Background: an optimization exercise with open tools, aiming at small area and a short achievable clock period. Do not read the settings as production practice.
Only simulation tests tie the RTL to the original design; equivalence was not proved.
Some runs may be left out. An edit can pass the tests and still lose a function that they never use.

==> flow/design.v <==
module full_adder(
	input logic x,y,z,
	output logic s,c);
	assign s = x ^ y ^ z;
	assign c = x&y | x&z | y&z;
endmodule 
module ADD_SUB(
	input logic [31:0] x,y,
	input logic c_in,
	output logic [31:0] s,
	output logic c_out
	);
	reg [30:0] tmp;
  full_adder bit_0(.x(x[0]), .y(y[0]^c_in), .z(c_in), .s(s[0]), .c(tmp[0]));
  full_adder bit_1(.x(x[1]), .y(y[1]^c_in), .z(tmp[0]), .s(s[1]), .c(tmp[1]));
  full_adder bit_2(.x(x[2]), .y(y[2]^c_in), .z(tmp[1]), .s(s[2]), .c(tmp[2]));
  full_adder bit_3(.x(x[3]), .y(y[3]^c_in), .z(tmp[2]), .s(s[3]), .c(tmp[3]));
  full_adder bit_4(.x(x[4]), .y(y[4]^c_in), .z(tmp[3]), .s(s[4]), .c(tmp[4]));
  full_adder bit_5(.x(x[5]), .y(y[5]^c_in), .z(tmp[4]), .s(s[5]), .c(tmp[5]));
  full_adder bit_6(.x(x[6]), .y(y[6]^c_in), .z(tmp[5]), .s(s[6]), .c(tmp[6]));
  full_adder bit_7(.x(x[7]), .y(y[7]^c_in), .z(tmp[6]), .s(s[7]), .c(tmp[7]));
  full_adder bit_8(.x(x[8]), .y(y[8]^c_in), .z(tmp[7]), .s(s[8]), .c(tmp[8]));
  full_adder bit_9(.x(x[9]), .y(y[9]^c_in), .z(tmp[8]), .s(s[9]), .c(tmp[9]));
  full_adder bit_10(.x(x[10]), .y(y[10]^c_in), .z(tmp[9]), .s(s[10]), .c(tmp[10]));
  full_adder bit_11(.x(x[11]), .y(y[11]^c_in), .z(tmp[10]), .s(s[11]), .c(tmp[11]));
  full_adder bit_12(.x(x[12]), .y(y[12]^c_in), .z(tmp[11]), .s(s[12]), .c(tmp[12]));
  full_adder bit_13(.x(x[13]), .y(y[13]^c_in), .z(tmp[12]), .s(s[13]), .c(tmp[13]));
  full_adder bit_14(.x(x[14]), .y(y[14]^c_in), .z(tmp[13]), .s(s[14]), .c(tmp[14]));
  full_adder bit_15(.x(x[15]), .y(y[15]^c_in), .z(tmp[14]), .s(s[15]), .c(tmp[15]));
  full_adder bit_16(.x(x[16]), .y(y[16]^c_in), .z(tmp[15]), .s(s[16]), .c(tmp[16]));
  full_adder bit_17(.x(x[17]), .y(y[17]^c_in), .z(tmp[16]), .s(s[17]), .c(tmp[17]));
  full_adder bit_18(.x(x[18]), .y(y[18]^c_in), .z(tmp[17]), .s(s[18]), .c(tmp[18]));
  full_adder bit_19(.x(x[19]), .y(y[19]^c_in), .z(tmp[18]), .s(s[19]), .c(tmp[19]));
  full_adder bit_20(.x(x[20]), .y(y[20]^c_in), .z(tmp[19]), .s(s[20]), .c(tmp[20]));
  full_adder bit_21(.x(x[21]), .y(y[21]^c_in), .z(tmp[20]), .s(s[21]), .c(tmp[21]));
  full_adder bit_22(.x(x[22]), .y(y[22]^c_in), .z(tmp[21]), .s(s[22]), .c(tmp[22]));
  full_adder bit_23(.x(x[23]), .y(y[23]^c_in), .z(tmp[22]), .s(s[23]), .c(tmp[23]));
  full_adder bit_24(.x(x[24]), .y(y[24]^c_in), .z(tmp[23]), .s(s[24]), .c(tmp[24]));
  full_adder bit_25(.x(x[25]), .y(y[25]^c_in), .z(tmp[24]), .s(s[25]), .c(tmp[25]));
  full_adder bit_26(.x(x[26]), .y(y[26]^c_in), .z(tmp[25]), .s(s[26]), .c(tmp[26]));
  full_adder bit_27(.x(x[27]), .y(y[27]^c_in), .z(tmp[26]), .s(s[27]), .c(tmp[27]));
  full_adder bit_28(.x(x[28]), .y(y[28]^c_in), .z(tmp[27]), .s(s[28]), .c(tmp[28]));
  full_adder bit_29(.x(x[29]), .y(y[29]^c_in), .z(tmp[28]), .s(s[29]), .c(tmp[29]));
  full_adder bit_30(.x(x[30]), .y(y[30]^c_in), .z(tmp[29]), .s(s[30]), .c(tmp[30]));
  full_adder bit_31(.x(x[31]), .y(y[31]^c_in), .z(tmp[30]), .s(s[31]), .c(c_out));
endmodule
module alu(
	input logic [31:0] i_op_a, i_op_b,
	input logic [3:0] i_alu_op,
	output logic [31:0] o_alu_data);
	parameter ADD  = 4'b0000;
	parameter SUB  = 4'b0001;
	parameter SLT  = 4'b0010;
	parameter SLTU = 4'b0011;
	parameter XOR  = 4'b0100;
	parameter OR   = 4'b0101;
	parameter AND  = 4'b0110;
	parameter SLL  = 4'b0111;
	parameter SRL  = 4'b1000;
	parameter SRA  = 4'b1001;
	parameter LUI  = 4'b1010;
	logic [31:0] add_result, sub_result;
	reg tmp0,tmp1;
	ADD_SUB dut(.x(i_op_a),.y(i_op_b),.c_in(1'b0),.s(add_result),.c_out(tmp0));
   ADD_SUB dut1(.x(i_op_a),.y(i_op_b),.c_in(1'b1),.s(sub_result),.c_out(tmp1));
		reg [31:0] check_slt;
		reg [31:0] slt_result;
	always @(*) begin
		if (~i_op_a[31] & i_op_b[31]) slt_result = 32'h0000_0000;  
		else if (i_op_a[31] & ~i_op_b[31]) slt_result = 32'h0000_0001; 
		else slt_result = {{31{1'b0}}, sub_result[31]};  
	end  
		logic [31:0] eq;
	   logic [31:0] eq_so_far;
	   logic [31:0] lt_i;
		logic [31:0] sltu_result;
	  assign eq = ~(i_op_a ^ i_op_b);  
	  assign eq_so_far[31] = 1'b1;
	  genvar i;
	  generate 
		 for (i = 30; i >= 0; i--) begin:step_1
			 assign eq_so_far[i] = eq[i+1] & eq_so_far[i+1];  
		 end
	  endgenerate
	  genvar j;
	  generate
		 for (j = 0; j <32; j++) begin:step_2
			 assign lt_i[j] = eq_so_far[j] & (~i_op_a[j] & i_op_b[j]);  
		 end
	  endgenerate
	  assign sltu_result = {31'b0,|lt_i[31:0]};
	function logic [31:0] sll_fc;
		input logic [31:0] r1;
		input logic [4:0] r2;
		logic [31:0] tmp0, tmp1, tmp2, tmp3, tmp4;
		begin
			tmp0 = (r2[0]==1'b1)?{r1[30:0], 1'b0}: r1;
		   tmp1 = (r2[1]==1'b1)?{tmp0[29:0], 2'b00}: tmp0;
		   tmp2 = (r2[2]==1'b1)?{tmp1[27:0], {4{1'b0}}}: tmp1;
		   tmp3 = (r2[3]==1'b1)?{tmp2[23:0], {8{1'b0}}}: tmp2;
		   sll_fc = (r2[4]==1'b1)?{tmp3[15:0], {16{1'b0}}}: tmp3;
		end
	endfunction
	function logic [31:0] srl_fc;
		input logic [31:0] r1;
		input logic [4:0] r2;
		logic [31:0] tmp0, tmp1, tmp2, tmp3, tmp4;
		begin
			tmp0 = (r2[0]==1'b1)?{1'b0, r1[31:1]}: r1;
		   tmp1 = (r2[1]==1'b1)?{2'b00, tmp0[31:2]}: tmp0;
		   tmp2 = (r2[2]==1'b1)?{{4{1'b0}}, tmp1[31:4]}: tmp1;
		   tmp3 = (r2[3]==1'b1)?{{8{1'b0}}, tmp2[31:8]}: tmp2;
		   srl_fc = (r2[4]==1'b1)?{{16{1'b0}}, tmp3[31:16]}: tmp3;
		end
	endfunction
	function logic [31:0] sra_fc;
		input logic [31:0] r1;
		input logic [4:0] r2;
		logic [31:0] tmp0, tmp1, tmp2, tmp3, tmp4;
		begin
			tmp0 = (r2[0]==1'b1)?{r1[31], r1[31:1]}: r1;
		   tmp1 = (r2[1]==1'b1)?{{2{tmp0[31]}}, tmp0[31:2]}: tmp0;
		   tmp2 = (r2[2]==1'b1)?{{4{tmp0[31]}}, tmp1[31:4]}: tmp1;
		   tmp3 = (r2[3]==1'b1)?{{8{tmp0[31]}}, tmp2[31:8]}: tmp2;
		   sra_fc = (r2[4]==1'b1)?{{16{tmp0[31]}}, tmp3[31:16]}: tmp3;
		end
	endfunction
	logic [31:0] lui_result;
	reg tmp3;
	ADD_SUB dut3(.x(32'h0000_0000), .y(i_op_b), .c_in(1'b0), .s(lui_result), .c_out(tmp3));
	always @(*) begin
		case (i_alu_op) 
			ADD:  o_alu_data = add_result;
			SUB:  o_alu_data = sub_result;
			SLT:  o_alu_data = slt_result;
			SLTU: o_alu_data = sltu_result;
			XOR:  o_alu_data = i_op_a ^ i_op_b;
			OR:   o_alu_data = i_op_a | i_op_b;
			AND:  o_alu_data = i_op_a & i_op_b;
			SLL:  o_alu_data = sll_fc(i_op_a, i_op_b[4:0]);
			SRL:  o_alu_data = srl_fc(i_op_a, i_op_b[4:0]);
			SRA:  o_alu_data = sra_fc(i_op_a, i_op_b[4:0]);
			LUI:  o_alu_data = lui_result;
			default: o_alu_data = 32'h0000_0000;
		endcase
   end
endmodule 
module brc(
	input logic [31:0] i_rs1_data,
	input logic [31:0] i_rs2_data,
	input logic i_br_un,
	output logic o_br_less,
	output logic o_br_equal);
	reg [31:0] tmp;
	assign tmp = ~(i_rs1_data ^ i_rs2_data);
	assign o_br_equal = &tmp;  
		logic [31:0] eq;
	   logic [31:0] eq_so_far;
	   logic [31:0] lt_i;
		logic [31:0] cltu_result;
	  assign eq = ~(i_rs1_data ^ i_rs2_data);  
	  assign eq_so_far[31] = 1'b1;
	  genvar i;
	  generate 
		 for (i = 30; i >= 0; i--) begin:step_1
			 assign eq_so_far[i] = eq[i+1] & eq_so_far[i+1];  
		 end
	  endgenerate
	  genvar j;
	  generate
		 for (j = 0; j <32; j++) begin:step_2
			 assign lt_i[j] = eq_so_far[j] & (~i_rs1_data[j] & i_rs2_data[j]);  
		 end
	  endgenerate
	  assign cltu_result = |lt_i[31:0];
   reg [31:0] sub_result;
	reg [31:0] clt_result;	
	reg tmp0;
	ADD_SUB dut(.x(i_rs1_data),.y(i_rs2_data),.c_in(1'b1),.s(sub_result),.c_out(tmp0));
	always @(*) begin
		if (~i_rs1_data[31] & i_rs2_data[31]) clt_result = 32'h0000_0000;  
		else if (i_rs1_data[31] & ~i_rs2_data[31]) clt_result = 32'h0000_0001; 
		else clt_result = sub_result[31];  
	end  
	assign o_br_less = (i_br_un)? clt_result : cltu_result;  
endmodule 
module regfile(
	input logic i_clk, i_reset, i_rd_wren,
	input logic [4:0] i_rs1_addr, i_rs2_addr, i_rd_addr,
	input logic [31:0] i_rd_data,
	output logic [31:0] o_rs1_data, o_rs2_data);
	reg [31:0] reg31_0 [31:0];
	reg check_rd_addr;
	always @(posedge i_clk or posedge i_reset) begin
		if (i_reset) begin
			for (int i = 0; i < 32; i++) begin
				reg31_0[i] <= 32'h0000_0000;
			end
		end else if (i_rd_wren) begin
			if (i_rd_addr == 5'b0000_0) reg31_0[i_rd_addr] <= 32'h0000_0000;
			else reg31_0[i_rd_addr] <= i_rd_data;
		end else begin
		end
	end
	assign o_rs1_data = reg31_0[i_rs1_addr];
	assign o_rs2_data = reg31_0[i_rs2_addr];
endmodule
module imm_gen(
    input logic [2:0] i_immsel,
    input logic [31:0] i_inst,
    output logic [31:0] o_imm
);
    parameter I_type = 3'b000;
    parameter S_type = 3'b001;
    parameter B_type = 3'b010;
    parameter J_type = 3'b011;
    always @(*) begin
        case (i_immsel)
            I_type: begin
                o_imm[0]      = i_inst[20];
                o_imm[4:1]    = i_inst[24:21];
                o_imm[10:5]   = i_inst[30:25];
                o_imm[11]     = i_inst[31];
                o_imm[19:12]  = {8{i_inst[31]}};
                o_imm[31:20]  = {12{i_inst[31]}};
            end
            S_type: begin
                o_imm[0]      = i_inst[7];
                o_imm[4:1]    = i_inst[11:8];
                o_imm[10:5]   = i_inst[30:25];
                o_imm[11]     = i_inst[31];
                o_imm[19:12]  = {8{i_inst[31]}};
                o_imm[31:20]  = {12{i_inst[31]}};
            end
            B_type: begin
                o_imm[0]      = 1'b0;
                o_imm[4:1]    = i_inst[11:8];
                o_imm[10:5]   = i_inst[30:25];
                o_imm[11]     = i_inst[7];
                o_imm[19:12]  = {8{i_inst[31]}};
                o_imm[31:20]  = {12{i_inst[31]}};
            end
            J_type: begin
                o_imm[0]      = 1'b0;
                o_imm[4:1]    = i_inst[24:21];
                o_imm[10:5]   = i_inst[30:25];
                o_imm[11]     = i_inst[20];
                o_imm[19:12]  = i_inst[19:12];
                o_imm[31:20]  = {12{i_inst[31]}};
            end
            default: begin  
                o_imm[0]      = 1'b0;
                o_imm[4:1]    = 4'b0000;
                o_imm[10:5]   = 6'b0000_00;
                o_imm[11]     = 1'b0;
                o_imm[19:12]  = i_inst[19:12];
                o_imm[31:20]  = i_inst[31:20];
            end
        endcase
    end
endmodule
module control_unit(
	input logic [31:0] i_inst,
	input logic i_BrEq, i_BrLT,
	output logic o_PCSel,o_RegWEn, o_BrUn, o_Bsel, o_Asel, o_MemRW, o_insn_vld,
	output logic [2:0] o_ImmSel,
	output logic [1:0] o_WBSel,
	output logic [3:0] o_ALUSel,
	output logic [2:0] o_lsu_sel);
	parameter add_sub = 3'b000;
	parameter sll = 3'b001;
	parameter slt = 3'b010;
	parameter sltu = 3'b011;
	parameter xorr = 3'b100;
	parameter srl_sra = 3'b101;
	parameter orr = 3'b110;
	parameter andd = 3'b111;
	always @(*) begin
		if (i_inst[6:0] == 7'b0110_011) begin  
			o_insn_vld = 1'b0;
			if (i_inst[31:25] == 7'b0000_000) begin  
				{o_PCSel, o_ImmSel, o_RegWEn, o_BrUn, o_Bsel, o_Asel, o_MemRW, o_WBSel} = {1'b0, 3'bxxx, 1'b1, 1'bx, 1'b0,1'b0, 1'b0, 2'b01};
				o_lsu_sel = 3'bxxx;
				case (i_inst[14:12])  
					add_sub: begin
									o_ALUSel = 4'b0000;	 
									o_insn_vld = 1'b1;
								end
					sll:		begin 
									o_ALUSel = 4'b0111;
									o_insn_vld = 1'b1;
								end
					slt: 		begin
									o_ALUSel = 4'b0010;
									o_insn_vld = 1'b1;
								end
					sltu: 	begin 
									o_ALUSel = 4'b0011;
									o_insn_vld = 1'b1;
								end
					xorr: 	begin 
									o_ALUSel = 4'b0100;
									o_insn_vld = 1'b1;
								end
					srl_sra:	begin
									o_ALUSel = 4'b1000;  
									o_insn_vld = 1'b1;
								end
					orr: 		begin 
									o_ALUSel = 4'b0101;
									o_insn_vld = 1'b1;
								end
					default:	begin
									o_ALUSel = 4'b0110;  
									o_insn_vld = 1'b0;
								end
				endcase
			end else if (i_inst[31:25] == 7'b0100_000) begin  
				{o_PCSel, o_ImmSel, o_RegWEn, o_BrUn, o_Bsel, o_Asel, o_MemRW, o_WBSel} = {1'b0, 3'bxxx, 1'b1, 1'bx, 1'b0,1'b0, 1'b0, 2'b01};
				 o_lsu_sel = 3'bxxx;
				 case (i_inst[14:12])
					add_sub: begin
									o_ALUSel = 4'b0001;	 
									o_insn_vld = 1'b1;
								end
					srl_sra:	begin
									o_ALUSel = 4'b1001;  
									o_insn_vld = 1'b1;
								end
					default:	begin
                                                        o_insn_vld = 1'b0;
				{o_PCSel, o_ImmSel, o_RegWEn, o_BrUn, o_Bsel, o_Asel, o_MemRW, o_WBSel} = {1'b0, 3'b000, 1'b0, 1'b0, 1'b0,1'b0, 1'b0, 2'b00};
							o_lsu_sel = 3'bxxx;
							o_ALUSel = 4'b1111;  
								end
				 endcase
			end else begin
				o_insn_vld = 1'b0;
				{o_PCSel, o_ImmSel, o_RegWEn, o_BrUn, o_Bsel, o_Asel, o_MemRW, o_WBSel} = {1'b0, 3'b000, 1'b0, 1'b0, 1'b0,1'b0, 1'b0, 2'b00};
				o_lsu_sel = 3'bxxx;
				o_ALUSel = 4'b1111;  
			end
end else if (i_inst[6:0] == 7'b001_0011) begin  
    o_insn_vld = 1'b1;
    if (i_inst[31:25] == 7'b0000_000) begin  
        if (i_inst[14:12] == sll) begin  
            {o_PCSel, o_ImmSel, o_RegWEn, o_BrUn, o_Bsel, o_Asel, o_MemRW, o_WBSel} = {1'b0, 3'b000, 1'b1, 1'bx, 1'b1, 1'b0, 1'b0, 2'b01};
            o_lsu_sel = 3'bxxx;
            o_ALUSel = 4'b0111;
        end else if (i_inst[14:12] == srl_sra) begin
            {o_PCSel, o_ImmSel, o_RegWEn, o_BrUn, o_Bsel, o_Asel, o_MemRW, o_WBSel} = {1'b0, 3'b000, 1'b1, 1'bx, 1'b1, 1'b0, 1'b0, 2'b01};
            o_lsu_sel = 3'bxxx;
            o_ALUSel = 4'b1000;  
        end else begin
            {o_PCSel, o_ImmSel, o_RegWEn, o_BrUn, o_Bsel, o_Asel, o_MemRW, o_WBSel} = {1'b0, 3'b000, 1'b1, 1'bx, 1'b1, 1'b0, 1'b0, 2'b01};
            o_lsu_sel = 3'bxxx;
            case (i_inst[14:12])
                add_sub: o_ALUSel = 4'b0000;  
                slt:     o_ALUSel = 4'b0010;  
                sltu:    o_ALUSel = 4'b0011;  
                xorr:    o_ALUSel = 4'b0100;  
                orr:     o_ALUSel = 4'b0101;  
                andd:    o_ALUSel = 4'b0110;  
                default: begin
                    o_insn_vld = 1'b0;
                    {o_PCSel, o_ImmSel, o_RegWEn, o_BrUn, o_Bsel, o_Asel, o_MemRW, o_WBSel} = {1'b0, 3'b000, 1'b0, 1'b0, 1'b0,1'b0, 1'b0, 2'b00};
                    o_ALUSel = 4'b0000;
                end
            endcase
        end
    end else if (i_inst[31:25] == 7'b0100_000) begin
        if (i_inst[14:12] == srl_sra) begin
            {o_PCSel, o_ImmSel, o_RegWEn, o_BrUn, o_Bsel, o_Asel, o_MemRW, o_WBSel} = {1'b0, 3'b000, 1'b1, 1'bx, 1'b1, 1'b0, 1'b0, 2'b01};
            o_lsu_sel = 3'bxxx;
            o_ALUSel = 4'b1001;  
        end else begin
            {o_PCSel, o_ImmSel, o_RegWEn, o_BrUn, o_Bsel, o_Asel, o_MemRW, o_WBSel} = {1'b0, 3'b000, 1'b1, 1'bx, 1'b1, 1'b0, 1'b0, 2'b01};
            o_lsu_sel = 3'bxxx;
            case (i_inst[14:12])
                add_sub: o_ALUSel = 4'b0000;
                slt:     o_ALUSel = 4'b0010;
                sltu:    o_ALUSel = 4'b0011;
                xorr:    o_ALUSel = 4'b0100;
                orr:     o_ALUSel = 4'b0101;
                andd:    o_ALUSel = 4'b0110;
                default: begin
                    o_insn_vld = 1'b0;
                    {o_PCSel, o_ImmSel, o_RegWEn, o_BrUn, o_Bsel, o_Asel, o_MemRW, o_WBSel} = {1'b0, 3'b000, 1'b0, 1'b0, 1'b0,1'b0, 1'b0, 2'b00};
                    o_lsu_sel = 3'bxxx;
                    o_ALUSel = 4'b0000;
                end
            endcase
        end
    end else begin
        {o_PCSel, o_ImmSel, o_RegWEn, o_BrUn, o_Bsel, o_Asel, o_MemRW, o_WBSel} = {1'b0, 3'b000, 1'b1, 1'bx, 1'b1, 1'b0, 1'b0, 2'b01};
        o_lsu_sel = 3'bxxx;
        case (i_inst[14:12])
            add_sub: o_ALUSel = 4'b0000;
            slt:     o_ALUSel = 4'b0010;
            sltu:    o_ALUSel = 4'b0011;
            xorr:    o_ALUSel = 4'b0100;
            orr:     o_ALUSel = 4'b0101;
            andd:    o_ALUSel = 4'b0110;
            default: begin
                o_insn_vld = 1'b0;
                {o_PCSel, o_ImmSel, o_RegWEn, o_BrUn, o_Bsel, o_Asel, o_MemRW, o_WBSel} = {1'b0, 3'b000, 1'b0, 1'b0, 1'b0,1'b0, 1'b0, 2'b00};
                o_lsu_sel = 3'bxxx;
                o_ALUSel = 4'b0000;
            end
        endcase
    end		 
		end else if(i_inst[6:0] == 7'b0000_011) begin
			o_insn_vld = 1'b1;
			{o_PCSel, o_ImmSel, o_RegWEn, o_BrUn, o_Bsel, o_Asel, o_MemRW, o_WBSel} = {1'b0, 3'b000, 1'b1, 1'bx, 1'b1,1'b0, 1'b0, 2'b00};
         o_ALUSel = 4'b0000;
			case(i_inst[14:12]) 
				3'b000: o_lsu_sel = 3'b010;  
				3'b001: o_lsu_sel = 3'b100;  
				3'b010: o_lsu_sel = 3'b000;  
				3'b100: o_lsu_sel = 3'b011;  
				3'b101: o_lsu_sel = 3'b101;  
				default: begin
					o_insn_vld = 1'b0;
                			{o_PCSel, o_ImmSel, o_RegWEn, o_BrUn, o_Bsel, o_Asel, o_MemRW, o_WBSel} = {1'b0, 3'b000, 1'b0, 1'b0, 1'b0,1'b0, 1'b0, 2'b00};
                			o_lsu_sel = 3'bxxx;
                			o_ALUSel = 4'b0000;
					end
			endcase
		end else if (i_inst[6:0] == 7'b0100_011) begin
			{o_PCSel, o_ImmSel, o_RegWEn, o_BrUn, o_Bsel, o_Asel, o_MemRW, o_WBSel} = {1'b0, 3'b001, 1'b0, 1'bx, 1'b1,1'b0, 1'b1, 2'bxx};
         o_ALUSel = 4'b0000;
			o_insn_vld = 1'b1;
			case(i_inst[14:12]) 
				3'b000: o_lsu_sel = 3'b110;  
				3'b001: o_lsu_sel = 3'b111;  
				3'b010: o_lsu_sel = 3'b001;  
				default: begin
					o_insn_vld = 1'b0;
                			{o_PCSel, o_ImmSel, o_RegWEn, o_BrUn, o_Bsel, o_Asel, o_MemRW, o_WBSel} = {1'b0, 3'b000, 1'b0, 1'b0, 1'b0,1'b0, 1'b0, 2'b00};
                			o_lsu_sel = 3'bxxx;
                			o_ALUSel = 4'b0000;
					end
			endcase
		end else if (i_inst[6:0] == 7'b1100_011) begin  
			{o_ALUSel, o_ImmSel, o_RegWEn,o_BrUn, o_Bsel, o_Asel, o_MemRW, o_WBSel} = {3'b000, 3'b010, 1'b0,1'b1, 1'b1,1'b1, 1'b0, 2'bxx};
			o_lsu_sel = 3'bxxx;
			case (i_inst[14:12])
				3'b000: begin	 
					o_insn_vld = 1'b1;
					if (i_BrEq) o_PCSel = 1'b1;
					else o_PCSel = 1'b0;
				end
				3'b001: begin  
					o_insn_vld = 1'b1;
					if (~i_BrEq) o_PCSel = 1'b1;
					else o_PCSel = 1'b0;
				end
				3'b100: begin  
					o_insn_vld = 1'b1;
					if (i_BrLT) o_PCSel = 1'b1;
					else o_PCSel = 1'b0;
				end
				3'b101: begin  
					o_insn_vld = 1'b1;
					if (~i_BrLT) o_PCSel = 1'b1;
					else o_PCSel = 1'b0;
				end
				3'b110: begin  
					o_insn_vld = 1'b1;
					o_BrUn = 1'b0;
					if (i_BrLT) o_PCSel = 1'b1;
					else o_PCSel = 1'b0;
				end
				3'b111: begin  
					o_insn_vld = 1'b1;
					o_BrUn = 1'b0;
					if (~i_BrLT) o_PCSel = 1'b1;
					else o_PCSel = 1'b0;
				end
				default: begin
					o_insn_vld = 1'b0;
					{o_PCSel, o_ImmSel, o_RegWEn, o_BrUn, o_Bsel, o_Asel, o_MemRW, o_WBSel} = {1'b0, 3'b000, 1'b0, 1'b0, 1'b0,1'b0, 1'b0, 2'b00};
					o_lsu_sel = 3'bxxx;
					o_ALUSel = 4'b1111;  
				end
			endcase
		end else if (i_inst[6:0] == 7'b1101_111) begin  
			o_insn_vld = 1'b1;
			o_lsu_sel = 3'bxxx;
			{o_PCSel, o_ImmSel, o_RegWEn, o_BrUn, o_Bsel, o_Asel, o_ALUSel, o_MemRW, o_WBSel} = {1'b1, 3'b011, 1'b1, 1'bx, 1'b1, 1'b1, 4'b0000, 1'b0, 2'b10};
		end else if (i_inst[6:0] == 7'b0110_111) begin 
			o_lsu_sel = 3'bxxx;
			o_insn_vld = 1'b1;
			{o_PCSel, o_ImmSel, o_RegWEn, o_BrUn, o_Bsel, o_Asel, o_ALUSel, o_MemRW, o_WBSel} = {1'b0, 3'b111, 1'b1, 1'bx, 1'b1, 1'bx, 4'b1010, 1'b0, 2'b01};
		end else if (i_inst[6:0] == 7'b0010_111) begin 
			o_insn_vld = 1'b1;
			o_lsu_sel = 3'bxxx;
			{o_PCSel, o_ImmSel, o_RegWEn, o_BrUn, o_Bsel, o_Asel, o_ALUSel, o_MemRW, o_WBSel} = {1'b0, 3'b111, 1'b1, 1'bx, 1'b1, 1'b1, 4'b0000, 1'b0, 2'b01};
		end else if (i_inst[6:0] == 7'b1100_111) begin 
			o_lsu_sel = 3'bxxx;
			if (i_inst[14:12] == 3'b000) begin
				o_insn_vld = 1'b1;
				{o_PCSel, o_ImmSel, o_RegWEn, o_BrUn, o_Bsel, o_Asel, o_ALUSel, o_MemRW, o_WBSel} = {1'b1, 3'b000, 1'b1, 1'bx, 1'b1, 1'b0, 4'b0000, 1'b0, 2'b10};
			end else begin
				o_insn_vld = 1'b0;
				{o_PCSel, o_ImmSel, o_RegWEn, o_BrUn, o_Bsel, o_Asel, o_MemRW, o_WBSel} = {1'b0, 3'b000, 1'b0, 1'b0, 1'b0,1'b0, 1'b0, 2'b00};
				o_ALUSel = 4'b1111;  
			end
		end else begin
			o_insn_vld = 1'b0;
			o_lsu_sel = 3'bxxx;
			{o_PCSel, o_ImmSel, o_RegWEn, o_BrUn, o_Bsel, o_Asel, o_MemRW, o_WBSel} = {1'b0, 3'b000, 1'b0, 1'b0, 1'b0,1'b0, 1'b0, 2'b00};
			o_ALUSel = 4'b1111;  
		end
	end
endmodule
module lsu (
    input  logic        i_clk, i_reset, i_lsu_wren,
    input  logic [31:0] i_lsu_addr, i_st_data, i_io_sw,
    input  logic [2:0]  i_type,
    output logic [31:0] o_ld_data, o_io_ledr, o_io_ledg, o_io_lcd,
    output logic [6:0]  o_io_hex0, o_io_hex1, o_io_hex2, o_io_hex3,
    output logic [6:0]  o_io_hex4, o_io_hex5, o_io_hex6, o_io_hex7
);
    logic [31:0] mem [0:63];
    logic [31:0] ledr_buffer;
    logic [31:0] ledg_buffer;
    logic [31:0] l7seg30_buffer;
    logic [31:0] l7seg74_buffer;
    logic [31:0] lcd_buffer;
    logic [31:0] swt_buffer;
    parameter LW  = 3'b000;
    parameter SW  = 3'b001;
    parameter LB  = 3'b010;
    parameter LBU = 3'b011;
    parameter LH  = 3'b100;
    parameter LHU = 3'b101;
    parameter SB  = 3'b110;
    parameter SH  = 3'b111;
    always @(posedge i_clk) begin
        if (i_reset) begin
            ledr_buffer    <= 32'h0000_0000;
            ledg_buffer    <= 32'h0000_0000;
            l7seg30_buffer <= 32'h0000_0000;
            l7seg74_buffer <= 32'h0000_0000;
            lcd_buffer     <= 32'h0000_0000;
        end else if (i_lsu_wren) begin
            if (i_lsu_addr[31:15] == 17'b0000_0000_0000_0000_0) begin
                case (i_type) 
                    SW: mem[i_lsu_addr[7:2]] <= i_st_data;
                    SB: begin
                        case(i_lsu_addr[1:0])
                            2'b00: mem[i_lsu_addr[7:2]][7:0]   <= i_st_data[7:0];
                            2'b01: mem[i_lsu_addr[7:2]][15:8]  <= i_st_data[7:0];
                            2'b10: mem[i_lsu_addr[7:2]][23:16] <= i_st_data[7:0];
                            2'b11: mem[i_lsu_addr[7:2]][31:24] <= i_st_data[7:0];
                        endcase
                    end
                    SH: begin
                        case(i_lsu_addr[1])
                            1'b0: mem[i_lsu_addr[7:2]][15:0]  <= i_st_data[15:0];
                            1'b1: mem[i_lsu_addr[7:2]][31:16] <= i_st_data[15:0];
                        endcase
                    end
                endcase
            end else if (i_lsu_addr[31:12] == 20'b0001_0000_0000_0000_0000) begin
                case (i_type) 
                    SW: ledr_buffer <= i_st_data;
                    SB: begin
                        case(i_lsu_addr[1:0])
                            2'b00: ledr_buffer[7:0]   <= i_st_data[7:0];
                            2'b01: ledr_buffer[15:8]  <= i_st_data[7:0];
                            2'b10: ledr_buffer[23:16] <= i_st_data[7:0];
                            2'b11: ledr_buffer[31:24] <= i_st_data[7:0];
                        endcase
                    end
                    SH: begin
                        case(i_lsu_addr[1])
                            1'b0: ledr_buffer[15:0]  <= i_st_data[15:0];
                            1'b1: ledr_buffer[31:16] <= i_st_data[15:0];
                        endcase
                    end
                endcase
            end else if (i_lsu_addr[31:12] == 20'h1000_1) begin
                case (i_type) 
                    SW: ledg_buffer <= i_st_data;
                    SB: begin
                        case(i_lsu_addr[1:0])
                            2'b00: ledg_buffer[7:0]   <= i_st_data[7:0];
                            2'b01: ledg_buffer[15:8]  <= i_st_data[7:0];
                            2'b10: ledg_buffer[23:16] <= i_st_data[7:0];
                            2'b11: ledg_buffer[31:24] <= i_st_data[7:0];
                        endcase
                    end
                    SH: begin
                        case(i_lsu_addr[1])
                            1'b0: ledg_buffer[15:0]  <= i_st_data[15:0];
                            1'b1: ledg_buffer[31:16] <= i_st_data[15:0];
                        endcase
                    end
                endcase
            end else if (i_lsu_addr[31:12] == 20'h1000_2) begin
                case (i_type) 
                    SW: l7seg30_buffer <= i_st_data;
                    SB: begin
                        case(i_lsu_addr[1:0])
                            2'b00: l7seg30_buffer[6:0]   <= i_st_data[6:0];  
                            2'b01: l7seg30_buffer[14:8]  <= i_st_data[6:0];  
                            2'b10: l7seg30_buffer[22:16] <= i_st_data[6:0];  
                            2'b11: l7seg30_buffer[30:24] <= i_st_data[6:0];  
                        endcase
                    end
                    SH: begin
                        case(i_lsu_addr[1])
                            1'b0: l7seg30_buffer[14:0]  <= i_st_data[14:0];  
                            1'b1: l7seg30_buffer[30:16] <= i_st_data[14:0];  
                        endcase
                    end
                endcase
            end else if (i_lsu_addr[31:12] == 20'h1000_3) begin
                case (i_type) 
                    SW: l7seg74_buffer <= i_st_data;
                    SB: begin
                        case(i_lsu_addr[1:0])
                            2'b00: l7seg74_buffer[6:0]   <= i_st_data[6:0];  
                            2'b01: l7seg74_buffer[14:8]  <= i_st_data[6:0];  
                            2'b10: l7seg74_buffer[22:16] <= i_st_data[6:0];  
                            2'b11: l7seg74_buffer[30:24] <= i_st_data[6:0];  
                        endcase
                    end
                    SH: begin
                        case(i_lsu_addr[1])
                            1'b0: l7seg74_buffer[14:0]  <= i_st_data[14:0];  
                            1'b1: l7seg74_buffer[30:16] <= i_st_data[14:0];  
                        endcase
                    end
                endcase
            end else if (i_lsu_addr[31:12] == 20'h1000_4) begin
                case (i_type) 
                    SW: lcd_buffer <= i_st_data;
                    SB: begin
                        case(i_lsu_addr[1:0])
                            2'b00: lcd_buffer[7:0]   <= i_st_data[7:0];  
                        endcase
                    end
                    SH: begin
                        case(i_lsu_addr[1])
                            1'b0: lcd_buffer[15:0] <= i_st_data[15:0];  
                        endcase
                    end
                endcase
            end
        end
    end
    always @(posedge i_clk or posedge i_reset) begin
        if (i_reset) swt_buffer <= 32'h0000_0000;
        else swt_buffer <= i_io_sw;
    end
    always @(*) begin
        o_ld_data = 32'h0000_0000;
        if (i_reset) begin
            o_ld_data = 32'h0000_0000;
        end else begin
            if (i_lsu_addr[31:15] == 17'b0000_0000_0000_0000_0) begin
                case(i_type) 
                    LW:  o_ld_data = mem[i_lsu_addr[7:2]];
                    LB:  begin
                        case (i_lsu_addr[1:0])
                            2'b00: o_ld_data = {{24{mem[i_lsu_addr[7:2]][7]}},  mem[i_lsu_addr[7:2]][7:0]};
                            2'b01: o_ld_data = {{24{mem[i_lsu_addr[7:2]][15]}}, mem[i_lsu_addr[7:2]][15:8]};
                            2'b10: o_ld_data = {{24{mem[i_lsu_addr[7:2]][23]}}, mem[i_lsu_addr[7:2]][23:16]};
                            2'b11: o_ld_data = {{24{mem[i_lsu_addr[7:2]][31]}}, mem[i_lsu_addr[7:2]][31:24]};
                        endcase
                    end
                    LBU: begin
                        case (i_lsu_addr[1:0])
                            2'b00: o_ld_data = {24'b0, mem[i_lsu_addr[7:2]][7:0]};
                            2'b01: o_ld_data = {24'b0, mem[i_lsu_addr[7:2]][15:8]};
                            2'b10: o_ld_data = {24'b0, mem[i_lsu_addr[7:2]][23:16]};
                            2'b11: o_ld_data = {24'b0, mem[i_lsu_addr[7:2]][31:24]};
                        endcase
                    end
                    LH:  begin
                        case (i_lsu_addr[1])
                            1'b0: o_ld_data = {{16{mem[i_lsu_addr[7:2]][15]}}, mem[i_lsu_addr[7:2]][15:0]};
                            1'b1: o_ld_data = {{16{mem[i_lsu_addr[7:2]][31]}}, mem[i_lsu_addr[7:2]][31:16]};
                        endcase
                    end
                    LHU: begin
                        case (i_lsu_addr[1])
                            1'b0: o_ld_data = {16'b0, mem[i_lsu_addr[7:2]][15:0]};
                            1'b1: o_ld_data = {16'b0, mem[i_lsu_addr[7:2]][31:16]};
                        endcase
                    end
                    default: o_ld_data = mem[i_lsu_addr[7:2]];  
                endcase
            end else if (i_lsu_addr[31:12] == 20'b0001_0000_0000_0000_0000) begin
                case(i_type) 
                    LW:  o_ld_data = ledr_buffer;
                    LB:  begin
                        case (i_lsu_addr[1:0])
                            2'b00: o_ld_data = {{24{ledr_buffer[7]}},  ledr_buffer[7:0]};
                            2'b01: o_ld_data = {{24{ledr_buffer[15]}}, ledr_buffer[15:8]};
                            2'b10: o_ld_data = {{24{ledr_buffer[23]}}, ledr_buffer[23:16]};
                            2'b11: o_ld_data = {{24{ledr_buffer[31]}}, ledr_buffer[31:24]};
                        endcase
                    end
                    LBU: begin
                        case (i_lsu_addr[1:0])
                            2'b00: o_ld_data = {24'b0, ledr_buffer[7:0]};
                            2'b01: o_ld_data = {24'b0, ledr_buffer[15:8]};
                            2'b10: o_ld_data = {24'b0, ledr_buffer[23:16]};
                            2'b11: o_ld_data = {24'b0, ledr_buffer[31:24]};
                        endcase
                    end
                    LH:  begin
                        case (i_lsu_addr[1])
                            1'b0: o_ld_data = {{16{ledr_buffer[15]}}, ledr_buffer[15:0]};
                            1'b1: o_ld_data = {{16{ledr_buffer[31]}}, ledr_buffer[31:16]};
                        endcase
                    end
                    LHU: begin
                        case (i_lsu_addr[1])
                            1'b0: o_ld_data = {16'b0, ledr_buffer[15:0]};
                            1'b1: o_ld_data = {16'b0, ledr_buffer[31:16]};
                        endcase
                    end
                    default: o_ld_data = ledr_buffer;  
                endcase
            end else if (i_lsu_addr[31:12] == 20'h1000_1) begin
                case(i_type) 
                    LW:  o_ld_data = ledg_buffer;
                    LB:  begin
                        case (i_lsu_addr[1:0])
                            2'b00: o_ld_data = {{24{ledg_buffer[7]}},  ledg_buffer[7:0]};
                            2'b01: o_ld_data = {{24{ledg_buffer[15]}}, ledg_buffer[15:8]};
                            2'b10: o_ld_data = {{24{ledg_buffer[23]}}, ledg_buffer[23:16]};
                            2'b11: o_ld_data = {{24{ledg_buffer[31]}}, ledg_buffer[31:24]};
                        endcase
                    end
                    LBU: begin
                        case (i_lsu_addr[1:0])
                            2'b00: o_ld_data = {24'b0, ledg_buffer[7:0]};
                            2'b01: o_ld_data = {24'b0, ledg_buffer[15:8]};
                            2'b10: o_ld_data = {24'b0, ledg_buffer[23:16]};
                            2'b11: o_ld_data = {24'b0, ledg_buffer[31:24]};
                        endcase
                    end
                    LH:  begin
                        case (i_lsu_addr[1])
                            1'b0: o_ld_data = {{16{ledg_buffer[15]}}, ledg_buffer[15:0]};
                            1'b1: o_ld_data = {{16{ledg_buffer[31]}}, ledg_buffer[31:16]};
                        endcase
                    end
                    LHU: begin
                        case (i_lsu_addr[1])
                            1'b0: o_ld_data = {16'b0, ledg_buffer[15:0]};
                            1'b1: o_ld_data = {16'b0, ledg_buffer[31:16]};
                        endcase
                    end
                    default: o_ld_data = ledg_buffer;  
                endcase
            end else if (i_lsu_addr[31:12] == 20'h1000_2) begin
                case(i_type) 
                    LW:  o_ld_data = l7seg30_buffer;
                    LB:  begin
                        case (i_lsu_addr[1:0])
                            2'b00: o_ld_data = {{24{l7seg30_buffer[6]}},  l7seg30_buffer[6:0]};
                            2'b01: o_ld_data = {{24{l7seg30_buffer[14]}}, l7seg30_buffer[14:8]};
                            2'b10: o_ld_data = {{24{l7seg30_buffer[22]}}, l7seg30_buffer[22:16]};
                            2'b11: o_ld_data = {{24{l7seg30_buffer[30]}}, l7seg30_buffer[30:24]};
                        endcase
                    end
                    LBU: begin
                        case (i_lsu_addr[1:0])
                            2'b00: o_ld_data = {24'b0, l7seg30_buffer[6:0]};
                            2'b01: o_ld_data = {24'b0, l7seg30_buffer[14:8]};
                            2'b10: o_ld_data = {24'b0, l7seg30_buffer[22:16]};
                            2'b11: o_ld_data = {24'b0, l7seg30_buffer[30:24]};
                        endcase
                    end
                    LH:  begin
                        case (i_lsu_addr[1])
                            1'b0: o_ld_data = {{16{l7seg30_buffer[14]}}, l7seg30_buffer[14:0]};
                            1'b1: o_ld_data = {{16{l7seg30_buffer[30]}}, l7seg30_buffer[30:16]};
                        endcase
                    end
                    LHU: begin
                        case (i_lsu_addr[1])
                            1'b0: o_ld_data = {16'b0, l7seg30_buffer[14:0]};
                            1'b1: o_ld_data = {16'b0, l7seg30_buffer[30:16]};
                        endcase
                    end
                    default: o_ld_data = l7seg30_buffer;  
                endcase
            end else if (i_lsu_addr[31:12] == 20'h1000_3) begin
                case(i_type) 
                    LW:  o_ld_data = l7seg74_buffer;
                    LB:  begin
                        case (i_lsu_addr[1:0])
                            2'b00: o_ld_data = {{24{l7seg74_buffer[6]}},  l7seg74_buffer[6:0]};
                            2'b01: o_ld_data = {{24{l7seg74_buffer[14]}}, l7seg74_buffer[14:8]};
                            2'b10: o_ld_data = {{24{l7seg74_buffer[22]}}, l7seg74_buffer[22:16]};
                            2'b11: o_ld_data = {{24{l7seg74_buffer[30]}}, l7seg74_buffer[30:24]};
                        endcase
                    end
                    LBU: begin
                        case (i_lsu_addr[1:0])
                            2'b00: o_ld_data = {24'b0, l7seg74_buffer[6:0]};
                            2'b01: o_ld_data = {24'b0, l7seg74_buffer[14:8]};
                            2'b10: o_ld_data = {24'b0, l7seg74_buffer[22:16]};
                            2'b11: o_ld_data = {24'b0, l7seg74_buffer[30:24]};
                        endcase
                    end
                    LH:  begin
                        case (i_lsu_addr[1])
                            1'b0: o_ld_data = {{16{l7seg74_buffer[14]}}, l7seg74_buffer[14:0]};
                            1'b1: o_ld_data = {{16{l7seg74_buffer[30]}}, l7seg74_buffer[30:16]};
                        endcase
                    end
                    LHU: begin
                        case (i_lsu_addr[1])
                            1'b0: o_ld_data = {16'b0, l7seg74_buffer[14:0]};
                            1'b1: o_ld_data = {16'b0, l7seg74_buffer[30:16]};
                        endcase
                    end
                    default: o_ld_data = l7seg74_buffer;  
                endcase
            end else if (i_lsu_addr[31:12] == 20'h1000_4) begin
                case(i_type) 
                    LW:  o_ld_data = lcd_buffer;
                    LB:  begin
                        case (i_lsu_addr[1:0])
                            2'b00: o_ld_data = {{24{lcd_buffer[7]}},  lcd_buffer[7:0]};
                            2'b01: o_ld_data = {{24{lcd_buffer[15]}}, lcd_buffer[15:8]};
                            2'b10: o_ld_data = {{24{lcd_buffer[23]}}, lcd_buffer[23:16]};
                            2'b11: o_ld_data = {{24{lcd_buffer[31]}}, lcd_buffer[31:24]};
                        endcase
                    end
                    LBU: begin
                        case (i_lsu_addr[1:0])
                            2'b00: o_ld_data = {24'b0, lcd_buffer[7:0]};
                            2'b01: o_ld_data = {24'b0, lcd_buffer[15:8]};
                            2'b10: o_ld_data = {24'b0, lcd_buffer[23:16]};
                            2'b11: o_ld_data = {24'b0, lcd_buffer[31:24]};
                        endcase
                    end
                    LH:  begin
                        case (i_lsu_addr[1])
                            1'b0: o_ld_data = {{16{lcd_buffer[15]}}, lcd_buffer[15:0]};
                            1'b1: o_ld_data = {{16{lcd_buffer[31]}}, lcd_buffer[31:16]};
                        endcase
                    end
                    LHU: begin
                        case (i_lsu_addr[1])
                            1'b0: o_ld_data = {16'b0, lcd_buffer[15:0]};
                            1'b1: o_ld_data = {16'b0, lcd_buffer[31:16]};
                        endcase
                    end
                    default: o_ld_data = lcd_buffer;  
                endcase
            end else if (i_lsu_addr[31:12] == 20'h1001_0) begin
                o_ld_data = swt_buffer;
            end 
        end
    end
    assign o_io_ledr = ledr_buffer;
    assign o_io_ledg = ledg_buffer;
    assign o_io_lcd  = lcd_buffer;
    assign o_io_hex0 = l7seg30_buffer[6:0];
    assign o_io_hex1 = l7seg30_buffer[14:8];
    assign o_io_hex2 = l7seg30_buffer[22:16];
    assign o_io_hex3 = l7seg30_buffer[30:24];
    assign o_io_hex4 = l7seg74_buffer[6:0];
    assign o_io_hex5 = l7seg74_buffer[14:8];
    assign o_io_hex6 = l7seg74_buffer[22:16];
    assign o_io_hex7 = l7seg74_buffer[30:24];
endmodule
module singlecycle (
    input  logic        i_clk, i_reset,
    input  logic [31:0] i_io_sw,
    input  logic [31:0] i_instr,
    output logic [31:0] o_pc_debug,
    output logic [31:0] o_io_ledr,
    output logic [31:0] o_io_ledg,
    output logic [31:0] o_io_lcd,
    output logic [31:0] o_io_hex0, o_io_hex1, o_io_hex2, o_io_hex3,
    output logic [31:0] o_io_hex4, o_io_hex5, o_io_hex6, o_io_hex7
);
    logic [31:0] pc, pc_next, pc_four;
    logic jalr;
    logic [31:0] instr;
    logic PCSel, RegWEn, BrUn, Bsel, Asel, MemRW, insn_vld;
    logic [2:0] ImmSel, lsu_sel;
    logic [1:0] WBSel;
    logic [3:0] ALUSel;
    logic BrEq, BrLT;
    logic [31:0] rs1_data, rs2_data, wb_data;
    logic [31:0] imm;
    logic [31:0] alu_op_a, alu_op_b, alu_data;
    logic [31:0] ld_data;
    assign pc_four = pc + 32'h0000_0004;
    assign pc_next = (PCSel == 1'b1) ? {alu_data[31:1], alu_data[0] & ~jalr} : pc_four;
    assign jalr = (instr[6:0] == 7'b1100111);
    always_ff @(posedge i_clk or posedge i_reset) begin
        if (i_reset) begin
            pc <= 32'h0000_0000;
        end else begin
            pc <= pc_next;
        end
    end
    assign o_pc_debug = pc;
    assign instr = i_reset ? 32'h0000_0000 : i_instr;
    control_unit ctrl (
        .i_inst(instr),
        .i_BrEq(BrEq),
        .i_BrLT(BrLT),
        .o_PCSel(PCSel),
        .o_RegWEn(RegWEn),
        .o_BrUn(BrUn),
        .o_Bsel(Bsel),
        .o_Asel(Asel),
        .o_MemRW(MemRW),
        .o_insn_vld(insn_vld),
        .o_ImmSel(ImmSel),
        .o_WBSel(WBSel),
        .o_ALUSel(ALUSel),
        .o_lsu_sel(lsu_sel)
    );
    regfile regfile_inst (
        .i_clk(i_clk),
        .i_reset(i_reset),
        .i_rs1_addr(instr[19:15]),
        .i_rs2_addr(instr[24:20]),
        .i_rd_addr(instr[11:7]),
        .i_rd_data(wb_data),
        .i_rd_wren(RegWEn),
        .o_rs1_data(rs1_data),
        .o_rs2_data(rs2_data)
    );
    imm_gen imm_gen_inst (
        .i_immsel(ImmSel),
        .i_inst(instr),
        .o_imm(imm)
    );
    brc brc_inst (
        .i_rs1_data(rs1_data),
        .i_rs2_data(rs2_data),
        .i_br_un(BrUn),
        .o_br_less(BrLT),
        .o_br_equal(BrEq)
    );
    assign alu_op_a = Asel ? pc : rs1_data;
    assign alu_op_b = Bsel ? imm : rs2_data;
    alu alu_inst (
        .i_op_a(alu_op_a),
        .i_op_b(alu_op_b),
        .i_alu_op(ALUSel),
        .o_alu_data(alu_data)
    );
    lsu lsu_inst (
        .i_clk(i_clk),
        .i_reset(i_reset),
        .i_lsu_wren(MemRW),
        .i_lsu_addr(alu_data),
        .i_st_data(rs2_data),
        .i_io_sw(i_io_sw),
        .i_type(lsu_sel),
        .o_ld_data(ld_data),
        .o_io_ledr(o_io_ledr),
        .o_io_ledg(o_io_ledg),
        .o_io_lcd(o_io_lcd),
        .o_io_hex0(o_io_hex0[6:0]),
        .o_io_hex1(o_io_hex1[6:0]),
        .o_io_hex2(o_io_hex2[6:0]),
        .o_io_hex3(o_io_hex3[6:0]),
        .o_io_hex4(o_io_hex4[6:0]),
        .o_io_hex5(o_io_hex5[6:0]),
        .o_io_hex6(o_io_hex6[6:0]),
        .o_io_hex7(o_io_hex7[6:0])
    );
    assign o_io_hex0[31:7] = 25'b0;
    assign o_io_hex1[31:7] = 25'b0;
    assign o_io_hex2[31:7] = 25'b0;
    assign o_io_hex3[31:7] = 25'b0;
    assign o_io_hex4[31:7] = 25'b0;
    assign o_io_hex5[31:7] = 25'b0;
    assign o_io_hex6[31:7] = 25'b0;
    assign o_io_hex7[31:7] = 25'b0;
    always_comb begin
        case (WBSel)
            2'b00: wb_data = ld_data;   
            2'b01: wb_data = alu_data;  
            2'b10: wb_data = pc_four;   
            default: wb_data = 32'h0000_0000;
        endcase
    end
endmodule
==> flow/run.sh <==
#!/bin/bash
# synth_recipe.tcl (not shown) runs the flow's synth.tcl, then flattens the netlist and writes it again
# the make line also repeats each setting of config.mk as NAME=value (left out here)
make -C /OpenROAD-flow-scripts/flow DESIGN_CONFIG=/design/flow/config.mk WORK_HOME=/design/flow/orfs CLKGATE_MAP_FILE= SYNTH_SCRIPT=/design/flow/synth_recipe.tcl finish
==> flow/config.mk <==
export PLATFORM = sky130hd
export DESIGN_NAME = singlecycle
export DESIGN_NICKNAME = singlecycle
export VERILOG_FILES = /design/flow/design.v
export SDC_FILE = /design/flow/constraint.sdc
export NUM_CORES = 8
export LEC_CHECK = 0
export CAP_MARGIN = 20
export CORE_MARGIN = 2
export CORE_UTILIZATION = 30
export PLACE_DENSITY = 0.5
export SLEW_MARGIN = 20
==> flow/constraint.sdc <==
create_clock -name core_clock -period 30.0 [get_ports {i_clk}]
set_input_delay 6.0000 -clock core_clock [delete_from_list [all_inputs] [get_ports {i_clk}]]
set_output_delay 6.0000 -clock core_clock [all_outputs]
set_load 0.01 [all_outputs]
==> run_1/routing.png <==
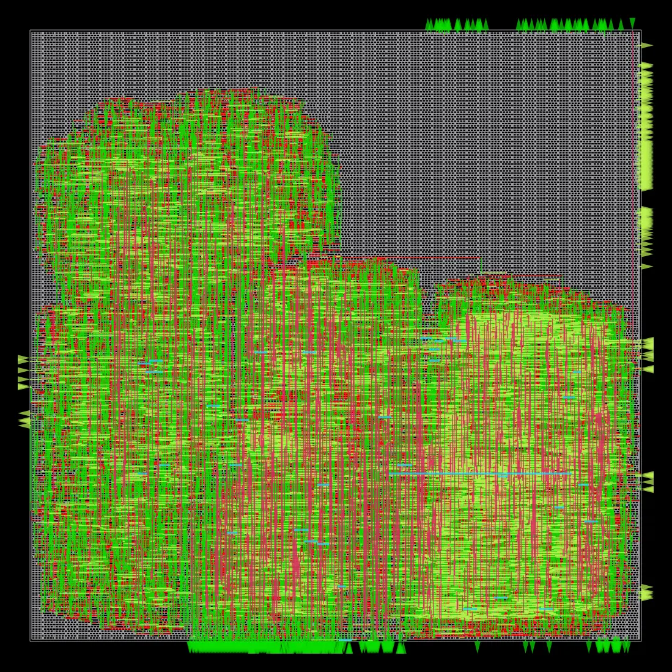
met3 wire len: 102 mm
routed length on met2: 375 mm
post-DR wirelength/cell: 39.4 um

==> run_1/by_instance.png <==
Scale: 1 px per um. Other sequential cells in the stronger gray, the rest of the logic in the fainter gray.
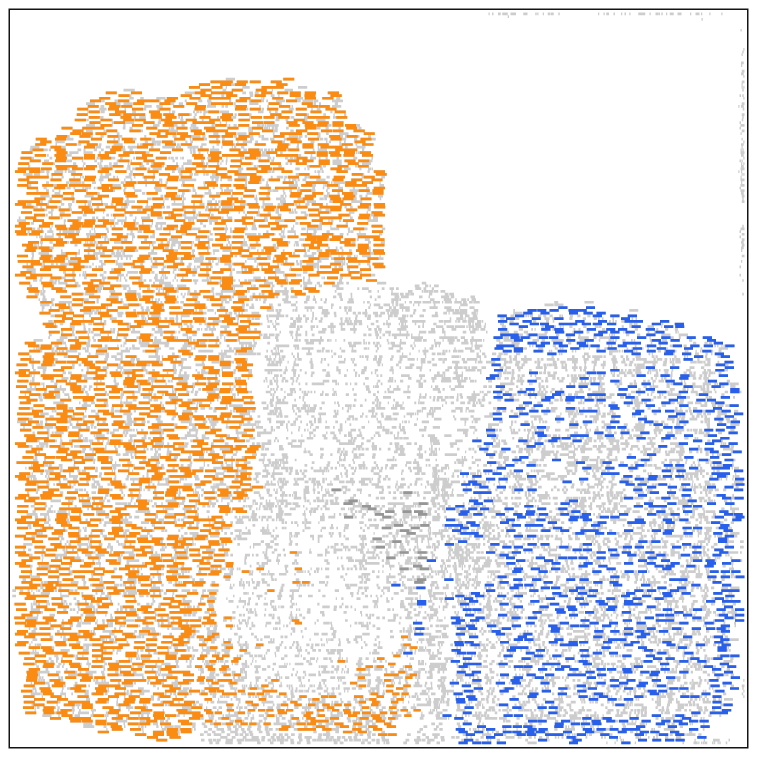
legend:
  regfile_inst:
    color: blue
    flops: 992
  lsu_inst:
    color: orange
    flops: 2240
not colored: 32
count of non-filler cells in the finished layout: 22500
Die Area: 543000 um^2

==> run_1/cell_density.png <==
Scale: 0.5 px per um. The die is cut into 37 by 37 equal tiles; dark blue is low, red is high, 0 to 100% covered.
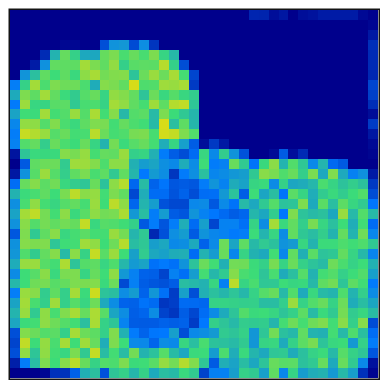
densest ninth of the die: left middle
nearly empty tiles: 24%
fullest tile: 70%
mean over tiles: 33%
emptiest ninth of the die: top right
total core area: 536000 um^2
Final Core Density: 35.0%
Starting Density: 30.1%

==> reports/qor.tcl, run 1 <==
set qor(status) {complete, no violations}
set qor(post_detailed_route_count_of_antenna_violating_nets) 0
set qor(gr-usage-met1_pct) 40.0
set qor(grt_pass1_vias) 130000
set qor(setup.worst_path.end) {regfile_inst.reg31_0[12][15]$_DFFE_PP0P_}
set qor(leading_cell_type_by_number_of_instances_after_synthesis) {edfxtp_1}
set qor(dominant_class_by_area) {sequential cells}
set qor(route.layer.met1.wl_mm) 339
set qor(regToRegStartpoint) {regfile_inst.reg31_0[15][0]$_DFFE_PP0P_}
set qor(die_w_um) 737
set qor(iteration_0_drc_markers) 22000
set qor(cpMostUsedCell) {fa_1}
set qor(synthXorXnorAreaFrac_pct) 0.174
set qor(final_cell_area_um2) 187000
set qor(finalCriticalPeriod_ps) 28860
set qor(layout-area-overhead-vs-synth_pct) 16.3
set qor(dominantRegCellSynth) {edfxtp_1}
set qor(main_combinational_cell_family_by_area_after_synthesis) {compound AO/OA/AOI/OAI gates}
set qor(fillers) 53600
set qor(timing.critical_path.buf_inv) 11
set qor(maxUsedRoutingLayer) {met5}
set qor(grt-busiest-layer) {met2}
set qor(route.detailed.vias_per_inst) 6.26
set qor(clock_network_contribution_to_total_cell_area_pct) 6.39
set qor(root_buffer) {clkbuf_16}
set qor(seq-cell-share_pct) 48.6
set qor(ff2ff_path_depth) 58
set qor(whs_path_depth) 2
set qor(antenna_found_initial) 96
set qor(ctsHtreeMaxLevel) 5
set qor(setup.reg_to_reg.worst_slack_ps) 7300
set qor(layout.cells.most_common_list) {2048 x edfxtp_1, 1298 x nand2_1, 1056 x dfrtp_1}
set qor(synth_compound_area_share_pct) 17.2
set qor(slew_viol_final) 0
set qor(multi_input_comb_area_um2) 64100
set qor(detailedPlace.worstSlack_ps) 347
set qor(timing.critical_path.slowest_cell_delay_ps) 990
set qor(setup-tns-final_ps) 0
set qor(fin_worst_skew_ps) 76.3
set qor(number_of_violations_of_the_max_capacitance_limit) 0
set qor(hold_class) {flip-flop to flip-flop}
set qor(worst-path-max-fanout) 16
set qor(firstDrtPassIters) 8
set qor(io_pins) 450
set qor(yosys.area.top_type_share_pct) 38.2
set qor(clk_sinks) 3264
set qor(synth_enable_flop_cells) 2048
set qor(detail_route.wirelength_mm) 887
set qor(cp-startpoint) {i_instr[24]}
set qor(groute.layer.met3.usage_pct) 9.48
set qor(r2r_end) {regfile_inst.reg31_0[12][15]$_DFFE_PP0P_}
set qor(numCtsBuffers) 362
set qor(fp.dieH_um) 737
set qor(gp_congestion) 1.04
set qor(hpwlAfterDp_mm) 587
set qor(grt_first_pass_wirelength_mm) 1180
set qor(io_buffer_count) 249
set qor(worstSkewPairLatency_ps) 1050
set qor(num_rows) 269
set qor(largest_register_ff_count) 2048
set qor(critPathSlowestCell) {a221oi_4}
set qor(postPlaceCellArea_um2) 175000
set qor(post_synth_inst_count) 14600
set qor(layout_clock_buffer_count) 459
set qor(grtUsageTotal_pct) 31.4
set qor(post-route-worst-setup-slack_ps) 1140
set qor(avgSynthCellArea_um2) 11.0
set qor(critical_path_required_ps) 30850
set qor(synth_register_bits) 3264
set qor(path_class) {input pin to flip-flop}
set qor(cts_tree) {yes}
set qor(place_inst) 21800
set qor(synth.yosys.warnings) 9
set qor(min_from) {lsu_inst.l7seg74_buffer[15]$_SDFFE_PP0P_}
set qor(post_cts_buffers) 0
set qor(crit_cells) 62
set qor(worst_setup_path_end_kind) {flip-flop}
set qor(max_freq_mhz) 34.6
set qor(clockBufferDepth) 4
set qor(yosysSeqAreaShare_pct) 56.5
set qor(non_clock_inverter_count) 205
set qor(fin_nets) 15200
set qor(hold_buffers) 0
set qor(synth_mux_area_share_pct) 4.31
set qor(antenna-diode-count) 79
set qor(rsz_0062_raised_after_global_routing) {no}
set qor(crit_family) {adder cells}
set qor(largest_net_degree_at_the_start_of_global_routing) 175
set qor(cts_resized) 0
set qor(clk_transition_reported_paths_ps) 60
set qor(post_synth_main_area_contributors) {edfxtp_1 38%, dfrtp_1 16%, and3_1 3.1%}
set qor(synth_largest_area_cell) {edfxtp_1}
set qor(seq_area_um2) 91100
set qor(layout.cells.most_common) {edfxtp_1}
set qor(async_flop_share_pct) 32.4
set qor(tightestPinTransition_ps) 1320
set qor(fin_hold_ws_ps) 467
set qor(layout.nonclk_buf_share_pct) 5.48
set qor(post_synth_and_or_nand_nor_area_fraction_pct) 14.4
set qor(yosys.cell_types.count) 145
set qor(multi_input_area_share_pct) 34.2
set qor(tap-cell-count) 7181
set qor(use_met2_pct) 45.9
set qor(post_synth_instance_area_um2) 161000
set qor(most_common_library_cells_after_synthesis) {2048 x edfxtp_1, 1315 x nand2_1, 1134 x nor2_1}
set qor(timing.max_slew.rel_slack_pct) 11.0
set qor(design.seq.count) 3264
set qor(drc) 0
set qor(hold-path-endpoint) {lsu_inst.l7seg74_buffer[15]$_SDFFE_PP0P_}
==> run_1/detail.png <==
Region (348, 496) to (388, 536) um. Cells in gray, sequential cells in the stronger gray; small squares are vias.
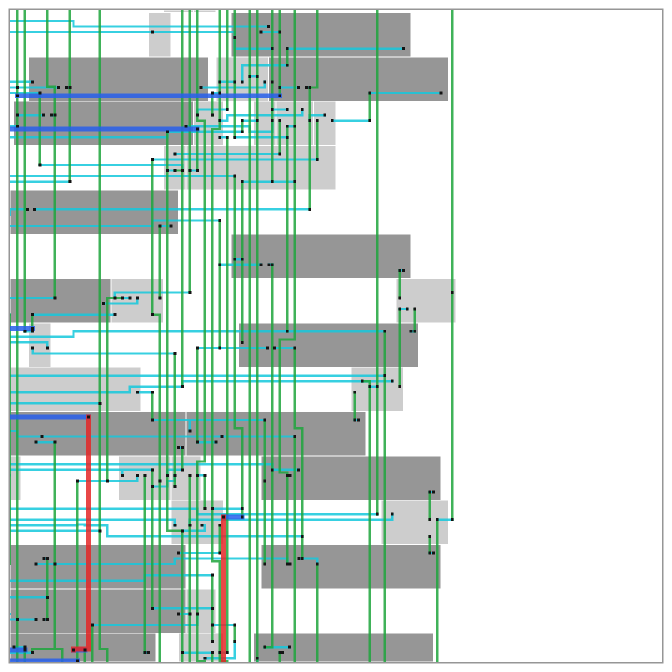

==> run 2: a larger rewrite; changed files in full <==
==> flow/design.v <==
module singlecycle (
    input  logic        i_clk, i_reset,
    input  logic [31:0] i_io_sw,
    input  logic [31:0] i_instr,
    output logic [31:0] o_pc_debug,
    output logic [31:0] o_io_ledr,
    output logic [31:0] o_io_ledg,
    output logic [31:0] o_io_lcd,
    output logic [31:0] o_io_hex0, o_io_hex1, o_io_hex2, o_io_hex3,
    output logic [31:0] o_io_hex4, o_io_hex5, o_io_hex6, o_io_hex7
);
    logic [31:0] pc;
    logic [31:0] ledr, ledg, lcd, hex30, hex74, swt;
    logic [31:0] mem [0:63];
    logic [31:1] rf_v;                  
    logic        s_we;                  
    logic        s_st;                  
    logic        s_ld;                  
    logic [4:0]  s_rd;
    logic [2:0]  s_f3;                  
    logic        s_alt;                 
    logic [2:0]  s_fn;                  
    logic [31:0] s_a, s_b;
    wire [31:0] ins = i_instr;
    wire [6:0]  opc = ins[6:0];
    wire [2:0]  f3  = ins[14:12];
    wire [4:0]  rd  = ins[11:7];
    wire [4:0]  ra1 = ins[19:15];
    wire [4:0]  ra2 = ins[24:20];
    wire        f7_0  = ins[31:25] == 7'b0000000;
    wire        f7_20 = ins[31:25] == 7'b0100000;
    wire is_op    = opc == 7'b0110011;
    wire is_opimm = opc == 7'b0010011;
    wire is_load  = opc == 7'b0000011;
    wire is_store = opc == 7'b0100011;
    wire is_br    = opc == 7'b1100011;
    wire is_jal   = opc == 7'b1101111;
    wire is_jalr  = opc == 7'b1100111 && f3 == 3'b000;
    wire is_lui   = opc == 7'b0110111;
    wire is_auipc = opc == 7'b0010111;
    wire op_ok    = is_op & (f7_0 | (f7_20 & (f3 == 3'b000 | f3 == 3'b101)));
    wire opimm_ok = is_opimm & ((f3 == 3'b001) ? f7_0 :
                                (f3 == 3'b101) ? (f7_0 | f7_20) : 1'b1);
    wire ld_ok    = is_load & (f3 == 3'b000 | f3 == 3'b001 | f3 == 3'b010 |
                               f3 == 3'b100 | f3 == 3'b101);
    wire st_ok    = is_store & (f3 == 3'b000 | f3 == 3'b001 | f3 == 3'b010);
    wire br_ok    = is_br & (f3 != 3'b010) & (f3 != 3'b011);
    wire wen      = (op_ok | opimm_ok | ld_ok | is_jal | is_jalr | is_lui | is_auipc)
                    & (rd != 5'd0);
    wire [31:0] imm_i = {{20{ins[31]}}, ins[31:20]};
    wire [31:0] imm_s = {{20{ins[31]}}, ins[31:25], ins[11:7]};
    wire [31:0] imm_b = {{20{ins[31]}}, ins[7], ins[30:25], ins[11:8], 1'b0};
    wire [31:0] imm_j = {{12{ins[31]}}, ins[19:12], ins[20], ins[30:21], 1'b0};
    wire [31:0] imm_u = {ins[31:12], 12'b0};
    logic [31:0] wb;                    
    logic [31:0] rfa [0:31];
    assign rfa[0] = 32'b0;
    genvar g;
    generate
        for (g = 1; g < 32; g++) begin : R
            logic [31:0] q;
            always_ff @(posedge i_clk)
                if (s_we && s_rd == g) q <= wb;
            assign rfa[g] = q;
        end
    endgenerate
    always_ff @(posedge i_clk or posedge i_reset)
        if (i_reset) rf_v <= '0;
        else if (s_we) rf_v[s_rd] <= 1'b1;
    wire [31:0] vld = {rf_v, 1'b0};
    wire fwd1 = s_we && (ra1 == s_rd);
    wire fwd2 = s_we && (ra2 == s_rd);
    wire [31:0] rs1 = fwd1 ? wb : (vld[ra1] ? rfa[ra1] : 32'b0);
    wire [31:0] rs2 = fwd2 ? wb : (vld[ra2] ? rfa[ra2] : 32'b0);
    wire [31:0] pc4 = pc + 32'd4;
    wire [31:0] pc_tgt = pc + (is_jal ? imm_j : imm_b);
    wire [31:0] agu = rs1 + (is_store ? imm_s : imm_i);
    wire        eq  = rs1 == rs2;
    wire        lt  = {rs1[31] ^ ~f3[1], rs1[30:0]} < {rs2[31] ^ ~f3[1], rs2[30:0]};
    wire        take = br_ok & (f3[0] ^ (f3[2] ? lt : eq));
    logic [31:0] pc_next_c;
    always_comb begin
        if (is_jalr)              pc_next_c = {agu[31:1], 1'b0};
        else if (is_jal | take)   pc_next_c = pc_tgt;
        else                      pc_next_c = pc4;
    end
    always_ff @(posedge i_clk or posedge i_reset)
        if (i_reset) pc <= 32'b0;
        else         pc <= pc_next_c;
    assign o_pc_debug = pc;
    wire io_st   = st_ok & (agu[31:15] == 17'h02000);    
    wire pg_ledr = io_st & agu[14:12] == 3'd0;
    wire pg_ledg = io_st & agu[14:12] == 3'd1;
    wire pg_h30  = io_st & agu[14:12] == 3'd2;
    wire pg_h74  = io_st & agu[14:12] == 3'd3;
    wire pg_lcd  = io_st & agu[14:12] == 3'd4;
    wire sw_w = f3[1];
    wire sh_w = f3[0];
    wire sb_w = ~f3[1] & ~f3[0];
    wire [3:0] lane = sw_w ? 4'b1111 :
                      sh_w ? (agu[1] ? 4'b1100 : 4'b0011) :
                             (4'b0001 << agu[1:0]);
    wire [3:0] lane_lcd = sw_w ? 4'b1111 :
                          sh_w ? (agu[1] ? 4'b0000 : 4'b0011) :
                                 (agu[1:0] == 2'b00 ? 4'b0001 : 4'b0000);
    wire [31:0] sdat = {sw_w ? rs2[31:24] : sh_w ? rs2[15:8] : rs2[7:0],
                        sw_w ? rs2[23:16] : rs2[7:0],
                        sh_w | sw_w ? rs2[15:8] : rs2[7:0],
                        rs2[7:0]};
    function automatic [31:0] merge(input [31:0] old, input [31:0] d, input [3:0] en);
        merge = {en[3] ? d[31:24] : old[31:24], en[2] ? d[23:16] : old[23:16],
                 en[1] ? d[15:8]  : old[15:8],  en[0] ? d[7:0]   : old[7:0]};
    endfunction
    function automatic [31:0] merge_hex(input [31:0] old, input [31:0] d, input [3:0] en,
                                        input full, input half);
        logic [31:0] m;
        m = merge(old, d, en);
        merge_hex = full ? m : {old[31], m[30:24], half ? m[23] : old[23], m[22:16],
                                old[15], m[14:8], half ? m[7] : old[7], m[6:0]};
    endfunction
    always_ff @(posedge i_clk) begin
        if (i_reset) begin
            ledr  <= 32'b0;
            ledg  <= 32'b0;
            hex30 <= 32'b0;
            hex74 <= 32'b0;
            lcd   <= 32'b0;
        end else begin
            if (pg_ledr) ledr  <= merge(ledr, sdat, lane);
            if (pg_ledg) ledg  <= merge(ledg, sdat, lane);
            if (pg_h30)  hex30 <= merge_hex(hex30, sdat, lane, sw_w, sh_w);
            if (pg_h74)  hex74 <= merge_hex(hex74, sdat, lane, sw_w, sh_w);
            if (pg_lcd)  lcd   <= merge(lcd, sdat, lane_lcd);
        end
    end
    always_ff @(posedge i_clk or posedge i_reset)
        if (i_reset) swt <= 32'b0;
        else         swt <= i_io_sw;
    assign o_io_ledr = ledr;
    assign o_io_ledg = ledg;
    assign o_io_lcd  = lcd;
    assign o_io_hex0 = {25'b0, hex30[6:0]};
    assign o_io_hex1 = {25'b0, hex30[14:8]};
    assign o_io_hex2 = {25'b0, hex30[22:16]};
    assign o_io_hex3 = {25'b0, hex30[30:24]};
    assign o_io_hex4 = {25'b0, hex74[6:0]};
    assign o_io_hex5 = {25'b0, hex74[14:8]};
    assign o_io_hex6 = {25'b0, hex74[22:16]};
    assign o_io_hex7 = {25'b0, hex74[30:24]};
    logic [31:0] a_in, b_in;
    always_comb begin
        if (is_load | is_store)     a_in = agu;
        else if (is_auipc)          a_in = pc;
        else if (is_jal | is_jalr)  a_in = pc4;
        else if (is_lui)            a_in = 32'b0;
        else                        a_in = rs1;
        if (is_op | is_store)       b_in = rs2;
        else if (is_load)           b_in = swt;
        else if (is_opimm)          b_in = imm_i;
        else if (is_lui | is_auipc) b_in = imm_u;
        else                        b_in = 32'b0;
    end
    wire alu_grp = is_op | is_opimm;
    always_ff @(posedge i_clk or posedge i_reset)
        if (i_reset) s_we <= 1'b0;
        else         s_we <= wen;
    always_ff @(posedge i_clk) begin
        s_st  <= st_ok & ~i_reset;
        s_ld  <= is_load;
        s_rd  <= rd;
        s_f3  <= f3;
        s_alt <= ins[30] & (is_op | (is_opimm & f3 == 3'b101));
        s_fn  <= alu_grp ? f3 : 3'b000;
        s_a   <= a_in;
        s_b   <= b_in;
    end
    wire        sub  = s_alt | (s_fn == 3'b010) | (s_fn == 3'b011);
    wire [32:0] diff = {1'b0, s_a} + {1'b0, s_b ^ {32{sub}}} + {32'b0, sub};
    wire        s_ltu = ~diff[32];
    wire        s_lt  = (s_a[31] ^ s_b[31]) ? s_a[31] : diff[31];
    wire [4:0]  sh = s_b[4:0];
    wire        left = s_fn == 3'b001;
    logic [31:0] sh_in, sh_out, sh_rev;
    logic [63:0] sh_wide;
    always_comb begin
        for (int i = 0; i < 32; i++) sh_in[i] = left ? s_a[31 - i] : s_a[i];
        sh_wide = {{32{s_alt & s_a[31] & ~left}}, sh_in} >> sh;
        sh_out = sh_wide[31:0];
        for (int i = 0; i < 32; i++) sh_rev[i] = sh_out[31 - i];
    end
    logic [31:0] alu;
    always_comb begin
        case (s_fn)
            3'b000: alu = diff[31:0];
            3'b001: alu = sh_rev;
            3'b010: alu = {31'b0, s_lt};
            3'b011: alu = {31'b0, s_ltu};
            3'b100: alu = s_a ^ s_b;
            3'b101: alu = sh_out;
            3'b110: alu = s_a | s_b;
            default: alu = s_a & s_b;
        endcase
    end
    wire        m_mem  = s_a[31:15] == 17'b0;
    wire        m_io   = s_a[31:15] == 17'h02000;
    wire        m_ledr = m_io & s_a[14:12] == 3'd0;
    wire        m_ledg = m_io & s_a[14:12] == 3'd1;
    wire        m_h30  = m_io & s_a[14:12] == 3'd2;
    wire        m_h74  = m_io & s_a[14:12] == 3'd3;
    wire        m_lcd  = m_io & s_a[14:12] == 3'd4;
    wire        m_swt  = s_a[31:12] == 20'h10010;
    wire [5:0]  widx   = s_a[7:2];
    wire [3:0] s_lane = s_f3[1] ? 4'b1111 :
                        s_f3[0] ? (s_a[1] ? 4'b1100 : 4'b0011) :
                                  (4'b0001 << s_a[1:0]);
    wire [31:0] s_sdat = {s_f3[1] ? s_b[31:24] : s_f3[0] ? s_b[15:8] : s_b[7:0],
                          s_f3[1] ? s_b[23:16] : s_b[7:0],
                          s_f3[1] | s_f3[0] ? s_b[15:8] : s_b[7:0],
                          s_b[7:0]};
    wire mem_we = s_st & m_mem;
    always_ff @(posedge i_clk) begin
        if (mem_we) begin
            if (s_lane[0]) mem[widx][7:0]   <= s_sdat[7:0];
            if (s_lane[1]) mem[widx][15:8]  <= s_sdat[15:8];
            if (s_lane[2]) mem[widx][23:16] <= s_sdat[23:16];
            if (s_lane[3]) mem[widx][31:24] <= s_sdat[31:24];
        end
    end
    logic [31:0] lword;
    always_comb begin
        lword = 32'b0;
        if (m_mem)  lword = mem[widx];
        if (m_ledr) lword = ledr;
        if (m_ledg) lword = ledg;
        if (m_h30)  lword = hex30;
        if (m_h74)  lword = hex74;
        if (m_lcd)  lword = lcd;
    end
    wire hexpg = m_h30 | m_h74;
    logic [31:0] ld;
    logic [7:0]  lb;
    logic [15:0] lh;
    always_comb begin
        case (s_a[1:0])
            2'b00: lb = lword[7:0];
            2'b01: lb = lword[15:8];
            2'b10: lb = lword[23:16];
            default: lb = lword[31:24];
        endcase
        lh = s_a[1] ? lword[31:16] : lword[15:0];
        if (hexpg) begin
            lb[7]  = lb[6]  & ~s_f3[2];
            lh[15] = lh[14] & ~s_f3[2];
        end
        case (s_f3)
            3'b000: ld = {{24{lb[7]}}, lb};
            3'b001: ld = {{16{lh[15]}}, lh};
            3'b100: ld = {24'b0, lb};
            3'b101: ld = {16'b0, lh};
            default: ld = lword;
        endcase
        if (hexpg & ~s_f3[1]) ld[31] = 1'b0;
        if (m_swt) ld = s_b;
    end
    assign wb = s_ld ? ld : alu;
endmodule
==> run_2/detail.png <==
Region (338, 481) to (378, 521) um. Cells in gray, sequential cells in the stronger gray; small squares are vias.
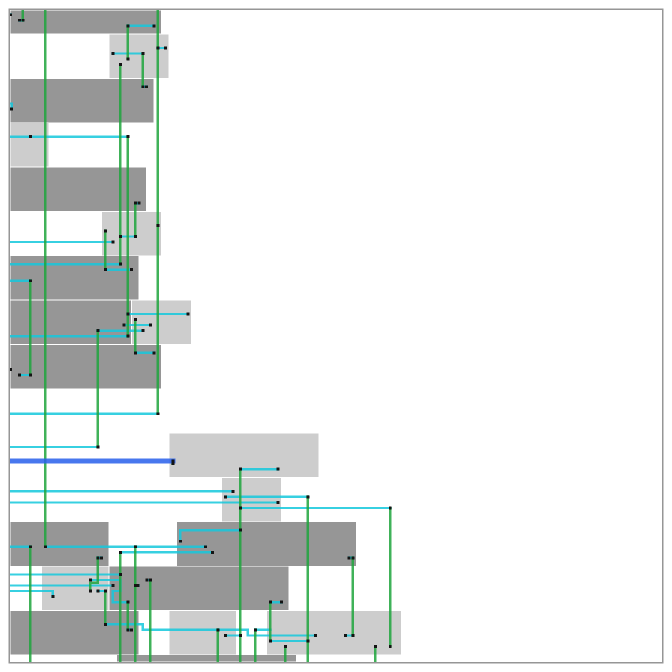
legend:
  metal 3:
    color: blue
  metal 1:
    color: cyan
  metal 2:
    color: green
sequential cells in the window: 10
netlist names of flops here include: mem (10)
most frequent: edfxtp_1 (10), mux2i_1 (4)
cells with their middle in the window: 19

==> run 2 against run 1 <==
Net effect: utilization down 0.20 points; final area down 6.4%; first-iteration DRC count down 7.7%; non-clock buffer count decreased by 547; maximum frequency up 93%; register-to-register slack better by 8600 ps; final cell count down 19%; setup slack better by 14000 ps; still clean.
==> reports/qor.tcl, run 2 <==
set qor(status) {complete, no violations}
set qor(antenna_found_initial) 76 ;# -21%
set qor(grt_pass1_vias) 105000 ;# -19%
set qor(main_combinational_cell_family_by_area_after_synthesis) {compound AO/OA/AOI/OAI gates}
set qor(critPathSlowestCell) {nor2_2}
set qor(layout.cells.most_common_list) {3040 x edfxtp_1, 743 x nor2_1, 559 x a221oi_1}
set qor(use_met2_pct) 40.4 ;# -5.5 points
set qor(rsz_0062_raised_after_global_routing) {no}
set qor(layout-area-overhead-vs-synth_pct) 15.6
set qor(r2r_end) {lcd[24]$_SDFFE_PP0P_}
set qor(layout.nonclk_buf_share_pct) 3.35 ;# -2.1 points
set qor(grt-busiest-layer) {met2}
set qor(fin_nets) 11400 ;# -25%
set qor(layout.cells.most_common) {edfxtp_1}
set qor(synth.yosys.warnings) 2 ;# -7
set qor(clockBufferDepth) 4 ;# unchanged
set qor(slew_viol_final) 0 ;# unchanged
set qor(iteration_0_drc_markers) 20300 ;# -7.7%
set qor(hpwlAfterDp_mm) 482 ;# -18%
set qor(synth_largest_area_cell) {edfxtp_1}
set qor(crit_cells) 26 ;# -58%
set qor(fin_hold_ws_ps) 490 ;# +22.8 ps
set qor(max_freq_mhz) 66.8 ;# +93%
set qor(finish.cell_count_without_fillers) 18200 ;# -19%
set qor(setup.reg_to_reg.worst_slack_ps) 15950 ;# +8650 ps
set qor(tap-cell-count) 6706 ;# -6.6%
set qor(seq-cell-share_pct) 56.1 ;# +7.5 points
set qor(min_from) {rf_v[15]$_DFFE_PP0P_}
set qor(yosys.area.top_type_share_pct) 60.2 ;# +22 points
set qor(detail_route.wirelength_mm) 742 ;# -16%
set qor(leading_cell_type_by_number_of_instances_after_synthesis) {edfxtp_1}
set qor(synth_enable_flop_cells) 3040 ;# +48%
set qor(number_of_violations_of_the_max_capacitance_limit) 0 ;# unchanged
set qor(place_inst) 17500 ;# -20%
set qor(gp_congestion) 1.31 ;# +27%
set qor(root_buffer) {clkbuf_16}
set qor(fillers) 48600 ;# -9.3%
set qor(post_detailed_route_count_of_antenna_violating_nets) 0 ;# unchanged
set qor(critical_path_required_ps) 30880 ;# +30 ps
set qor(timing.max_slew.rel_slack_pct) 11.6 ;# +0.63 points
set qor(io_buffer_count) 248 ;# -0.40%
set qor(final_cell_area_um2) 175000 ;# -6.4%
set qor(timing.critical_path.buf_inv) 4 ;# -7
set qor(tightestPinTransition_ps) 1330 ;# +9.07 ps
set qor(cp-startpoint) {i_instr[16]}
set qor(groute.layer.met3.usage_pct) 9.53 ;# +0.047 points
set qor(gr-usage-met1_pct) 35.8 ;# -4.2 points
set qor(layout_clock_buffer_count) 442 ;# -3.7%
set qor(crit_family) {simple AND/OR/NAND/NOR gates}
set qor(avgSynthCellArea_um2) 13.9 ;# +26%
set qor(whs_path_depth) 1 ;# -1
set qor(post_cts_buffers) 0 ;# unchanged
set qor(clk_sinks) 3373 ;# +3.3%
set qor(postPlaceCellArea_um2) 163000 ;# -6.8%
==> run_2/routing.png <==
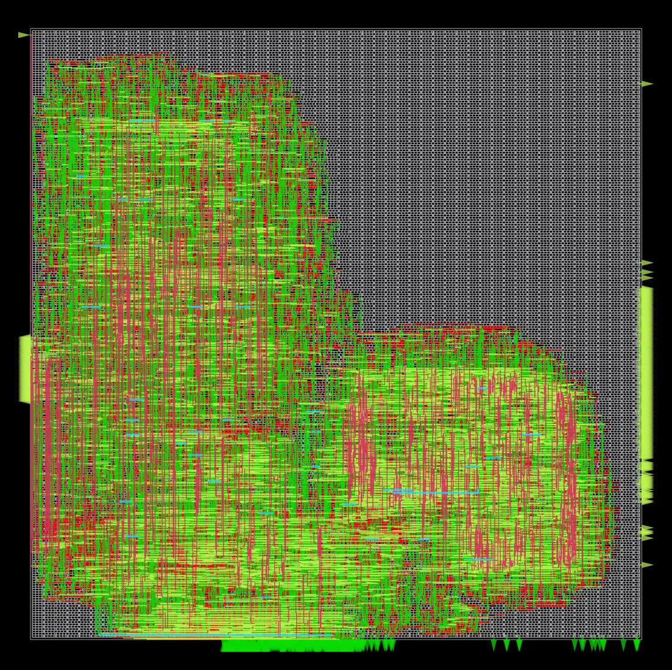
total number of vias: 113000
routed length on met2: 309 mm
met1 wire length: 279 mm

==> run_2/cell_density.png <==
Scale: 0.5 px per um. The die is cut into 36 by 36 equal tiles; dark blue is low, red is high, 0 to 100% covered.
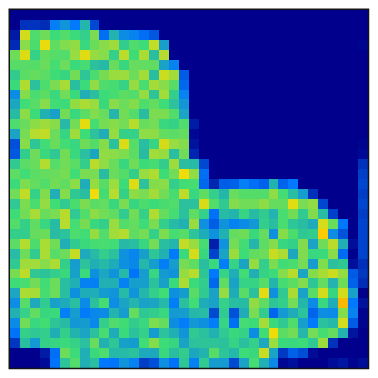

==> run 3: changes to the inputs <==
--- a/flow/design.v
+++ b/flow/design.v
@@ -54,2 +54,26 @@
     wire [31:0] imm_u = {ins[31:12], 12'b0};
+    function automatic [63:0] ks_add(input [31:0] a, input [31:0] b);
+        logic [31:0] g, p, gg, pp;
+        g = a & b;
+        p = a ^ b;
+        gg = g;
+        pp = p;
+        for (int d = 1; d < 32; d = d * 2)
+            for (int i = 31; i >= d; i--) begin
+                gg[i] = gg[i] | (pp[i] & gg[i - d]);
+                pp[i] = pp[i] & pp[i - d];
+            end
+        ks_add = {gg, p ^ {gg[30:0], 1'b0}};
+    endfunction
+    function automatic [1:0] cmp_tree(input [31:0] a, input [31:0] b);
+        logic [31:0] l, e;
+        l = ~a & b;
+        e = ~(a ^ b);
+        for (int w = 32; w > 1; w = w / 2)
+            for (int i = 0; i < w / 2; i++) begin
+                l[i] = l[2 * i + 1] | (e[2 * i + 1] & l[2 * i]);
+                e[i] = e[2 * i + 1] & e[2 * i];
+            end
+        cmp_tree = {l[0], e[0]};
+    endfunction
     logic [31:0] wb;                    
@@ -69,12 +93,24 @@
         else if (s_we) rf_v[s_rd] <= 1'b1;
-    wire [31:0] vld = {rf_v, 1'b0};
     wire fwd1 = s_we && (ra1 == s_rd);
     wire fwd2 = s_we && (ra2 == s_rd);
-    wire [31:0] rs1 = fwd1 ? wb : (vld[ra1] ? rfa[ra1] : 32'b0);
-    wire [31:0] rs2 = fwd2 ? wb : (vld[ra2] ? rfa[ra2] : 32'b0);
+    logic [31:0] rd1, rd2;
+    always_comb begin
+        rd1 = 32'b0;
+        rd2 = 32'b0;
+        for (int i = 1; i < 32; i++) begin
+            rd1 = rd1 | ({32{ra1 == i && rf_v[i]}} & rfa[i]);
+            rd2 = rd2 | ({32{ra2 == i && rf_v[i]}} & rfa[i]);
+        end
+    end
+    wire [31:0] rs1 = fwd1 ? wb : rd1;
+    wire [31:0] rs2 = fwd2 ? wb : rd2;
     wire [31:0] pc4 = pc + 32'd4;
     wire [31:0] pc_tgt = pc + (is_jal ? imm_j : imm_b);
-    wire [31:0] agu = rs1 + (is_store ? imm_s : imm_i);
-    wire        eq  = rs1 == rs2;
-    wire        lt  = {rs1[31] ^ ~f3[1], rs1[30:0]} < {rs2[31] ^ ~f3[1], rs2[30:0]};
+    wire [31:0] imm_ls = is_store ? imm_s : imm_i;
+    wire [63:0] agu_c = ks_add(rs1, imm_ls);
+    wire [31:0] agu = agu_c[31:0];
+    wire        c12 = agu_c[32 + 11];           
+    wire [1:0]  cmp = cmp_tree({rs1[31] ^ ~f3[1], rs1[30:0]}, {rs2[31] ^ ~f3[1], rs2[30:0]});
+    wire        eq  = cmp[0];
+    wire        lt  = cmp[1];
     wire        take = br_ok & (f3[0] ^ (f3[2] ? lt : eq));
@@ -90,8 +126,22 @@
     assign o_pc_debug = pc;
-    wire io_st   = st_ok & (agu[31:15] == 17'h02000);    
-    wire pg_ledr = io_st & agu[14:12] == 3'd0;
-    wire pg_ledg = io_st & agu[14:12] == 3'd1;
-    wire pg_h30  = io_st & agu[14:12] == 3'd2;
-    wire pg_h74  = io_st & agu[14:12] == 3'd3;
-    wire pg_lcd  = io_st & agu[14:12] == 3'd4;
+    wire [19:0] hi = rs1[31:12];
+    wire        hi_io = hi[19:3] == 17'h02000;
+    wire [6:0]  hik = {hi_io & hi[2:0] == 3'd5, hi_io & hi[2:0] == 3'd4,
+                       hi_io & hi[2:0] == 3'd3, hi_io & hi[2:0] == 3'd2,
+                       hi_io & hi[2:0] == 3'd1, hi_io & hi[2:0] == 3'd0,
+                       hi == 20'h0FFFF};
+    wire        dz = c12 == imm_s[11];          
+    wire        dp = c12 & ~imm_s[11];          
+    wire        dm = ~c12 & imm_s[11];          
+    wire [4:0]  pg;
+    generate
+        for (g = 0; g < 5; g++) begin : PG
+            assign pg[g] = st_ok & ((dz & hik[g + 1]) | (dp & hik[g]) | (dm & hik[g + 2]));
+        end
+    endgenerate
+    wire pg_ledr = pg[0];
+    wire pg_ledg = pg[1];
+    wire pg_h30  = pg[2];
+    wire pg_h74  = pg[3];
+    wire pg_lcd  = pg[4];
     wire sw_w = f3[1];
==> flow/flow/run.sh (new file) <==
#!/bin/bash
# Layout flow: the standard ORFS flow (standard.sh) with these changes:
#  - repair_timing aims at 20 ns of setup slack, so the resizer sizes and buffers
#    the critical paths instead of stopping once the 30 ns clock is met;
#  - clock tree sinks are clustered 20 to a buffer and CTS adds no dummy loads;
#  - ports are buffered with buf_2 cells.
# The synthesis, floorplan, power grid, SDC and clock period are the standard ones.
set -euo pipefail
export SETUP_SLACK_MARGIN=20
export CTS_ARGS="-sink_clustering_enable -repair_clock_nets -sink_clustering_size 20 -sink_clustering_max_diameter 100 -dont_use_dummy_load"
export BUFFER_PORTS_ARGS="-buffer_cell sky130_fd_sc_hd__buf_2"
bash standard.sh > standard.log 2>&1
==> flow/standard.sh (new file) <==
#!/bin/bash
# synth_recipe.tcl (not shown) runs the flow's synth.tcl, then flattens the netlist and writes it again
# the make line also repeats each setting of config.mk as NAME=value (left out here)
make -C /OpenROAD-flow-scripts/flow DESIGN_CONFIG=/design/flow/config.mk WORK_HOME=/design/flow/orfs CLKGATE_MAP_FILE= SYNTH_SCRIPT=/design/flow/synth_recipe.tcl "${@:-finish}"
removed: flow/run.sh
==> run_3/cell_density.png <==
Scale: 0.5 px per um. The die is cut into 36 by 36 equal tiles; dark blue is low, red is high, 0 to 100% covered.
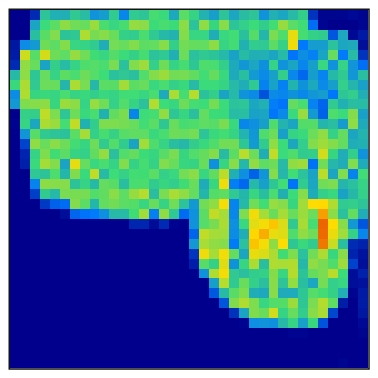
nearly empty tiles: 31%
emptiest ninth of the die: bottom left
tiles over 75% full: 0.70%
fullest tile: 89%

==> run 3 against run 2 <==
Net effect: routed wire length up 1.4%; register-to-register slack better by 3900 ps; synthesized cell count up 0.68%; flip-flop and latch count unchanged; final cell count up 0.13%; count of clock-buffer cells in the layout down 244; final area about the same; highest routed layer unchanged.
==> reports/qor.tcl, run 3 <==
set qor(largest_register_ff_count) 2048
set qor(tightestPinTransition_ps) 1270 ;# -57.2 ps
set qor(layout.nonclk_buf_share_pct) 6.31 ;# +3.0 points
set qor(grt_pass1_vias) 105000 ;# +0.27%
set qor(gr-usage-met1_pct) 36.6 ;# +0.77 points
set qor(grt-ovfl-total) 0
set qor(ctsHtreeMaxLevel) 4
set qor(layout-area-overhead-vs-synth_pct) 15.2
set qor(timing.max_slew.rel_slack_pct) 14.8 ;# +3.1 points
set qor(dominantRegCellSynth) {edfxtp_1}
set qor(critical_path_required_ps) 30860 ;# -20 ps
set qor(use_met2_pct) 39.8 ;# -0.54 points
set qor(async_flop_share_pct) 2.82
set qor(clk_sinks) 3373 ;# unchanged
set qor(fp.dieH_um) 717
set qor(worstSkewPairLatency_ps) 1020
set qor(synth.yosys.warnings) 2 ;# unchanged
set qor(finalCriticalPeriod_ps) 10310
set qor(finalHoldViolCount) 0
set qor(rsz_0062_raised_after_global_routing) {yes}
set qor(timing.critical_path.buf_inv) 7 ;# +3
set qor(detail_route.wirelength_mm) 752 ;# +1.4%
set qor(initial_core_util_pct) 30.1
set qor(groute.layer.met3.usage_pct) 9.21 ;# -0.32 points
set qor(clock_network_contribution_to_total_cell_area_pct) 2.82
set qor(leading_cell_type_by_number_of_instances_after_synthesis) {edfxtp_1}
set qor(routed-via-count) 117000 ;# +2.8%
set qor(multi_input_comb_area_um2) 51800
set qor(seq_area_um2) 98500
set qor(io_pins) 450
set qor(max_freq_mhz) 97.0 ;# +45%
set qor(buffers) 1127
set qor(final_core_util_pct) 34.7
set qor(fillers) 48800 ;# +0.40%
set qor(final_cell_area_um2) 176000 ;# about the same
set qor(synth_largest_area_cell) {edfxtp_1}
set qor(iteration_0_drc_markers) 22800 ;# +12%
set qor(r2r_end) {pc[2]$_DFF_PP0_}
set qor(main_combinational_cell_family_by_area_after_synthesis) {compound AO/OA/AOI/OAI gates}
set qor(gp_congestion) 0.985 ;# -25%
set qor(setup.reg_to_reg.worst_slack_ps) 19800 ;# +3850 ps
set qor(place_inst) 17500 ;# +0.21%
set qor(layout_clock_buffer_count) 198 ;# -55%
set qor(antenna-diode-count) 50
set qor(layout.cells.most_common) {edfxtp_1}
set qor(critPathSlowestCell) {nor3b_2}
set qor(die_w_um) 717
set qor(largest_net_degree_at_the_start_of_global_routing) 92
set qor(layout_worst_path_cycle_share_pct) 34.4
set qor(yosysSeqAreaShare_pct) 64.6
set qor(hold_buffers) 0
set qor(tap-cell-count) 6706 ;# unchanged
set qor(synthXorXnorAreaFrac_pct) 0.816
set qor(crit_family) {compound AO/OA/AOI/OAI gates}
set qor(drive_above_1_share_pct) 20.4
set qor(route.layer.met1.wl_mm) 282 ;# +1.0%
set qor(synth_register_bits) 3373
set qor(post_detailed_route_count_of_antenna_violating_nets) 0 ;# unchanged
set qor(min_from) {hex30[31]$_SDFFE_PP0P_}
set qor(num_rows) 261
set qor(clockBufferDepth) 4 ;# unchanged
set qor(synth_compound_area_share_pct) 14.8
set qor(grt-busiest-layer) {met2}
set qor(whs_path_depth) 2 ;# +1
set qor(slew_viol_final) 0 ;# unchanged
set qor(hpwlAfterDp_mm) 461 ;# -4.5%
set qor(maxUsedRoutingLayer) {met5}
set qor(postPlaceCellArea_um2) 162000 ;# -0.69%
set qor(crit_cells) 29 ;# +12%
set qor(multi_input_area_share_pct) 29.5
set qor(root_buffer) {clkbuf_16}
set qor(status) {complete, no violations}
set qor(seq-cell-share_pct) 56.1 ;# about the same
set qor(hold-path-endpoint) {hex30[31]$_SDFFE_PP0P_}
set qor(post_synth_instance_area_um2) 152000
set qor(fin_nets) 11700 ;# +2.7%
set qor(hold_class) {flip-flop to flip-flop}
set qor(yosys.cell_types.count) 127
set qor(post_synth_inst_count) 11000
set qor(avgSynthCellArea_um2) 13.9 ;# -0.31%
set qor(detailroute.wirelength.met3_mm) 102
set qor(yosys.area.top_type_share_pct) 59.9 ;# -0.22 points
set qor(post-route-worst-setup-slack_ps) 19690
set qor(most_common_library_cells_after_synthesis) {3040 x edfxtp_1, 704 x nor2_1, 665 x a22oi_1}
set qor(synth_mux_area_share_pct) 6.83
set qor(met2RoutedLength_mm) 309 ;# -0.12%
set qor(adder_cell_area_share_of_the_yosys_netlist_pct) 1.71
set qor(drc) 0
set qor(total_core_area_um2) 506000
set qor(fin_hold_ws_ps) 475 ;# -14.6 ps
set qor(type_of_element_launching_the_critical_path) {input pin}
set qor(post_synth_and_or_nand_nor_area_fraction_pct) 7.07
set qor(grtUsageTotal_pct) 27.9
set qor(timing.critical_path.slowest_cell_delay_ps) 470
set qor(path_class) {input pin to flip-flop}
set qor(synth_enable_flop_cells) 3040 ;# unchanged
set qor(setup.worst_path.end) {pc[2]$_DFF_PP0_}
set qor(design.seq.count) 3373
set qor(setup-tns-final_ps) 0
set qor(non_clock_inverter_count) 185
set qor(post_cts_buffers) 261 ;# +261
set qor(number_of_violations_of_the_max_capacitance_limit) 0 ;# unchanged
set qor(io_buffer_count) 248 ;# unchanged
set qor(wl_per_cell_um) 41.3
set qor(route.detailed.vias_per_inst) 6.40
set qor(layout.cells.most_common_list) {3040 x edfxtp_1, 659 x a22oi_1, 653 x nor2_1}
set qor(antenna_found_initial) 78 ;# +2.6%
set qor(cp-startpoint) {i_instr[23]}
set qor(firstDrtPassIters) 17
set qor(cts_tree) {yes}
set qor(clk_transition_reported_paths_ps) 80
set qor(finish.cell_count_without_fillers) 18200 ;# +0.13%
set qor(numCtsBuffers) 198
==> run_3/layer_met1.png <==
Scale: 1 px per um.
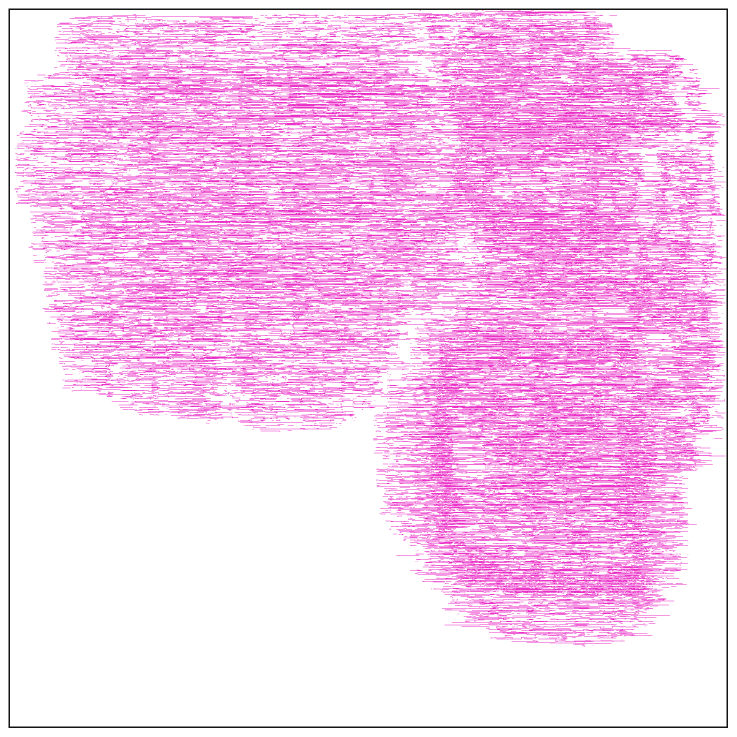
longest straight run: 147 um
wire length on this layer: 282 mm

==> run_3/detail.png <==
Region (338, 482) to (378, 522) um. Cells in gray, sequential cells in the stronger gray; small squares are vias.
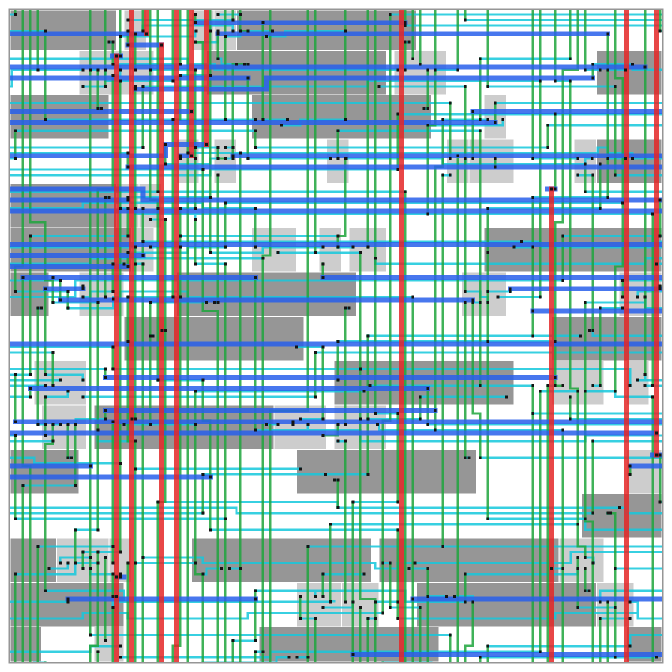

--- run 4 (changed files replaced; the others as in run 3) ---
==> flow/design.v <==
module singlecycle (
    input  logic        i_clk, i_reset,
    input  logic [31:0] i_io_sw,
    input  logic [31:0] i_instr,
    output logic [31:0] o_pc_debug,
    output logic [31:0] o_io_ledr,
    output logic [31:0] o_io_ledg,
    output logic [31:0] o_io_lcd,
    output logic [31:0] o_io_hex0, o_io_hex1, o_io_hex2, o_io_hex3,
    output logic [31:0] o_io_hex4, o_io_hex5, o_io_hex6, o_io_hex7
);
    logic [31:0] pc;
    logic [31:0] ledr, ledg, lcd, hex30, hex74, swt;
    logic [31:1] rf_v;                  
    logic        s_we;                  
    logic        s_st;                  
    logic        s_ld;                  
    logic [4:0]  s_rd;
    logic [2:0]  s_f3;                  
    logic        s_alt;                 
    logic [2:0]  s_fn;                  
    logic [31:0] s_a, s_b;
    logic [31:0]      wb;               
    logic [32*32-1:0] rf_all;           
    logic [64*32-1:0] mem_all;          
    logic [31:0]      pc_next;
    logic [4:0]       pg;               
    logic [3:0]       lane, lane_lcd;
    logic             hex_full, hex_half;
    logic [31:0]      sdat;
    logic             wen, st_ok, ld_in, alt_in;
    logic [4:0]       rd_in;
    logic [2:0]       f3_in, fn_in;
    logic [31:0]      a_in, b_in;
    logic             mem_we;
    logic [3:0]       s_lane;
    logic [31:0]      s_sdat;
    s1_logic u_s1 (
        .ins(i_instr), .rf_all(rf_all), .rf_v(rf_v), .wb(wb), .s_we(s_we), .s_rd(s_rd),
        .pc(pc), .swt(swt),
        .pc_next(pc_next), .pg(pg), .lane(lane), .lane_lcd(lane_lcd),
        .hex_full(hex_full), .hex_half(hex_half), .sdat(sdat),
        .wen(wen), .st_ok(st_ok), .ld(ld_in), .alt(alt_in), .rd(rd_in), .f3(f3_in),
        .fn(fn_in), .a_in(a_in), .b_in(b_in));
    s2_logic u_s2 (
        .s_a(s_a), .s_b(s_b), .s_f3(s_f3), .s_fn(s_fn), .s_alt(s_alt), .s_ld(s_ld),
        .s_st(s_st), .mem_all(mem_all), .ledr(ledr), .ledg(ledg), .hex30(hex30),
        .hex74(hex74), .lcd(lcd),
        .wb(wb), .mem_we(mem_we), .lane(s_lane), .sdat(s_sdat));
    assign rf_all[31:0] = 32'b0;
    genvar g;
    generate
        for (g = 1; g < 32; g++) begin : R
            logic [31:0] q;
            always_ff @(posedge i_clk)
                if (s_we && s_rd == g) q <= wb;
            assign rf_all[32 * g +: 32] = q;
        end
    endgenerate
    always_ff @(posedge i_clk or posedge i_reset)
        if (i_reset) rf_v <= '0;
        else if (s_we) rf_v[s_rd] <= 1'b1;
    generate
        for (g = 0; g < 64; g++) begin : M
            logic [31:0] q;
            wire we = mem_we && s_a[7:2] == g;
            always_ff @(posedge i_clk) begin
                if (we && s_lane[0]) q[7:0]   <= s_sdat[7:0];
                if (we && s_lane[1]) q[15:8]  <= s_sdat[15:8];
                if (we && s_lane[2]) q[23:16] <= s_sdat[23:16];
                if (we && s_lane[3]) q[31:24] <= s_sdat[31:24];
            end
            assign mem_all[32 * g +: 32] = q;
        end
    endgenerate
    always_ff @(posedge i_clk or posedge i_reset)
        if (i_reset) pc <= 32'b0;
        else         pc <= pc_next;
    assign o_pc_debug = pc;
    wire [3:0] hex_b7 = hex_full ? lane : hex_half ? (lane & 4'b0101) : 4'b0000;
    always_ff @(posedge i_clk) begin
        if (i_reset) begin
            ledr  <= 32'b0;
            ledg  <= 32'b0;
            hex30 <= 32'b0;
            hex74 <= 32'b0;
            lcd   <= 32'b0;
        end else begin
            for (int k = 0; k < 4; k++) begin
                if (pg[0] & lane[k])     ledr[8 * k +: 8]  <= sdat[8 * k +: 8];
                if (pg[1] & lane[k])     ledg[8 * k +: 8]  <= sdat[8 * k +: 8];
                if (pg[2] & lane[k])     hex30[8 * k +: 7] <= sdat[8 * k +: 7];
                if (pg[2] & hex_b7[k])   hex30[8 * k + 7]  <= sdat[8 * k + 7];
                if (pg[3] & lane[k])     hex74[8 * k +: 7] <= sdat[8 * k +: 7];
                if (pg[3] & hex_b7[k])   hex74[8 * k + 7]  <= sdat[8 * k + 7];
                if (pg[4] & lane_lcd[k]) lcd[8 * k +: 8]   <= sdat[8 * k +: 8];
            end
        end
    end
    always_ff @(posedge i_clk or posedge i_reset)
        if (i_reset) swt <= 32'b0;
        else         swt <= i_io_sw;
    assign o_io_ledr = ledr;
    assign o_io_ledg = ledg;
    assign o_io_lcd  = lcd;
    assign o_io_hex0 = {25'b0, hex30[6:0]};
    assign o_io_hex1 = {25'b0, hex30[14:8]};
    assign o_io_hex2 = {25'b0, hex30[22:16]};
    assign o_io_hex3 = {25'b0, hex30[30:24]};
    assign o_io_hex4 = {25'b0, hex74[6:0]};
    assign o_io_hex5 = {25'b0, hex74[14:8]};
    assign o_io_hex6 = {25'b0, hex74[22:16]};
    assign o_io_hex7 = {25'b0, hex74[30:24]};
    always_ff @(posedge i_clk or posedge i_reset)
        if (i_reset) s_we <= 1'b0;
        else         s_we <= wen;
    always_ff @(posedge i_clk) begin
        s_st  <= st_ok & ~i_reset;
        s_ld  <= ld_in;
        s_rd  <= rd_in;
        s_f3  <= f3_in;
        s_alt <= alt_in;
        s_fn  <= fn_in;
        s_a   <= a_in;
        s_b   <= b_in;
    end
endmodule
module s1_logic (
    input  logic [31:0]      ins,
    input  logic [32*32-1:0] rf_all,
    input  logic [31:1]      rf_v,
    input  logic [31:0]      wb,
    input  logic             s_we,
    input  logic [4:0]       s_rd,
    input  logic [31:0]      pc, swt,
    output logic [31:0]      pc_next,
    output logic [4:0]       pg,
    output logic [3:0]       lane, lane_lcd,
    output logic             hex_full, hex_half,
    output logic [31:0]      sdat,
    output logic             wen, st_ok, ld, alt,
    output logic [4:0]       rd,
    output logic [2:0]       f3, fn,
    output logic [31:0]      a_in, b_in
);
    wire [6:0]  opc = ins[6:0];
    wire [4:0]  ra1 = ins[19:15];
    wire [4:0]  ra2 = ins[24:20];
    wire        f7_0  = ins[31:25] == 7'b0000000;
    wire        f7_20 = ins[31:25] == 7'b0100000;
    assign f3 = ins[14:12];
    assign rd = ins[11:7];
    wire is_op    = opc == 7'b0110011;
    wire is_opimm = opc == 7'b0010011;
    wire is_load  = opc == 7'b0000011;
    wire is_store = opc == 7'b0100011;
    wire is_br    = opc == 7'b1100011;
    wire is_jal   = opc == 7'b1101111;
    wire is_jalr  = opc == 7'b1100111 && f3 == 3'b000;
    wire is_lui   = opc == 7'b0110111;
    wire is_auipc = opc == 7'b0010111;
    wire op_ok    = is_op & (f7_0 | (f7_20 & (f3 == 3'b000 | f3 == 3'b101)));
    wire opimm_ok = is_opimm & ((f3 == 3'b001) ? f7_0 :
                                (f3 == 3'b101) ? (f7_0 | f7_20) : 1'b1);
    wire ld_ok    = is_load & (f3 == 3'b000 | f3 == 3'b001 | f3 == 3'b010 |
                               f3 == 3'b100 | f3 == 3'b101);
    assign st_ok  = is_store & (f3 == 3'b000 | f3 == 3'b001 | f3 == 3'b010);
    wire br_ok    = is_br & (f3 != 3'b010) & (f3 != 3'b011);
    assign wen    = (op_ok | opimm_ok | ld_ok | is_jal | is_jalr | is_lui | is_auipc)
                    & (rd != 5'd0);
    assign ld     = is_load;
    assign alt    = ins[30] & (is_op | (is_opimm & f3 == 3'b101));
    assign fn     = (is_op | is_opimm) ? f3 : 3'b000;
    wire [31:0] imm_i = {{20{ins[31]}}, ins[31:20]};
    wire [31:0] imm_s = {{20{ins[31]}}, ins[31:25], ins[11:7]};
    wire [31:0] imm_b = {{20{ins[31]}}, ins[7], ins[30:25], ins[11:8], 1'b0};
    wire [31:0] imm_j = {{12{ins[31]}}, ins[19:12], ins[20], ins[30:21], 1'b0};
    wire [31:0] imm_u = {ins[31:12], 12'b0};
    logic [31:0] rd1, rd2;
    always_comb begin
        rd1 = 32'b0;
        rd2 = 32'b0;
        for (int i = 1; i < 32; i++) begin
            rd1 = rd1 | ({32{ra1 == i && rf_v[i]}} & rf_all[32 * i +: 32]);
            rd2 = rd2 | ({32{ra2 == i && rf_v[i]}} & rf_all[32 * i +: 32]);
        end
    end
    wire fwd1 = s_we && (ra1 == s_rd);
    wire fwd2 = s_we && (ra2 == s_rd);
    wire [31:0] rs1 = fwd1 ? wb : rd1;
    wire [31:0] rs2 = fwd2 ? wb : rd2;
    wire [31:0] pc4 = pc + 32'd4;
    wire [31:0] pc_tgt = pc + (is_jal ? imm_j : imm_b);
    wire [31:0] imm_ls = is_store ? imm_s : imm_i;
    logic [31:0] agu, agu_co;
    pfx_add32 u_agu (.a(rs1), .b(imm_ls), .s(agu), .co(agu_co));
    wire        c12 = agu_co[11];           
    wire [1:0]  ea = agu[1:0];
    wire        sgn = ~f3[1];
    logic       eq, lt;
    tree_cmp32 u_cmp (.a({rs1[31] ^ sgn, rs1[30:0]}), .b({rs2[31] ^ sgn, rs2[30:0]}),
                      .lt(lt), .eq(eq));
    wire        take = br_ok & (f3[0] ^ (f3[2] ? lt : eq));
    always_comb begin
        if (is_jalr)              pc_next = {agu[31:1], 1'b0};
        else if (is_jal | take)   pc_next = pc_tgt;
        else                      pc_next = pc4;
    end
    wire [19:0] hi = rs1[31:12];
    wire        hi_io = hi[19:3] == 17'h02000;
    wire [6:0]  hik = {hi_io & hi[2:0] == 3'd5, hi_io & hi[2:0] == 3'd4,
                       hi_io & hi[2:0] == 3'd3, hi_io & hi[2:0] == 3'd2,
                       hi_io & hi[2:0] == 3'd1, hi_io & hi[2:0] == 3'd0,
                       hi == 20'h0FFFF};
    wire        dz = c12 == imm_s[11];          
    wire        dp = c12 & ~imm_s[11];          
    wire        dm = ~c12 & imm_s[11];          
    always_comb
        for (int j = 0; j < 5; j++)
            pg[j] = st_ok & ((dz & hik[j + 1]) | (dp & hik[j]) | (dm & hik[j + 2]));
    wire sw_w = f3[1];
    wire sh_w = f3[0];
    assign hex_full = sw_w;
    assign hex_half = sh_w;
    assign lane = sw_w ? 4'b1111 :
                  sh_w ? (ea[1] ? 4'b1100 : 4'b0011) :
                         (4'b0001 << ea);
    assign lane_lcd = sw_w ? 4'b1111 :
                      sh_w ? (ea[1] ? 4'b0000 : 4'b0011) :
                             (ea == 2'b00 ? 4'b0001 : 4'b0000);
    assign sdat = {sw_w ? rs2[31:24] : sh_w ? rs2[15:8] : rs2[7:0],
                   sw_w ? rs2[23:16] : rs2[7:0],
                   sh_w | sw_w ? rs2[15:8] : rs2[7:0],
                   rs2[7:0]};
    always_comb begin
        if (is_load | is_store)     a_in = agu;
        else if (is_auipc)          a_in = pc;
        else if (is_jal | is_jalr)  a_in = pc4;
        else if (is_lui)            a_in = 32'b0;
        else                        a_in = rs1;
        if (is_op | is_store)       b_in = rs2;
        else if (is_load)           b_in = swt;
        else if (is_opimm)          b_in = imm_i;
        else if (is_lui | is_auipc) b_in = imm_u;
        else                        b_in = 32'b0;
    end
endmodule
module s2_logic (
    input  logic [31:0]      s_a, s_b,
    input  logic [2:0]       s_f3, s_fn,
    input  logic             s_alt, s_ld, s_st,
    input  logic [64*32-1:0] mem_all,
    input  logic [31:0]      ledr, ledg, hex30, hex74, lcd,
    output logic [31:0]      wb,
    output logic             mem_we,
    output logic [3:0]       lane,
    output logic [31:0]      sdat
);
    wire        sub  = s_alt | (s_fn == 3'b010) | (s_fn == 3'b011);
    wire [32:0] diff = {1'b0, s_a} + {1'b0, s_b ^ {32{sub}}} + {32'b0, sub};
    wire        s_ltu = ~diff[32];
    wire        s_lt  = (s_a[31] ^ s_b[31]) ? s_a[31] : diff[31];
    wire [4:0]  sh = s_b[4:0];
    wire        left = s_fn == 3'b001;
    logic [31:0] sh_in, sh_out, sh_rev;
    logic [63:0] sh_wide;
    always_comb begin
        for (int i = 0; i < 32; i++) sh_in[i] = left ? s_a[31 - i] : s_a[i];
        sh_wide = {{32{s_alt & s_a[31] & ~left}}, sh_in} >> sh;
        sh_out = sh_wide[31:0];
        for (int i = 0; i < 32; i++) sh_rev[i] = sh_out[31 - i];
    end
    logic [31:0] alu;
    always_comb begin
        case (s_fn)
            3'b000: alu = diff[31:0];
            3'b001: alu = sh_rev;
            3'b010: alu = {31'b0, s_lt};
            3'b011: alu = {31'b0, s_ltu};
            3'b100: alu = s_a ^ s_b;
            3'b101: alu = sh_out;
            3'b110: alu = s_a | s_b;
            default: alu = s_a & s_b;
        endcase
    end
    wire        m_mem  = s_a[31:15] == 17'b0;
    wire        m_io   = s_a[31:15] == 17'h02000;
    wire        m_ledr = m_io & s_a[14:12] == 3'd0;
    wire        m_ledg = m_io & s_a[14:12] == 3'd1;
    wire        m_h30  = m_io & s_a[14:12] == 3'd2;
    wire        m_h74  = m_io & s_a[14:12] == 3'd3;
    wire        m_lcd  = m_io & s_a[14:12] == 3'd4;
    wire        m_swt  = s_a[31:12] == 20'h10010;
    assign lane = s_f3[1] ? 4'b1111 :
                  s_f3[0] ? (s_a[1] ? 4'b1100 : 4'b0011) :
                            (4'b0001 << s_a[1:0]);
    assign sdat = {s_f3[1] ? s_b[31:24] : s_f3[0] ? s_b[15:8] : s_b[7:0],
                   s_f3[1] ? s_b[23:16] : s_b[7:0],
                   s_f3[1] | s_f3[0] ? s_b[15:8] : s_b[7:0],
                   s_b[7:0]};
    assign mem_we = s_st & m_mem;
    logic [63:0] msel;
    always_comb
        for (int i = 0; i < 64; i++) msel[i] = s_a[7:2] == i;
    logic [31:0] mword, lword;
    ao_mux64 u_mrd (.sel(msel), .d(mem_all), .q(mword));
    always_comb begin
        lword = 32'b0;
        if (m_mem)  lword = mword;
        if (m_ledr) lword = ledr;
        if (m_ledg) lword = ledg;
        if (m_h30)  lword = hex30;
        if (m_h74)  lword = hex74;
        if (m_lcd)  lword = lcd;
    end
    wire hexpg = m_h30 | m_h74;
    logic [31:0] ldv;
    logic [7:0]  lb;
    logic [15:0] lh;
    always_comb begin
        case (s_a[1:0])
            2'b00: lb = lword[7:0];
            2'b01: lb = lword[15:8];
            2'b10: lb = lword[23:16];
            default: lb = lword[31:24];
        endcase
        lh = s_a[1] ? lword[31:16] : lword[15:0];
        if (hexpg) begin
            lb[7]  = lb[6]  & ~s_f3[2];
            lh[15] = lh[14] & ~s_f3[2];
        end
        case (s_f3)
            3'b000: ldv = {{24{lb[7]}}, lb};
            3'b001: ldv = {{16{lh[15]}}, lh};
            3'b100: ldv = {24'b0, lb};
            3'b101: ldv = {16'b0, lh};
            default: ldv = lword;
        endcase
        if (hexpg & ~s_f3[1]) ldv[31] = 1'b0;
        if (m_swt) ldv = s_b;
    end
    assign wb = s_ld ? ldv : alu;
endmodule
module ao_mux32 (                       
    input  logic [31:0]      sel,
    input  logic [32*32-1:0] d,
    output logic [31:0]      q_n
);
    genvar b, j;
    generate
        for (b = 0; b < 32; b++) begin : B
            logic [10:0] y;
            logic [2:0]  z;
            for (j = 0; j < 10; j++) begin : T
                g_ao222i u (.a(sel[3 * j + 1]), .b(d[32 * (3 * j + 1) + b]),
                            .c(sel[3 * j + 2]), .d(d[32 * (3 * j + 2) + b]),
                            .e(sel[3 * j + 3]), .f(d[32 * (3 * j + 3) + b]), .y(y[j]));
            end
            g_nand2 u31 (.a(sel[31]), .b(d[32 * 31 + b]), .y(y[10]));
            g_nand4 n0 (.a(y[0]), .b(y[1]), .c(y[2]), .d(y[3]), .y(z[0]));
            g_nand4 n1 (.a(y[4]), .b(y[5]), .c(y[6]), .d(y[7]), .y(z[1]));
            g_nand3 n2 (.a(y[8]), .b(y[9]), .c(y[10]), .y(z[2]));
            g_nor3 o (.a(z[0]), .b(z[1]), .c(z[2]), .y(q_n[b]));
        end
    endgenerate
endmodule
module ao_mux64 (                       
    input  logic [63:0]      sel,
    input  logic [64*32-1:0] d,
    output logic [31:0]      q
);
    genvar b, j;
    generate
        for (b = 0; b < 32; b++) begin : B
            logic [21:0] y;
            logic [5:0]  z;
            logic [2:0]  w;
            for (j = 0; j < 21; j++) begin : T
                g_ao222i u (.a(sel[3 * j]), .b(d[32 * (3 * j) + b]),
                            .c(sel[3 * j + 1]), .d(d[32 * (3 * j + 1) + b]),
                            .e(sel[3 * j + 2]), .f(d[32 * (3 * j + 2) + b]), .y(y[j]));
            end
            g_nand2 u63 (.a(sel[63]), .b(d[32 * 63 + b]), .y(y[21]));
            for (j = 0; j < 5; j++) begin : N
                g_nand4 n (.a(y[4 * j]), .b(y[4 * j + 1]), .c(y[4 * j + 2]), .d(y[4 * j + 3]),
                           .y(z[j]));
            end
            g_nand2 n5 (.a(y[20]), .b(y[21]), .y(z[5]));
            g_nor2 o0 (.a(z[0]), .b(z[1]), .y(w[0]));
            g_nor2 o1 (.a(z[2]), .b(z[3]), .y(w[1]));
            g_nor2 o2 (.a(z[4]), .b(z[5]), .y(w[2]));
            g_nand3 r (.a(w[0]), .b(w[1]), .c(w[2]), .y(q[b]));
        end
    endgenerate
endmodule
module g_ao222i (input logic a, b, c, d, e, f, output logic y);
    assign y = ~((a & b) | (c & d) | (e & f));
endmodule
module g_nand2 (input logic a, b, output logic y);
    assign y = ~(a & b);
endmodule
module g_nand3 (input logic a, b, c, output logic y);
    assign y = ~(a & b & c);
endmodule
module g_nand4 (input logic a, b, c, d, output logic y);
    assign y = ~(a & b & c & d);
endmodule
module g_nor2 (input logic a, b, output logic y);
    assign y = ~(a | b);
endmodule
module g_nor3 (input logic a, b, c, output logic y);
    assign y = ~(a | b | c);
endmodule
module pfx_add32 (
    input  logic [31:0] a, b,
    output logic [31:0] s, co
);
    logic [31:0] p, g0n, p0n;
    logic [31:0] gg [0:5];
    logic [31:0] pp [0:5];
    genvar i, k;
    generate
        for (i = 0; i < 32; i++) begin : L0
            g_xor2  x (.a(a[i]), .b(b[i]), .y(p[i]));
            g_nand2 n (.a(a[i]), .b(b[i]), .y(gg[0][i]));      
            g_xnor2 q (.a(a[i]), .b(b[i]), .y(pp[0][i]));      
        end
        for (k = 1; k <= 5; k++) begin : LV
            localparam int D = 1 << (k - 1);
            for (i = 0; i < 32; i++) begin : N
                if (k % 2 == 1) begin : POS     
                    if (i >= D) begin : C
                        g_o21ai u (.a1(pp[k-1][i]), .a2(gg[k-1][i-D]), .b1(gg[k-1][i]), .y(gg[k][i]));
                        g_nor2  v (.a(pp[k-1][i]), .b(pp[k-1][i-D]), .y(pp[k][i]));
                    end else begin : T
                        g_inv   u (.a(gg[k-1][i]), .y(gg[k][i]));
                        assign pp[k][i] = 1'b0;
                    end
                end else begin : NEG            
                    if (i >= D) begin : C
                        g_a21oi u (.a1(pp[k-1][i]), .a2(gg[k-1][i-D]), .b1(gg[k-1][i]), .y(gg[k][i]));
                        g_nand2 v (.a(pp[k-1][i]), .b(pp[k-1][i-D]), .y(pp[k][i]));
                    end else begin : T
                        g_inv   u (.a(gg[k-1][i]), .y(gg[k][i]));
                        assign pp[k][i] = 1'b1;
                    end
                end
            end
        end
        assign s[0] = p[0];
        for (i = 1; i < 32; i++) begin : S
            g_xor2 x (.a(p[i]), .b(gg[5][i-1]), .y(s[i]));
        end
    endgenerate
    assign co = gg[5];
endmodule
module tree_cmp32 (
    input  logic [31:0] a, b,
    output logic        lt, eq
);
    logic [31:0] ll [0:5];
    logic [31:0] ee [0:5];
    genvar i, k;
    generate
        for (i = 0; i < 32; i++) begin : L0
            g_orn   o (.a(a[i]), .bn(b[i]), .y(ll[0][i]));     
            g_xor2  x (.a(a[i]), .b(b[i]), .y(ee[0][i]));      
        end
        for (k = 1; k <= 5; k++) begin : LV
            localparam int W = 32 >> k;
            for (i = 0; i < W; i++) begin : N
                if (k % 2 == 1) begin : POS
                    g_o21ai u (.a1(ee[k-1][2*i+1]), .a2(ll[k-1][2*i]), .b1(ll[k-1][2*i+1]), .y(ll[k][i]));
                    g_nor2  v (.a(ee[k-1][2*i+1]), .b(ee[k-1][2*i]), .y(ee[k][i]));
                end else begin : NEG
                    g_a21oi u (.a1(ee[k-1][2*i+1]), .a2(ll[k-1][2*i]), .b1(ll[k-1][2*i+1]), .y(ll[k][i]));
                    g_nand2 v (.a(ee[k-1][2*i+1]), .b(ee[k-1][2*i]), .y(ee[k][i]));
                end
            end
        end
    endgenerate
    assign lt = ll[5][0];
    assign eq = ee[5][0];
endmodule
module g_inv (input logic a, output logic y);
    assign y = ~a;
endmodule
module g_xor2 (input logic a, b, output logic y);
    assign y = a ^ b;
endmodule
module g_xnor2 (input logic a, b, output logic y);
    assign y = ~(a ^ b);
endmodule
module g_orn (input logic a, bn, output logic y);
    assign y = a | ~bn;
endmodule
module g_a21oi (input logic a1, a2, b1, output logic y);
    assign y = ~((a1 & a2) | b1);
endmodule
module g_o21ai (input logic a1, a2, b1, output logic y);
    assign y = ~((a1 | a2) & b1);
endmodule
==> flow/config.mk <==
export PLATFORM = sky130hd
export DESIGN_NAME = singlecycle
export DESIGN_NICKNAME = singlecycle
export VERILOG_FILES = /design/flow/design.v
export SDC_FILE = /design/flow/constraint.sdc
export NUM_CORES = 8
export LEC_CHECK = 0
export CAP_MARGIN = 20
export CORE_MARGIN = 2
export CORE_UTILIZATION = 30
export PLACE_DENSITY = 0.5
export SLEW_MARGIN = 20
export SYNTH_HIERARCHICAL = 1
==> run_4/detail.png <==
Region (333, 474) to (373, 514) um. Cells in gray, sequential cells in the stronger gray; small squares are vias.
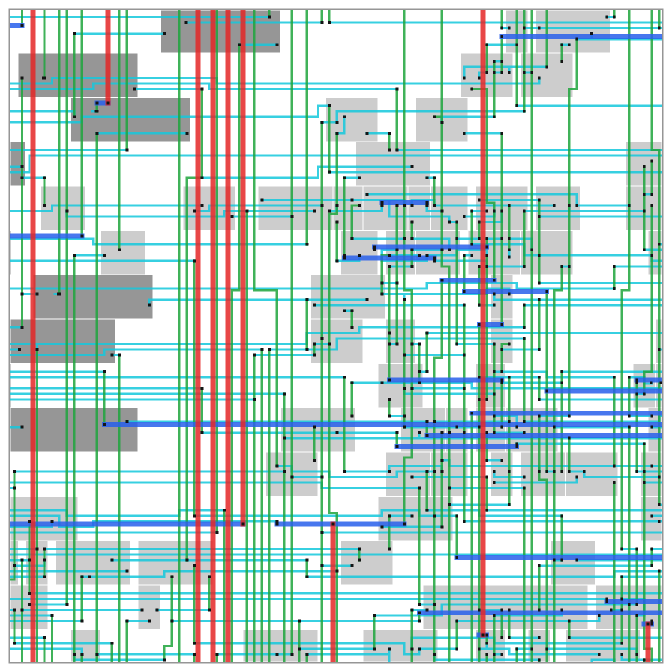
legend:
  metal 4:
    color: red
  metal 3:
    color: blue
  metal 1:
    color: cyan
  metal 2:
    color: green
sequential cells in the window: 6
cells with their middle in the window: 68
most frequent: ha_1 (10), xnor2_1 (9), nor2_1 (7)
netlist names of flops here include: s_a (4)

==> run 4 against run 3 <==
Net effect: still clean on timing, DRC and antenna; worst hold slack better by 3.0 ps; final cell count fell by 1.6%; routed wire length shrank 6.9%; register-to-register slack better by 630 ps; global-route usage is 1.3 points lower; flip-flop and latch count increased by 1; critical path type unchanged.
==> reports/qor.tcl, run 4 <==
set qor(io_pins) 450 ;# unchanged
set qor(hold_buffers) 0 ;# unchanged
set qor(hold-path-endpoint) {ledr[13]$_SDFFE_PP0P_}
set qor(tap-cell-count) 6475 ;# -3.4%
set qor(layout.cells.most_common) {edfxtp_1}
set qor(grtUsageTotal_pct) 26.5 ;# -1.3 points
set qor(max_freq_mhz) 99.4 ;# +2.5%
set qor(worstSkewPairLatency_ps) 1030 ;# about the same
set qor(fillers) 47800 ;# -2.0%
set qor(number_of_violations_of_the_max_capacitance_limit) 0 ;# unchanged
set qor(clockBufferDepth) 4 ;# unchanged
set qor(timing.max_slew.rel_slack_pct) 17.7 ;# +2.9 points
set qor(firstDrtPassIters) 11 ;# -6
set qor(critPathSlowestCell) {a31oi_4}
set qor(layout.nonclk_buf_share_pct) 4.43 ;# -1.9 points
set qor(largest_register_ff_count) 2048 ;# unchanged
set qor(multi_input_area_share_pct) 28.5 ;# -0.99 points
set qor(cts_tree) {yes}
set qor(root_buffer) {clkbuf_16}
set qor(final_core_util_pct) 34.1 ;# -0.60 points
set qor(place_inst) 17500 ;# -0.37%
set qor(fp.dieH_um) 706 ;# -1.5%
set qor(total_core_area_um2) 490000 ;# -3.1%
set qor(die_w_um) 706 ;# -1.5%
set qor(setup.reg_to_reg.worst_slack_ps) 20430 ;# +630 ps
set qor(postPlaceCellArea_um2) 158000 ;# -2.6%
set qor(groute.layer.met3.usage_pct) 9.69 ;# +0.48 points
set qor(type_of_element_launching_the_critical_path) {input pin}
set qor(timing.critical_path.buf_inv) 4 ;# -3
set qor(clk_sinks) 3374 ;# +0.030%
set qor(post_cts_buffers) 67 ;# -74%
set qor(grt-ovfl-total) 0 ;# unchanged
set qor(worst-path-max-fanout) 23
set qor(antenna_found_initial) 69 ;# -12%
set qor(layout_worst_path_cycle_share_pct) 33.5 ;# -0.84 points
set qor(detailroute.wirelength.met3_mm) 96.4 ;# -5.7%
set qor(post_synth_instance_area_um2) 148000 ;# -3.0%
set qor(multi_input_comb_area_um2) 47700 ;# -7.9%
set qor(maxUsedRoutingLayer) {met5}
set qor(iteration_0_drc_markers) 22400 ;# -1.8%
set qor(hold_class) {flip-flop to flip-flop}
set qor(r2r_end) {hex74[31]$_SDFFE_PP0P_}
set qor(buffers) 857 ;# -24%
set qor(finalCriticalPeriod_ps) 10060 ;# -253 ps
set qor(rsz_0062_raised_after_global_routing) {yes}
set qor(crit_cells) 21 ;# -28%
set qor(fin_nets) 11600 ;# -1.2%
set qor(path_class) {input pin to flip-flop}
set qor(hpwlAfterDp_mm) 448 ;# -2.7%
set qor(finalHoldViolCount) 0 ;# unchanged
set qor(non_clock_inverter_count) 125 ;# -32%
set qor(grt_pass1_vias) 103000 ;# -2.3%
set qor(numCtsBuffers) 196 ;# -1.0%
set qor(final_cell_area_um2) 167000 ;# -4.7%
set qor(clk_transition_reported_paths_ps) 80 ;# about the same
set qor(seq_area_um2) 98500 ;# about the same
set qor(num_rows) 257 ;# -1.5%
set qor(clock_network_contribution_to_total_cell_area_pct) 2.93 ;# +0.11 points
set qor(post-route-worst-setup-slack_ps) 19940 ;# +253 ps
set qor(use_met2_pct) 38.7 ;# -1.1 points
set qor(post_detailed_route_count_of_antenna_violating_nets) 0 ;# unchanged
set qor(largest_net_degree_at_the_start_of_global_routing) 77 ;# -16%
set qor(routed-via-count) 114000 ;# -2.3%
set qor(drc) 0 ;# unchanged
set qor(finish.cell_count_without_fillers) 17900 ;# -1.6%
set qor(layout.cells.most_common_list) {3040 x edfxtp_1, 754 x a222oi_1, 746 x nand2_1}
set qor(route.detailed.vias_per_inst) 6.36 ;# -0.65%
set qor(ctsHtreeMaxLevel) 4 ;# unchanged
set qor(setup.worst_path.end) {pc[16]$_DFF_PP0_}
set qor(slew_viol_final) 0 ;# unchanged
set qor(cp-startpoint) {i_instr[16]}
set qor(fin_hold_ws_ps) 478 ;# +3.01 ps
set qor(critical_path_required_ps) 30820 ;# -40 ps
set qor(gp_congestion) 1.01 ;# +2.2%
set qor(synth.yosys.warnings) 16 ;# +14
set qor(detail_route.wirelength_mm) 700 ;# -6.9%
set qor(gr-usage-met1_pct) 33.4 ;# -3.1 points
set qor(io_buffer_count) 249 ;# +0.40%
set qor(drive_above_1_share_pct) 14.7 ;# -5.6 points
set qor(grt-busiest-layer) {met2}
set qor(status) {complete, no violations}
set qor(layout_clock_buffer_count) 196 ;# -1.0%
set qor(wl_per_cell_um) 39.1 ;# -5.4%
set qor(post_synth_inst_count) 11000 ;# +0.027%
set qor(seq-cell-share_pct) 58.9 ;# +2.8 points
set qor(crit_family) {compound AO/OA/AOI/OAI gates}
set qor(timing.critical_path.slowest_cell_delay_ps) 460 ;# about the same
set qor(min_from) {ledr[13]$_SDFFE_PP0P_}
set qor(antenna-diode-count) 66 ;# +32%
set qor(initial_core_util_pct) 30.1 ;# about the same
set qor(avgSynthCellArea_um2) 13.4 ;# -3.0%
set qor(whs_path_depth) 2 ;# unchanged
==> run_4/routing.png <==
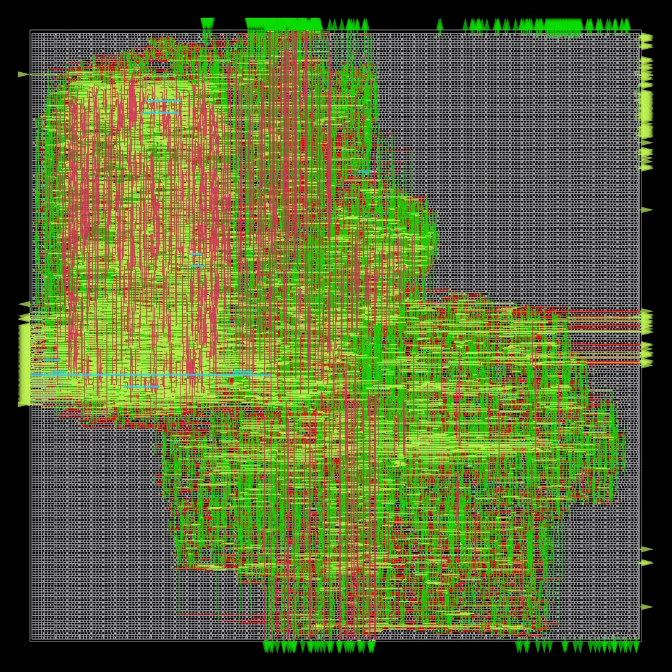
met1 wire length: 255 mm
routed length on met2: 292 mm

==> run_4/layer_met1.png <==
Scale: 1 px per um.
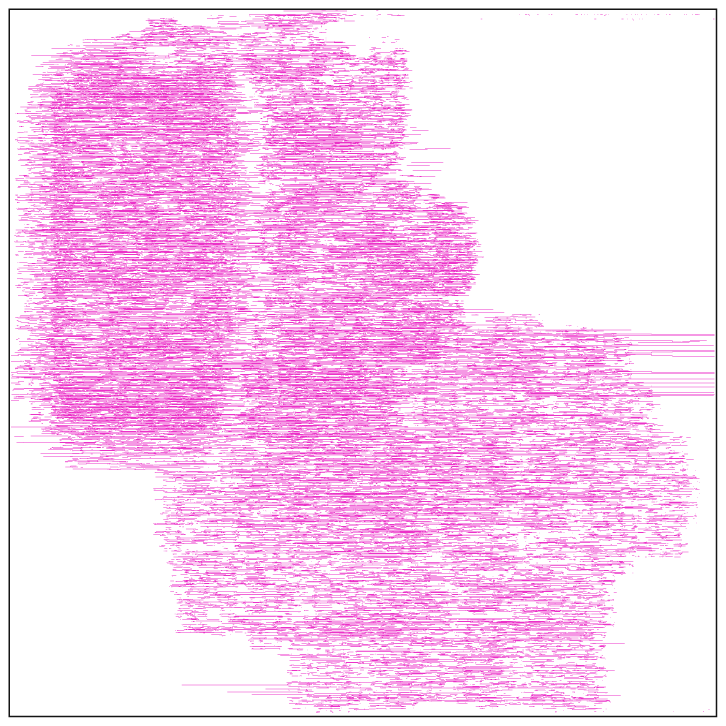

==> run 5: changes to the inputs <==
--- a/flow/design.v
+++ b/flow/design.v
@@ -26,6 +26,4 @@
     logic [31:0]      pc_next;
-    logic [4:0]       pg;               
-    logic [3:0]       lane, lane_lcd;
-    logic             hex_full, hex_half;
-    logic [31:0]      sdat;
+    logic [39:0]      io_en;            
+    logic [31:0]      io_d;             
     logic             wen, st_ok, ld_in, alt_in;
@@ -40,4 +38,3 @@
         .pc(pc), .swt(swt),
-        .pc_next(pc_next), .pg(pg), .lane(lane), .lane_lcd(lane_lcd),
-        .hex_full(hex_full), .hex_half(hex_half), .sdat(sdat),
+        .rst(i_reset), .pc_next(pc_next), .io_en(io_en), .io_d(io_d),
         .wen(wen), .st_ok(st_ok), .ld(ld_in), .alt(alt_in), .rd(rd_in), .f3(f3_in),
@@ -79,22 +76,17 @@
     assign o_pc_debug = pc;
-    wire [3:0] hex_b7 = hex_full ? lane : hex_half ? (lane & 4'b0101) : 4'b0000;
-    always_ff @(posedge i_clk) begin
-        if (i_reset) begin
-            ledr  <= 32'b0;
-            ledg  <= 32'b0;
-            hex30 <= 32'b0;
-            hex74 <= 32'b0;
-            lcd   <= 32'b0;
-        end else begin
-            for (int k = 0; k < 4; k++) begin
-                if (pg[0] & lane[k])     ledr[8 * k +: 8]  <= sdat[8 * k +: 8];
-                if (pg[1] & lane[k])     ledg[8 * k +: 8]  <= sdat[8 * k +: 8];
-                if (pg[2] & lane[k])     hex30[8 * k +: 7] <= sdat[8 * k +: 7];
-                if (pg[2] & hex_b7[k])   hex30[8 * k + 7]  <= sdat[8 * k + 7];
-                if (pg[3] & lane[k])     hex74[8 * k +: 7] <= sdat[8 * k +: 7];
-                if (pg[3] & hex_b7[k])   hex74[8 * k + 7]  <= sdat[8 * k + 7];
-                if (pg[4] & lane_lcd[k]) lcd[8 * k +: 8]   <= sdat[8 * k +: 8];
-            end
+    logic [31:0] io_q [0:4];
+    generate
+        for (g = 0; g < 5; g++) begin : IO
+            always_ff @(posedge i_clk)
+                for (int k = 0; k < 4; k++) begin
+                    if (io_en[8 * g + k])     io_q[g][8 * k +: 7] <= io_d[8 * k +: 7];
+                    if (io_en[8 * g + 4 + k]) io_q[g][8 * k + 7]  <= io_d[8 * k + 7];
+                end
         end
-    end
+    endgenerate
+    assign ledr  = io_q[0];
+    assign ledg  = io_q[1];
+    assign hex30 = io_q[2];
+    assign hex74 = io_q[3];
+    assign lcd   = io_q[4];
     always_ff @(posedge i_clk or posedge i_reset)
@@ -135,7 +127,6 @@
     input  logic [31:0]      pc, swt,
+    input  logic             rst,
     output logic [31:0]      pc_next,
-    output logic [4:0]       pg,
-    output logic [3:0]       lane, lane_lcd,
-    output logic             hex_full, hex_half,
-    output logic [31:0]      sdat,
+    output logic [39:0]      io_en,
+    output logic [31:0]      io_d,
     output logic             wen, st_ok, ld, alt,
@@ -203,7 +194,10 @@
     wire        take = br_ok & (f3[0] ^ (f3[2] ? lt : eq));
-    always_comb begin
-        if (is_jalr)              pc_next = {agu[31:1], 1'b0};
-        else if (is_jal | take)   pc_next = pc_tgt;
-        else                      pc_next = pc4;
-    end
+    wire [31:0] pc_seq = is_jalr ? {agu[31:1], 1'b0} : pc4;
+    wire        jmp = is_jal | take;
+    genvar gi;
+    generate
+        for (gi = 0; gi < 32; gi++) begin : PM
+            g_mux2 m (.a(pc_seq[gi]), .b(pc_tgt[gi]), .s(jmp), .y(pc_next[gi]));
+        end
+    endgenerate
     wire [19:0] hi = rs1[31:12];
@@ -214,19 +208,34 @@
                        hi == 20'h0FFFF};
-    wire        dz = c12 == imm_s[11];          
-    wire        dp = c12 & ~imm_s[11];          
-    wire        dm = ~c12 & imm_s[11];          
+    logic [4:0] pg0, pg1;
     always_comb
-        for (int j = 0; j < 5; j++)
-            pg[j] = st_ok & ((dz & hik[j + 1]) | (dp & hik[j]) | (dm & hik[j + 2]));
+        for (int j = 0; j < 5; j++) begin
+            pg0[j] = st_ok & (imm_s[11] ? hik[j + 2] : hik[j + 1]);
+            pg1[j] = st_ok & (imm_s[11] ? hik[j + 1] : hik[j]);
+        end
     wire sw_w = f3[1];
     wire sh_w = f3[0];
-    assign hex_full = sw_w;
-    assign hex_half = sh_w;
-    assign lane = sw_w ? 4'b1111 :
-                  sh_w ? (ea[1] ? 4'b1100 : 4'b0011) :
-                         (4'b0001 << ea);
-    assign lane_lcd = sw_w ? 4'b1111 :
-                      sh_w ? (ea[1] ? 4'b0000 : 4'b0011) :
-                             (ea == 2'b00 ? 4'b0001 : 4'b0000);
-    assign sdat = {sw_w ? rs2[31:24] : sh_w ? rs2[15:8] : rs2[7:0],
+    wire [3:0] lane = sw_w ? 4'b1111 :
+                      sh_w ? (ea[1] ? 4'b1100 : 4'b0011) :
+                             (4'b0001 << ea);
+    wire [3:0] lane_lcd = sw_w ? 4'b1111 :
+                          sh_w ? (ea[1] ? 4'b0000 : 4'b0011) :
+                                 (ea == 2'b00 ? 4'b0001 : 4'b0000);
+    wire [3:0] lane_h7 = sw_w ? lane : sh_w ? (lane & 4'b0101) : 4'b0000;
+    logic [39:0] m0, m1;
+    always_comb
+        for (int j = 0; j < 5; j++)
+            for (int k = 0; k < 4; k++) begin
+                m0[8 * j + k]     = rst | (pg0[j] & (j == 4 ? lane_lcd[k] : lane[k]));
+                m1[8 * j + k]     = rst | (pg1[j] & (j == 4 ? lane_lcd[k] : lane[k]));
+                m0[8 * j + 4 + k] = rst | (pg0[j] & (j == 4 ? lane_lcd[k] :
+                                                     (j == 2 || j == 3) ? lane_h7[k] : lane[k]));
+                m1[8 * j + 4 + k] = rst | (pg1[j] & (j == 4 ? lane_lcd[k] :
+                                                     (j == 2 || j == 3) ? lane_h7[k] : lane[k]));
+            end
+    generate
+        for (gi = 0; gi < 40; gi++) begin : EN
+            g_mux2 m (.a(m0[gi]), .b(m1[gi]), .s(c12), .y(io_en[gi]));
+        end
+    endgenerate
+    wire [31:0] sdat = {sw_w ? rs2[31:24] : sh_w ? rs2[15:8] : rs2[7:0],
                    sw_w ? rs2[23:16] : rs2[7:0],
@@ -234,2 +243,3 @@
                    rs2[7:0]};
+    assign io_d = sdat & {32{~rst}};
     always_comb begin
@@ -502 +512,4 @@
 endmodule
+module g_mux2 (input logic a, b, s, output logic y);
+    assign y = s ? b : a;
+endmodule
--- a/flow/config.mk
+++ b/flow/config.mk
@@ -7,3 +7,3 @@
 export LEC_CHECK = 0
-export CAP_MARGIN = 20
+export CAP_MARGIN = 35
 export CORE_MARGIN = 2
@@ -11,3 +11,3 @@
 export PLACE_DENSITY = 0.5
-export SLEW_MARGIN = 20
+export SLEW_MARGIN = 35
 export SYNTH_HIERARCHICAL = 1
==> run_5/layer_met1.png <==
Scale: 1 px per um.
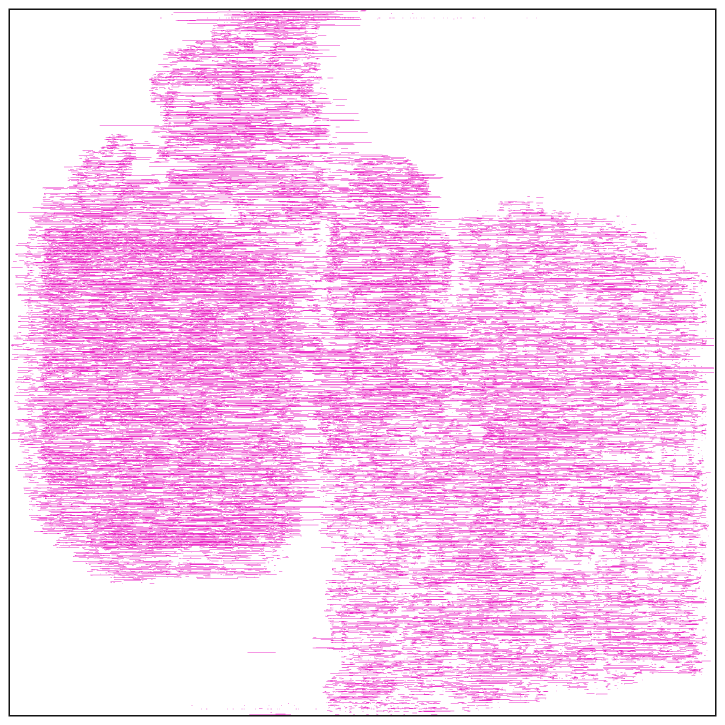
wire length on this layer: 253 mm
main direction: horizontal
nets with wire on the layer: 10529
share of all routed wire: 35%
longest straight run: 145 um

==> run 5 against run 4 <==
Net effect: critical path type unchanged; non-clock buffer count fell by 6; highest routed layer unchanged; final area rose by 0.19%; utilization rose by 0.087 points; die area fell by 0.23%; still clean; largest cell class unchanged; count of clock-buffer cells in the layout rose by 5.
==> reports/qor.tcl, run 5 <==
set qor(status) {complete, no violations}
set qor(postPlaceCellArea_um2) 158000 ;# +0.10%
set qor(hpwlAfterDp_mm) 460 ;# +2.5%
set qor(place_inst) 16900 ;# -3.2%
set qor(wl_per_cell_um) 41.3 ;# +5.7%
set qor(iteration_0_drc_markers) 19100 ;# -15%
set qor(path_class) {input pin to flip-flop}
set qor(clockBufferDepth) 4 ;# unchanged
set qor(post-route-worst-setup-slack_ps) 19840 ;# -101 ps
set qor(antenna-diode-count) 80 ;# +21%
set qor(final_cell_area_um2) 168000 ;# +0.19%
set qor(grt_pass1_vias) 103000 ;# +0.55%
set qor(initial_core_util_pct) 30.1 ;# -0.049 points
set qor(io_buffer_count) 249 ;# unchanged
set qor(slew_viol_final) 0 ;# unchanged
set qor(clk_sinks) 3374 ;# unchanged
set qor(gr-usage-met1_pct) 32.3 ;# -1.1 points
set qor(seq-cell-share_pct) 59.7 ;# +0.85 points
set qor(firstDrtPassIters) 13 ;# +2
set qor(synth.yosys.warnings) 17 ;# +1
set qor(setup.reg_to_reg.worst_slack_ps) 20240 ;# -190 ps
set qor(ctsHtreeMaxLevel) 4 ;# unchanged
set qor(layout.nonclk_buf_share_pct) 4.57 ;# +0.14 points
set qor(cts_resized) 299
set qor(hold-path-endpoint) {rf_v[3]$_DFFE_PP0P_}
set qor(setup-violations-final) 0
set qor(seq_area_um2) 100000 ;# +1.6%
set qor(total_core_area_um2) 490000 ;# about the same
set qor(post_synth_inst_count) 10400 ;# -5.7%
set qor(grt-busiest-layer) {met2}
set qor(fin_nets) 11000 ;# -4.8%
set qor(numCtsBuffers) 201 ;# +2.6%
set qor(timing.critical_path.slowest_cell_delay_ps) 740 ;# +280 ps
set qor(cpMostUsedCell) {inv_1}
set qor(finalCriticalPeriod_ps) 10160 ;# +101 ps
set qor(finish.cell_count_without_fillers) 17400 ;# -3.0%
set qor(use_met2_pct) 42.1 ;# +3.4 points
set qor(io_pins) 450 ;# unchanged
set qor(critPathSlowestCell) {nor4_4}
set qor(post_detailed_route_count_of_antenna_violating_nets) 0 ;# unchanged
set qor(post_cts_buffers) 83 ;# +24%
set qor(buffers) 851 ;# -0.70%
set qor(gp_congestion) 0.960 ;# -4.5%
set qor(grt-ovfl-total) 0 ;# unchanged
set qor(number_of_violations_of_the_max_capacitance_limit) 0 ;# unchanged
set qor(grtUsageTotal_pct) 27.4 ;# +0.91 points
set qor(dominant_class_by_area) {sequential cells}
set qor(drc) 0 ;# unchanged
set qor(fp.dieH_um) 705 ;# -0.11%
set qor(layout_clock_buffer_count) 201 ;# +2.6%
set qor(setup.worst_path.end) {io_q[4][11]$_DFFE_PP_}
set qor(hold_class) {flip-flop to flip-flop}
set qor(detail_route.wirelength_mm) 717 ;# +2.5%
set qor(tap-cell-count) 6475 ;# unchanged
set qor(layout_worst_path_cycle_share_pct) 33.9 ;# +0.34 points
set qor(cts_tree) {yes}
set qor(multi_input_comb_area_um2) 45900 ;# -3.7%
set qor(min_from) {rf_v[3]$_DFFE_PP0P_}
set qor(fillers) 47200 ;# -1.3%
set qor(num_rows) 257 ;# unchanged
set qor(timing.max_slew.rel_slack_pct) 28.0 ;# +10 points
set qor(r2r_end) {pc[0]$_DFF_PP0_}
set qor(whs_path_depth) 1 ;# -1
set qor(largest_net_degree_at_the_start_of_global_routing) 76 ;# -1.3%
set qor(groute.layer.met3.usage_pct) 9.38 ;# -0.30 points
set qor(antenna_found_initial) 73 ;# +5.8%
set qor(avgSynthCellArea_um2) 14.2 ;# +5.8%
set qor(worstSkewPairLatency_ps) 1020 ;# about the same
set qor(non_clock_inverter_count) 144 ;# +15%
set qor(hold_buffers) 0 ;# unchanged
set qor(ff2ff_path_depth) 35
set qor(crit_family) {buffers and inverters}
set qor(fin_hold_ws_ps) 528 ;# +49.6 ps
set qor(multi_input_area_share_pct) 27.4 ;# -1.1 points
set qor(die_w_um) 705 ;# -0.11%
set qor(worst-path-max-fanout) 35 ;# +52%
set qor(route.detailed.vias_per_inst) 6.39 ;# +0.53%
set qor(final_core_util_pct) 34.2 ;# +0.087 points
set qor(cp-startpoint) {i_instr[19]}
set qor(largest_register_ff_count) 2048 ;# unchanged
set qor(timing.critical_path.buf_inv) 11 ;# +7
set qor(post_synth_instance_area_um2) 147000 ;# -0.23%
set qor(clock_network_contribution_to_total_cell_area_pct) 3.00 ;# +0.069 points
set qor(critical_path_required_ps) 30700 ;# -120 ps
set qor(layout.cells.most_common_list) {3200 x edfxtp_1, 764 x a222oi_1, 566 x nor2_1}
set qor(clk_transition_reported_paths_ps) 80 ;# about the same
set qor(max_freq_mhz) 98.4 ;# -0.99%
set qor(rsz_0062_raised_after_global_routing) {no}
set qor(root_buffer) {clkbuf_16}
set qor(drive_above_1_share_pct) 16.3 ;# +1.6 points
set qor(crit_cells) 22 ;# +4.8%
set qor(layout.cells.most_common) {edfxtp_1}
set qor(finalHoldViolCount) 0 ;# unchanged
==> run_5/routing.png <==
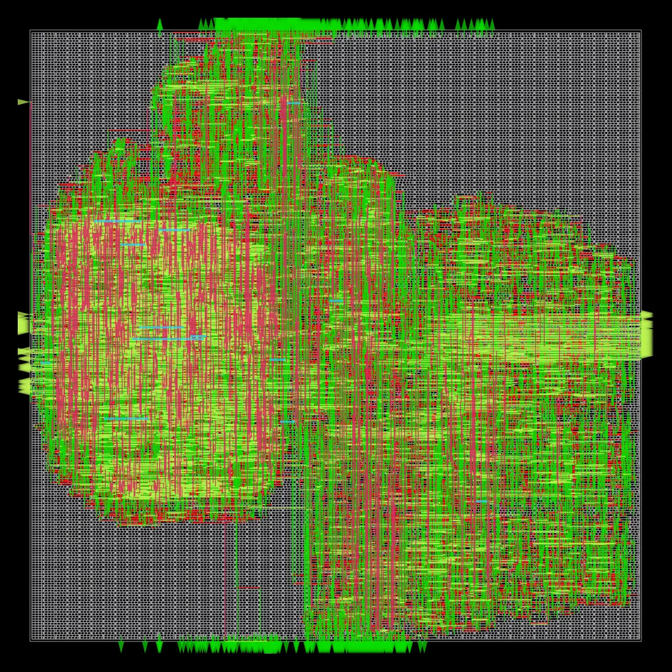
top routing layer in use: met5
total number of vias: 111000
routed length on met2: 314 mm
met1 wire length: 253 mm
met3 wire len: 86.7 mm

==> run_5/cell_density.png <==
Scale: 0.5 px per um. The die is cut into 35 by 35 equal tiles; dark blue is low, red is high, 0 to 100% covered.
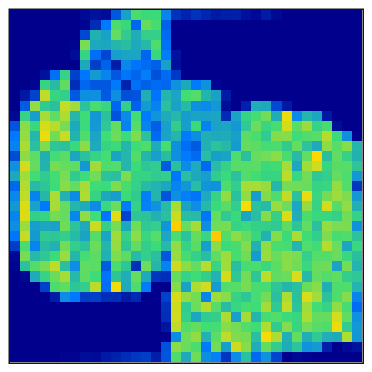

==> run 6: changes to the inputs <==
--- a/flow/design.v
+++ b/flow/design.v
@@ -185,5 +185,5 @@
     wire [31:0] imm_ls = is_store ? imm_s : imm_i;
-    logic [31:0] agu, agu_co;
-    pfx_add32 u_agu (.a(rs1), .b(imm_ls), .s(agu), .co(agu_co));
-    wire        c12 = agu_co[11];           
+    logic [31:0] agu, agu_co, agu_co4n;
+    pfx_add32 u_agu (.a(rs1), .b(imm_ls), .s(agu), .co(agu_co), .co4n(agu_co4n));
+    wire        c12n = agu_co4n[11];        
     wire [1:0]  ea = agu[1:0];
@@ -191,11 +191,20 @@
     logic       eq, lt;
+    logic [1:0] ll4, ee4;
     tree_cmp32 u_cmp (.a({rs1[31] ^ sgn, rs1[30:0]}), .b({rs2[31] ^ sgn, rs2[30:0]}),
-                      .lt(lt), .eq(eq));
+                      .lt(lt), .eq(eq), .ll4(ll4), .ee4(ee4));
     wire        take = br_ok & (f3[0] ^ (f3[2] ? lt : eq));
     wire [31:0] pc_seq = is_jalr ? {agu[31:1], 1'b0} : pc4;
-    wire        jmp = is_jal | take;
+    wire c_lt = br_ok & f3[2] & ~f3[0];
+    wire c_ge = br_ok & f3[2] & f3[0];
+    wire c_eq = br_ok & ~f3[2] & ~f3[0];
+    wire c_ne = br_ok & ~f3[2] & f3[0];
+    logic [3:0] jmp;
     genvar gi;
     generate
+        for (gi = 0; gi < 4; gi++) begin : TK
+            take_unit t (.ll4(ll4), .ee4(ee4), .c_lt(c_lt), .c_ge(c_ge), .c_eq(c_eq),
+                         .c_ne(c_ne), .jal(is_jal), .jmp(jmp[gi]));
+        end
         for (gi = 0; gi < 32; gi++) begin : PM
-            g_mux2 m (.a(pc_seq[gi]), .b(pc_tgt[gi]), .s(jmp), .y(pc_next[gi]));
+            g_mux2 m (.a(pc_seq[gi]), .b(pc_tgt[gi]), .s(jmp[gi / 8]), .y(pc_next[gi]));
         end
@@ -236,3 +245,3 @@
         for (gi = 0; gi < 40; gi++) begin : EN
-            g_mux2 m (.a(m0[gi]), .b(m1[gi]), .s(c12), .y(io_en[gi]));
+            g_mux2 m (.a(m1[gi]), .b(m0[gi]), .s(c12n), .y(io_en[gi]));
         end
@@ -425,3 +434,4 @@
     input  logic [31:0] a, b,
-    output logic [31:0] s, co
+    output logic [31:0] s, co,
+    output logic [31:0] co4n                
 );
@@ -465,2 +475,3 @@
     assign co = gg[5];
+    assign co4n = gg[4];
 endmodule
@@ -468,3 +479,4 @@
     input  logic [31:0] a, b,
-    output logic        lt, eq
+    output logic        lt, eq,
+    output logic [1:0]  ll4, ee4        
 );
@@ -493,2 +505,4 @@
     assign eq = ee[5][0];
+    assign ll4 = ll[4][1:0];
+    assign ee4 = ee[4][1:0];
 endmodule
@@ -515 +529,10 @@
 endmodule
+module take_unit (
+    input  logic [1:0] ll4, ee4,
+    input  logic       c_lt, c_ge, c_eq, c_ne, jal,
+    output logic       jmp
+);
+    wire lt = ~ll4[1] | (~ee4[1] & ~ll4[0]);
+    wire eq = ~ee4[1] & ~ee4[0];
+    assign jmp = jal | (c_lt & lt) | (c_ge & ~lt) | (c_eq & eq) | (c_ne & ~eq);
+endmodule
==> run_6/cell_density.png <==
Scale: 0.5 px per um. The die is cut into 35 by 35 equal tiles; dark blue is low, red is high, 0 to 100% covered.
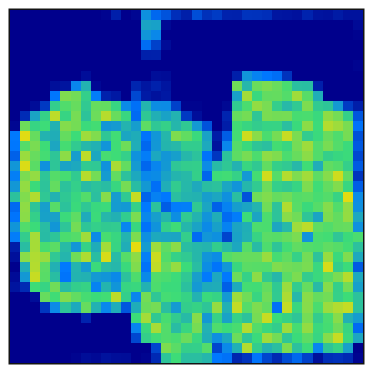
emptiest ninth of the die: top middle
nearly empty tiles: 26%
fullest tile: 72%
Final Core Density: 33.7%
total core area: 490000 um^2
Starting Density: 30.1%

==> run_6/layer_met1.png <==
Scale: 1 px per um.
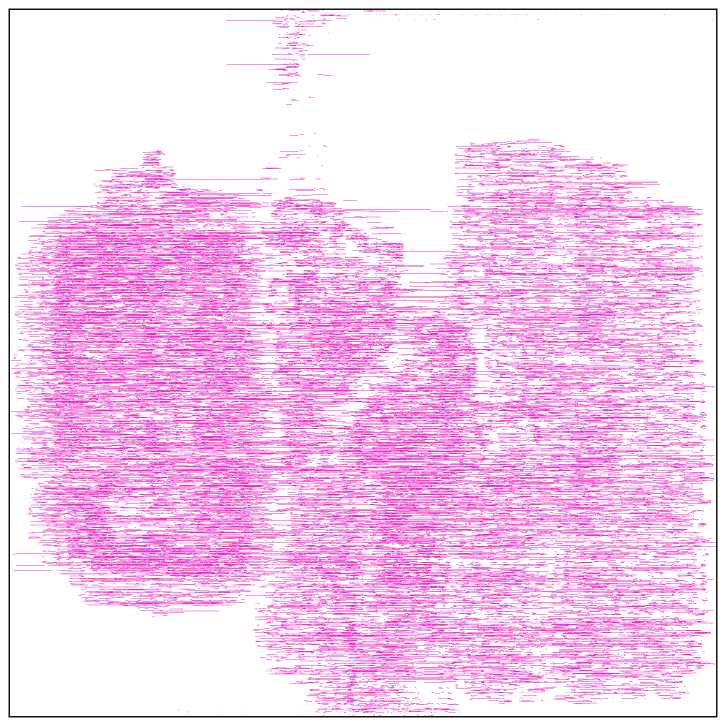
wire length on this layer: 247 mm
share of all routed wire: 35%
longest straight run: 165 um
main direction: horizontal

==> run 6 against run 5 <==
Net effect: maximum frequency is 0.65% higher; critical endpoint is now io_q[4][6]$_DFFE_PP_; largest cell class unchanged; synthesized cell count is 2.7% higher; still clean; via count is 1.3% lower; critical path depth down 6; final area is 1.4% lower.
==> reports/qor.tcl, run 6 <==
set qor(drive_above_1_share_pct) 14.4 ;# -1.9 points
set qor(dieArea_um2) 498000
set qor(layout-area-overhead-vs-synth_pct) 11.8
set qor(setup-violations-final) 0 ;# unchanged
set qor(post_synth_inst_count) 10600 ;# +2.7%
set qor(buffers) 718 ;# -16%
set qor(grt_pass1_vias) 103000 ;# -0.48%
set qor(cts_resized) 115 ;# -62%
set qor(setup.reg_to_reg.worst_slack_ps) 20350 ;# +110 ps
set qor(met2RoutedLength_mm) 311 ;# -0.89%
set qor(postPlaceCellArea_um2) 159000 ;# +0.41%
set qor(tap-cell-count) 6475 ;# unchanged
set qor(fp.dieH_um) 706 ;# +0.15%
set qor(setup-tns-final_ps) 0
set qor(finish.cell_count_without_fillers) 17500 ;# +0.45%
set qor(grt-busiest-layer) {met2}
set qor(detailroute.wirelength.met3_mm) 77.6 ;# -11%
set qor(grtUsageTotal_pct) 26.7 ;# -0.77 points
set qor(post_synth_instance_area_um2) 148000 ;# +0.31%
set qor(regToRegStartpoint) {s_a[5]$_DFF_P_}
set qor(hold_buffers) 0 ;# unchanged
set qor(seq_area_um2) 100000 ;# about the same
set qor(ff2ff_path_depth) 26 ;# -26%
set qor(clk_sinks) 3374 ;# unchanged
set qor(num-multi-input-gates) 6517
set qor(multi_input_area_share_pct) 27.9 ;# +0.50 points
set qor(worst_setup_path_end_kind) {flip-flop}
set qor(synth.yosys.warnings) 17 ;# unchanged
set qor(setup.worst_path.end) {io_q[4][6]$_DFFE_PP_}
set qor(r2r_end) {io_q[4][16]$_DFFE_PP_}
set qor(non_clock_inverter_count) 133 ;# -7.6%
set qor(crit_chain) {buf_8, and3b_1, buf_4, and2_1, buf_4, a222oi_1, nor4bb_1, a31oi_1, buf_4, nor3_4, nand3_1, buf_4, nor3b_4, buf_12, a21o_1, mux2_4}
set qor(cts_tree) {yes}
set qor(final_cell_area_um2) 165000 ;# -1.4%
set qor(io_pins) 450 ;# unchanged
set qor(fillers) 47800 ;# +1.2%
set qor(whs_path_depth) 1 ;# unchanged
set qor(clk_transition_reported_paths_ps) 80 ;# about the same
set qor(place_inst) 17200 ;# +1.7%
set qor(use_met2_pct) 41.8 ;# -0.33 points
set qor(antenna_found_initial) 58 ;# -21%
set qor(iteration_0_drc_markers) 19800 ;# +3.7%
set qor(numCtsBuffers) 200 ;# -0.50%
set qor(grt-ovfl-total) 0 ;# unchanged
set qor(multi_input_comb_area_um2) 46100 ;# +0.42%
set qor(cp-startpoint) {i_instr[19]}
set qor(slew_viol_final) 0 ;# unchanged
set qor(max_freq_mhz) 99.0 ;# +0.65%
set qor(layout.cells.most_common_list) {3200 x edfxtp_1, 746 x a222oi_1, 643 x nand3_1}
set qor(layout.cells.most_common) {edfxtp_1}
set qor(min_from) {rf_v[2]$_DFFE_PP0P_}
set qor(timing.critical_path.buf_inv) 6 ;# -5
set qor(design.seq.count) 3374
set qor(antenna-diode-count) 37 ;# -54%
set qor(num_rows) 257 ;# unchanged
set qor(finalHoldViolCount) 0 ;# unchanged
set qor(type_of_element_launching_the_critical_path) {input pin}
set qor(crit_family) {simple AND/OR/NAND/NOR gates}
set qor(number_of_violations_of_the_max_capacitance_limit) 0 ;# unchanged
set qor(detailedPlace.worstSlack_ps) 17430
set qor(crit_cells) 16 ;# -27%
set qor(hold_class) {flip-flop to flip-flop}
set qor(groute.layer.met3.usage_pct) 7.37 ;# -2.0 points
set qor(routed-via-count) 110000 ;# -1.3%
set qor(die_w_um) 706 ;# +0.15%
set qor(root_buffer) {clkbuf_16}
set qor(dominant_class_by_area) {sequential cells}
set qor(worst-path-max-fanout) 34 ;# -2.9%
set qor(wl_per_cell_um) 39.9 ;# -3.4%
set qor(route.layer.met1.wl_mm) 247 ;# -2.2%
set qor(layout_worst_path_cycle_share_pct) 33.7 ;# -0.22 points
set qor(path_class) {input pin to flip-flop}
set qor(finalCriticalPeriod_ps) 10100 ;# -65.1 ps
set qor(critPathSlowestCell) {a222oi_1}
set qor(clockBufferDepth) 4 ;# unchanged
set qor(rsz_0062_raised_after_global_routing) {yes}
set qor(fin_hold_ws_ps) 509 ;# -18.5 ps
set qor(worst_ep_arrival_time_ps) 10720
set qor(maxUsedRoutingLayer) {met5}
set qor(fin_nets) 11200 ;# +1.1%
set qor(post_detailed_route_count_of_antenna_violating_nets) 0 ;# unchanged
set qor(timing.critical_path.slowest_cell_delay_ps) 770 ;# +30 ps
set qor(worstSkewPairLatency_ps) 1020 ;# about the same
set qor(post_cts_buffers) 9 ;# -89%
set qor(avgSynthCellArea_um2) 13.9 ;# -2.3%
set qor(clock_network_contribution_to_total_cell_area_pct) 3.03 ;# +0.027 points
set qor(post-route-worst-setup-slack_ps) 19900 ;# +65.1 ps
set qor(drc) 0 ;# unchanged
set qor(layout.nonclk_buf_share_pct) 3.25 ;# -1.3 points
set qor(hpwlAfterDp_mm) 465 ;# +1.2%
set qor(gp_congestion) 0.992 ;# +3.3%
set qor(seq-cell-share_pct) 60.6 ;# +0.83 points
set qor(cpMostUsedCell) {buf_4}
set qor(io_buffer_count) 249 ;# unchanged
set qor(status) {complete, no violations}
set qor(fin_worst_skew_ps) 163
set qor(largest_net_degree_at_the_start_of_global_routing) 66 ;# -13%
set qor(gr-usage-met1_pct) 32.1 ;# -0.25 points
set qor(ctsHtreeMaxLevel) 4 ;# unchanged
set qor(hold-path-endpoint) {rf_v[2]$_DFFE_PP0P_}
set qor(tightestPinTransition_ps) 1070
set qor(firstDrtPassIters) 11 ;# -2
set qor(route.detailed.vias_per_inst) 6.28 ;# -1.7%
set qor(largest_register_ff_count) 2048 ;# unchanged
set qor(layout_clock_buffer_count) 200 ;# -0.50%
set qor(detail_route.wirelength_mm) 696 ;# -2.9%
set qor(timing.max_slew.rel_slack_pct) 28.5 ;# +0.56 points
set qor(critical_path_required_ps) 30620 ;# -80 ps
==> run_6/detail.png <==
Region (333, 474) to (373, 514) um. Cells in gray, sequential cells in the stronger gray; small squares are vias.
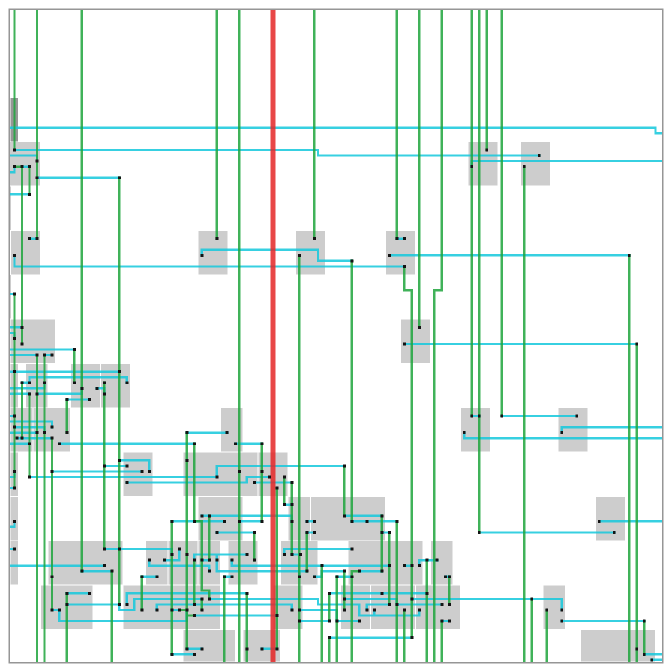

==> run 7: changes to the inputs <==
--- a/flow/flow/run.sh
+++ b/flow/flow/run.sh
@@ -2,3 +2,3 @@
 # Layout flow: the standard ORFS flow (standard.sh) with these changes:
-#  - repair_timing aims at 20 ns of setup slack, so the resizer sizes and buffers
+#  - repair_timing aims at 21 ns of setup slack, so the resizer sizes and buffers
 #    the critical paths instead of stopping once the 30 ns clock is met;
@@ -8,3 +8,3 @@
 set -euo pipefail
-export SETUP_SLACK_MARGIN=20
+export SETUP_SLACK_MARGIN=21
 export CTS_ARGS="-sink_clustering_enable -repair_clock_nets -sink_clustering_size 20 -sink_clustering_max_diameter 100 -dont_use_dummy_load"
==> run_7/detail.png <==
Region (333, 474) to (373, 514) um. Cells in gray, sequential cells in the stronger gray; small squares are vias.
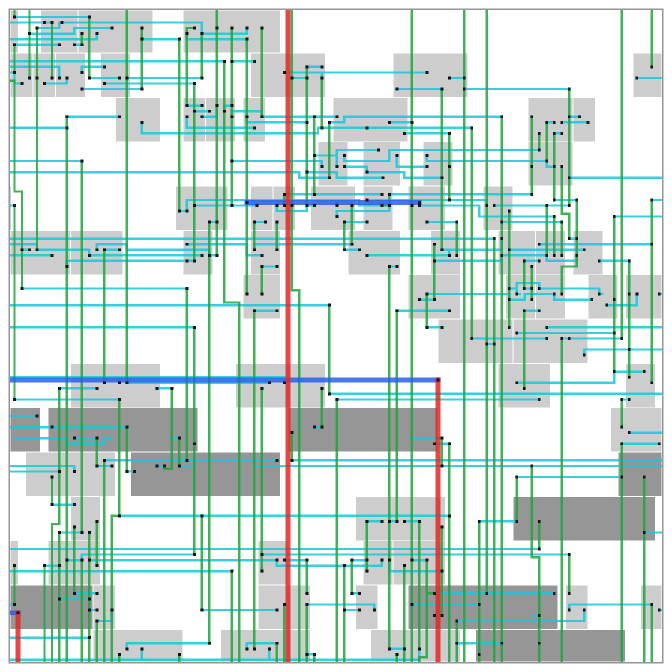
legend:
  metal 2:
    color: green
  metal 3:
    color: blue
  metal 4:
    color: red
  metal 1:
    color: cyan
sequential cells in the window: 7
most frequent: a21oi_1 (11), mux2_4 (7)
netlist names of flops here include: pc (6), s_b (1)
cells with their middle in the window: 71

==> run 7 against run 6 <==
Net effect: still clean on timing, DRC and antenna; maximum frequency is 6.5% higher; die area stayed put; area after synthesis stayed put; setup slack better by 620 ps; global-route usage is 0.74 points higher; utilization is 1.2 points higher; flip-flop and latch count stayed put; worst hold slack better by 35 ps; critical path type unchanged; critical endpoint is now pc[31]$_DFF_PP0_.
==> reports/qor.tcl, run 7 <==
set qor(largest_net_degree_at_the_start_of_global_routing) 70 ;# +6.1%
set qor(fin_worst_skew_ps) 171 ;# +8.14 ps
set qor(number_of_violations_of_the_max_capacitance_limit) 0 ;# unchanged
set qor(wl_per_cell_um) 40.4 ;# +1.2%
set qor(worst-path-max-fanout) 8 ;# -76%
set qor(cts_tree) {yes}
set qor(post_synth_inst_count) 10600 ;# unchanged
set qor(seq-cell-share_pct) 58.4 ;# -2.2 points
set qor(gr-usage-met1_pct) 31.9 ;# -0.16 points
set qor(post_detailed_route_count_of_antenna_violating_nets) 0 ;# unchanged
set qor(status) {complete, no violations}
set qor(hold_class) {flip-flop to flip-flop}
set qor(firstDrtPassIters) 13 ;# +2
set qor(synth.yosys.warnings) 17 ;# unchanged
set qor(tap-cell-count) 6475 ;# unchanged
set qor(layout.nonclk_buf_share_pct) 5.71 ;# +2.5 points
set qor(detailroute.wirelength.met3_mm) 88.1 ;# +14%
set qor(root_buffer) {clkbuf_16}
set qor(hpwlAfterDp_mm) 464 ;# -0.19%
set qor(r2r_end) {pc[29]$_DFF_PP0_}
set qor(avgSynthCellArea_um2) 13.9 ;# unchanged
set qor(layout-area-overhead-vs-synth_pct) 15.9
set qor(layout.cells.most_common) {edfxtp_1}
set qor(io_buffer_count) 249 ;# unchanged
set qor(fp.dieH_um) 706 ;# unchanged
set qor(num_rows) 257 ;# unchanged
set qor(groute.layer.met3.usage_pct) 9.00 ;# +1.6 points
set qor(detailedPlace.worstSlack_ps) 17020 ;# -410 ps
set qor(fin_nets) 11500 ;# +2.7%
set qor(critPathSlowestCell) {nor4_4}
set qor(post-route-worst-setup-slack_ps) 20520 ;# +619 ps
set qor(routed-via-count) 112000 ;# +2.5%
set qor(route.detailed.vias_per_inst) 6.32 ;# +0.63%
set qor(drc) 0 ;# unchanged
set qor(worst_setup_path_end_kind) {flip-flop}
set qor(crit_cells) 19 ;# +3
set qor(fin_hold_ws_ps) 545 ;# +35.4 ps
set qor(antenna-diode-count) 52 ;# +41%
set qor(finish.cell_count_without_fillers) 17800 ;# +1.8%
set qor(multi_input_area_share_pct) 27.8 ;# -0.10 points
set qor(dominant_class_by_area) {sequential cells}
set qor(setup.worst_path.end) {pc[31]$_DFF_PP0_}
set qor(layout_worst_path_cycle_share_pct) 31.6 ;# -2.1 points
set qor(hold-path-endpoint) {rf_v[12]$_DFFE_PP0P_}
set qor(clock_network_contribution_to_total_cell_area_pct) 2.98 ;# -0.049 points
set qor(rsz_0062_raised_after_global_routing) {yes}
set qor(type_of_element_launching_the_critical_path) {input pin}
set qor(grt_pass1_vias) 104000 ;# +0.95%
set qor(tightestPinTransition_ps) 1060 ;# -8.81 ps
set qor(iteration_0_drc_markers) 21800 ;# +10%
set qor(crit_family) {simple AND/OR/NAND/NOR gates}
set qor(path_class) {input pin to flip-flop}
set qor(layout_clock_buffer_count) 204 ;# +2.0%
set qor(setup.reg_to_reg.worst_slack_ps) 21120 ;# +770 ps
set qor(finalHoldViolCount) 0 ;# unchanged
set qor(clk_transition_reported_paths_ps) 90 ;# about the same
set qor(final_core_util_pct) 34.9 ;# +1.2 points
set qor(crit_chain) {buf_16, and3b_4, buf_12, and2_4, buf_12, buf_4, a22oi_1, nand3_1, nor4_4, a21oi_4, xnor2_4, o21ai_2, a21oi_2, o21ai_2, a21oi_2, o21ai_1, xor2_1, mux2_4, mux2_4}
==> run_7/routing.png <==
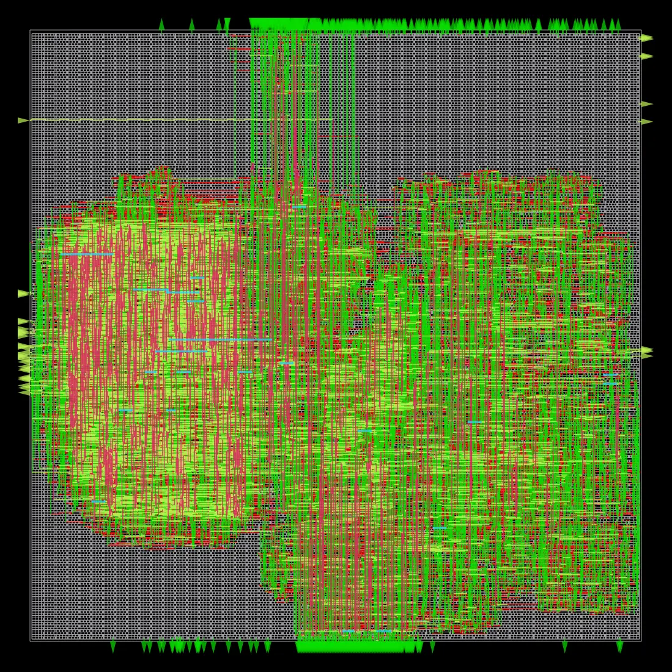
routed length on met2: 319 mm
Overall Global Routing Usage: 27.4%

==> run_7/layer_met1.png <==
Scale: 1 px per um.
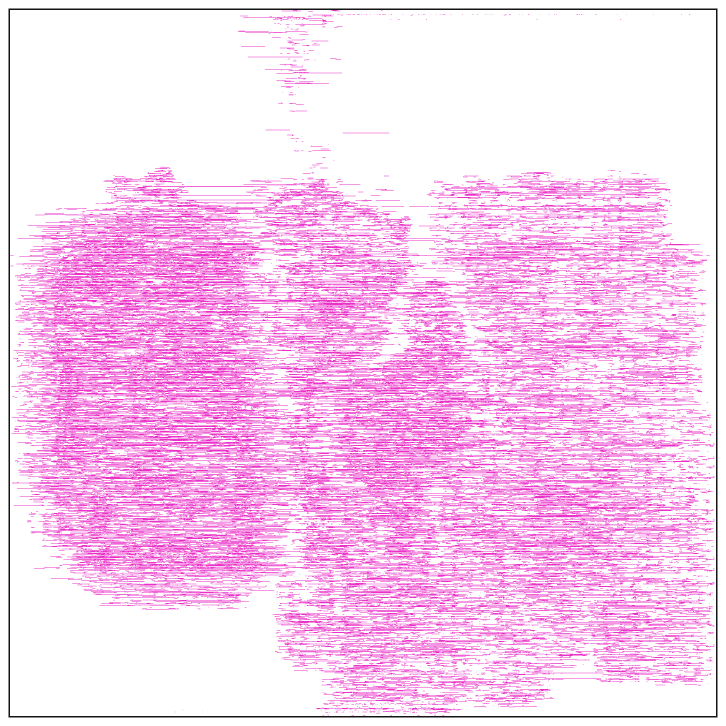

==> run 8: changes to the inputs <==
==> flow/flow/run.sh (replaced) <==
#!/bin/bash
# Layout flow: the standard ORFS flow (standard.sh) with these changes:
#  - repair_timing aims at 21 ns of setup slack, so the resizer sizes and buffers
#    the critical paths instead of stopping once the 30 ns clock is met;
#  - clock tree sinks are clustered 25 to a buffer and CTS adds no dummy loads;
#  - ports are buffered with buf_2 cells.
# The synthesis, floorplan, power grid, SDC and clock period are the standard ones.
set -euo pipefail
export SETUP_SLACK_MARGIN=21
export CTS_ARGS="-sink_clustering_enable -repair_clock_nets -sink_clustering_size 25 -sink_clustering_max_diameter 100 -dont_use_dummy_load"
export BUFFER_PORTS_ARGS="-buffer_cell sky130_fd_sc_hd__buf_2"
bash standard.sh > standard.log 2>&1
==> run_8/layer_met1.png <==
Scale: 1 px per um.
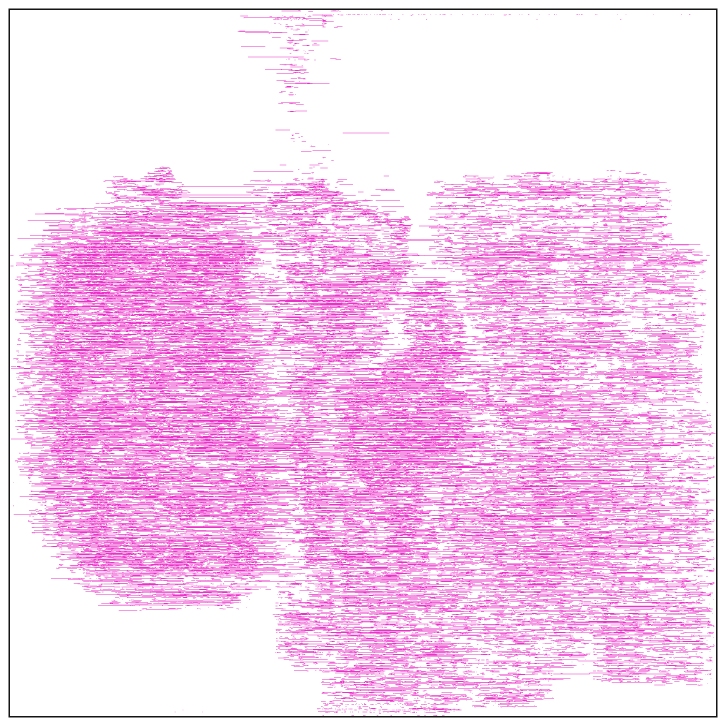
main direction: horizontal
nets with wire on the layer: 10825
wire length on this layer: 246 mm
share of all routed wire: 34%
longest straight run: 189 um

==> run 8 against run 7 <==
Net effect: maximum frequency decreased by 0.40%; register-to-register slack got worse by 20 ps; utilization is 0.23 points lower; largest cell class unchanged.
==> reports/qor.tcl, run 8 <==
set qor(status) {complete, no violations}
set qor(crit_cells) 20 ;# +1
set qor(post_cts_buffers) 271
set qor(drc) 0 ;# unchanged
set qor(use_met2_pct) 42.7
set qor(path_class) {input pin to flip-flop}
set qor(hold_class) {flip-flop to flip-flop}
set qor(gr-usage-met1_pct) 32.0 ;# +0.072 points
set qor(finalCriticalPeriod_ps) 9520
set qor(fin_nets) 11400 ;# -0.39%
set qor(critical_path_required_ps) 30810
set qor(initial_core_util_pct) 30.1
set qor(hold_buffers) 0
set qor(crit_chain) {buf_6, nor3b_2, and3_4, buf_6, a22oi_1, nand2_1, nor4_1, a31oi_1, buf_4, xor2_1, nor2_1, nand2_1, nor2_4, a21oi_4, buf_12, o21ai_2, mux2i_1, nand4b_1, buf_6, mux2_4}
set qor(layout.cells.most_common_list) {3200 x edfxtp_1, 746 x a222oi_1, 641 x nand3_1}
set qor(layout-area-overhead-vs-synth_pct) 15.1
set qor(layout_clock_buffer_count) 170 ;# -17%
set qor(layout.cells.most_common) {edfxtp_1}
set qor(worst_setup_path_end_kind) {flip-flop}
set qor(layout.nonclk_buf_share_pct) 5.66 ;# -0.049 points
set qor(design.seq.count) 3374
set qor(groute.layer.met3.usage_pct) 8.88 ;# -0.11 points
set qor(type_of_element_launching_the_critical_path) {input pin}
set qor(finish.cell_count_without_fillers) 17700 ;# -0.24%
set qor(crit_family) {simple AND/OR/NAND/NOR gates}
set qor(max_freq_mhz) 105
set qor(slew_viol_final) 0
set qor(setup-violations-final) 0
set qor(num_rows) 257 ;# unchanged
set qor(critPathSlowestCell) {and3_4}
set qor(number_of_violations_of_the_max_capacitance_limit) 0 ;# unchanged
set qor(fillers) 47300
set qor(finalHoldViolCount) 0 ;# unchanged
set qor(iteration_0_drc_markers) 21600 ;# -1.1%
set qor(postPlaceCellArea_um2) 159000
set qor(clk_transition_reported_paths_ps) 90 ;# about the same
set qor(worst-path-max-fanout) 21 ;# +13
set qor(timing.critical_path.slowest_cell_delay_ps) 490
set qor(cpMostUsedCell) {buf_6}
set qor(tightestPinTransition_ps) 1110 ;# +48.2 ps
set qor(cts_tree) {yes}
set qor(hpwlAfterDp_mm) 464 ;# unchanged
set qor(maxUsedRoutingLayer) {met5}
set qor(r2r_end) {pc[29]$_DFF_PP0_}
set qor(ctsHtreeMaxLevel) 4
set qor(die_w_um) 706
set qor(post_synth_instance_area_um2) 148000
set qor(firstDrtPassIters) 13 ;# unchanged
set qor(io_pins) 450
set qor(seq_area_um2) 100000
set qor(place_inst) 17200
set qor(multi_input_area_share_pct) 27.9 ;# +0.11 points
set qor(num-multi-input-gates) 6520
set qor(worstSkewPairLatency_ps) 990
set qor(root_buffer) {clkbuf_16}
set qor(tap-cell-count) 6475 ;# unchanged
set qor(grt_first_pass_wirelength_mm) 938
set qor(largest_net_degree_at_the_start_of_global_routing) 70 ;# unchanged
set qor(antenna-diode-count) 55 ;# +5.8%
set qor(dominant_class_by_area) {sequential cells}
set qor(worst_ep_arrival_time_ps) 10320
set qor(ff2ff_path_depth) 31
set qor(synth.yosys.warnings) 17 ;# unchanged
set qor(non_clock_inverter_count) 133
set qor(drive_above_1_share_pct) 18.4
set qor(grt_pass1_vias) 103000 ;# -0.28%
set qor(route.layer.met1.wl_mm) 246
set qor(fin_hold_ws_ps) 554 ;# +9.61 ps
set qor(post_detailed_route_count_of_antenna_violating_nets) 0 ;# unchanged
set qor(grtUsageTotal_pct) 27.4 ;# about the same
set qor(detailedPlace.worstSlack_ps) 17020 ;# unchanged
set qor(hold-path-endpoint) {rf_v[12]$_DFFE_PP0P_}
set qor(met2RoutedLength_mm) 319 ;# -0.29%
set qor(setup.worst_path.end) {pc[29]$_DFF_PP0_}
set qor(clockBufferDepth) 4
set qor(setup.reg_to_reg.worst_slack_ps) 21100 ;# -20 ps
set qor(gp_congestion) 1.01
set qor(antenna_found_initial) 75
set qor(total_core_area_um2) 490000
set qor(largest_register_ff_count) 2048
set qor(io_buffer_count) 249 ;# unchanged
set qor(route.detailed.vias_per_inst) 6.33 ;# about the same
set qor(seq-cell-share_pct) 58.8 ;# +0.39 points
set qor(post_synth_inst_count) 10600 ;# unchanged
set qor(numCtsBuffers) 170
set qor(avgSynthCellArea_um2) 13.9 ;# unchanged
set qor(timing.max_slew.rel_slack_pct) 25.9
set qor(cts_resized) 634
set qor(multi_input_comb_area_um2) 47500
set qor(rsz_0062_raised_after_global_routing) {yes}
set qor(clk_sinks) 3374
set qor(fin_worst_skew_ps) 157 ;# -14.1 ps
set qor(fp.dieH_um) 706 ;# unchanged
set qor(post-route-worst-setup-slack_ps) 20480 ;# -38.5 ps
set qor(detail_route.wirelength_mm) 716
set qor(layout_worst_path_cycle_share_pct) 31.7 ;# +0.13 points
set qor(detailroute.wirelength.met3_mm) 86.6 ;# -1.8%
set qor(final_cell_area_um2) 170000
set qor(grt-ovfl-total) 0
set qor(setup-tns-final_ps) 0
set qor(grt-busiest-layer) {met2}
set qor(min_from) {rf_v[12]$_DFFE_PP0P_}
set qor(wl_per_cell_um) 40.4 ;# about the same
set qor(regToRegStartpoint) {s_a[5]$_DFF_P_}
set qor(clock_network_contribution_to_total_cell_area_pct) 2.50 ;# -0.48 points
set qor(cp-startpoint) {i_instr[21]}
set qor(routed-via-count) 112000 ;# -0.20%
==> run_8/cell_density.png <==
Scale: 0.5 px per um. The die is cut into 35 by 35 equal tiles; dark blue is low, red is high, 0 to 100% covered.
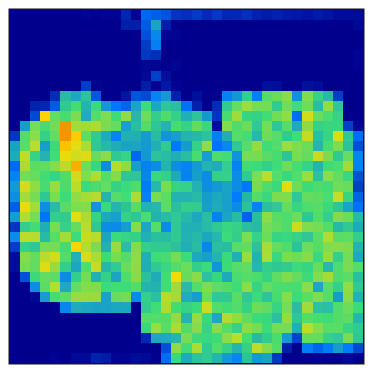
nearly empty tiles: 28%
emptiest ninth of the die: top left
fullest tile: 83%
Final Core Density: 34.7%

==> run_8/detail.png <==
Region (333, 474) to (373, 514) um. Cells in gray, sequential cells in the stronger gray; small squares are vias.
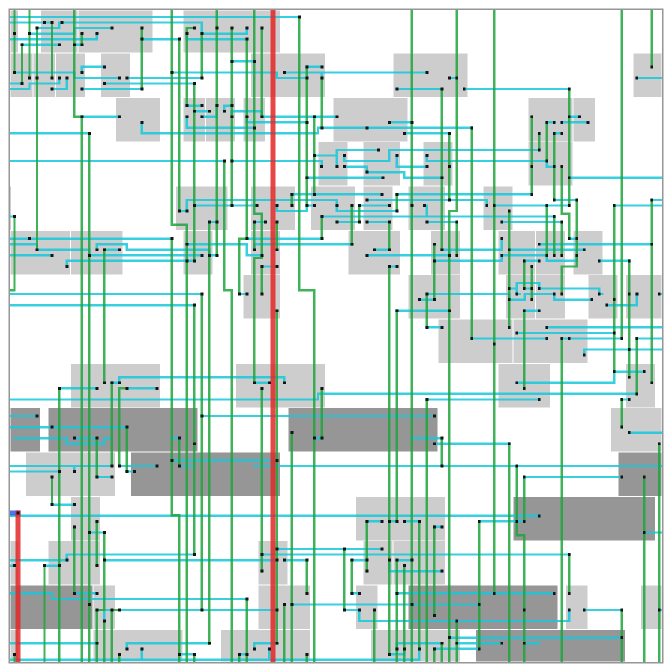

==> run 9: changes to the inputs <==
--- a/flow/design.v
+++ b/flow/design.v
@@ -232,3 +232,4 @@
     wire [3:0] lane_h7 = sw_w ? lane : sh_w ? (lane & 4'b0101) : 4'b0000;
-    logic [39:0] m0, m1;
+    logic [4:0]  pg;
+    logic [39:0] msk;
     always_comb
@@ -236,12 +237,11 @@
             for (int k = 0; k < 4; k++) begin
-                m0[8 * j + k]     = rst | (pg0[j] & (j == 4 ? lane_lcd[k] : lane[k]));
-                m1[8 * j + k]     = rst | (pg1[j] & (j == 4 ? lane_lcd[k] : lane[k]));
-                m0[8 * j + 4 + k] = rst | (pg0[j] & (j == 4 ? lane_lcd[k] :
-                                                     (j == 2 || j == 3) ? lane_h7[k] : lane[k]));
-                m1[8 * j + 4 + k] = rst | (pg1[j] & (j == 4 ? lane_lcd[k] :
-                                                     (j == 2 || j == 3) ? lane_h7[k] : lane[k]));
+                msk[8 * j + k]     = j == 4 ? lane_lcd[k] : lane[k];
+                msk[8 * j + 4 + k] = j == 4 ? lane_lcd[k] : (j == 2 || j == 3) ? lane_h7[k] : lane[k];
             end
     generate
+        for (gi = 0; gi < 5; gi++) begin : PG
+            g_mux2 m (.a(pg1[gi]), .b(pg0[gi]), .s(c12n), .y(pg[gi]));
+        end
         for (gi = 0; gi < 40; gi++) begin : EN
-            g_mux2 m (.a(m1[gi]), .b(m0[gi]), .s(c12n), .y(io_en[gi]));
+            g_a21o e (.a1(pg[gi / 8]), .a2(msk[gi]), .b1(rst), .y(io_en[gi]));
         end
@@ -538 +538,4 @@
 endmodule
+module g_a21o (input logic a1, a2, b1, output logic y);
+    assign y = (a1 & a2) | b1;
+endmodule
--- a/flow/config.mk
+++ b/flow/config.mk
@@ -10,3 +10,3 @@
 export CORE_UTILIZATION = 30
-export PLACE_DENSITY = 0.5
+export PLACE_DENSITY = 0.7
 export SLEW_MARGIN = 35
==> run_9/detail.png <==
Region (332, 473) to (372, 513) um. Cells in gray, sequential cells in the stronger gray; small squares are vias.
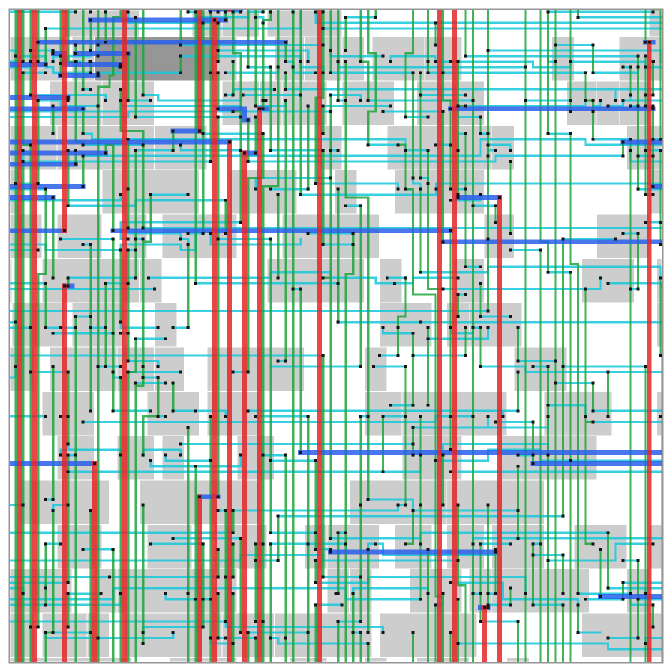
legend:
  metal 1:
    color: cyan
  metal 3:
    color: blue
  metal 4:
    color: red
  metal 2:
    color: green
sequential cells in the window: 1
cells with their middle in the window: 111
netlist names of flops here include: s_a (1)
most frequent: a21oi_2 (11), nor2_1 (9), xor2_1 (8)

==> run 9 against run 8 <==
Net effect: worst hold slack worse by 36 ps; final area is 0.43% lower; flip-flop and latch count stayed put; area after synthesis is 0.37% lower; count of clock-buffer cells in the layout is 6 lower; synthesized cell count is 2.0% lower; non-clock buffer count is 92 lower; utilization is 0.082 points lower; routed wire length is 5.6% lower; highest routed layer unchanged.
==> reports/qor.tcl, run 9 <==
set qor(ff2ff_path_depth) 29 ;# -6.5%
set qor(io_buffer_count) 249 ;# unchanged
set qor(routed-via-count) 115000 ;# +2.3%
set qor(min_from) {rf_v[18]$_DFFE_PP0P_}
set qor(num_rows) 257 ;# unchanged
set qor(antenna_found_initial) 80 ;# +6.7%
set qor(num-multi-input-gates) 6341 ;# -2.7%
set qor(grt-ovfl-total) 0 ;# unchanged
set qor(detail_route.wirelength_mm) 676 ;# -5.6%
set qor(route.layer.met1.wl_mm) 219 ;# -11%
set qor(multi_input_area_share_pct) 28.2 ;# +0.33 points
set qor(largest_register_ff_count) 2048 ;# unchanged
set qor(post_detailed_route_count_of_antenna_violating_nets) 0 ;# unchanged
set qor(drive_above_1_share_pct) 18.3 ;# -0.074 points
set qor(non_clock_inverter_count) 122 ;# -8.3%
set qor(numCtsBuffers) 164 ;# -3.5%
set qor(dominant_class_by_area) {sequential cells}
set qor(firstDrtPassIters) 15 ;# +2
set qor(post_synth_inst_count) 10400 ;# -2.0%
set qor(drc) 0 ;# unchanged
set qor(setup-tns-final_ps) 0 ;# unchanged
set qor(rsz_0062_raised_after_global_routing) {yes}
set qor(timing.critical_path.slowest_cell_delay_ps) 480 ;# about the same
set qor(worst_setup_path_end_kind) {flip-flop}
set qor(timing.critical_path.buf_inv) 4
set qor(max_freq_mhz) 105 ;# +0.18%
set qor(initial_core_util_pct) 30.1 ;# -0.053 points
set qor(status) {complete, no violations}
set qor(multi_input_comb_area_um2) 47800 ;# +0.73%
set qor(route.detailed.vias_per_inst) 6.57 ;# +3.9%
set qor(total_core_area_um2) 489000 ;# -0.20%
set qor(tap-cell-count) 6475 ;# unchanged
set qor(ctsHtreeMaxLevel) 4 ;# unchanged
set qor(layout-area-overhead-vs-synth_pct) 15.1 ;# about the same
set qor(finalHoldViolCount) 0 ;# unchanged
set qor(grt-busiest-layer) {met2}
set qor(timing.max_slew.rel_slack_pct) 25.5 ;# -0.38 points
set qor(number_of_violations_of_the_max_capacitance_limit) 0 ;# unchanged
set qor(gp_congestion) 1.05 ;# +3.3%
set qor(design.seq.count) 3374 ;# unchanged
set qor(critPathSlowestCell) {a2111oi_1}
set qor(slew_viol_final) 0 ;# unchanged
set qor(cpMostUsedCell) {buf_12}
set qor(wl_per_cell_um) 38.7 ;# -4.2%
set qor(fin_hold_ws_ps) 518 ;# -35.7 ps
set qor(type_of_element_launching_the_critical_path) {input pin}
set qor(seq_area_um2) 100000 ;# unchanged
set qor(grt_pass1_vias) 103000 ;# -0.40%
set qor(buffers) 914
set qor(post_cts_buffers) 201 ;# -26%
set qor(iteration_0_drc_markers) 25900 ;# +20%
set qor(crit_cells) 15 ;# -25%
set qor(critical_path_required_ps) 30610 ;# -200 ps
set qor(seq-cell-share_pct) 59.1 ;# +0.26 points
set qor(cp-startpoint) {i_instr[18]}
set qor(post_synth_instance_area_um2) 147000 ;# -0.37%
set qor(layout_clock_buffer_count) 164 ;# -3.5%
set qor(fp.dieH_um) 705 ;# -0.19%
set qor(r2r_end) {io_q[3][6]$_DFFE_PP_}
set qor(detailroute.wirelength.met3_mm) 115 ;# +33%
set qor(postPlaceCellArea_um2) 158000 ;# -0.56%
set qor(cts_resized) 668 ;# +5.4%
set qor(gr-usage-met1_pct) 29.8 ;# -2.2 points
set qor(finalCriticalPeriod_ps) 9500 ;# -17.0 ps
set qor(layout.cells.most_common) {edfxtp_1}
set qor(clk_transition_reported_paths_ps) 100 ;# about the same
set qor(synth.yosys.warnings) 17 ;# unchanged
set qor(io_pins) 450 ;# unchanged
set qor(layout.nonclk_buf_share_pct) 5.13 ;# -0.53 points
set qor(tightestPinTransition_ps) 1120 ;# +5.70 ps
set qor(largest_net_degree_at_the_start_of_global_routing) 70 ;# unchanged
set qor(crit_family) {simple AND/OR/NAND/NOR gates}
set qor(cts_tree) {yes}
set qor(hpwlAfterDp_mm) 430 ;# -7.4%
set qor(regToRegStartpoint) {s_a[4]$_DFF_P_}
set qor(path_class) {input pin to flip-flop}
set qor(layout.cells.most_common_list) {3200 x edfxtp_1, 743 x a222oi_1, 585 x nor2_1}
set qor(fin_nets) 11100 ;# -2.5%
set qor(hold-path-endpoint) {rf_v[18]$_DFFE_PP0P_}
set qor(fillers) 46600 ;# -1.5%
set qor(post-route-worst-setup-slack_ps) 20500 ;# +17.0 ps
set qor(setup.reg_to_reg.worst_slack_ps) 21080 ;# -20 ps
set qor(layout_worst_path_cycle_share_pct) 31.7 ;# -0.057 points
set qor(met2RoutedLength_mm) 276 ;# -13%
set qor(grt_first_pass_wirelength_mm) 885 ;# -5.7%
set qor(hold_class) {flip-flop to flip-flop}
set qor(maxUsedRoutingLayer) {met5}
set qor(final_cell_area_um2) 169000 ;# -0.43%
set qor(hold_buffers) 0 ;# unchanged
set qor(dieArea_um2) 497000
set qor(die_w_um) 705 ;# -0.19%
set qor(crit_chain) {bufbuf_16, and4bb_4, and2_2, buf_12, a2111oi_1, and4_1, a31oi_4, buf_6, buf_12, nor2_4, nand4b_1, nor4b_4, and4bb_1, mux2_4, a21o_4}
set qor(final_core_util_pct) 34.6 ;# -0.082 points
set qor(detailedPlace.worstSlack_ps) 17890 ;# +871 ps
set qor(clock_network_contribution_to_total_cell_area_pct) 2.42 ;# -0.078 points
set qor(setup.worst_path.end) {io_q[3][6]$_DFFE_PP_}
set qor(root_buffer) {clkbuf_16}
set qor(grtUsageTotal_pct) 25.6 ;# -1.7 points
set qor(groute.layer.met3.usage_pct) 12.8 ;# +3.9 points
set qor(worst-path-max-fanout) 27 ;# +29%
set qor(fin_worst_skew_ps) 152 ;# -4.84 ps
set qor(finish.cell_count_without_fillers) 17500 ;# -1.5%
set qor(worst_ep_arrival_time_ps) 10110 ;# -210 ps
set qor(antenna-diode-count) 72 ;# +31%
set qor(setup-violations-final) 0 ;# unchanged
set qor(place_inst) 16900 ;# -1.4%
set qor(use_met2_pct) 36.6 ;# -6.1 points
set qor(avgSynthCellArea_um2) 14.1 ;# +1.7%
set qor(clk_sinks) 3374 ;# unchanged
set qor(worstSkewPairLatency_ps) 970 ;# -20 ps
set qor(whs_path_depth) 1
set qor(clockBufferDepth) 4 ;# unchanged
==> run_9/layer_met1.png <==
Scale: 1 px per um.
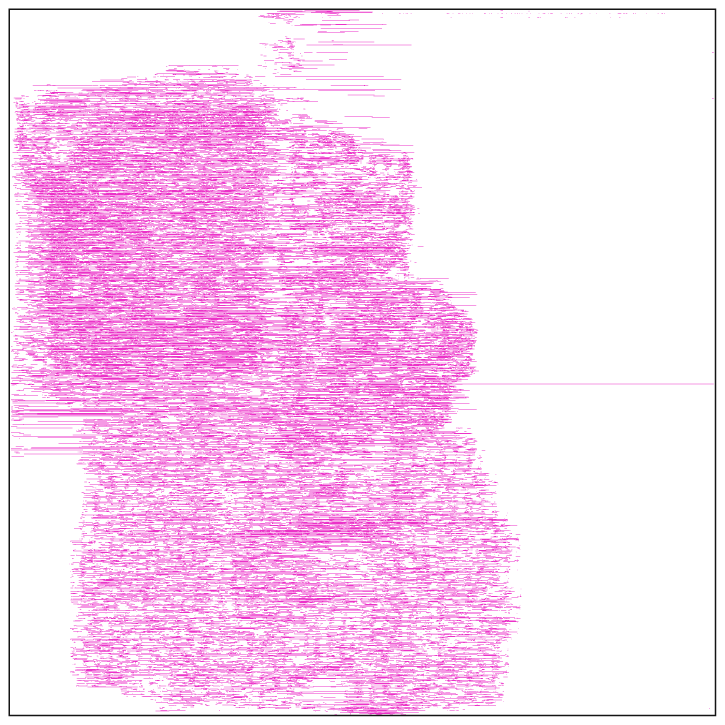
longest straight run: 264 um
share of all routed wire: 32%
main direction: horizontal
nets with wire on the layer: 10549
wire length on this layer: 219 mm

==> run_9/routing.png <==
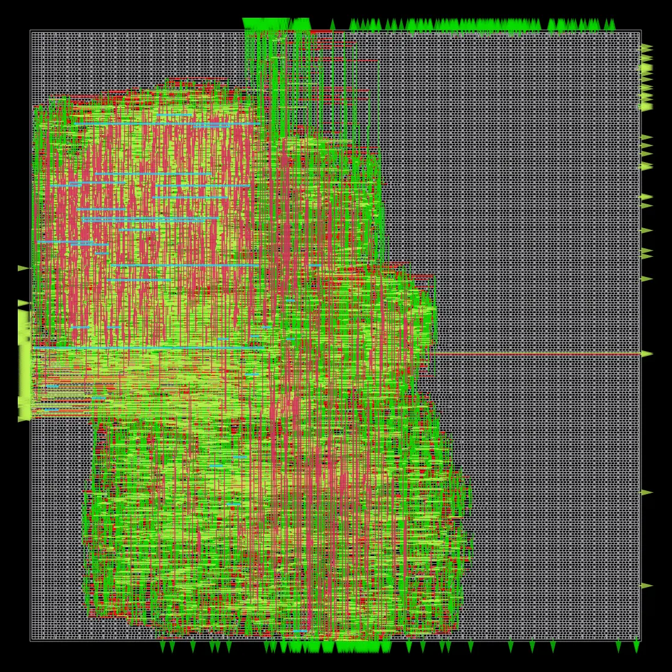

==> run 10: changes to the inputs <==
--- a/flow/config.mk
+++ b/flow/config.mk
@@ -10,3 +10,3 @@
 export CORE_UTILIZATION = 30
-export PLACE_DENSITY = 0.7
+export PLACE_DENSITY = 0.55
 export SLEW_MARGIN = 35
==> run_10/routing.png <==
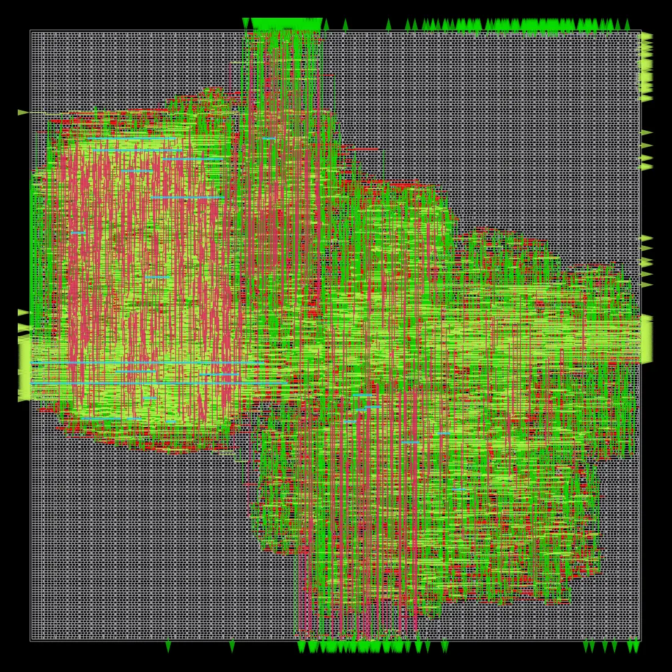
met1 wire length: 241 mm
DRT Wirelength: 702 mm
met3 wire len: 104 mm
routed length on met2: 292 mm

==> run_10/layer_met1.png <==
Scale: 1 px per um.
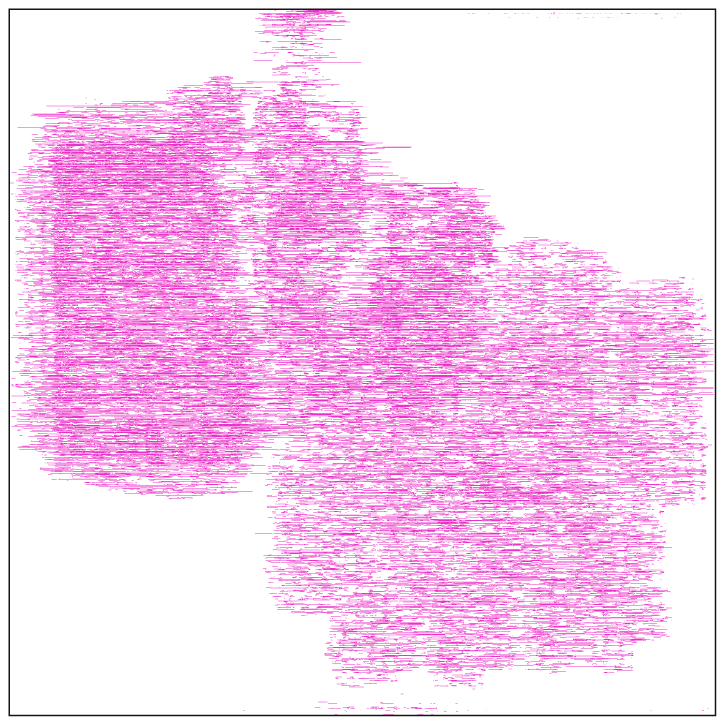
nets with wire on the layer: 10575
wire length on this layer: 241 mm
longest straight run: 135 um

==> run 10 against run 9 <==
Net effect: register-to-register slack lost 300 ps; die area unchanged; first-iteration DRC count decreased by 7.7%; setup slack got worse by 77 ps; critical endpoint is now io_q[0][14]$_DFFE_PP_.
==> reports/qor.tcl, run 10 <==
set qor(detailedPlace.worstSlack_ps) 17790 ;# -105 ps
set qor(timing.critical_path.slowest_cell_delay_ps) 670 ;# +190 ps
set qor(post_synth_inst_count) 10400 ;# unchanged
set qor(non_clock_inverter_count) 122 ;# unchanged
set qor(finish.cell_count_without_fillers) 17500 ;# -0.069%
set qor(antenna_found_initial) 88 ;# +10%
set qor(clock_network_contribution_to_total_cell_area_pct) 2.48 ;# +0.062 points
set qor(dieArea_um2) 497000 ;# unchanged
set qor(num-multi-input-gates) 6346 ;# +0.079%
set qor(io_buffer_count) 249 ;# unchanged
set qor(avgSynthCellArea_um2) 14.1 ;# unchanged
set qor(timing.critical_path.buf_inv) 4 ;# unchanged
set qor(setup.reg_to_reg.worst_slack_ps) 20780 ;# -300 ps
set qor(numCtsBuffers) 167 ;# +1.8%
set qor(fin_hold_ws_ps) 531 ;# +12.7 ps
set qor(drive_above_1_share_pct) 17.1 ;# -1.2 points
set qor(place_inst) 17000 ;# +0.083%
set qor(firstDrtPassIters) 14 ;# -1
set qor(post_synth_instance_area_um2) 147000 ;# unchanged
set qor(post_cts_buffers) 181 ;# -10%
set qor(grtUsageTotal_pct) 26.8 ;# +1.2 points
set qor(cpMostUsedCell) {buf_12}
set qor(multi_input_area_share_pct) 27.9 ;# -0.32 points
set qor(largest_register_ff_count) 2048 ;# unchanged
set qor(crit_family) {simple AND/OR/NAND/NOR gates}
set qor(antenna-diode-count) 69 ;# -4.2%
set qor(worst_ep_arrival_time_ps) 10300 ;# +190 ps
set qor(total_core_area_um2) 489000 ;# unchanged
set qor(worstSkewPairLatency_ps) 1050 ;# +80 ps
set qor(worst_setup_path_end_kind) {flip-flop}
set qor(layout_clock_buffer_count) 167 ;# +1.8%
set qor(ff2ff_path_depth) 31 ;# +6.9%
set qor(grt_pass1_vias) 102000 ;# -1.4%
set qor(crit_chain) {buf_16, and3_4, buf_12, and2_4, buf_12, a22oi_1, and3_1, nand4_1, nor4_4, a21oi_4, xnor2_4, o21ai_2, a21oi_2, o21ai_4, a21oi_4, buf_12, mux2_4, a21o_4}
set qor(seq-cell-share_pct) 59.5 ;# +0.43 points
set qor(setup.worst_path.end) {io_q[0][14]$_DFFE_PP_}
set qor(initial_core_util_pct) 30.1 ;# unchanged
set qor(layout.nonclk_buf_share_pct) 4.93 ;# -0.20 points
set qor(finalCriticalPeriod_ps) 9580 ;# +77.0 ps
set qor(route.detailed.vias_per_inst) 6.43 ;# -2.2%
set qor(die_w_um) 705 ;# unchanged
set qor(max_freq_mhz) 104 ;# -0.80%
set qor(path_class) {input pin to flip-flop}
set qor(r2r_end) {pc[31]$_DFF_PP0_}
set qor(hold_buffers) 0 ;# unchanged
set qor(seq_area_um2) 100000 ;# about the same
set qor(synth.yosys.warnings) 17 ;# unchanged
set qor(hold-path-endpoint) {rf_v[18]$_DFFE_PP0P_}
set qor(clockBufferDepth) 4 ;# unchanged
set qor(wl_per_cell_um) 40.2 ;# +3.9%
set qor(cts_resized) 492 ;# -26%
set qor(gr-usage-met1_pct) 32.1 ;# +2.3 points
set qor(clk_sinks) 3374 ;# unchanged
set qor(postPlaceCellArea_um2) 158000 ;# +0.26%
set qor(buffers) 897 ;# -1.9%
set qor(groute.layer.met3.usage_pct) 11.4 ;# -1.4 points
set qor(post-route-worst-setup-slack_ps) 20420 ;# -77.0 ps
set qor(rsz_0062_raised_after_global_routing) {yes}
set qor(critical_path_required_ps) 30730 ;# +120 ps
set qor(dominant_class_by_area) {sequential cells}
set qor(setup-tns-final_ps) 0 ;# unchanged
set qor(num_rows) 257 ;# unchanged
set qor(grt-busiest-layer) {met2}
set qor(worst-path-max-fanout) 23 ;# -15%
set qor(min_from) {rf_v[18]$_DFFE_PP0P_}
set qor(routed-via-count) 112000 ;# -2.3%
set qor(whs_path_depth) 1 ;# unchanged
set qor(design.seq.count) 3374 ;# unchanged
set qor(final_cell_area_um2) 168000 ;# -0.72%
set qor(crit_cells) 18 ;# +3
set qor(number_of_violations_of_the_max_capacitance_limit) 0 ;# unchanged
set qor(grt-ovfl-total) 0 ;# unchanged
set qor(cts_tree) {yes}
set qor(multi_input_comb_area_um2) 46900 ;# -1.8%
set qor(status) {complete, no violations}
set qor(io_pins) 450 ;# unchanged
set qor(clk_transition_reported_paths_ps) 100 ;# about the same
set qor(gp_congestion) 0.987 ;# -5.6%
==> run_10/cell_density.png <==
Scale: 0.5 px per um. The die is cut into 35 by 35 equal tiles; dark blue is low, red is high, 0 to 100% covered.
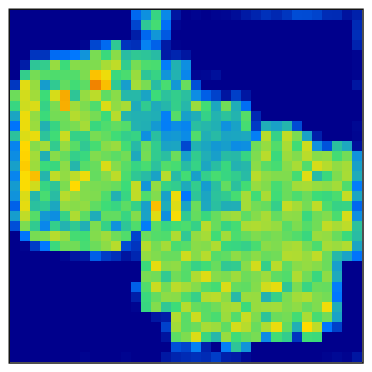

==> run 11: changes to the inputs <==
--- a/flow/design.v
+++ b/flow/design.v
@@ -59,2 +59,3 @@
         else if (s_we) rf_v[s_rd] <= 1'b1;
+    wire [3:0] lane_n = ~s_lane;
     generate
@@ -62,8 +63,12 @@
             logic [31:0] q;
-            wire we = mem_we && s_a[7:2] == g;
+            wire we_n = ~(mem_we && s_a[7:2] == g);
+            logic [3:0] en;
+            for (genvar k = 0; k < 4; k++) begin : E
+                g_nor2 u (.a(we_n), .b(lane_n[k]), .y(en[k]));
+            end
             always_ff @(posedge i_clk) begin
-                if (we && s_lane[0]) q[7:0]   <= s_sdat[7:0];
-                if (we && s_lane[1]) q[15:8]  <= s_sdat[15:8];
-                if (we && s_lane[2]) q[23:16] <= s_sdat[23:16];
-                if (we && s_lane[3]) q[31:24] <= s_sdat[31:24];
+                if (en[0]) q[7:0]   <= s_sdat[7:0];
+                if (en[1]) q[15:8]  <= s_sdat[15:8];
+                if (en[2]) q[23:16] <= s_sdat[23:16];
+                if (en[3]) q[31:24] <= s_sdat[31:24];
             end
--- a/flow/flow/run.sh
+++ b/flow/flow/run.sh
@@ -5,3 +5,3 @@
 #  - clock tree sinks are clustered 25 to a buffer and CTS adds no dummy loads;
-#  - ports are buffered with buf_2 cells.
+#  - ports are buffered with buf_1 cells.
 # The synthesis, floorplan, power grid, SDC and clock period are the standard ones.
@@ -10,3 +10,3 @@
 export CTS_ARGS="-sink_clustering_enable -repair_clock_nets -sink_clustering_size 25 -sink_clustering_max_diameter 100 -dont_use_dummy_load"
-export BUFFER_PORTS_ARGS="-buffer_cell sky130_fd_sc_hd__buf_2"
+export BUFFER_PORTS_ARGS="-buffer_cell sky130_fd_sc_hd__buf_1"
 bash standard.sh > standard.log 2>&1
--- a/flow/config.mk
+++ b/flow/config.mk
@@ -10,3 +10,3 @@
 export CORE_UTILIZATION = 30
-export PLACE_DENSITY = 0.55
+export PLACE_DENSITY = 0.7
 export SLEW_MARGIN = 35
==> run_11/cell_density.png <==
Scale: 0.5 px per um. The die is cut into 35 by 35 equal tiles; dark blue is low, red is high, 0 to 100% covered.
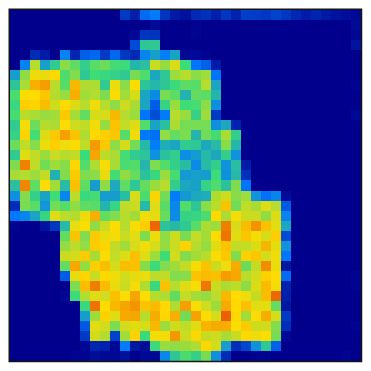
densest ninth of the die: bottom middle
fullest tile: 89%
tiles over 75% full: 9.5%
mean over tiles: 32%
nearly empty tiles: 42%
emptiest ninth of the die: top right
total core area: 485000 um^2
Starting Density: 30.1%
Final Core Density: 34.5%

==> run_11/routing.png <==
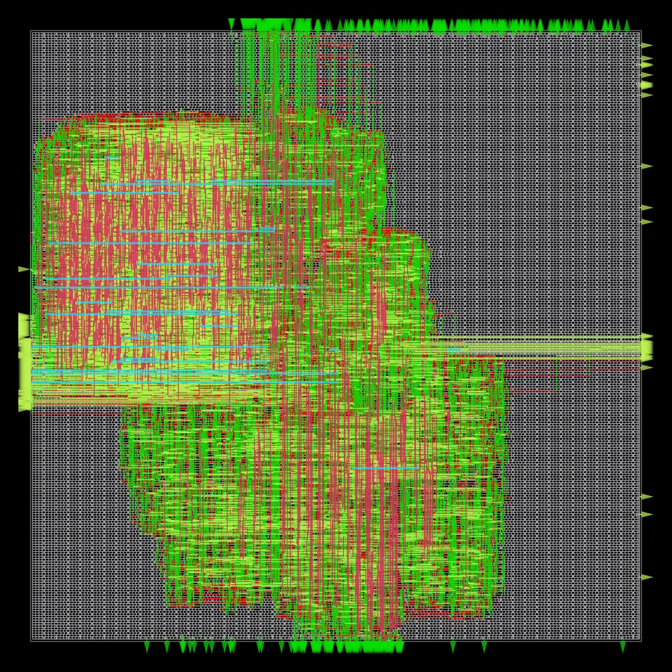
met1 wire length: 211 mm
met3 wire len: 111 mm
routed length on met2: 271 mm
DRT Wirelength: 661 mm

==> run 11 against run 10 <==
Net effect: critical endpoint is now io_q[3][21]$_DFFE_PP_; global-route usage is 1.5 points lower; largest cell class unchanged; final area is 0.47% lower; area after synthesis is 0.92% lower; count of clock-buffer cells in the layout is 5 lower.
==> reports/qor.tcl, run 11 <==
set qor(status) {complete, no violations}
set qor(setup-violations-final) 0
set qor(detailedPlace.worstSlack_ps) 17750 ;# -38.2 ps
set qor(largest_register_ff_count) 2048 ;# unchanged
set qor(worst-path-max-fanout) 38 ;# +65%
set qor(fp.dieH_um) 701
set qor(post_synth_inst_count) 10300 ;# -1.2%
set qor(fin_nets) 11100
set qor(cts_resized) 536 ;# +8.9%
set qor(slew_viol_final) 0
set qor(worst_setup_path_end_kind) {flip-flop}
set qor(place_inst) 16800 ;# -0.64%
set qor(post_synth_instance_area_um2) 146000 ;# -0.92%
set qor(hold-path-endpoint) {rf_v[8]$_DFFE_PP0P_}
set qor(design.seq.count) 3374 ;# unchanged
set qor(numCtsBuffers) 162 ;# -3.0%
set qor(routed-via-count) 113000 ;# +0.62%
set qor(num_rows) 256 ;# -0.39%
set qor(io_buffer_count) 249 ;# unchanged
set qor(post_detailed_route_count_of_antenna_violating_nets) 0
set qor(ctsHtreeMaxLevel) 4
set qor(post-route-worst-setup-slack_ps) 20300 ;# -120 ps
set qor(crit_cells) 18 ;# unchanged
set qor(setup.reg_to_reg.worst_slack_ps) 20790 ;# about the same
set qor(cts_tree) {yes}
set qor(grt-busiest-layer) {met2}
set qor(r2r_end) {pc[26]$_DFF_PP0_}
set qor(fin_worst_skew_ps) 126
set qor(grt_pass1_vias) 102000 ;# +0.17%
set qor(clk_sinks) 3374 ;# unchanged
set qor(avgSynthCellArea_um2) 14.2 ;# +0.28%
set qor(timing.critical_path.buf_inv) 5 ;# +1
set qor(grt-ovfl-total) 0 ;# unchanged
set qor(critical_path_required_ps) 30620 ;# -110 ps
set qor(post_cts_buffers) 220 ;# +22%
set qor(hpwlAfterDp_mm) 416
set qor(multi_input_comb_area_um2) 46000 ;# -2.0%
set qor(drive_above_1_share_pct) 16.1 ;# -1.0 points
set qor(rsz_0062_raised_after_global_routing) {yes}
set qor(die_w_um) 701 ;# -0.46%
set qor(clock_network_contribution_to_total_cell_area_pct) 2.42 ;# -0.063 points
set qor(io_pins) 450 ;# unchanged
set qor(clk_transition_reported_paths_ps) 90 ;# about the same
set qor(firstDrtPassIters) 14 ;# unchanged
set qor(layout.nonclk_buf_share_pct) 5.16 ;# +0.23 points
set qor(grt_first_pass_wirelength_mm) 865
set qor(root_buffer) {clkbuf_16}
set qor(ff2ff_path_depth) 32 ;# +3.2%
set qor(path_class) {input pin to flip-flop}
set qor(layout_clock_buffer_count) 162 ;# -3.0%
set qor(non_clock_inverter_count) 132 ;# +8.2%
set qor(maxUsedRoutingLayer) {met5}
set qor(worst_ep_arrival_time_ps) 10320 ;# +20 ps
set qor(grtUsageTotal_pct) 25.3 ;# -1.5 points
set qor(dieArea_um2) 492000 ;# -0.92%
set qor(finish.cell_count_without_fillers) 17400 ;# -0.45%
set qor(tap-cell-count) 6450
set qor(largest_net_degree_at_the_start_of_global_routing) 69
set qor(synth.yosys.warnings) 18 ;# +1
set qor(buffers) 966 ;# +7.7%
set qor(hold_buffers) 0 ;# unchanged
set qor(gp_congestion) 1.00 ;# +1.6%
set qor(antenna_found_initial) 39 ;# -56%
set qor(dominant_class_by_area) {sequential cells}
set qor(finalHoldViolCount) 0
set qor(worstSkewPairLatency_ps) 940 ;# -110 ps
set qor(gr-usage-met1_pct) 29.2 ;# -2.9 points
set qor(cpMostUsedCell) {buf_12}
set qor(final_cell_area_um2) 167000 ;# -0.47%
set qor(tightestPinTransition_ps) 1180
set qor(timing.max_slew.rel_slack_pct) 21.4
set qor(route.detailed.vias_per_inst) 6.50 ;# +1.1%
set qor(seq-cell-share_pct) 59.8 ;# +0.27 points
set qor(layout.cells.most_common_list) {3200 x edfxtp_1, 749 x a222oi_1, 747 x nor2_1}
set qor(groute.layer.met3.usage_pct) 12.0 ;# +0.64 points
set qor(finalCriticalPeriod_ps) 9700 ;# +120 ps
set qor(max_freq_mhz) 103 ;# -1.2%
set qor(antenna-diode-count) 46 ;# -33%
set qor(whs_path_depth) 1 ;# unchanged
set qor(crit_chain) {clkbuf_16, buf_12, nor3b_4, buf_12, and2_4, buf_12, a222oi_1, nand3_1, nor4_4, a21oi_4, xnor2_4, o21ai_2, a21oi_2, o21ai_2, a21oi_4, buf_12, mux2_4, a21o_4}
set qor(crit_family) {compound AO/OA/AOI/OAI gates}
set qor(cp-startpoint) {i_instr[15]}
set qor(fin_hold_ws_ps) 533 ;# +1.56 ps
set qor(hold_class) {flip-flop to flip-flop}
set qor(min_from) {rf_v[8]$_DFFE_PP0P_}
set qor(setup.worst_path.end) {io_q[3][21]$_DFFE_PP_}
set qor(number_of_violations_of_the_max_capacitance_limit) 0 ;# unchanged
set qor(wl_per_cell_um) 38.0 ;# -5.5%
set qor(seq_area_um2) 100000 ;# about the same
set qor(timing.critical_path.slowest_cell_delay_ps) 650 ;# -20 ps
set qor(multi_input_area_share_pct) 27.5 ;# -0.44 points
set qor(clockBufferDepth) 4 ;# unchanged
set qor(num-multi-input-gates) 6242 ;# -1.6%
set qor(postPlaceCellArea_um2) 157000 ;# -1.1%
set qor(setup-tns-final_ps) 0 ;# unchanged
==> run_11/detail.png <==
Region (331, 471) to (371, 511) um. Cells in gray, sequential cells in the stronger gray; small squares are vias.
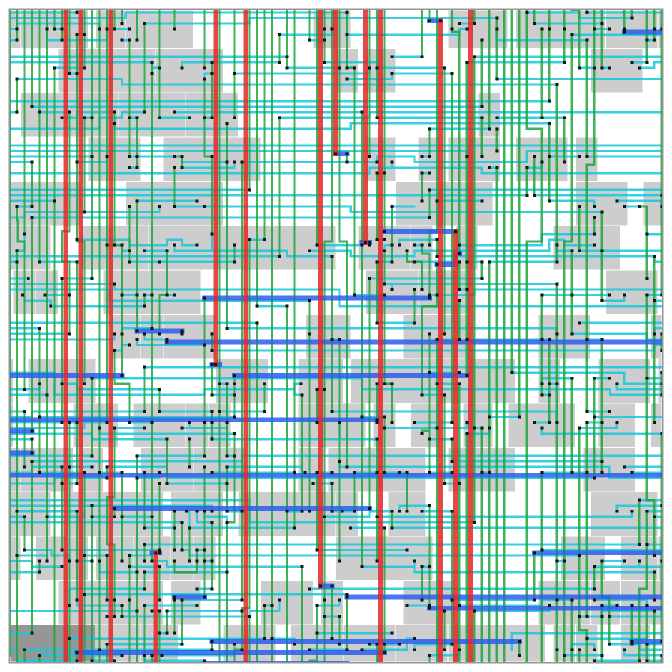

==> run 12: changes to the inputs <==
--- a/flow/config.mk
+++ b/flow/config.mk
@@ -10,3 +10,3 @@
 export CORE_UTILIZATION = 30
-export PLACE_DENSITY = 0.7
+export PLACE_DENSITY = 0.55
 export SLEW_MARGIN = 35
==> run_12/detail.png <==
Region (331, 471) to (371, 511) um. Cells in gray, sequential cells in the stronger gray; small squares are vias.
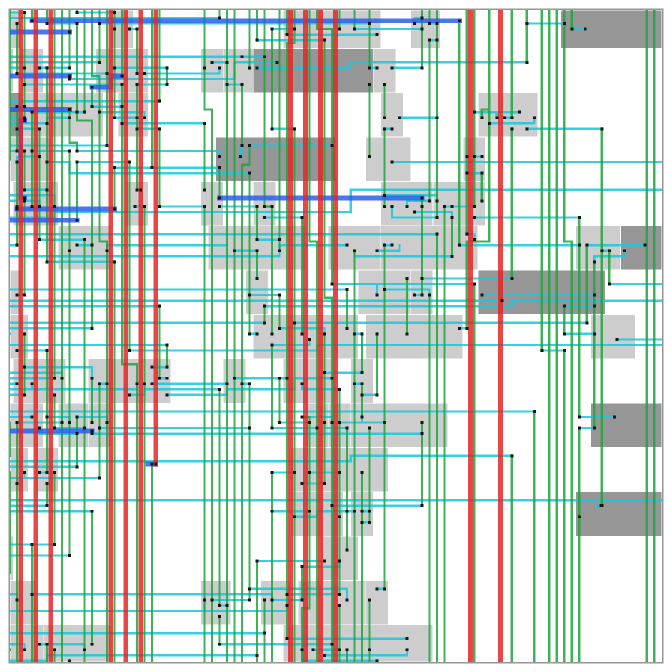
legend:
  metal 3:
    color: blue
  metal 2:
    color: green
  metal 1:
    color: cyan
  metal 4:
    color: red
cells with their middle in the window: 69
netlist names of flops here include: s_a (6)
sequential cells in the window: 6
most frequent: nor2_1 (10), nand2_1 (8), a21oi_2 (8)

==> run_12/routing.png <==
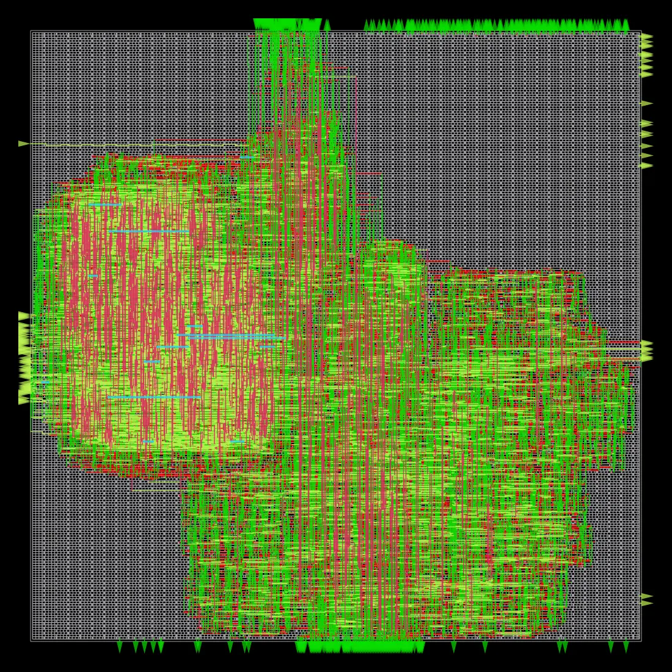
total number of vias: 112000
Overall Global Routing Usage: 26.6%
DRT Wirelength: 688 mm

==> run 12 against run 11 <==
Net effect: non-clock buffer count down 14; global-route usage up 1.3 points; critical path depth up 3; worst hold slack better by 3.9 ps; highest routed layer unchanged; synthesized cell count unchanged; final cell count up 0.17%; via count down 0.46%.
==> reports/qor.tcl, run 12 <==
set qor(status) {complete, no violations}
set qor(postPlaceCellArea_um2) 157000 ;# +0.16%
set qor(layout_clock_buffer_count) 167 ;# +3.1%
set qor(io_buffer_count) 249 ;# unchanged
set qor(clock_network_contribution_to_total_cell_area_pct) 2.49 ;# +0.072 points
set qor(crit_cells) 21 ;# +3
set qor(route.detailed.vias_per_inst) 6.46 ;# -0.62%
set qor(detailroute.wirelength.met3_mm) 95.5 ;# -14%
set qor(grt_first_pass_wirelength_mm) 902 ;# +4.3%
set qor(hold-path-endpoint) {s_b[11]$_DFF_P_}
set qor(clockBufferDepth) 4 ;# unchanged
set qor(fillers) 46800
set qor(cp-startpoint) {i_instr[15]}
set qor(root_buffer) {clkbuf_16}
set qor(fin_worst_skew_ps) 170 ;# +43.2 ps
set qor(setup.reg_to_reg.worst_slack_ps) 20680 ;# -110 ps
set qor(drc) 0
set qor(grt-busiest-layer) {met2}
set qor(gr-usage-met1_pct) 31.9 ;# +2.7 points
set qor(grt_pass1_vias) 102000 ;# -0.19%
set qor(ff2ff_path_depth) 32 ;# unchanged
set qor(final_cell_area_um2) 168000 ;# +0.10%
set qor(largest_register_ff_count) 2048 ;# unchanged
set qor(layout_worst_path_cycle_share_pct) 32.0
set qor(num_rows) 256 ;# unchanged
set qor(min_from) {swt[11]$_DFF_PP0_}
set qor(r2r_end) {pc[2]$_DFF_PP0_}
set qor(firstDrtPassIters) 14 ;# unchanged
set qor(largest_net_degree_at_the_start_of_global_routing) 70 ;# +1.4%
set qor(dieArea_um2) 492000 ;# unchanged
set qor(io_pins) 450 ;# unchanged
set qor(buffers) 952 ;# -1.4%
set qor(crit_family) {simple AND/OR/NAND/NOR gates}
set qor(setup-violations-final) 0 ;# unchanged
set qor(non_clock_inverter_count) 132 ;# unchanged
set qor(finalCriticalPeriod_ps) 9590 ;# -111 ps
set qor(synth.yosys.warnings) 18 ;# unchanged
set qor(crit_chain) {clkbuf_16, and3_1, buf_4, and2_4, buf_12, buf_4, a222oi_1, nand3_1, nor4_4, a21oi_4, nand2b_4, o21ai_2, a21oi_2, o21ai_2, a21oi_4, buf_12, o21ai_2, mux2i_1, nand4b_1, buf_6, mux2_4}
set qor(post_detailed_route_count_of_antenna_violating_nets) 0 ;# unchanged
set qor(fin_hold_ws_ps) 537 ;# +3.93 ps
set qor(numCtsBuffers) 167 ;# +3.1%
set qor(cts_resized) 509 ;# -5.0%
set qor(seq-cell-share_pct) 59.7 ;# about the same
set qor(type_of_element_launching_the_critical_path) {input pin}
set qor(number_of_violations_of_the_max_capacitance_limit) 0 ;# unchanged
set qor(worstSkewPairLatency_ps) 1020 ;# +80 ps
set qor(clk_transition_reported_paths_ps) 110 ;# +20 ps
set qor(groute.layer.met3.usage_pct) 10.3 ;# -1.7 points
set qor(max_freq_mhz) 104 ;# +1.2%
set qor(critPathSlowestCell) {nor4_4}
set qor(num-multi-input-gates) 6249 ;# +0.11%
set qor(slew_viol_final) 0 ;# unchanged
set qor(timing.critical_path.buf_inv) 6 ;# +1
set qor(worst_setup_path_end_kind) {flip-flop}
set qor(layout.nonclk_buf_share_pct) 5.11 ;# -0.048 points
set qor(post_synth_inst_count) 10300 ;# unchanged
set qor(tap-cell-count) 6450 ;# unchanged
set qor(avgSynthCellArea_um2) 14.2 ;# unchanged
set qor(antenna-diode-count) 77 ;# +67%
set qor(worst_ep_arrival_time_ps) 10420 ;# +100 ps
set qor(cpMostUsedCell) {o21ai_2}
set qor(place_inst) 16800 ;# unchanged
set qor(use_met2_pct) 39.7
set qor(post-route-worst-setup-slack_ps) 20410 ;# +111 ps
set qor(finalHoldViolCount) 0 ;# unchanged
set qor(final_core_util_pct) 34.5 ;# +0.036 points
set qor(hold_class) {flip-flop to flip-flop}
set qor(fin_nets) 11100 ;# -0.018%
set qor(dominant_class_by_area) {sequential cells}
set qor(multi_input_area_share_pct) 27.5 ;# about the same
set qor(hpwlAfterDp_mm) 437 ;# +5.1%
set qor(hold_buffers) 0 ;# unchanged
set qor(setup-tns-final_ps) 0 ;# unchanged
set qor(timing.critical_path.slowest_cell_delay_ps) 640 ;# about the same
set qor(clk_sinks) 3374 ;# unchanged
set qor(drive_above_1_share_pct) 16.1 ;# about the same
set qor(whs_path_depth) 2 ;# +1
set qor(timing.max_slew.rel_slack_pct) 27.0 ;# +5.6 points
set qor(detailedPlace.worstSlack_ps) 17490 ;# -257 ps
set qor(layout.cells.most_common_list) {3200 x edfxtp_1, 749 x nor2_1, 749 x a222oi_1}
set qor(seq_area_um2) 100000 ;# about the same
set qor(post_cts_buffers) 238 ;# +8.2%
set qor(rsz_0062_raised_after_global_routing) {yes}
set qor(tightestPinTransition_ps) 1100 ;# -84.0 ps
set qor(layout-area-overhead-vs-synth_pct) 14.9
set qor(finish.cell_count_without_fillers) 17400 ;# +0.17%
set qor(post_synth_instance_area_um2) 146000 ;# unchanged
set qor(die_w_um) 701 ;# unchanged
set qor(grt-ovfl-total) 0 ;# unchanged
set qor(antenna_found_initial) 62 ;# +59%
set qor(maxUsedRoutingLayer) {met5}
set qor(ctsHtreeMaxLevel) 4 ;# unchanged
set qor(worst-path-max-fanout) 24 ;# -37%
set qor(multi_input_comb_area_um2) 46000 ;# about the same
set qor(gp_congestion) 0.995 ;# -0.73%
set qor(total_core_area_um2) 485000 ;# unchanged
set qor(critical_path_required_ps) 30830 ;# +210 ps
set qor(route.layer.met1.wl_mm) 238 ;# +13%
set qor(initial_core_util_pct) 30.1 ;# unchanged
set qor(wl_per_cell_um) 39.5 ;# +3.9%
set qor(design.seq.count) 3374 ;# unchanged
set qor(met2RoutedLength_mm) 292 ;# +7.9%
set qor(cts_tree) {yes}
set qor(fp.dieH_um) 701 ;# unchanged
set qor(setup.worst_path.end) {pc[2]$_DFF_PP0_}
set qor(layout.cells.most_common) {edfxtp_1}
set qor(path_class) {input pin to flip-flop}
==> run_12/layer_met1.png <==
Scale: 1 px per um.
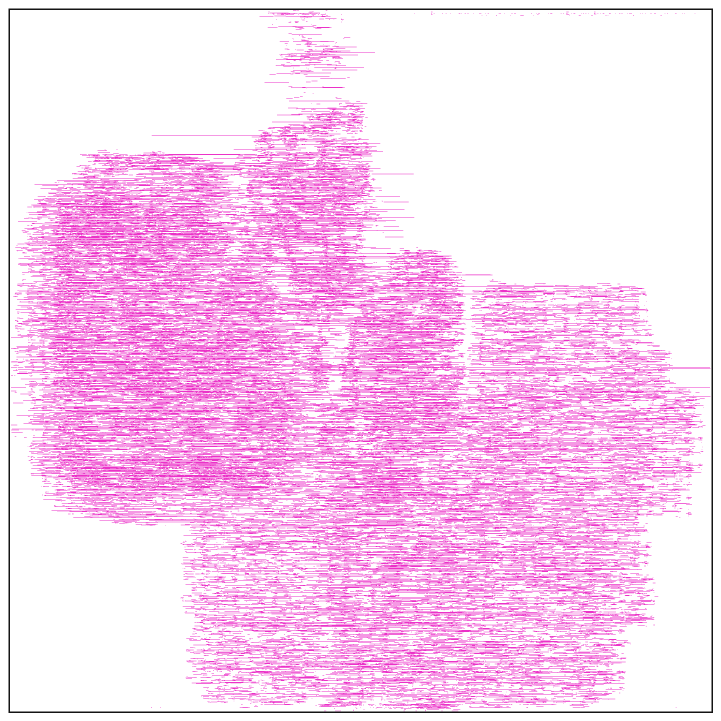

==> run 13: changes to the inputs <==
--- a/flow/config.mk
+++ b/flow/config.mk
@@ -10,3 +10,3 @@
 export CORE_UTILIZATION = 30
-export PLACE_DENSITY = 0.55
+export PLACE_DENSITY = 0.62
 export SLEW_MARGIN = 35
==> run_13/layer_met1.png <==
Scale: 1 px per um.
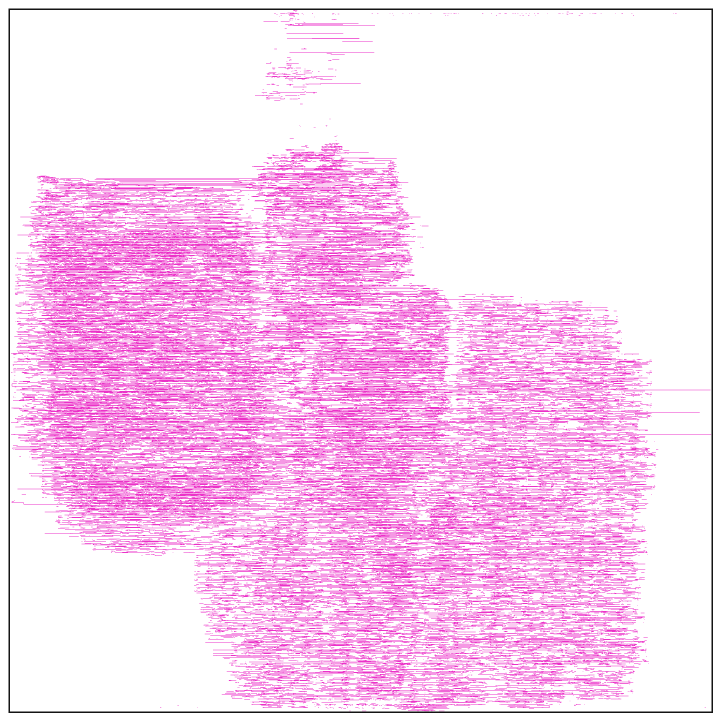
wire length on this layer: 227 mm
nets with wire on the layer: 10517
longest straight run: 163 um
share of all routed wire: 34%
total number of vias: 112000
DRT Wirelength: 671 mm
fraction of met1 tracks used by global routing: 31.0%

==> run_13/detail.png <==
Region (331, 471) to (371, 511) um. Cells in gray, sequential cells in the stronger gray; small squares are vias.
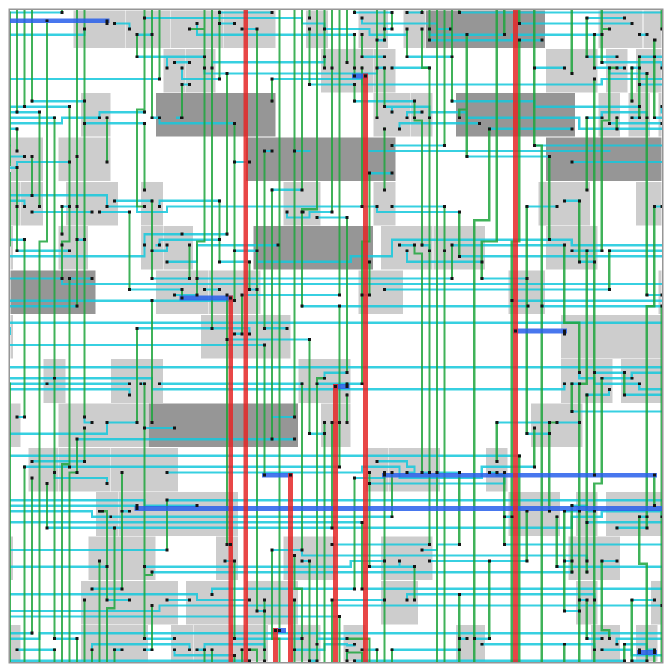
legend:
  metal 4:
    color: red
  metal 3:
    color: blue
  metal 2:
    color: green
  metal 1:
    color: cyan
cells with their middle in the window: 87
sequential cells in the window: 8
most frequent: nor2_1 (12), xor2_1 (11)
netlist names of flops here include: s_a (5), pc (3)

==> run 13 against run 12 <==
Net effect: maximum frequency is 0.35% higher; critical path type unchanged; global-route usage is 0.93 points lower; die area stayed put; non-clock buffer count is 14 lower; worst hold slack worse by 30 ps; still clean.
==> reports/qor.tcl, run 13 <==
set qor(status) {complete, no violations}
set qor(crit_chain) {buf_12, buf_12, and3b_2, and3_4, buf_12, a222oi_1, and3_1, nand4_1, nor4_4, a21oi_4, xor2_2, nor2_1, nand2_1, nor2_2, nand2_4, buf_6, o21ai_2, mux2i_1, nand4b_1, buf_6, mux2_4}
set qor(maxUsedRoutingLayer) {met5}
set qor(design.seq.count) 3374 ;# unchanged
set qor(grt-busiest-layer) {met2}
set qor(wl_per_cell_um) 38.6 ;# -2.2%
set qor(fillers) 46600 ;# -0.38%
set qor(cts_resized) 366 ;# -28%
set qor(number_of_violations_of_the_max_capacitance_limit) 0 ;# unchanged
set qor(final_core_util_pct) 34.5 ;# about the same
set qor(postPlaceCellArea_um2) 157000 ;# -0.14%
set qor(antenna-diode-count) 50 ;# -35%
set qor(fin_hold_ws_ps) 506 ;# -30.4 ps
set qor(hold_buffers) 0 ;# unchanged
set qor(rsz_0062_raised_after_global_routing) {yes}
set qor(finalCriticalPeriod_ps) 9550 ;# -33.2 ps
set qor(place_inst) 16800 ;# +0.0059%
set qor(layout.cells.most_common) {edfxtp_1}
set qor(slew_viol_final) 0 ;# unchanged
set qor(final_cell_area_um2) 168000 ;# about the same
set qor(cp-startpoint) {i_instr[23]}
set qor(worst_setup_path_end_kind) {flip-flop}
set qor(ff2ff_path_depth) 29 ;# -9.4%
set qor(clockBufferDepth) 4 ;# unchanged
set qor(non_clock_inverter_count) 132 ;# unchanged
set qor(r2r_end) {io_q[4][22]$_DFFE_PP_}
set qor(num-multi-input-gates) 6238 ;# -0.18%
set qor(timing.critical_path.buf_inv) 5 ;# -1
set qor(multi_input_area_share_pct) 27.6 ;# +0.11 points
set qor(root_buffer) {clkbuf_16}
set qor(met2RoutedLength_mm) 279 ;# -4.5%
set qor(layout.nonclk_buf_share_pct) 5.03 ;# -0.079 points
set qor(num_rows) 256 ;# unchanged
set qor(use_met2_pct) 37.6 ;# -2.1 points
set qor(whs_path_depth) 2 ;# unchanged
set qor(groute.layer.met3.usage_pct) 10.3 ;# +0.013 points
set qor(largest_net_degree_at_the_start_of_global_routing) 68 ;# -2.9%
set qor(tap-cell-count) 6450 ;# unchanged
set qor(total_core_area_um2) 485000 ;# unchanged
set qor(detailedPlace.worstSlack_ps) 17720 ;# +233 ps
set qor(io_buffer_count) 249 ;# unchanged
set qor(crit_cells) 21 ;# unchanged
set qor(crit_family) {simple AND/OR/NAND/NOR gates}
set qor(layout_worst_path_cycle_share_pct) 31.8 ;# -0.11 points
set qor(clk_transition_reported_paths_ps) 110 ;# about the same
set qor(critPathSlowestCell) {nor4_4}
set qor(min_from) {swt[11]$_DFF_PP0_}
set qor(io_pins) 450 ;# unchanged
set qor(initial_core_util_pct) 30.1 ;# unchanged
set qor(synth.yosys.warnings) 18 ;# unchanged
set qor(drive_above_1_share_pct) 16.3 ;# +0.22 points
set qor(worst_ep_arrival_time_ps) 10390 ;# -30 ps
set qor(hpwlAfterDp_mm) 435 ;# -0.61%
set qor(setup-violations-final) 0 ;# unchanged
set qor(seq-cell-share_pct) 59.7 ;# about the same
set qor(worst-path-max-fanout) 8 ;# -67%
set qor(clk_sinks) 3374 ;# unchanged
set qor(die_w_um) 701 ;# unchanged
set qor(detailroute.wirelength.met3_mm) 102 ;# +6.6%
set qor(avgSynthCellArea_um2) 14.2 ;# unchanged
set qor(setup.reg_to_reg.worst_slack_ps) 20730 ;# +50 ps
set qor(cpMostUsedCell) {buf_12}
set qor(critical_path_required_ps) 30840 ;# about the same
set qor(multi_input_comb_area_um2) 46200 ;# +0.40%
set qor(gp_congestion) 1.01 ;# +1.2%
set qor(grt_pass1_vias) 101000 ;# -0.73%
set qor(largest_register_ff_count) 2048 ;# unchanged
set qor(grt-ovfl-total) 0 ;# unchanged
set qor(fin_nets) 11100 ;# -0.23%
set qor(fp.dieH_um) 701 ;# unchanged
set qor(grt_first_pass_wirelength_mm) 875 ;# -2.9%
set qor(fin_worst_skew_ps) 211 ;# +41.2 ps
set qor(worstSkewPairLatency_ps) 1020 ;# about the same
set qor(post_detailed_route_count_of_antenna_violating_nets) 0 ;# unchanged
set qor(route.detailed.vias_per_inst) 6.48 ;# +0.35%
set qor(tightestPinTransition_ps) 1110 ;# +16.0 ps
set qor(buffers) 938 ;# -1.5%
set qor(antenna_found_initial) 54 ;# -13%
set qor(clock_network_contribution_to_total_cell_area_pct) 2.49 ;# about the same
set qor(cts_tree) {yes}
set qor(grtUsageTotal_pct) 25.7 ;# -0.93 points
set qor(route.layer.met1.wl_mm) 227 ;# -4.7%
set qor(post_cts_buffers) 115 ;# -52%
set qor(hold_class) {flip-flop to flip-flop}
set qor(finalHoldViolCount) 0 ;# unchanged
set qor(layout_clock_buffer_count) 167 ;# unchanged
set qor(setup-tns-final_ps) 0 ;# unchanged
==> run_13/routing.png <==
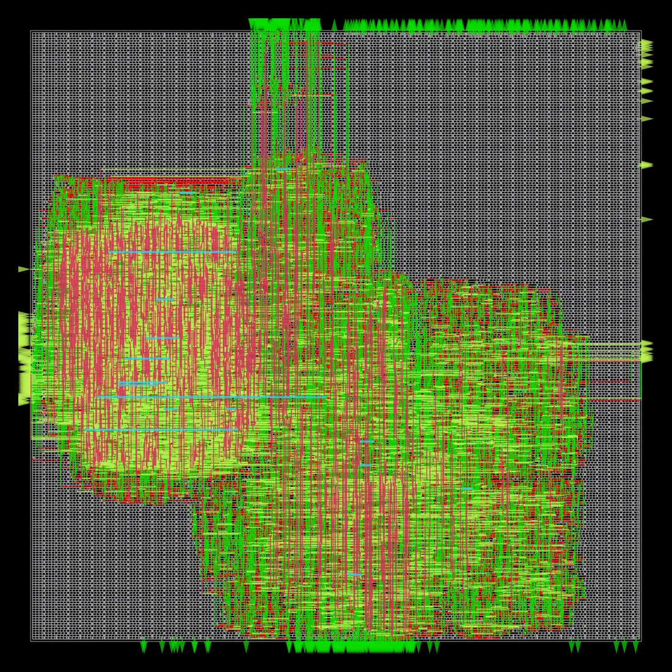

==> run 14: changes to the inputs <==
--- a/flow/config.mk
+++ b/flow/config.mk
@@ -9,4 +9,4 @@
 export CORE_MARGIN = 2
-export CORE_UTILIZATION = 30
-export PLACE_DENSITY = 0.62
+export CORE_UTILIZATION = 45
+export PLACE_DENSITY = 0.6
 export SLEW_MARGIN = 35
==> run_14/routing.png <==
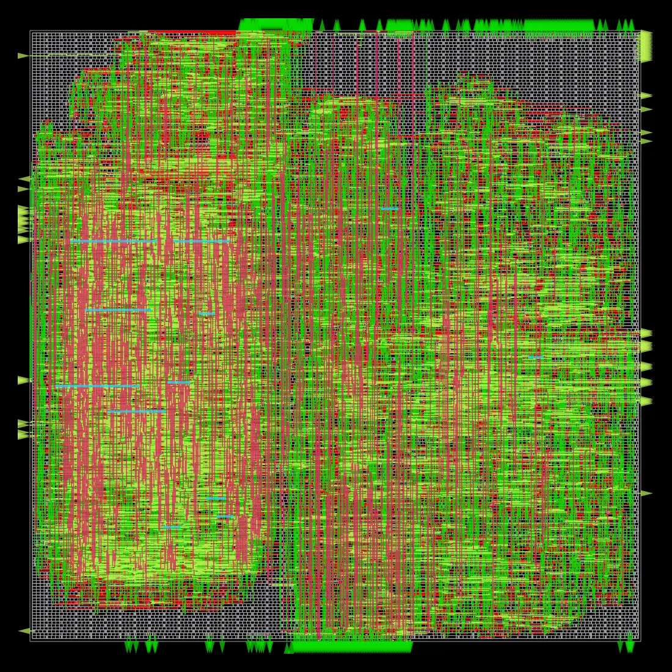
total number of vias: 112000
met1 wire length: 227 mm
DRT Wirelength: 683 mm
Overall Global Routing Usage: 40.2%

==> run 14 against run 13 <==
Net effect: clock skew shrank 90 ps; non-clock buffer count shrank 25; first-iteration DRC count shrank 2.1%; register-to-register slack lost 330 ps; setup slack lost 120 ps; critical path type unchanged.
==> reports/qor.tcl, run 14 <==
set qor(maxUsedRoutingLayer) {met5}
set qor(drive_above_1_share_pct) 16.1 ;# -0.20 points
set qor(max_freq_mhz) 103
set qor(crit_cells) 17 ;# -19%
set qor(detailroute.wirelength.met3_mm) 93.0 ;# -8.7%
set qor(finalCriticalPeriod_ps) 9670 ;# +122 ps
set qor(io_pins) 450 ;# unchanged
set qor(numCtsBuffers) 168
set qor(cts_resized) 598 ;# +63%
set qor(layout.nonclk_buf_share_pct) 5.00 ;# -0.029 points
set qor(fillers) 27100 ;# -42%
set qor(finish.cell_count_without_fillers) 15200
set qor(final_core_util_pct) 50.9 ;# +16 points
set qor(clock_network_contribution_to_total_cell_area_pct) 2.55 ;# +0.059 points
set qor(cp-startpoint) {i_instr[17]}
set qor(iteration_0_drc_markers) 23400
set qor(use_met2_pct) 58.5 ;# +21 points
set qor(hold_class) {flip-flop to flip-flop}
set qor(grt-busiest-layer) {met2}
set qor(post_synth_inst_count) 10300
set qor(min_from) {rf_v[24]$_DFFE_PP0P_}
set qor(multi_input_area_share_pct) 28.0 ;# +0.42 points
set qor(groute.layer.met3.usage_pct) 13.5 ;# +3.1 points
set qor(tap-cell-count) 4325 ;# -33%
set qor(total_core_area_um2) 323000 ;# -33%
set qor(path_class) {input pin to flip-flop}
set qor(design.seq.count) 3374 ;# unchanged
set qor(antenna-diode-count) 70 ;# +40%
set qor(route.detailed.vias_per_inst) 7.35 ;# +13%
set qor(seq_area_um2) 100000
set qor(timing.critical_path.slowest_cell_delay_ps) 640
set qor(crit_chain) {buf_12, buf_12, and3_4, buf_12, buf_16, and2_4, buf_12, a221oi_4, nand3_2, nor4_4, a21oi_4, buf_6, xor2_2, nand2b_1, nand2_1, nand2_2, a21o_4}
set qor(post_cts_buffers) 212 ;# +84%
set qor(dominant_class_by_area) {sequential cells}
set qor(postPlaceCellArea_um2) 154000 ;# -1.7%
set qor(critical_path_required_ps) 30660 ;# -180 ps
set qor(seq-cell-share_pct) 60.8 ;# +1.0 points
set qor(largest_register_ff_count) 2048 ;# unchanged
set qor(die_w_um) 573 ;# -18%
set qor(timing.max_slew.rel_slack_pct) 25.9
set qor(ff2ff_path_depth) 30 ;# +3.4%
set qor(clockBufferDepth) 4 ;# unchanged
set qor(hold_buffers) 0 ;# unchanged
set qor(num_rows) 209 ;# -18%
set qor(synth.yosys.warnings) 18 ;# unchanged
set qor(tightestPinTransition_ps) 1110 ;# -0.727 ps
set qor(grt_pass1_vias) 103000 ;# +2.1%
set qor(timing.critical_path.buf_inv) 6 ;# +1
set qor(type_of_element_launching_the_critical_path) {input pin}
set qor(initial_core_util_pct) 45.1 ;# +15 points
set qor(fin_nets) 11000 ;# -0.14%
set qor(multi_input_comb_area_um2) 46100 ;# -0.21%
set qor(buffers) 913 ;# -2.7%
set qor(hold-path-endpoint) {rf_v[24]$_DFFE_PP0P_}
set qor(crit_family) {simple AND/OR/NAND/NOR gates}
set qor(setup-violations-final) 0 ;# unchanged
set qor(slew_viol_final) 0 ;# unchanged
set qor(r2r_end) {io_q[3][0]$_DFFE_PP_}
set qor(layout.cells.most_common) {edfxtp_1}
set qor(firstDrtPassIters) 14
set qor(final_cell_area_um2) 165000 ;# -1.7%
set qor(status) {complete, no violations}
set qor(dieArea_um2) 329000
set qor(io_buffer_count) 249 ;# unchanged
set qor(antenna_found_initial) 68 ;# +26%
set qor(layout_worst_path_cycle_share_pct) 32.2 ;# +0.41 points
set qor(layout-area-overhead-vs-synth_pct) 12.9
set qor(hpwlAfterDp_mm) 423 ;# -2.6%
set qor(drc) 0
set qor(worst-path-max-fanout) 14 ;# +6
set qor(gp_congestion) 1.00 ;# -0.25%
set qor(cts_tree) {yes}
set qor(place_inst) 14700 ;# -13%
set qor(number_of_violations_of_the_max_capacitance_limit) 0 ;# unchanged
set qor(whs_path_depth) 1 ;# -1
set qor(clk_transition_reported_paths_ps) 90 ;# -20 ps
set qor(non_clock_inverter_count) 132 ;# unchanged
set qor(post-route-worst-setup-slack_ps) 20330
set qor(layout_clock_buffer_count) 168 ;# +0.60%
set qor(met2RoutedLength_mm) 289 ;# +3.7%
set qor(finalHoldViolCount) 0 ;# unchanged
set qor(setup.reg_to_reg.worst_slack_ps) 20400 ;# -330 ps
set qor(fin_hold_ws_ps) 556 ;# +50.2 ps
set qor(avgSynthCellArea_um2) 14.2 ;# unchanged
set qor(detailedPlace.worstSlack_ps) 17770 ;# +45.8 ps
set qor(critPathSlowestCell) {nor4_4}
set qor(rsz_0062_raised_after_global_routing) {yes}
set qor(worstSkewPairLatency_ps) 960 ;# -60 ps
set qor(setup-tns-final_ps) 0 ;# unchanged
set qor(root_buffer) {clkbuf_16}
set qor(fin_worst_skew_ps) 121 ;# -89.8 ps
set qor(grt-ovfl-total) 0 ;# unchanged
set qor(largest_net_degree_at_the_start_of_global_routing) 69 ;# +1.5%
set qor(fp.dieH_um) 573 ;# -18%
set qor(num-multi-input-gates) 6246 ;# +0.13%
set qor(regToRegStartpoint) {s_a[4]$_DFF_P_}
set qor(cpMostUsedCell) {buf_12}
set qor(post_synth_instance_area_um2) 146000
set qor(ctsHtreeMaxLevel) 4
set qor(clk_sinks) 3374 ;# unchanged
set qor(wl_per_cell_um) 44.9 ;# +16%
set qor(setup.worst_path.end) {io_q[0][21]$_DFFE_PP_}
set qor(worst_ep_arrival_time_ps) 10330 ;# -60 ps
set qor(post_detailed_route_count_of_antenna_violating_nets) 0 ;# unchanged
set qor(layout.cells.most_common_list) {3200 x edfxtp_1, 749 x a222oi_1, 726 x nor2_1}
set qor(grt_first_pass_wirelength_mm) 903 ;# +3.1%
set qor(worst_setup_path_end_kind) {flip-flop}
==> run_14/layer_met1.png <==
Scale: 1 px per um.
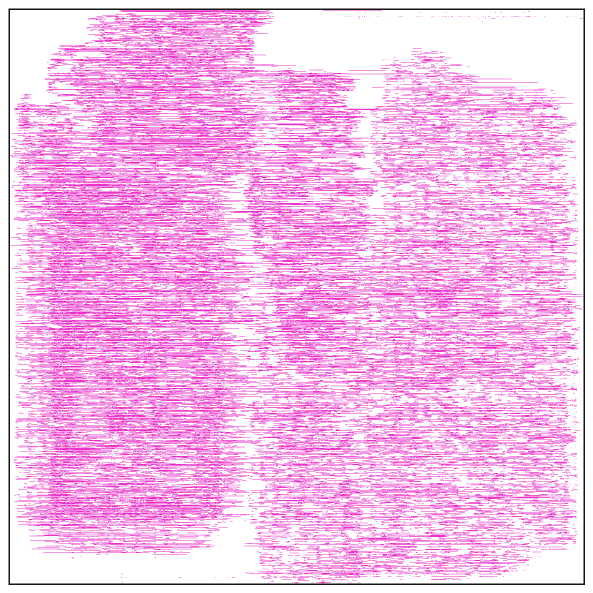
main direction: horizontal
longest straight run: 136 um
wire length on this layer: 227 mm
nets with wire on the layer: 10502
fraction of met1 tracks used by global routing: 48.5%

==> run_14/detail.png <==
Region (267, 381) to (307, 421) um. Cells in gray, sequential cells in the stronger gray; small squares are vias.
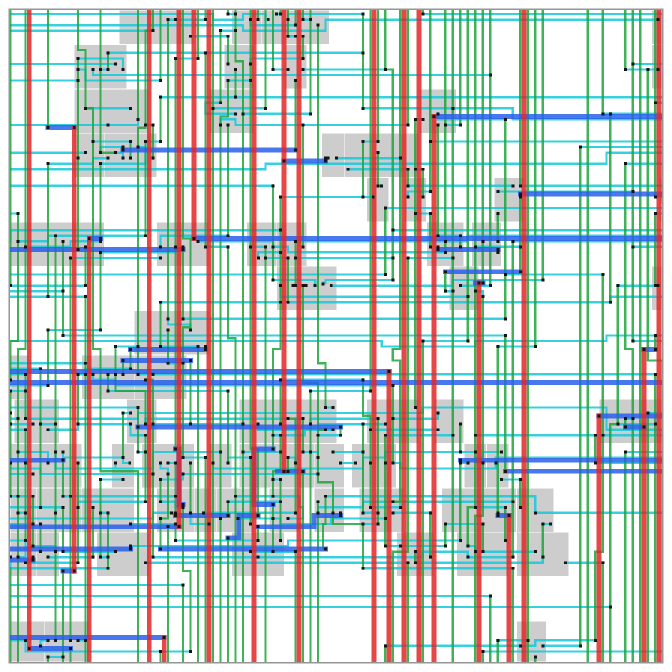

==> run 15: changes to the inputs <==
--- a/flow/flow/run.sh
+++ b/flow/flow/run.sh
@@ -2,3 +2,3 @@
 # Layout flow: the standard ORFS flow (standard.sh) with these changes:
-#  - repair_timing aims at 21 ns of setup slack, so the resizer sizes and buffers
+#  - repair_timing aims at 20.5 ns of setup slack, so the resizer sizes and buffers
 #    the critical paths instead of stopping once the 30 ns clock is met;
@@ -8,3 +8,3 @@
 set -euo pipefail
-export SETUP_SLACK_MARGIN=21
+export SETUP_SLACK_MARGIN=20.5
 export CTS_ARGS="-sink_clustering_enable -repair_clock_nets -sink_clustering_size 25 -sink_clustering_max_diameter 100 -dont_use_dummy_load"
--- a/flow/config.mk
+++ b/flow/config.mk
@@ -9,4 +9,4 @@
 export CORE_MARGIN = 2
-export CORE_UTILIZATION = 45
-export PLACE_DENSITY = 0.6
+export CORE_UTILIZATION = 30
+export PLACE_DENSITY = 0.55
 export SLEW_MARGIN = 35
==> run_15/detail.png <==
Region (331, 471) to (371, 511) um. Cells in gray, sequential cells in the stronger gray; small squares are vias.
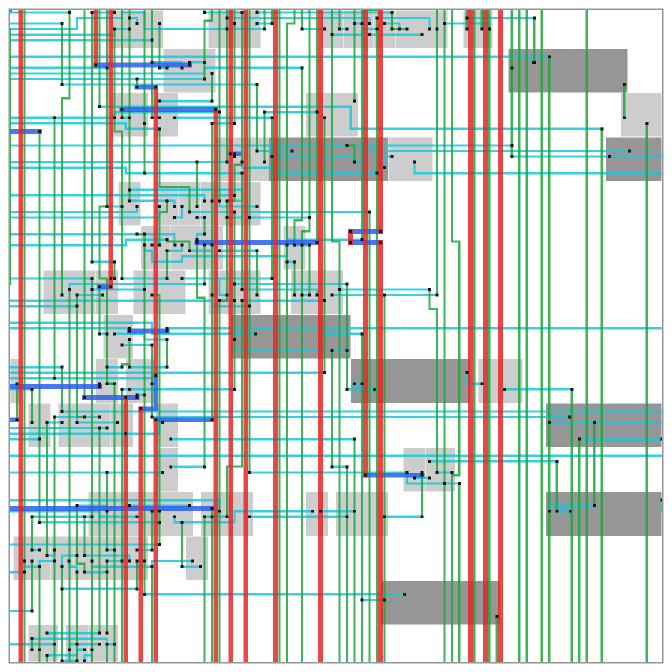
legend:
  metal 2:
    color: green
  metal 3:
    color: blue
  metal 1:
    color: cyan
  metal 4:
    color: red
netlist names of flops here include: s_a (5), s_b (2)
cells with their middle in the window: 59
sequential cells in the window: 7
most frequent: xor2_1 (8)

==> run_15/layer_met1.png <==
Scale: 1 px per um.
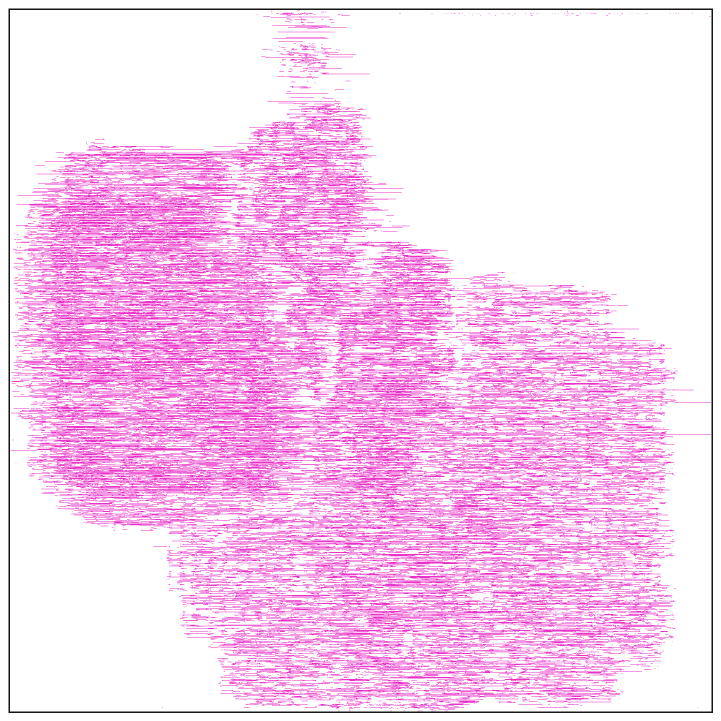
longest straight run: 122 um
share of all routed wire: 35%

==> run 15 against run 14 <==
Net effect: synthesized cell count did not move; worst hold slack got worse by 29 ps; final area rose by 0.65%; utilization fell by 17 points; count of clock-buffer cells in the layout fell by 2; critical path type unchanged; non-clock buffer count fell by 40; area after synthesis did not move; die area rose by 50%; via count fell by 0.94%.
==> reports/qor.tcl, run 15 <==
set qor(firstDrtPassIters) 13 ;# -1
set qor(worstSkewPairLatency_ps) 1020 ;# +60 ps
set qor(gp_congestion) 1.02 ;# +1.2%
set qor(die_w_um) 701 ;# +22%
set qor(largest_net_degree_at_the_start_of_global_routing) 73 ;# +5.8%
set qor(clk_sinks) 3374 ;# unchanged
set qor(crit_chain) {clkbuf_8, nor2_2, and2_4, buf_12, a2111oi_0, and4_1, a31oi_1, buf_4, nor4b_4, nand4b_1, nor4b_4, and4bb_1, mux2_4, a21o_4}
set qor(layout_worst_path_cycle_share_pct) 32.3 ;# +0.042 points
set qor(post_cts_buffers) 77 ;# -64%
set qor(min_from) {rf_v[3]$_DFFE_PP0P_}
set qor(finish.cell_count_without_fillers) 17300 ;# +14%
set qor(fin_nets) 11000 ;# -0.41%
set qor(use_met2_pct) 39.3 ;# -19 points
set qor(critical_path_required_ps) 30630 ;# -30 ps
set qor(detailroute.wirelength.met3_mm) 91.8 ;# -1.3%
set qor(initial_core_util_pct) 30.1 ;# -15 points
set qor(timing.critical_path.slowest_cell_delay_ps) 520 ;# -120 ps
set qor(layout.cells.most_common) {edfxtp_1}
set qor(crit_family) {simple AND/OR/NAND/NOR gates}
set qor(hold_class) {flip-flop to flip-flop}
set qor(io_pins) 450 ;# unchanged
set qor(hpwlAfterDp_mm) 439 ;# +3.8%
set qor(rsz_0062_raised_after_global_routing) {yes}
set qor(worst_ep_arrival_time_ps) 10320 ;# about the same
set qor(fp.dieH_um) 701 ;# +22%
set qor(design.seq.count) 3374 ;# unchanged
set qor(wl_per_cell_um) 39.6 ;# -12%
set qor(iteration_0_drc_markers) 22100 ;# -5.3%
set qor(worst-path-max-fanout) 24 ;# +10
set qor(layout.nonclk_buf_share_pct) 4.48 ;# -0.53 points
set qor(setup.reg_to_reg.worst_slack_ps) 20660 ;# +260 ps
set qor(fin_hold_ws_ps) 528 ;# -28.5 ps
set qor(num_rows) 256 ;# +22%
set qor(avgSynthCellArea_um2) 14.2 ;# unchanged
set qor(gr-usage-met1_pct) 31.9 ;# -17 points
set qor(dieArea_um2) 492000 ;# +50%
set qor(postPlaceCellArea_um2) 157000 ;# +1.8%
set qor(number_of_violations_of_the_max_capacitance_limit) 0 ;# unchanged
set qor(multi_input_area_share_pct) 27.4 ;# -0.61 points
set qor(setup-violations-final) 0 ;# unchanged
set qor(antenna-diode-count) 72 ;# +2.9%
set qor(dominant_class_by_area) {sequential cells}
set qor(tap-cell-count) 6450 ;# +49%
set qor(detail_route.wirelength_mm) 685 ;# +0.24%
set qor(status) {complete, no violations}
set qor(cts_resized) 333 ;# -44%
set qor(tightestPinTransition_ps) 1070 ;# -38.3 ps
set qor(layout-area-overhead-vs-synth_pct) 13.6
set qor(timing.max_slew.rel_slack_pct) 28.5 ;# +2.6 points
set qor(grt_first_pass_wirelength_mm) 891 ;# -1.3%
set qor(hold_buffers) 0 ;# unchanged
set qor(hold-path-endpoint) {rf_v[3]$_DFFE_PP0P_}
set qor(ctsHtreeMaxLevel) 4 ;# unchanged
set qor(timing.critical_path.buf_inv) 3 ;# -3
set qor(finalHoldViolCount) 0 ;# unchanged
set qor(route.detailed.vias_per_inst) 6.41 ;# -13%
set qor(path_class) {input pin to flip-flop}
set qor(post_synth_inst_count) 10300 ;# unchanged
set qor(grt-busiest-layer) {met2}
set qor(antenna_found_initial) 57 ;# -16%
set qor(buffers) 873 ;# -4.4%
set qor(regToRegStartpoint) {s_a[7]$_DFF_P_}
set qor(final_cell_area_um2) 166000 ;# +0.65%
set qor(layout.cells.most_common_list) {3200 x edfxtp_1, 757 x nor2_1, 749 x a222oi_1}
set qor(route.layer.met1.wl_mm) 239 ;# +5.3%
set qor(seq_area_um2) 100000 ;# about the same

## Gallery

Placement density heat map.
panel A
Scale: 0.5 px per um. The die is cut into 29 by 29 equal tiles; dark blue is low, red is high, 0 to 100% covered.
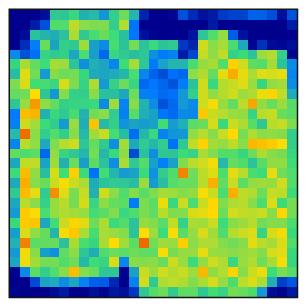
panel B
Scale: 0.5 px per um. The die is cut into 35 by 35 equal tiles; dark blue is low, red is high, 0 to 100% covered.
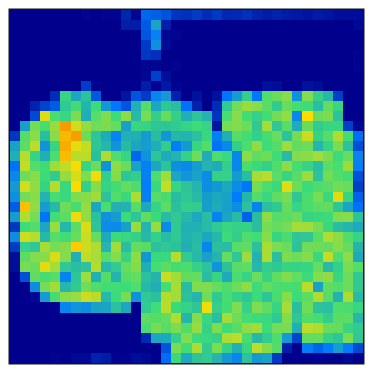
panel C
Scale: 0.5 px per um. The die is cut into 35 by 35 equal tiles; dark blue is low, red is high, 0 to 100% covered.
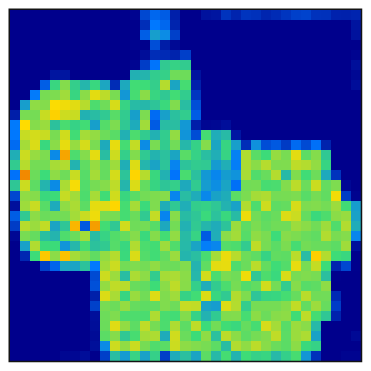
panel D
Scale: 0.5 px per um. The die is cut into 35 by 35 equal tiles; dark blue is low, red is high, 0 to 100% covered.
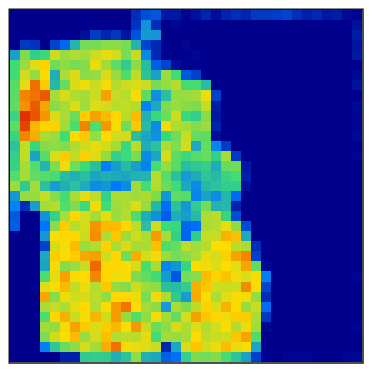
Panel D is run 9.
Panel C is run 12.
Panel A is run 14.
Panel B is run 7.
- smallest die: panel A
- highest utilization: panel A

static timing again, ports no longer ideal:
The flow's constraints put no driver on any port. The routed layouts listed below were extracted and timed again, unchanged, in two steps. Step 1 assumes that a clkbuf_16 drives the clock port and a buf_2 every other input. Step 2 adds t to the input delays and takes it off the output delays; t is the mean of the earliest and latest rising clock arrival at the registers after step 1. Input paths then give back, and output paths get back, about the clock's delay inside the block. a / b / c = no drivers / after step 1 / after step 2; a / b = the first two.
run	t (ns)	slack for setup (ns)	hold slack, ns	worst setup path at the end
run 1	1.153	1.138 / 1.165 / 0.012	0.467 / 0.467 / 0.467	input to register
run 2	1.091	15.036 / 15.119 / 14.028	0.490 / 0.490 / 0.490	input to register
run 3	1.075	19.686 / 19.428 / 18.353	0.475 / 0.475 / 0.475	input to register
run 4	1.091	19.939 / 20.022 / 18.932	0.478 / 0.478 / 0.478	input to register
run 5	1.043	19.838 / 19.798 / 18.755	0.528 / 0.528 / 0.528	input to register
run 6	1.056	19.903 / 19.884 / 18.828	0.509 / 0.509 / 0.509	input to register
run 7	1.049	20.522 / 20.228 / 19.179	0.545 / 0.545 / 0.545	input to register
run 8	1.022	20.484 / 20.212 / 19.189	0.554 / 0.554 / 0.554	input to register
run 9	0.982	20.501 / 20.257 / 19.275	0.518 / 0.518 / 0.518	input to register
run 10	1.098	20.424 / 20.134 / 19.036	0.531 / 0.531 / 0.531	input to register
run 11	0.986	20.303 / 20.349 / 19.363	0.533 / 0.533 / 0.533	input to register
run 12	1.050	20.415 / 20.403 / 19.352	0.537 / 0.537 / 0.537	input to register
run 13	1.022	20.448 / 20.509 / 19.487	0.506 / 0.506 / 0.506	input to register
run 14	1.018	20.325 / 20.394 / 19.377	0.556 / 0.556 / 0.556	input to register
run 15	1.048	20.313 / 20.364 / 19.316	0.528 / 0.528 / 0.528	input to register
After both steps every run listed still meets setup and hold. For run 10, which loses most, drivers alone change the setup slack by -0.290 ns; drivers and shift together by -1.388 ns.
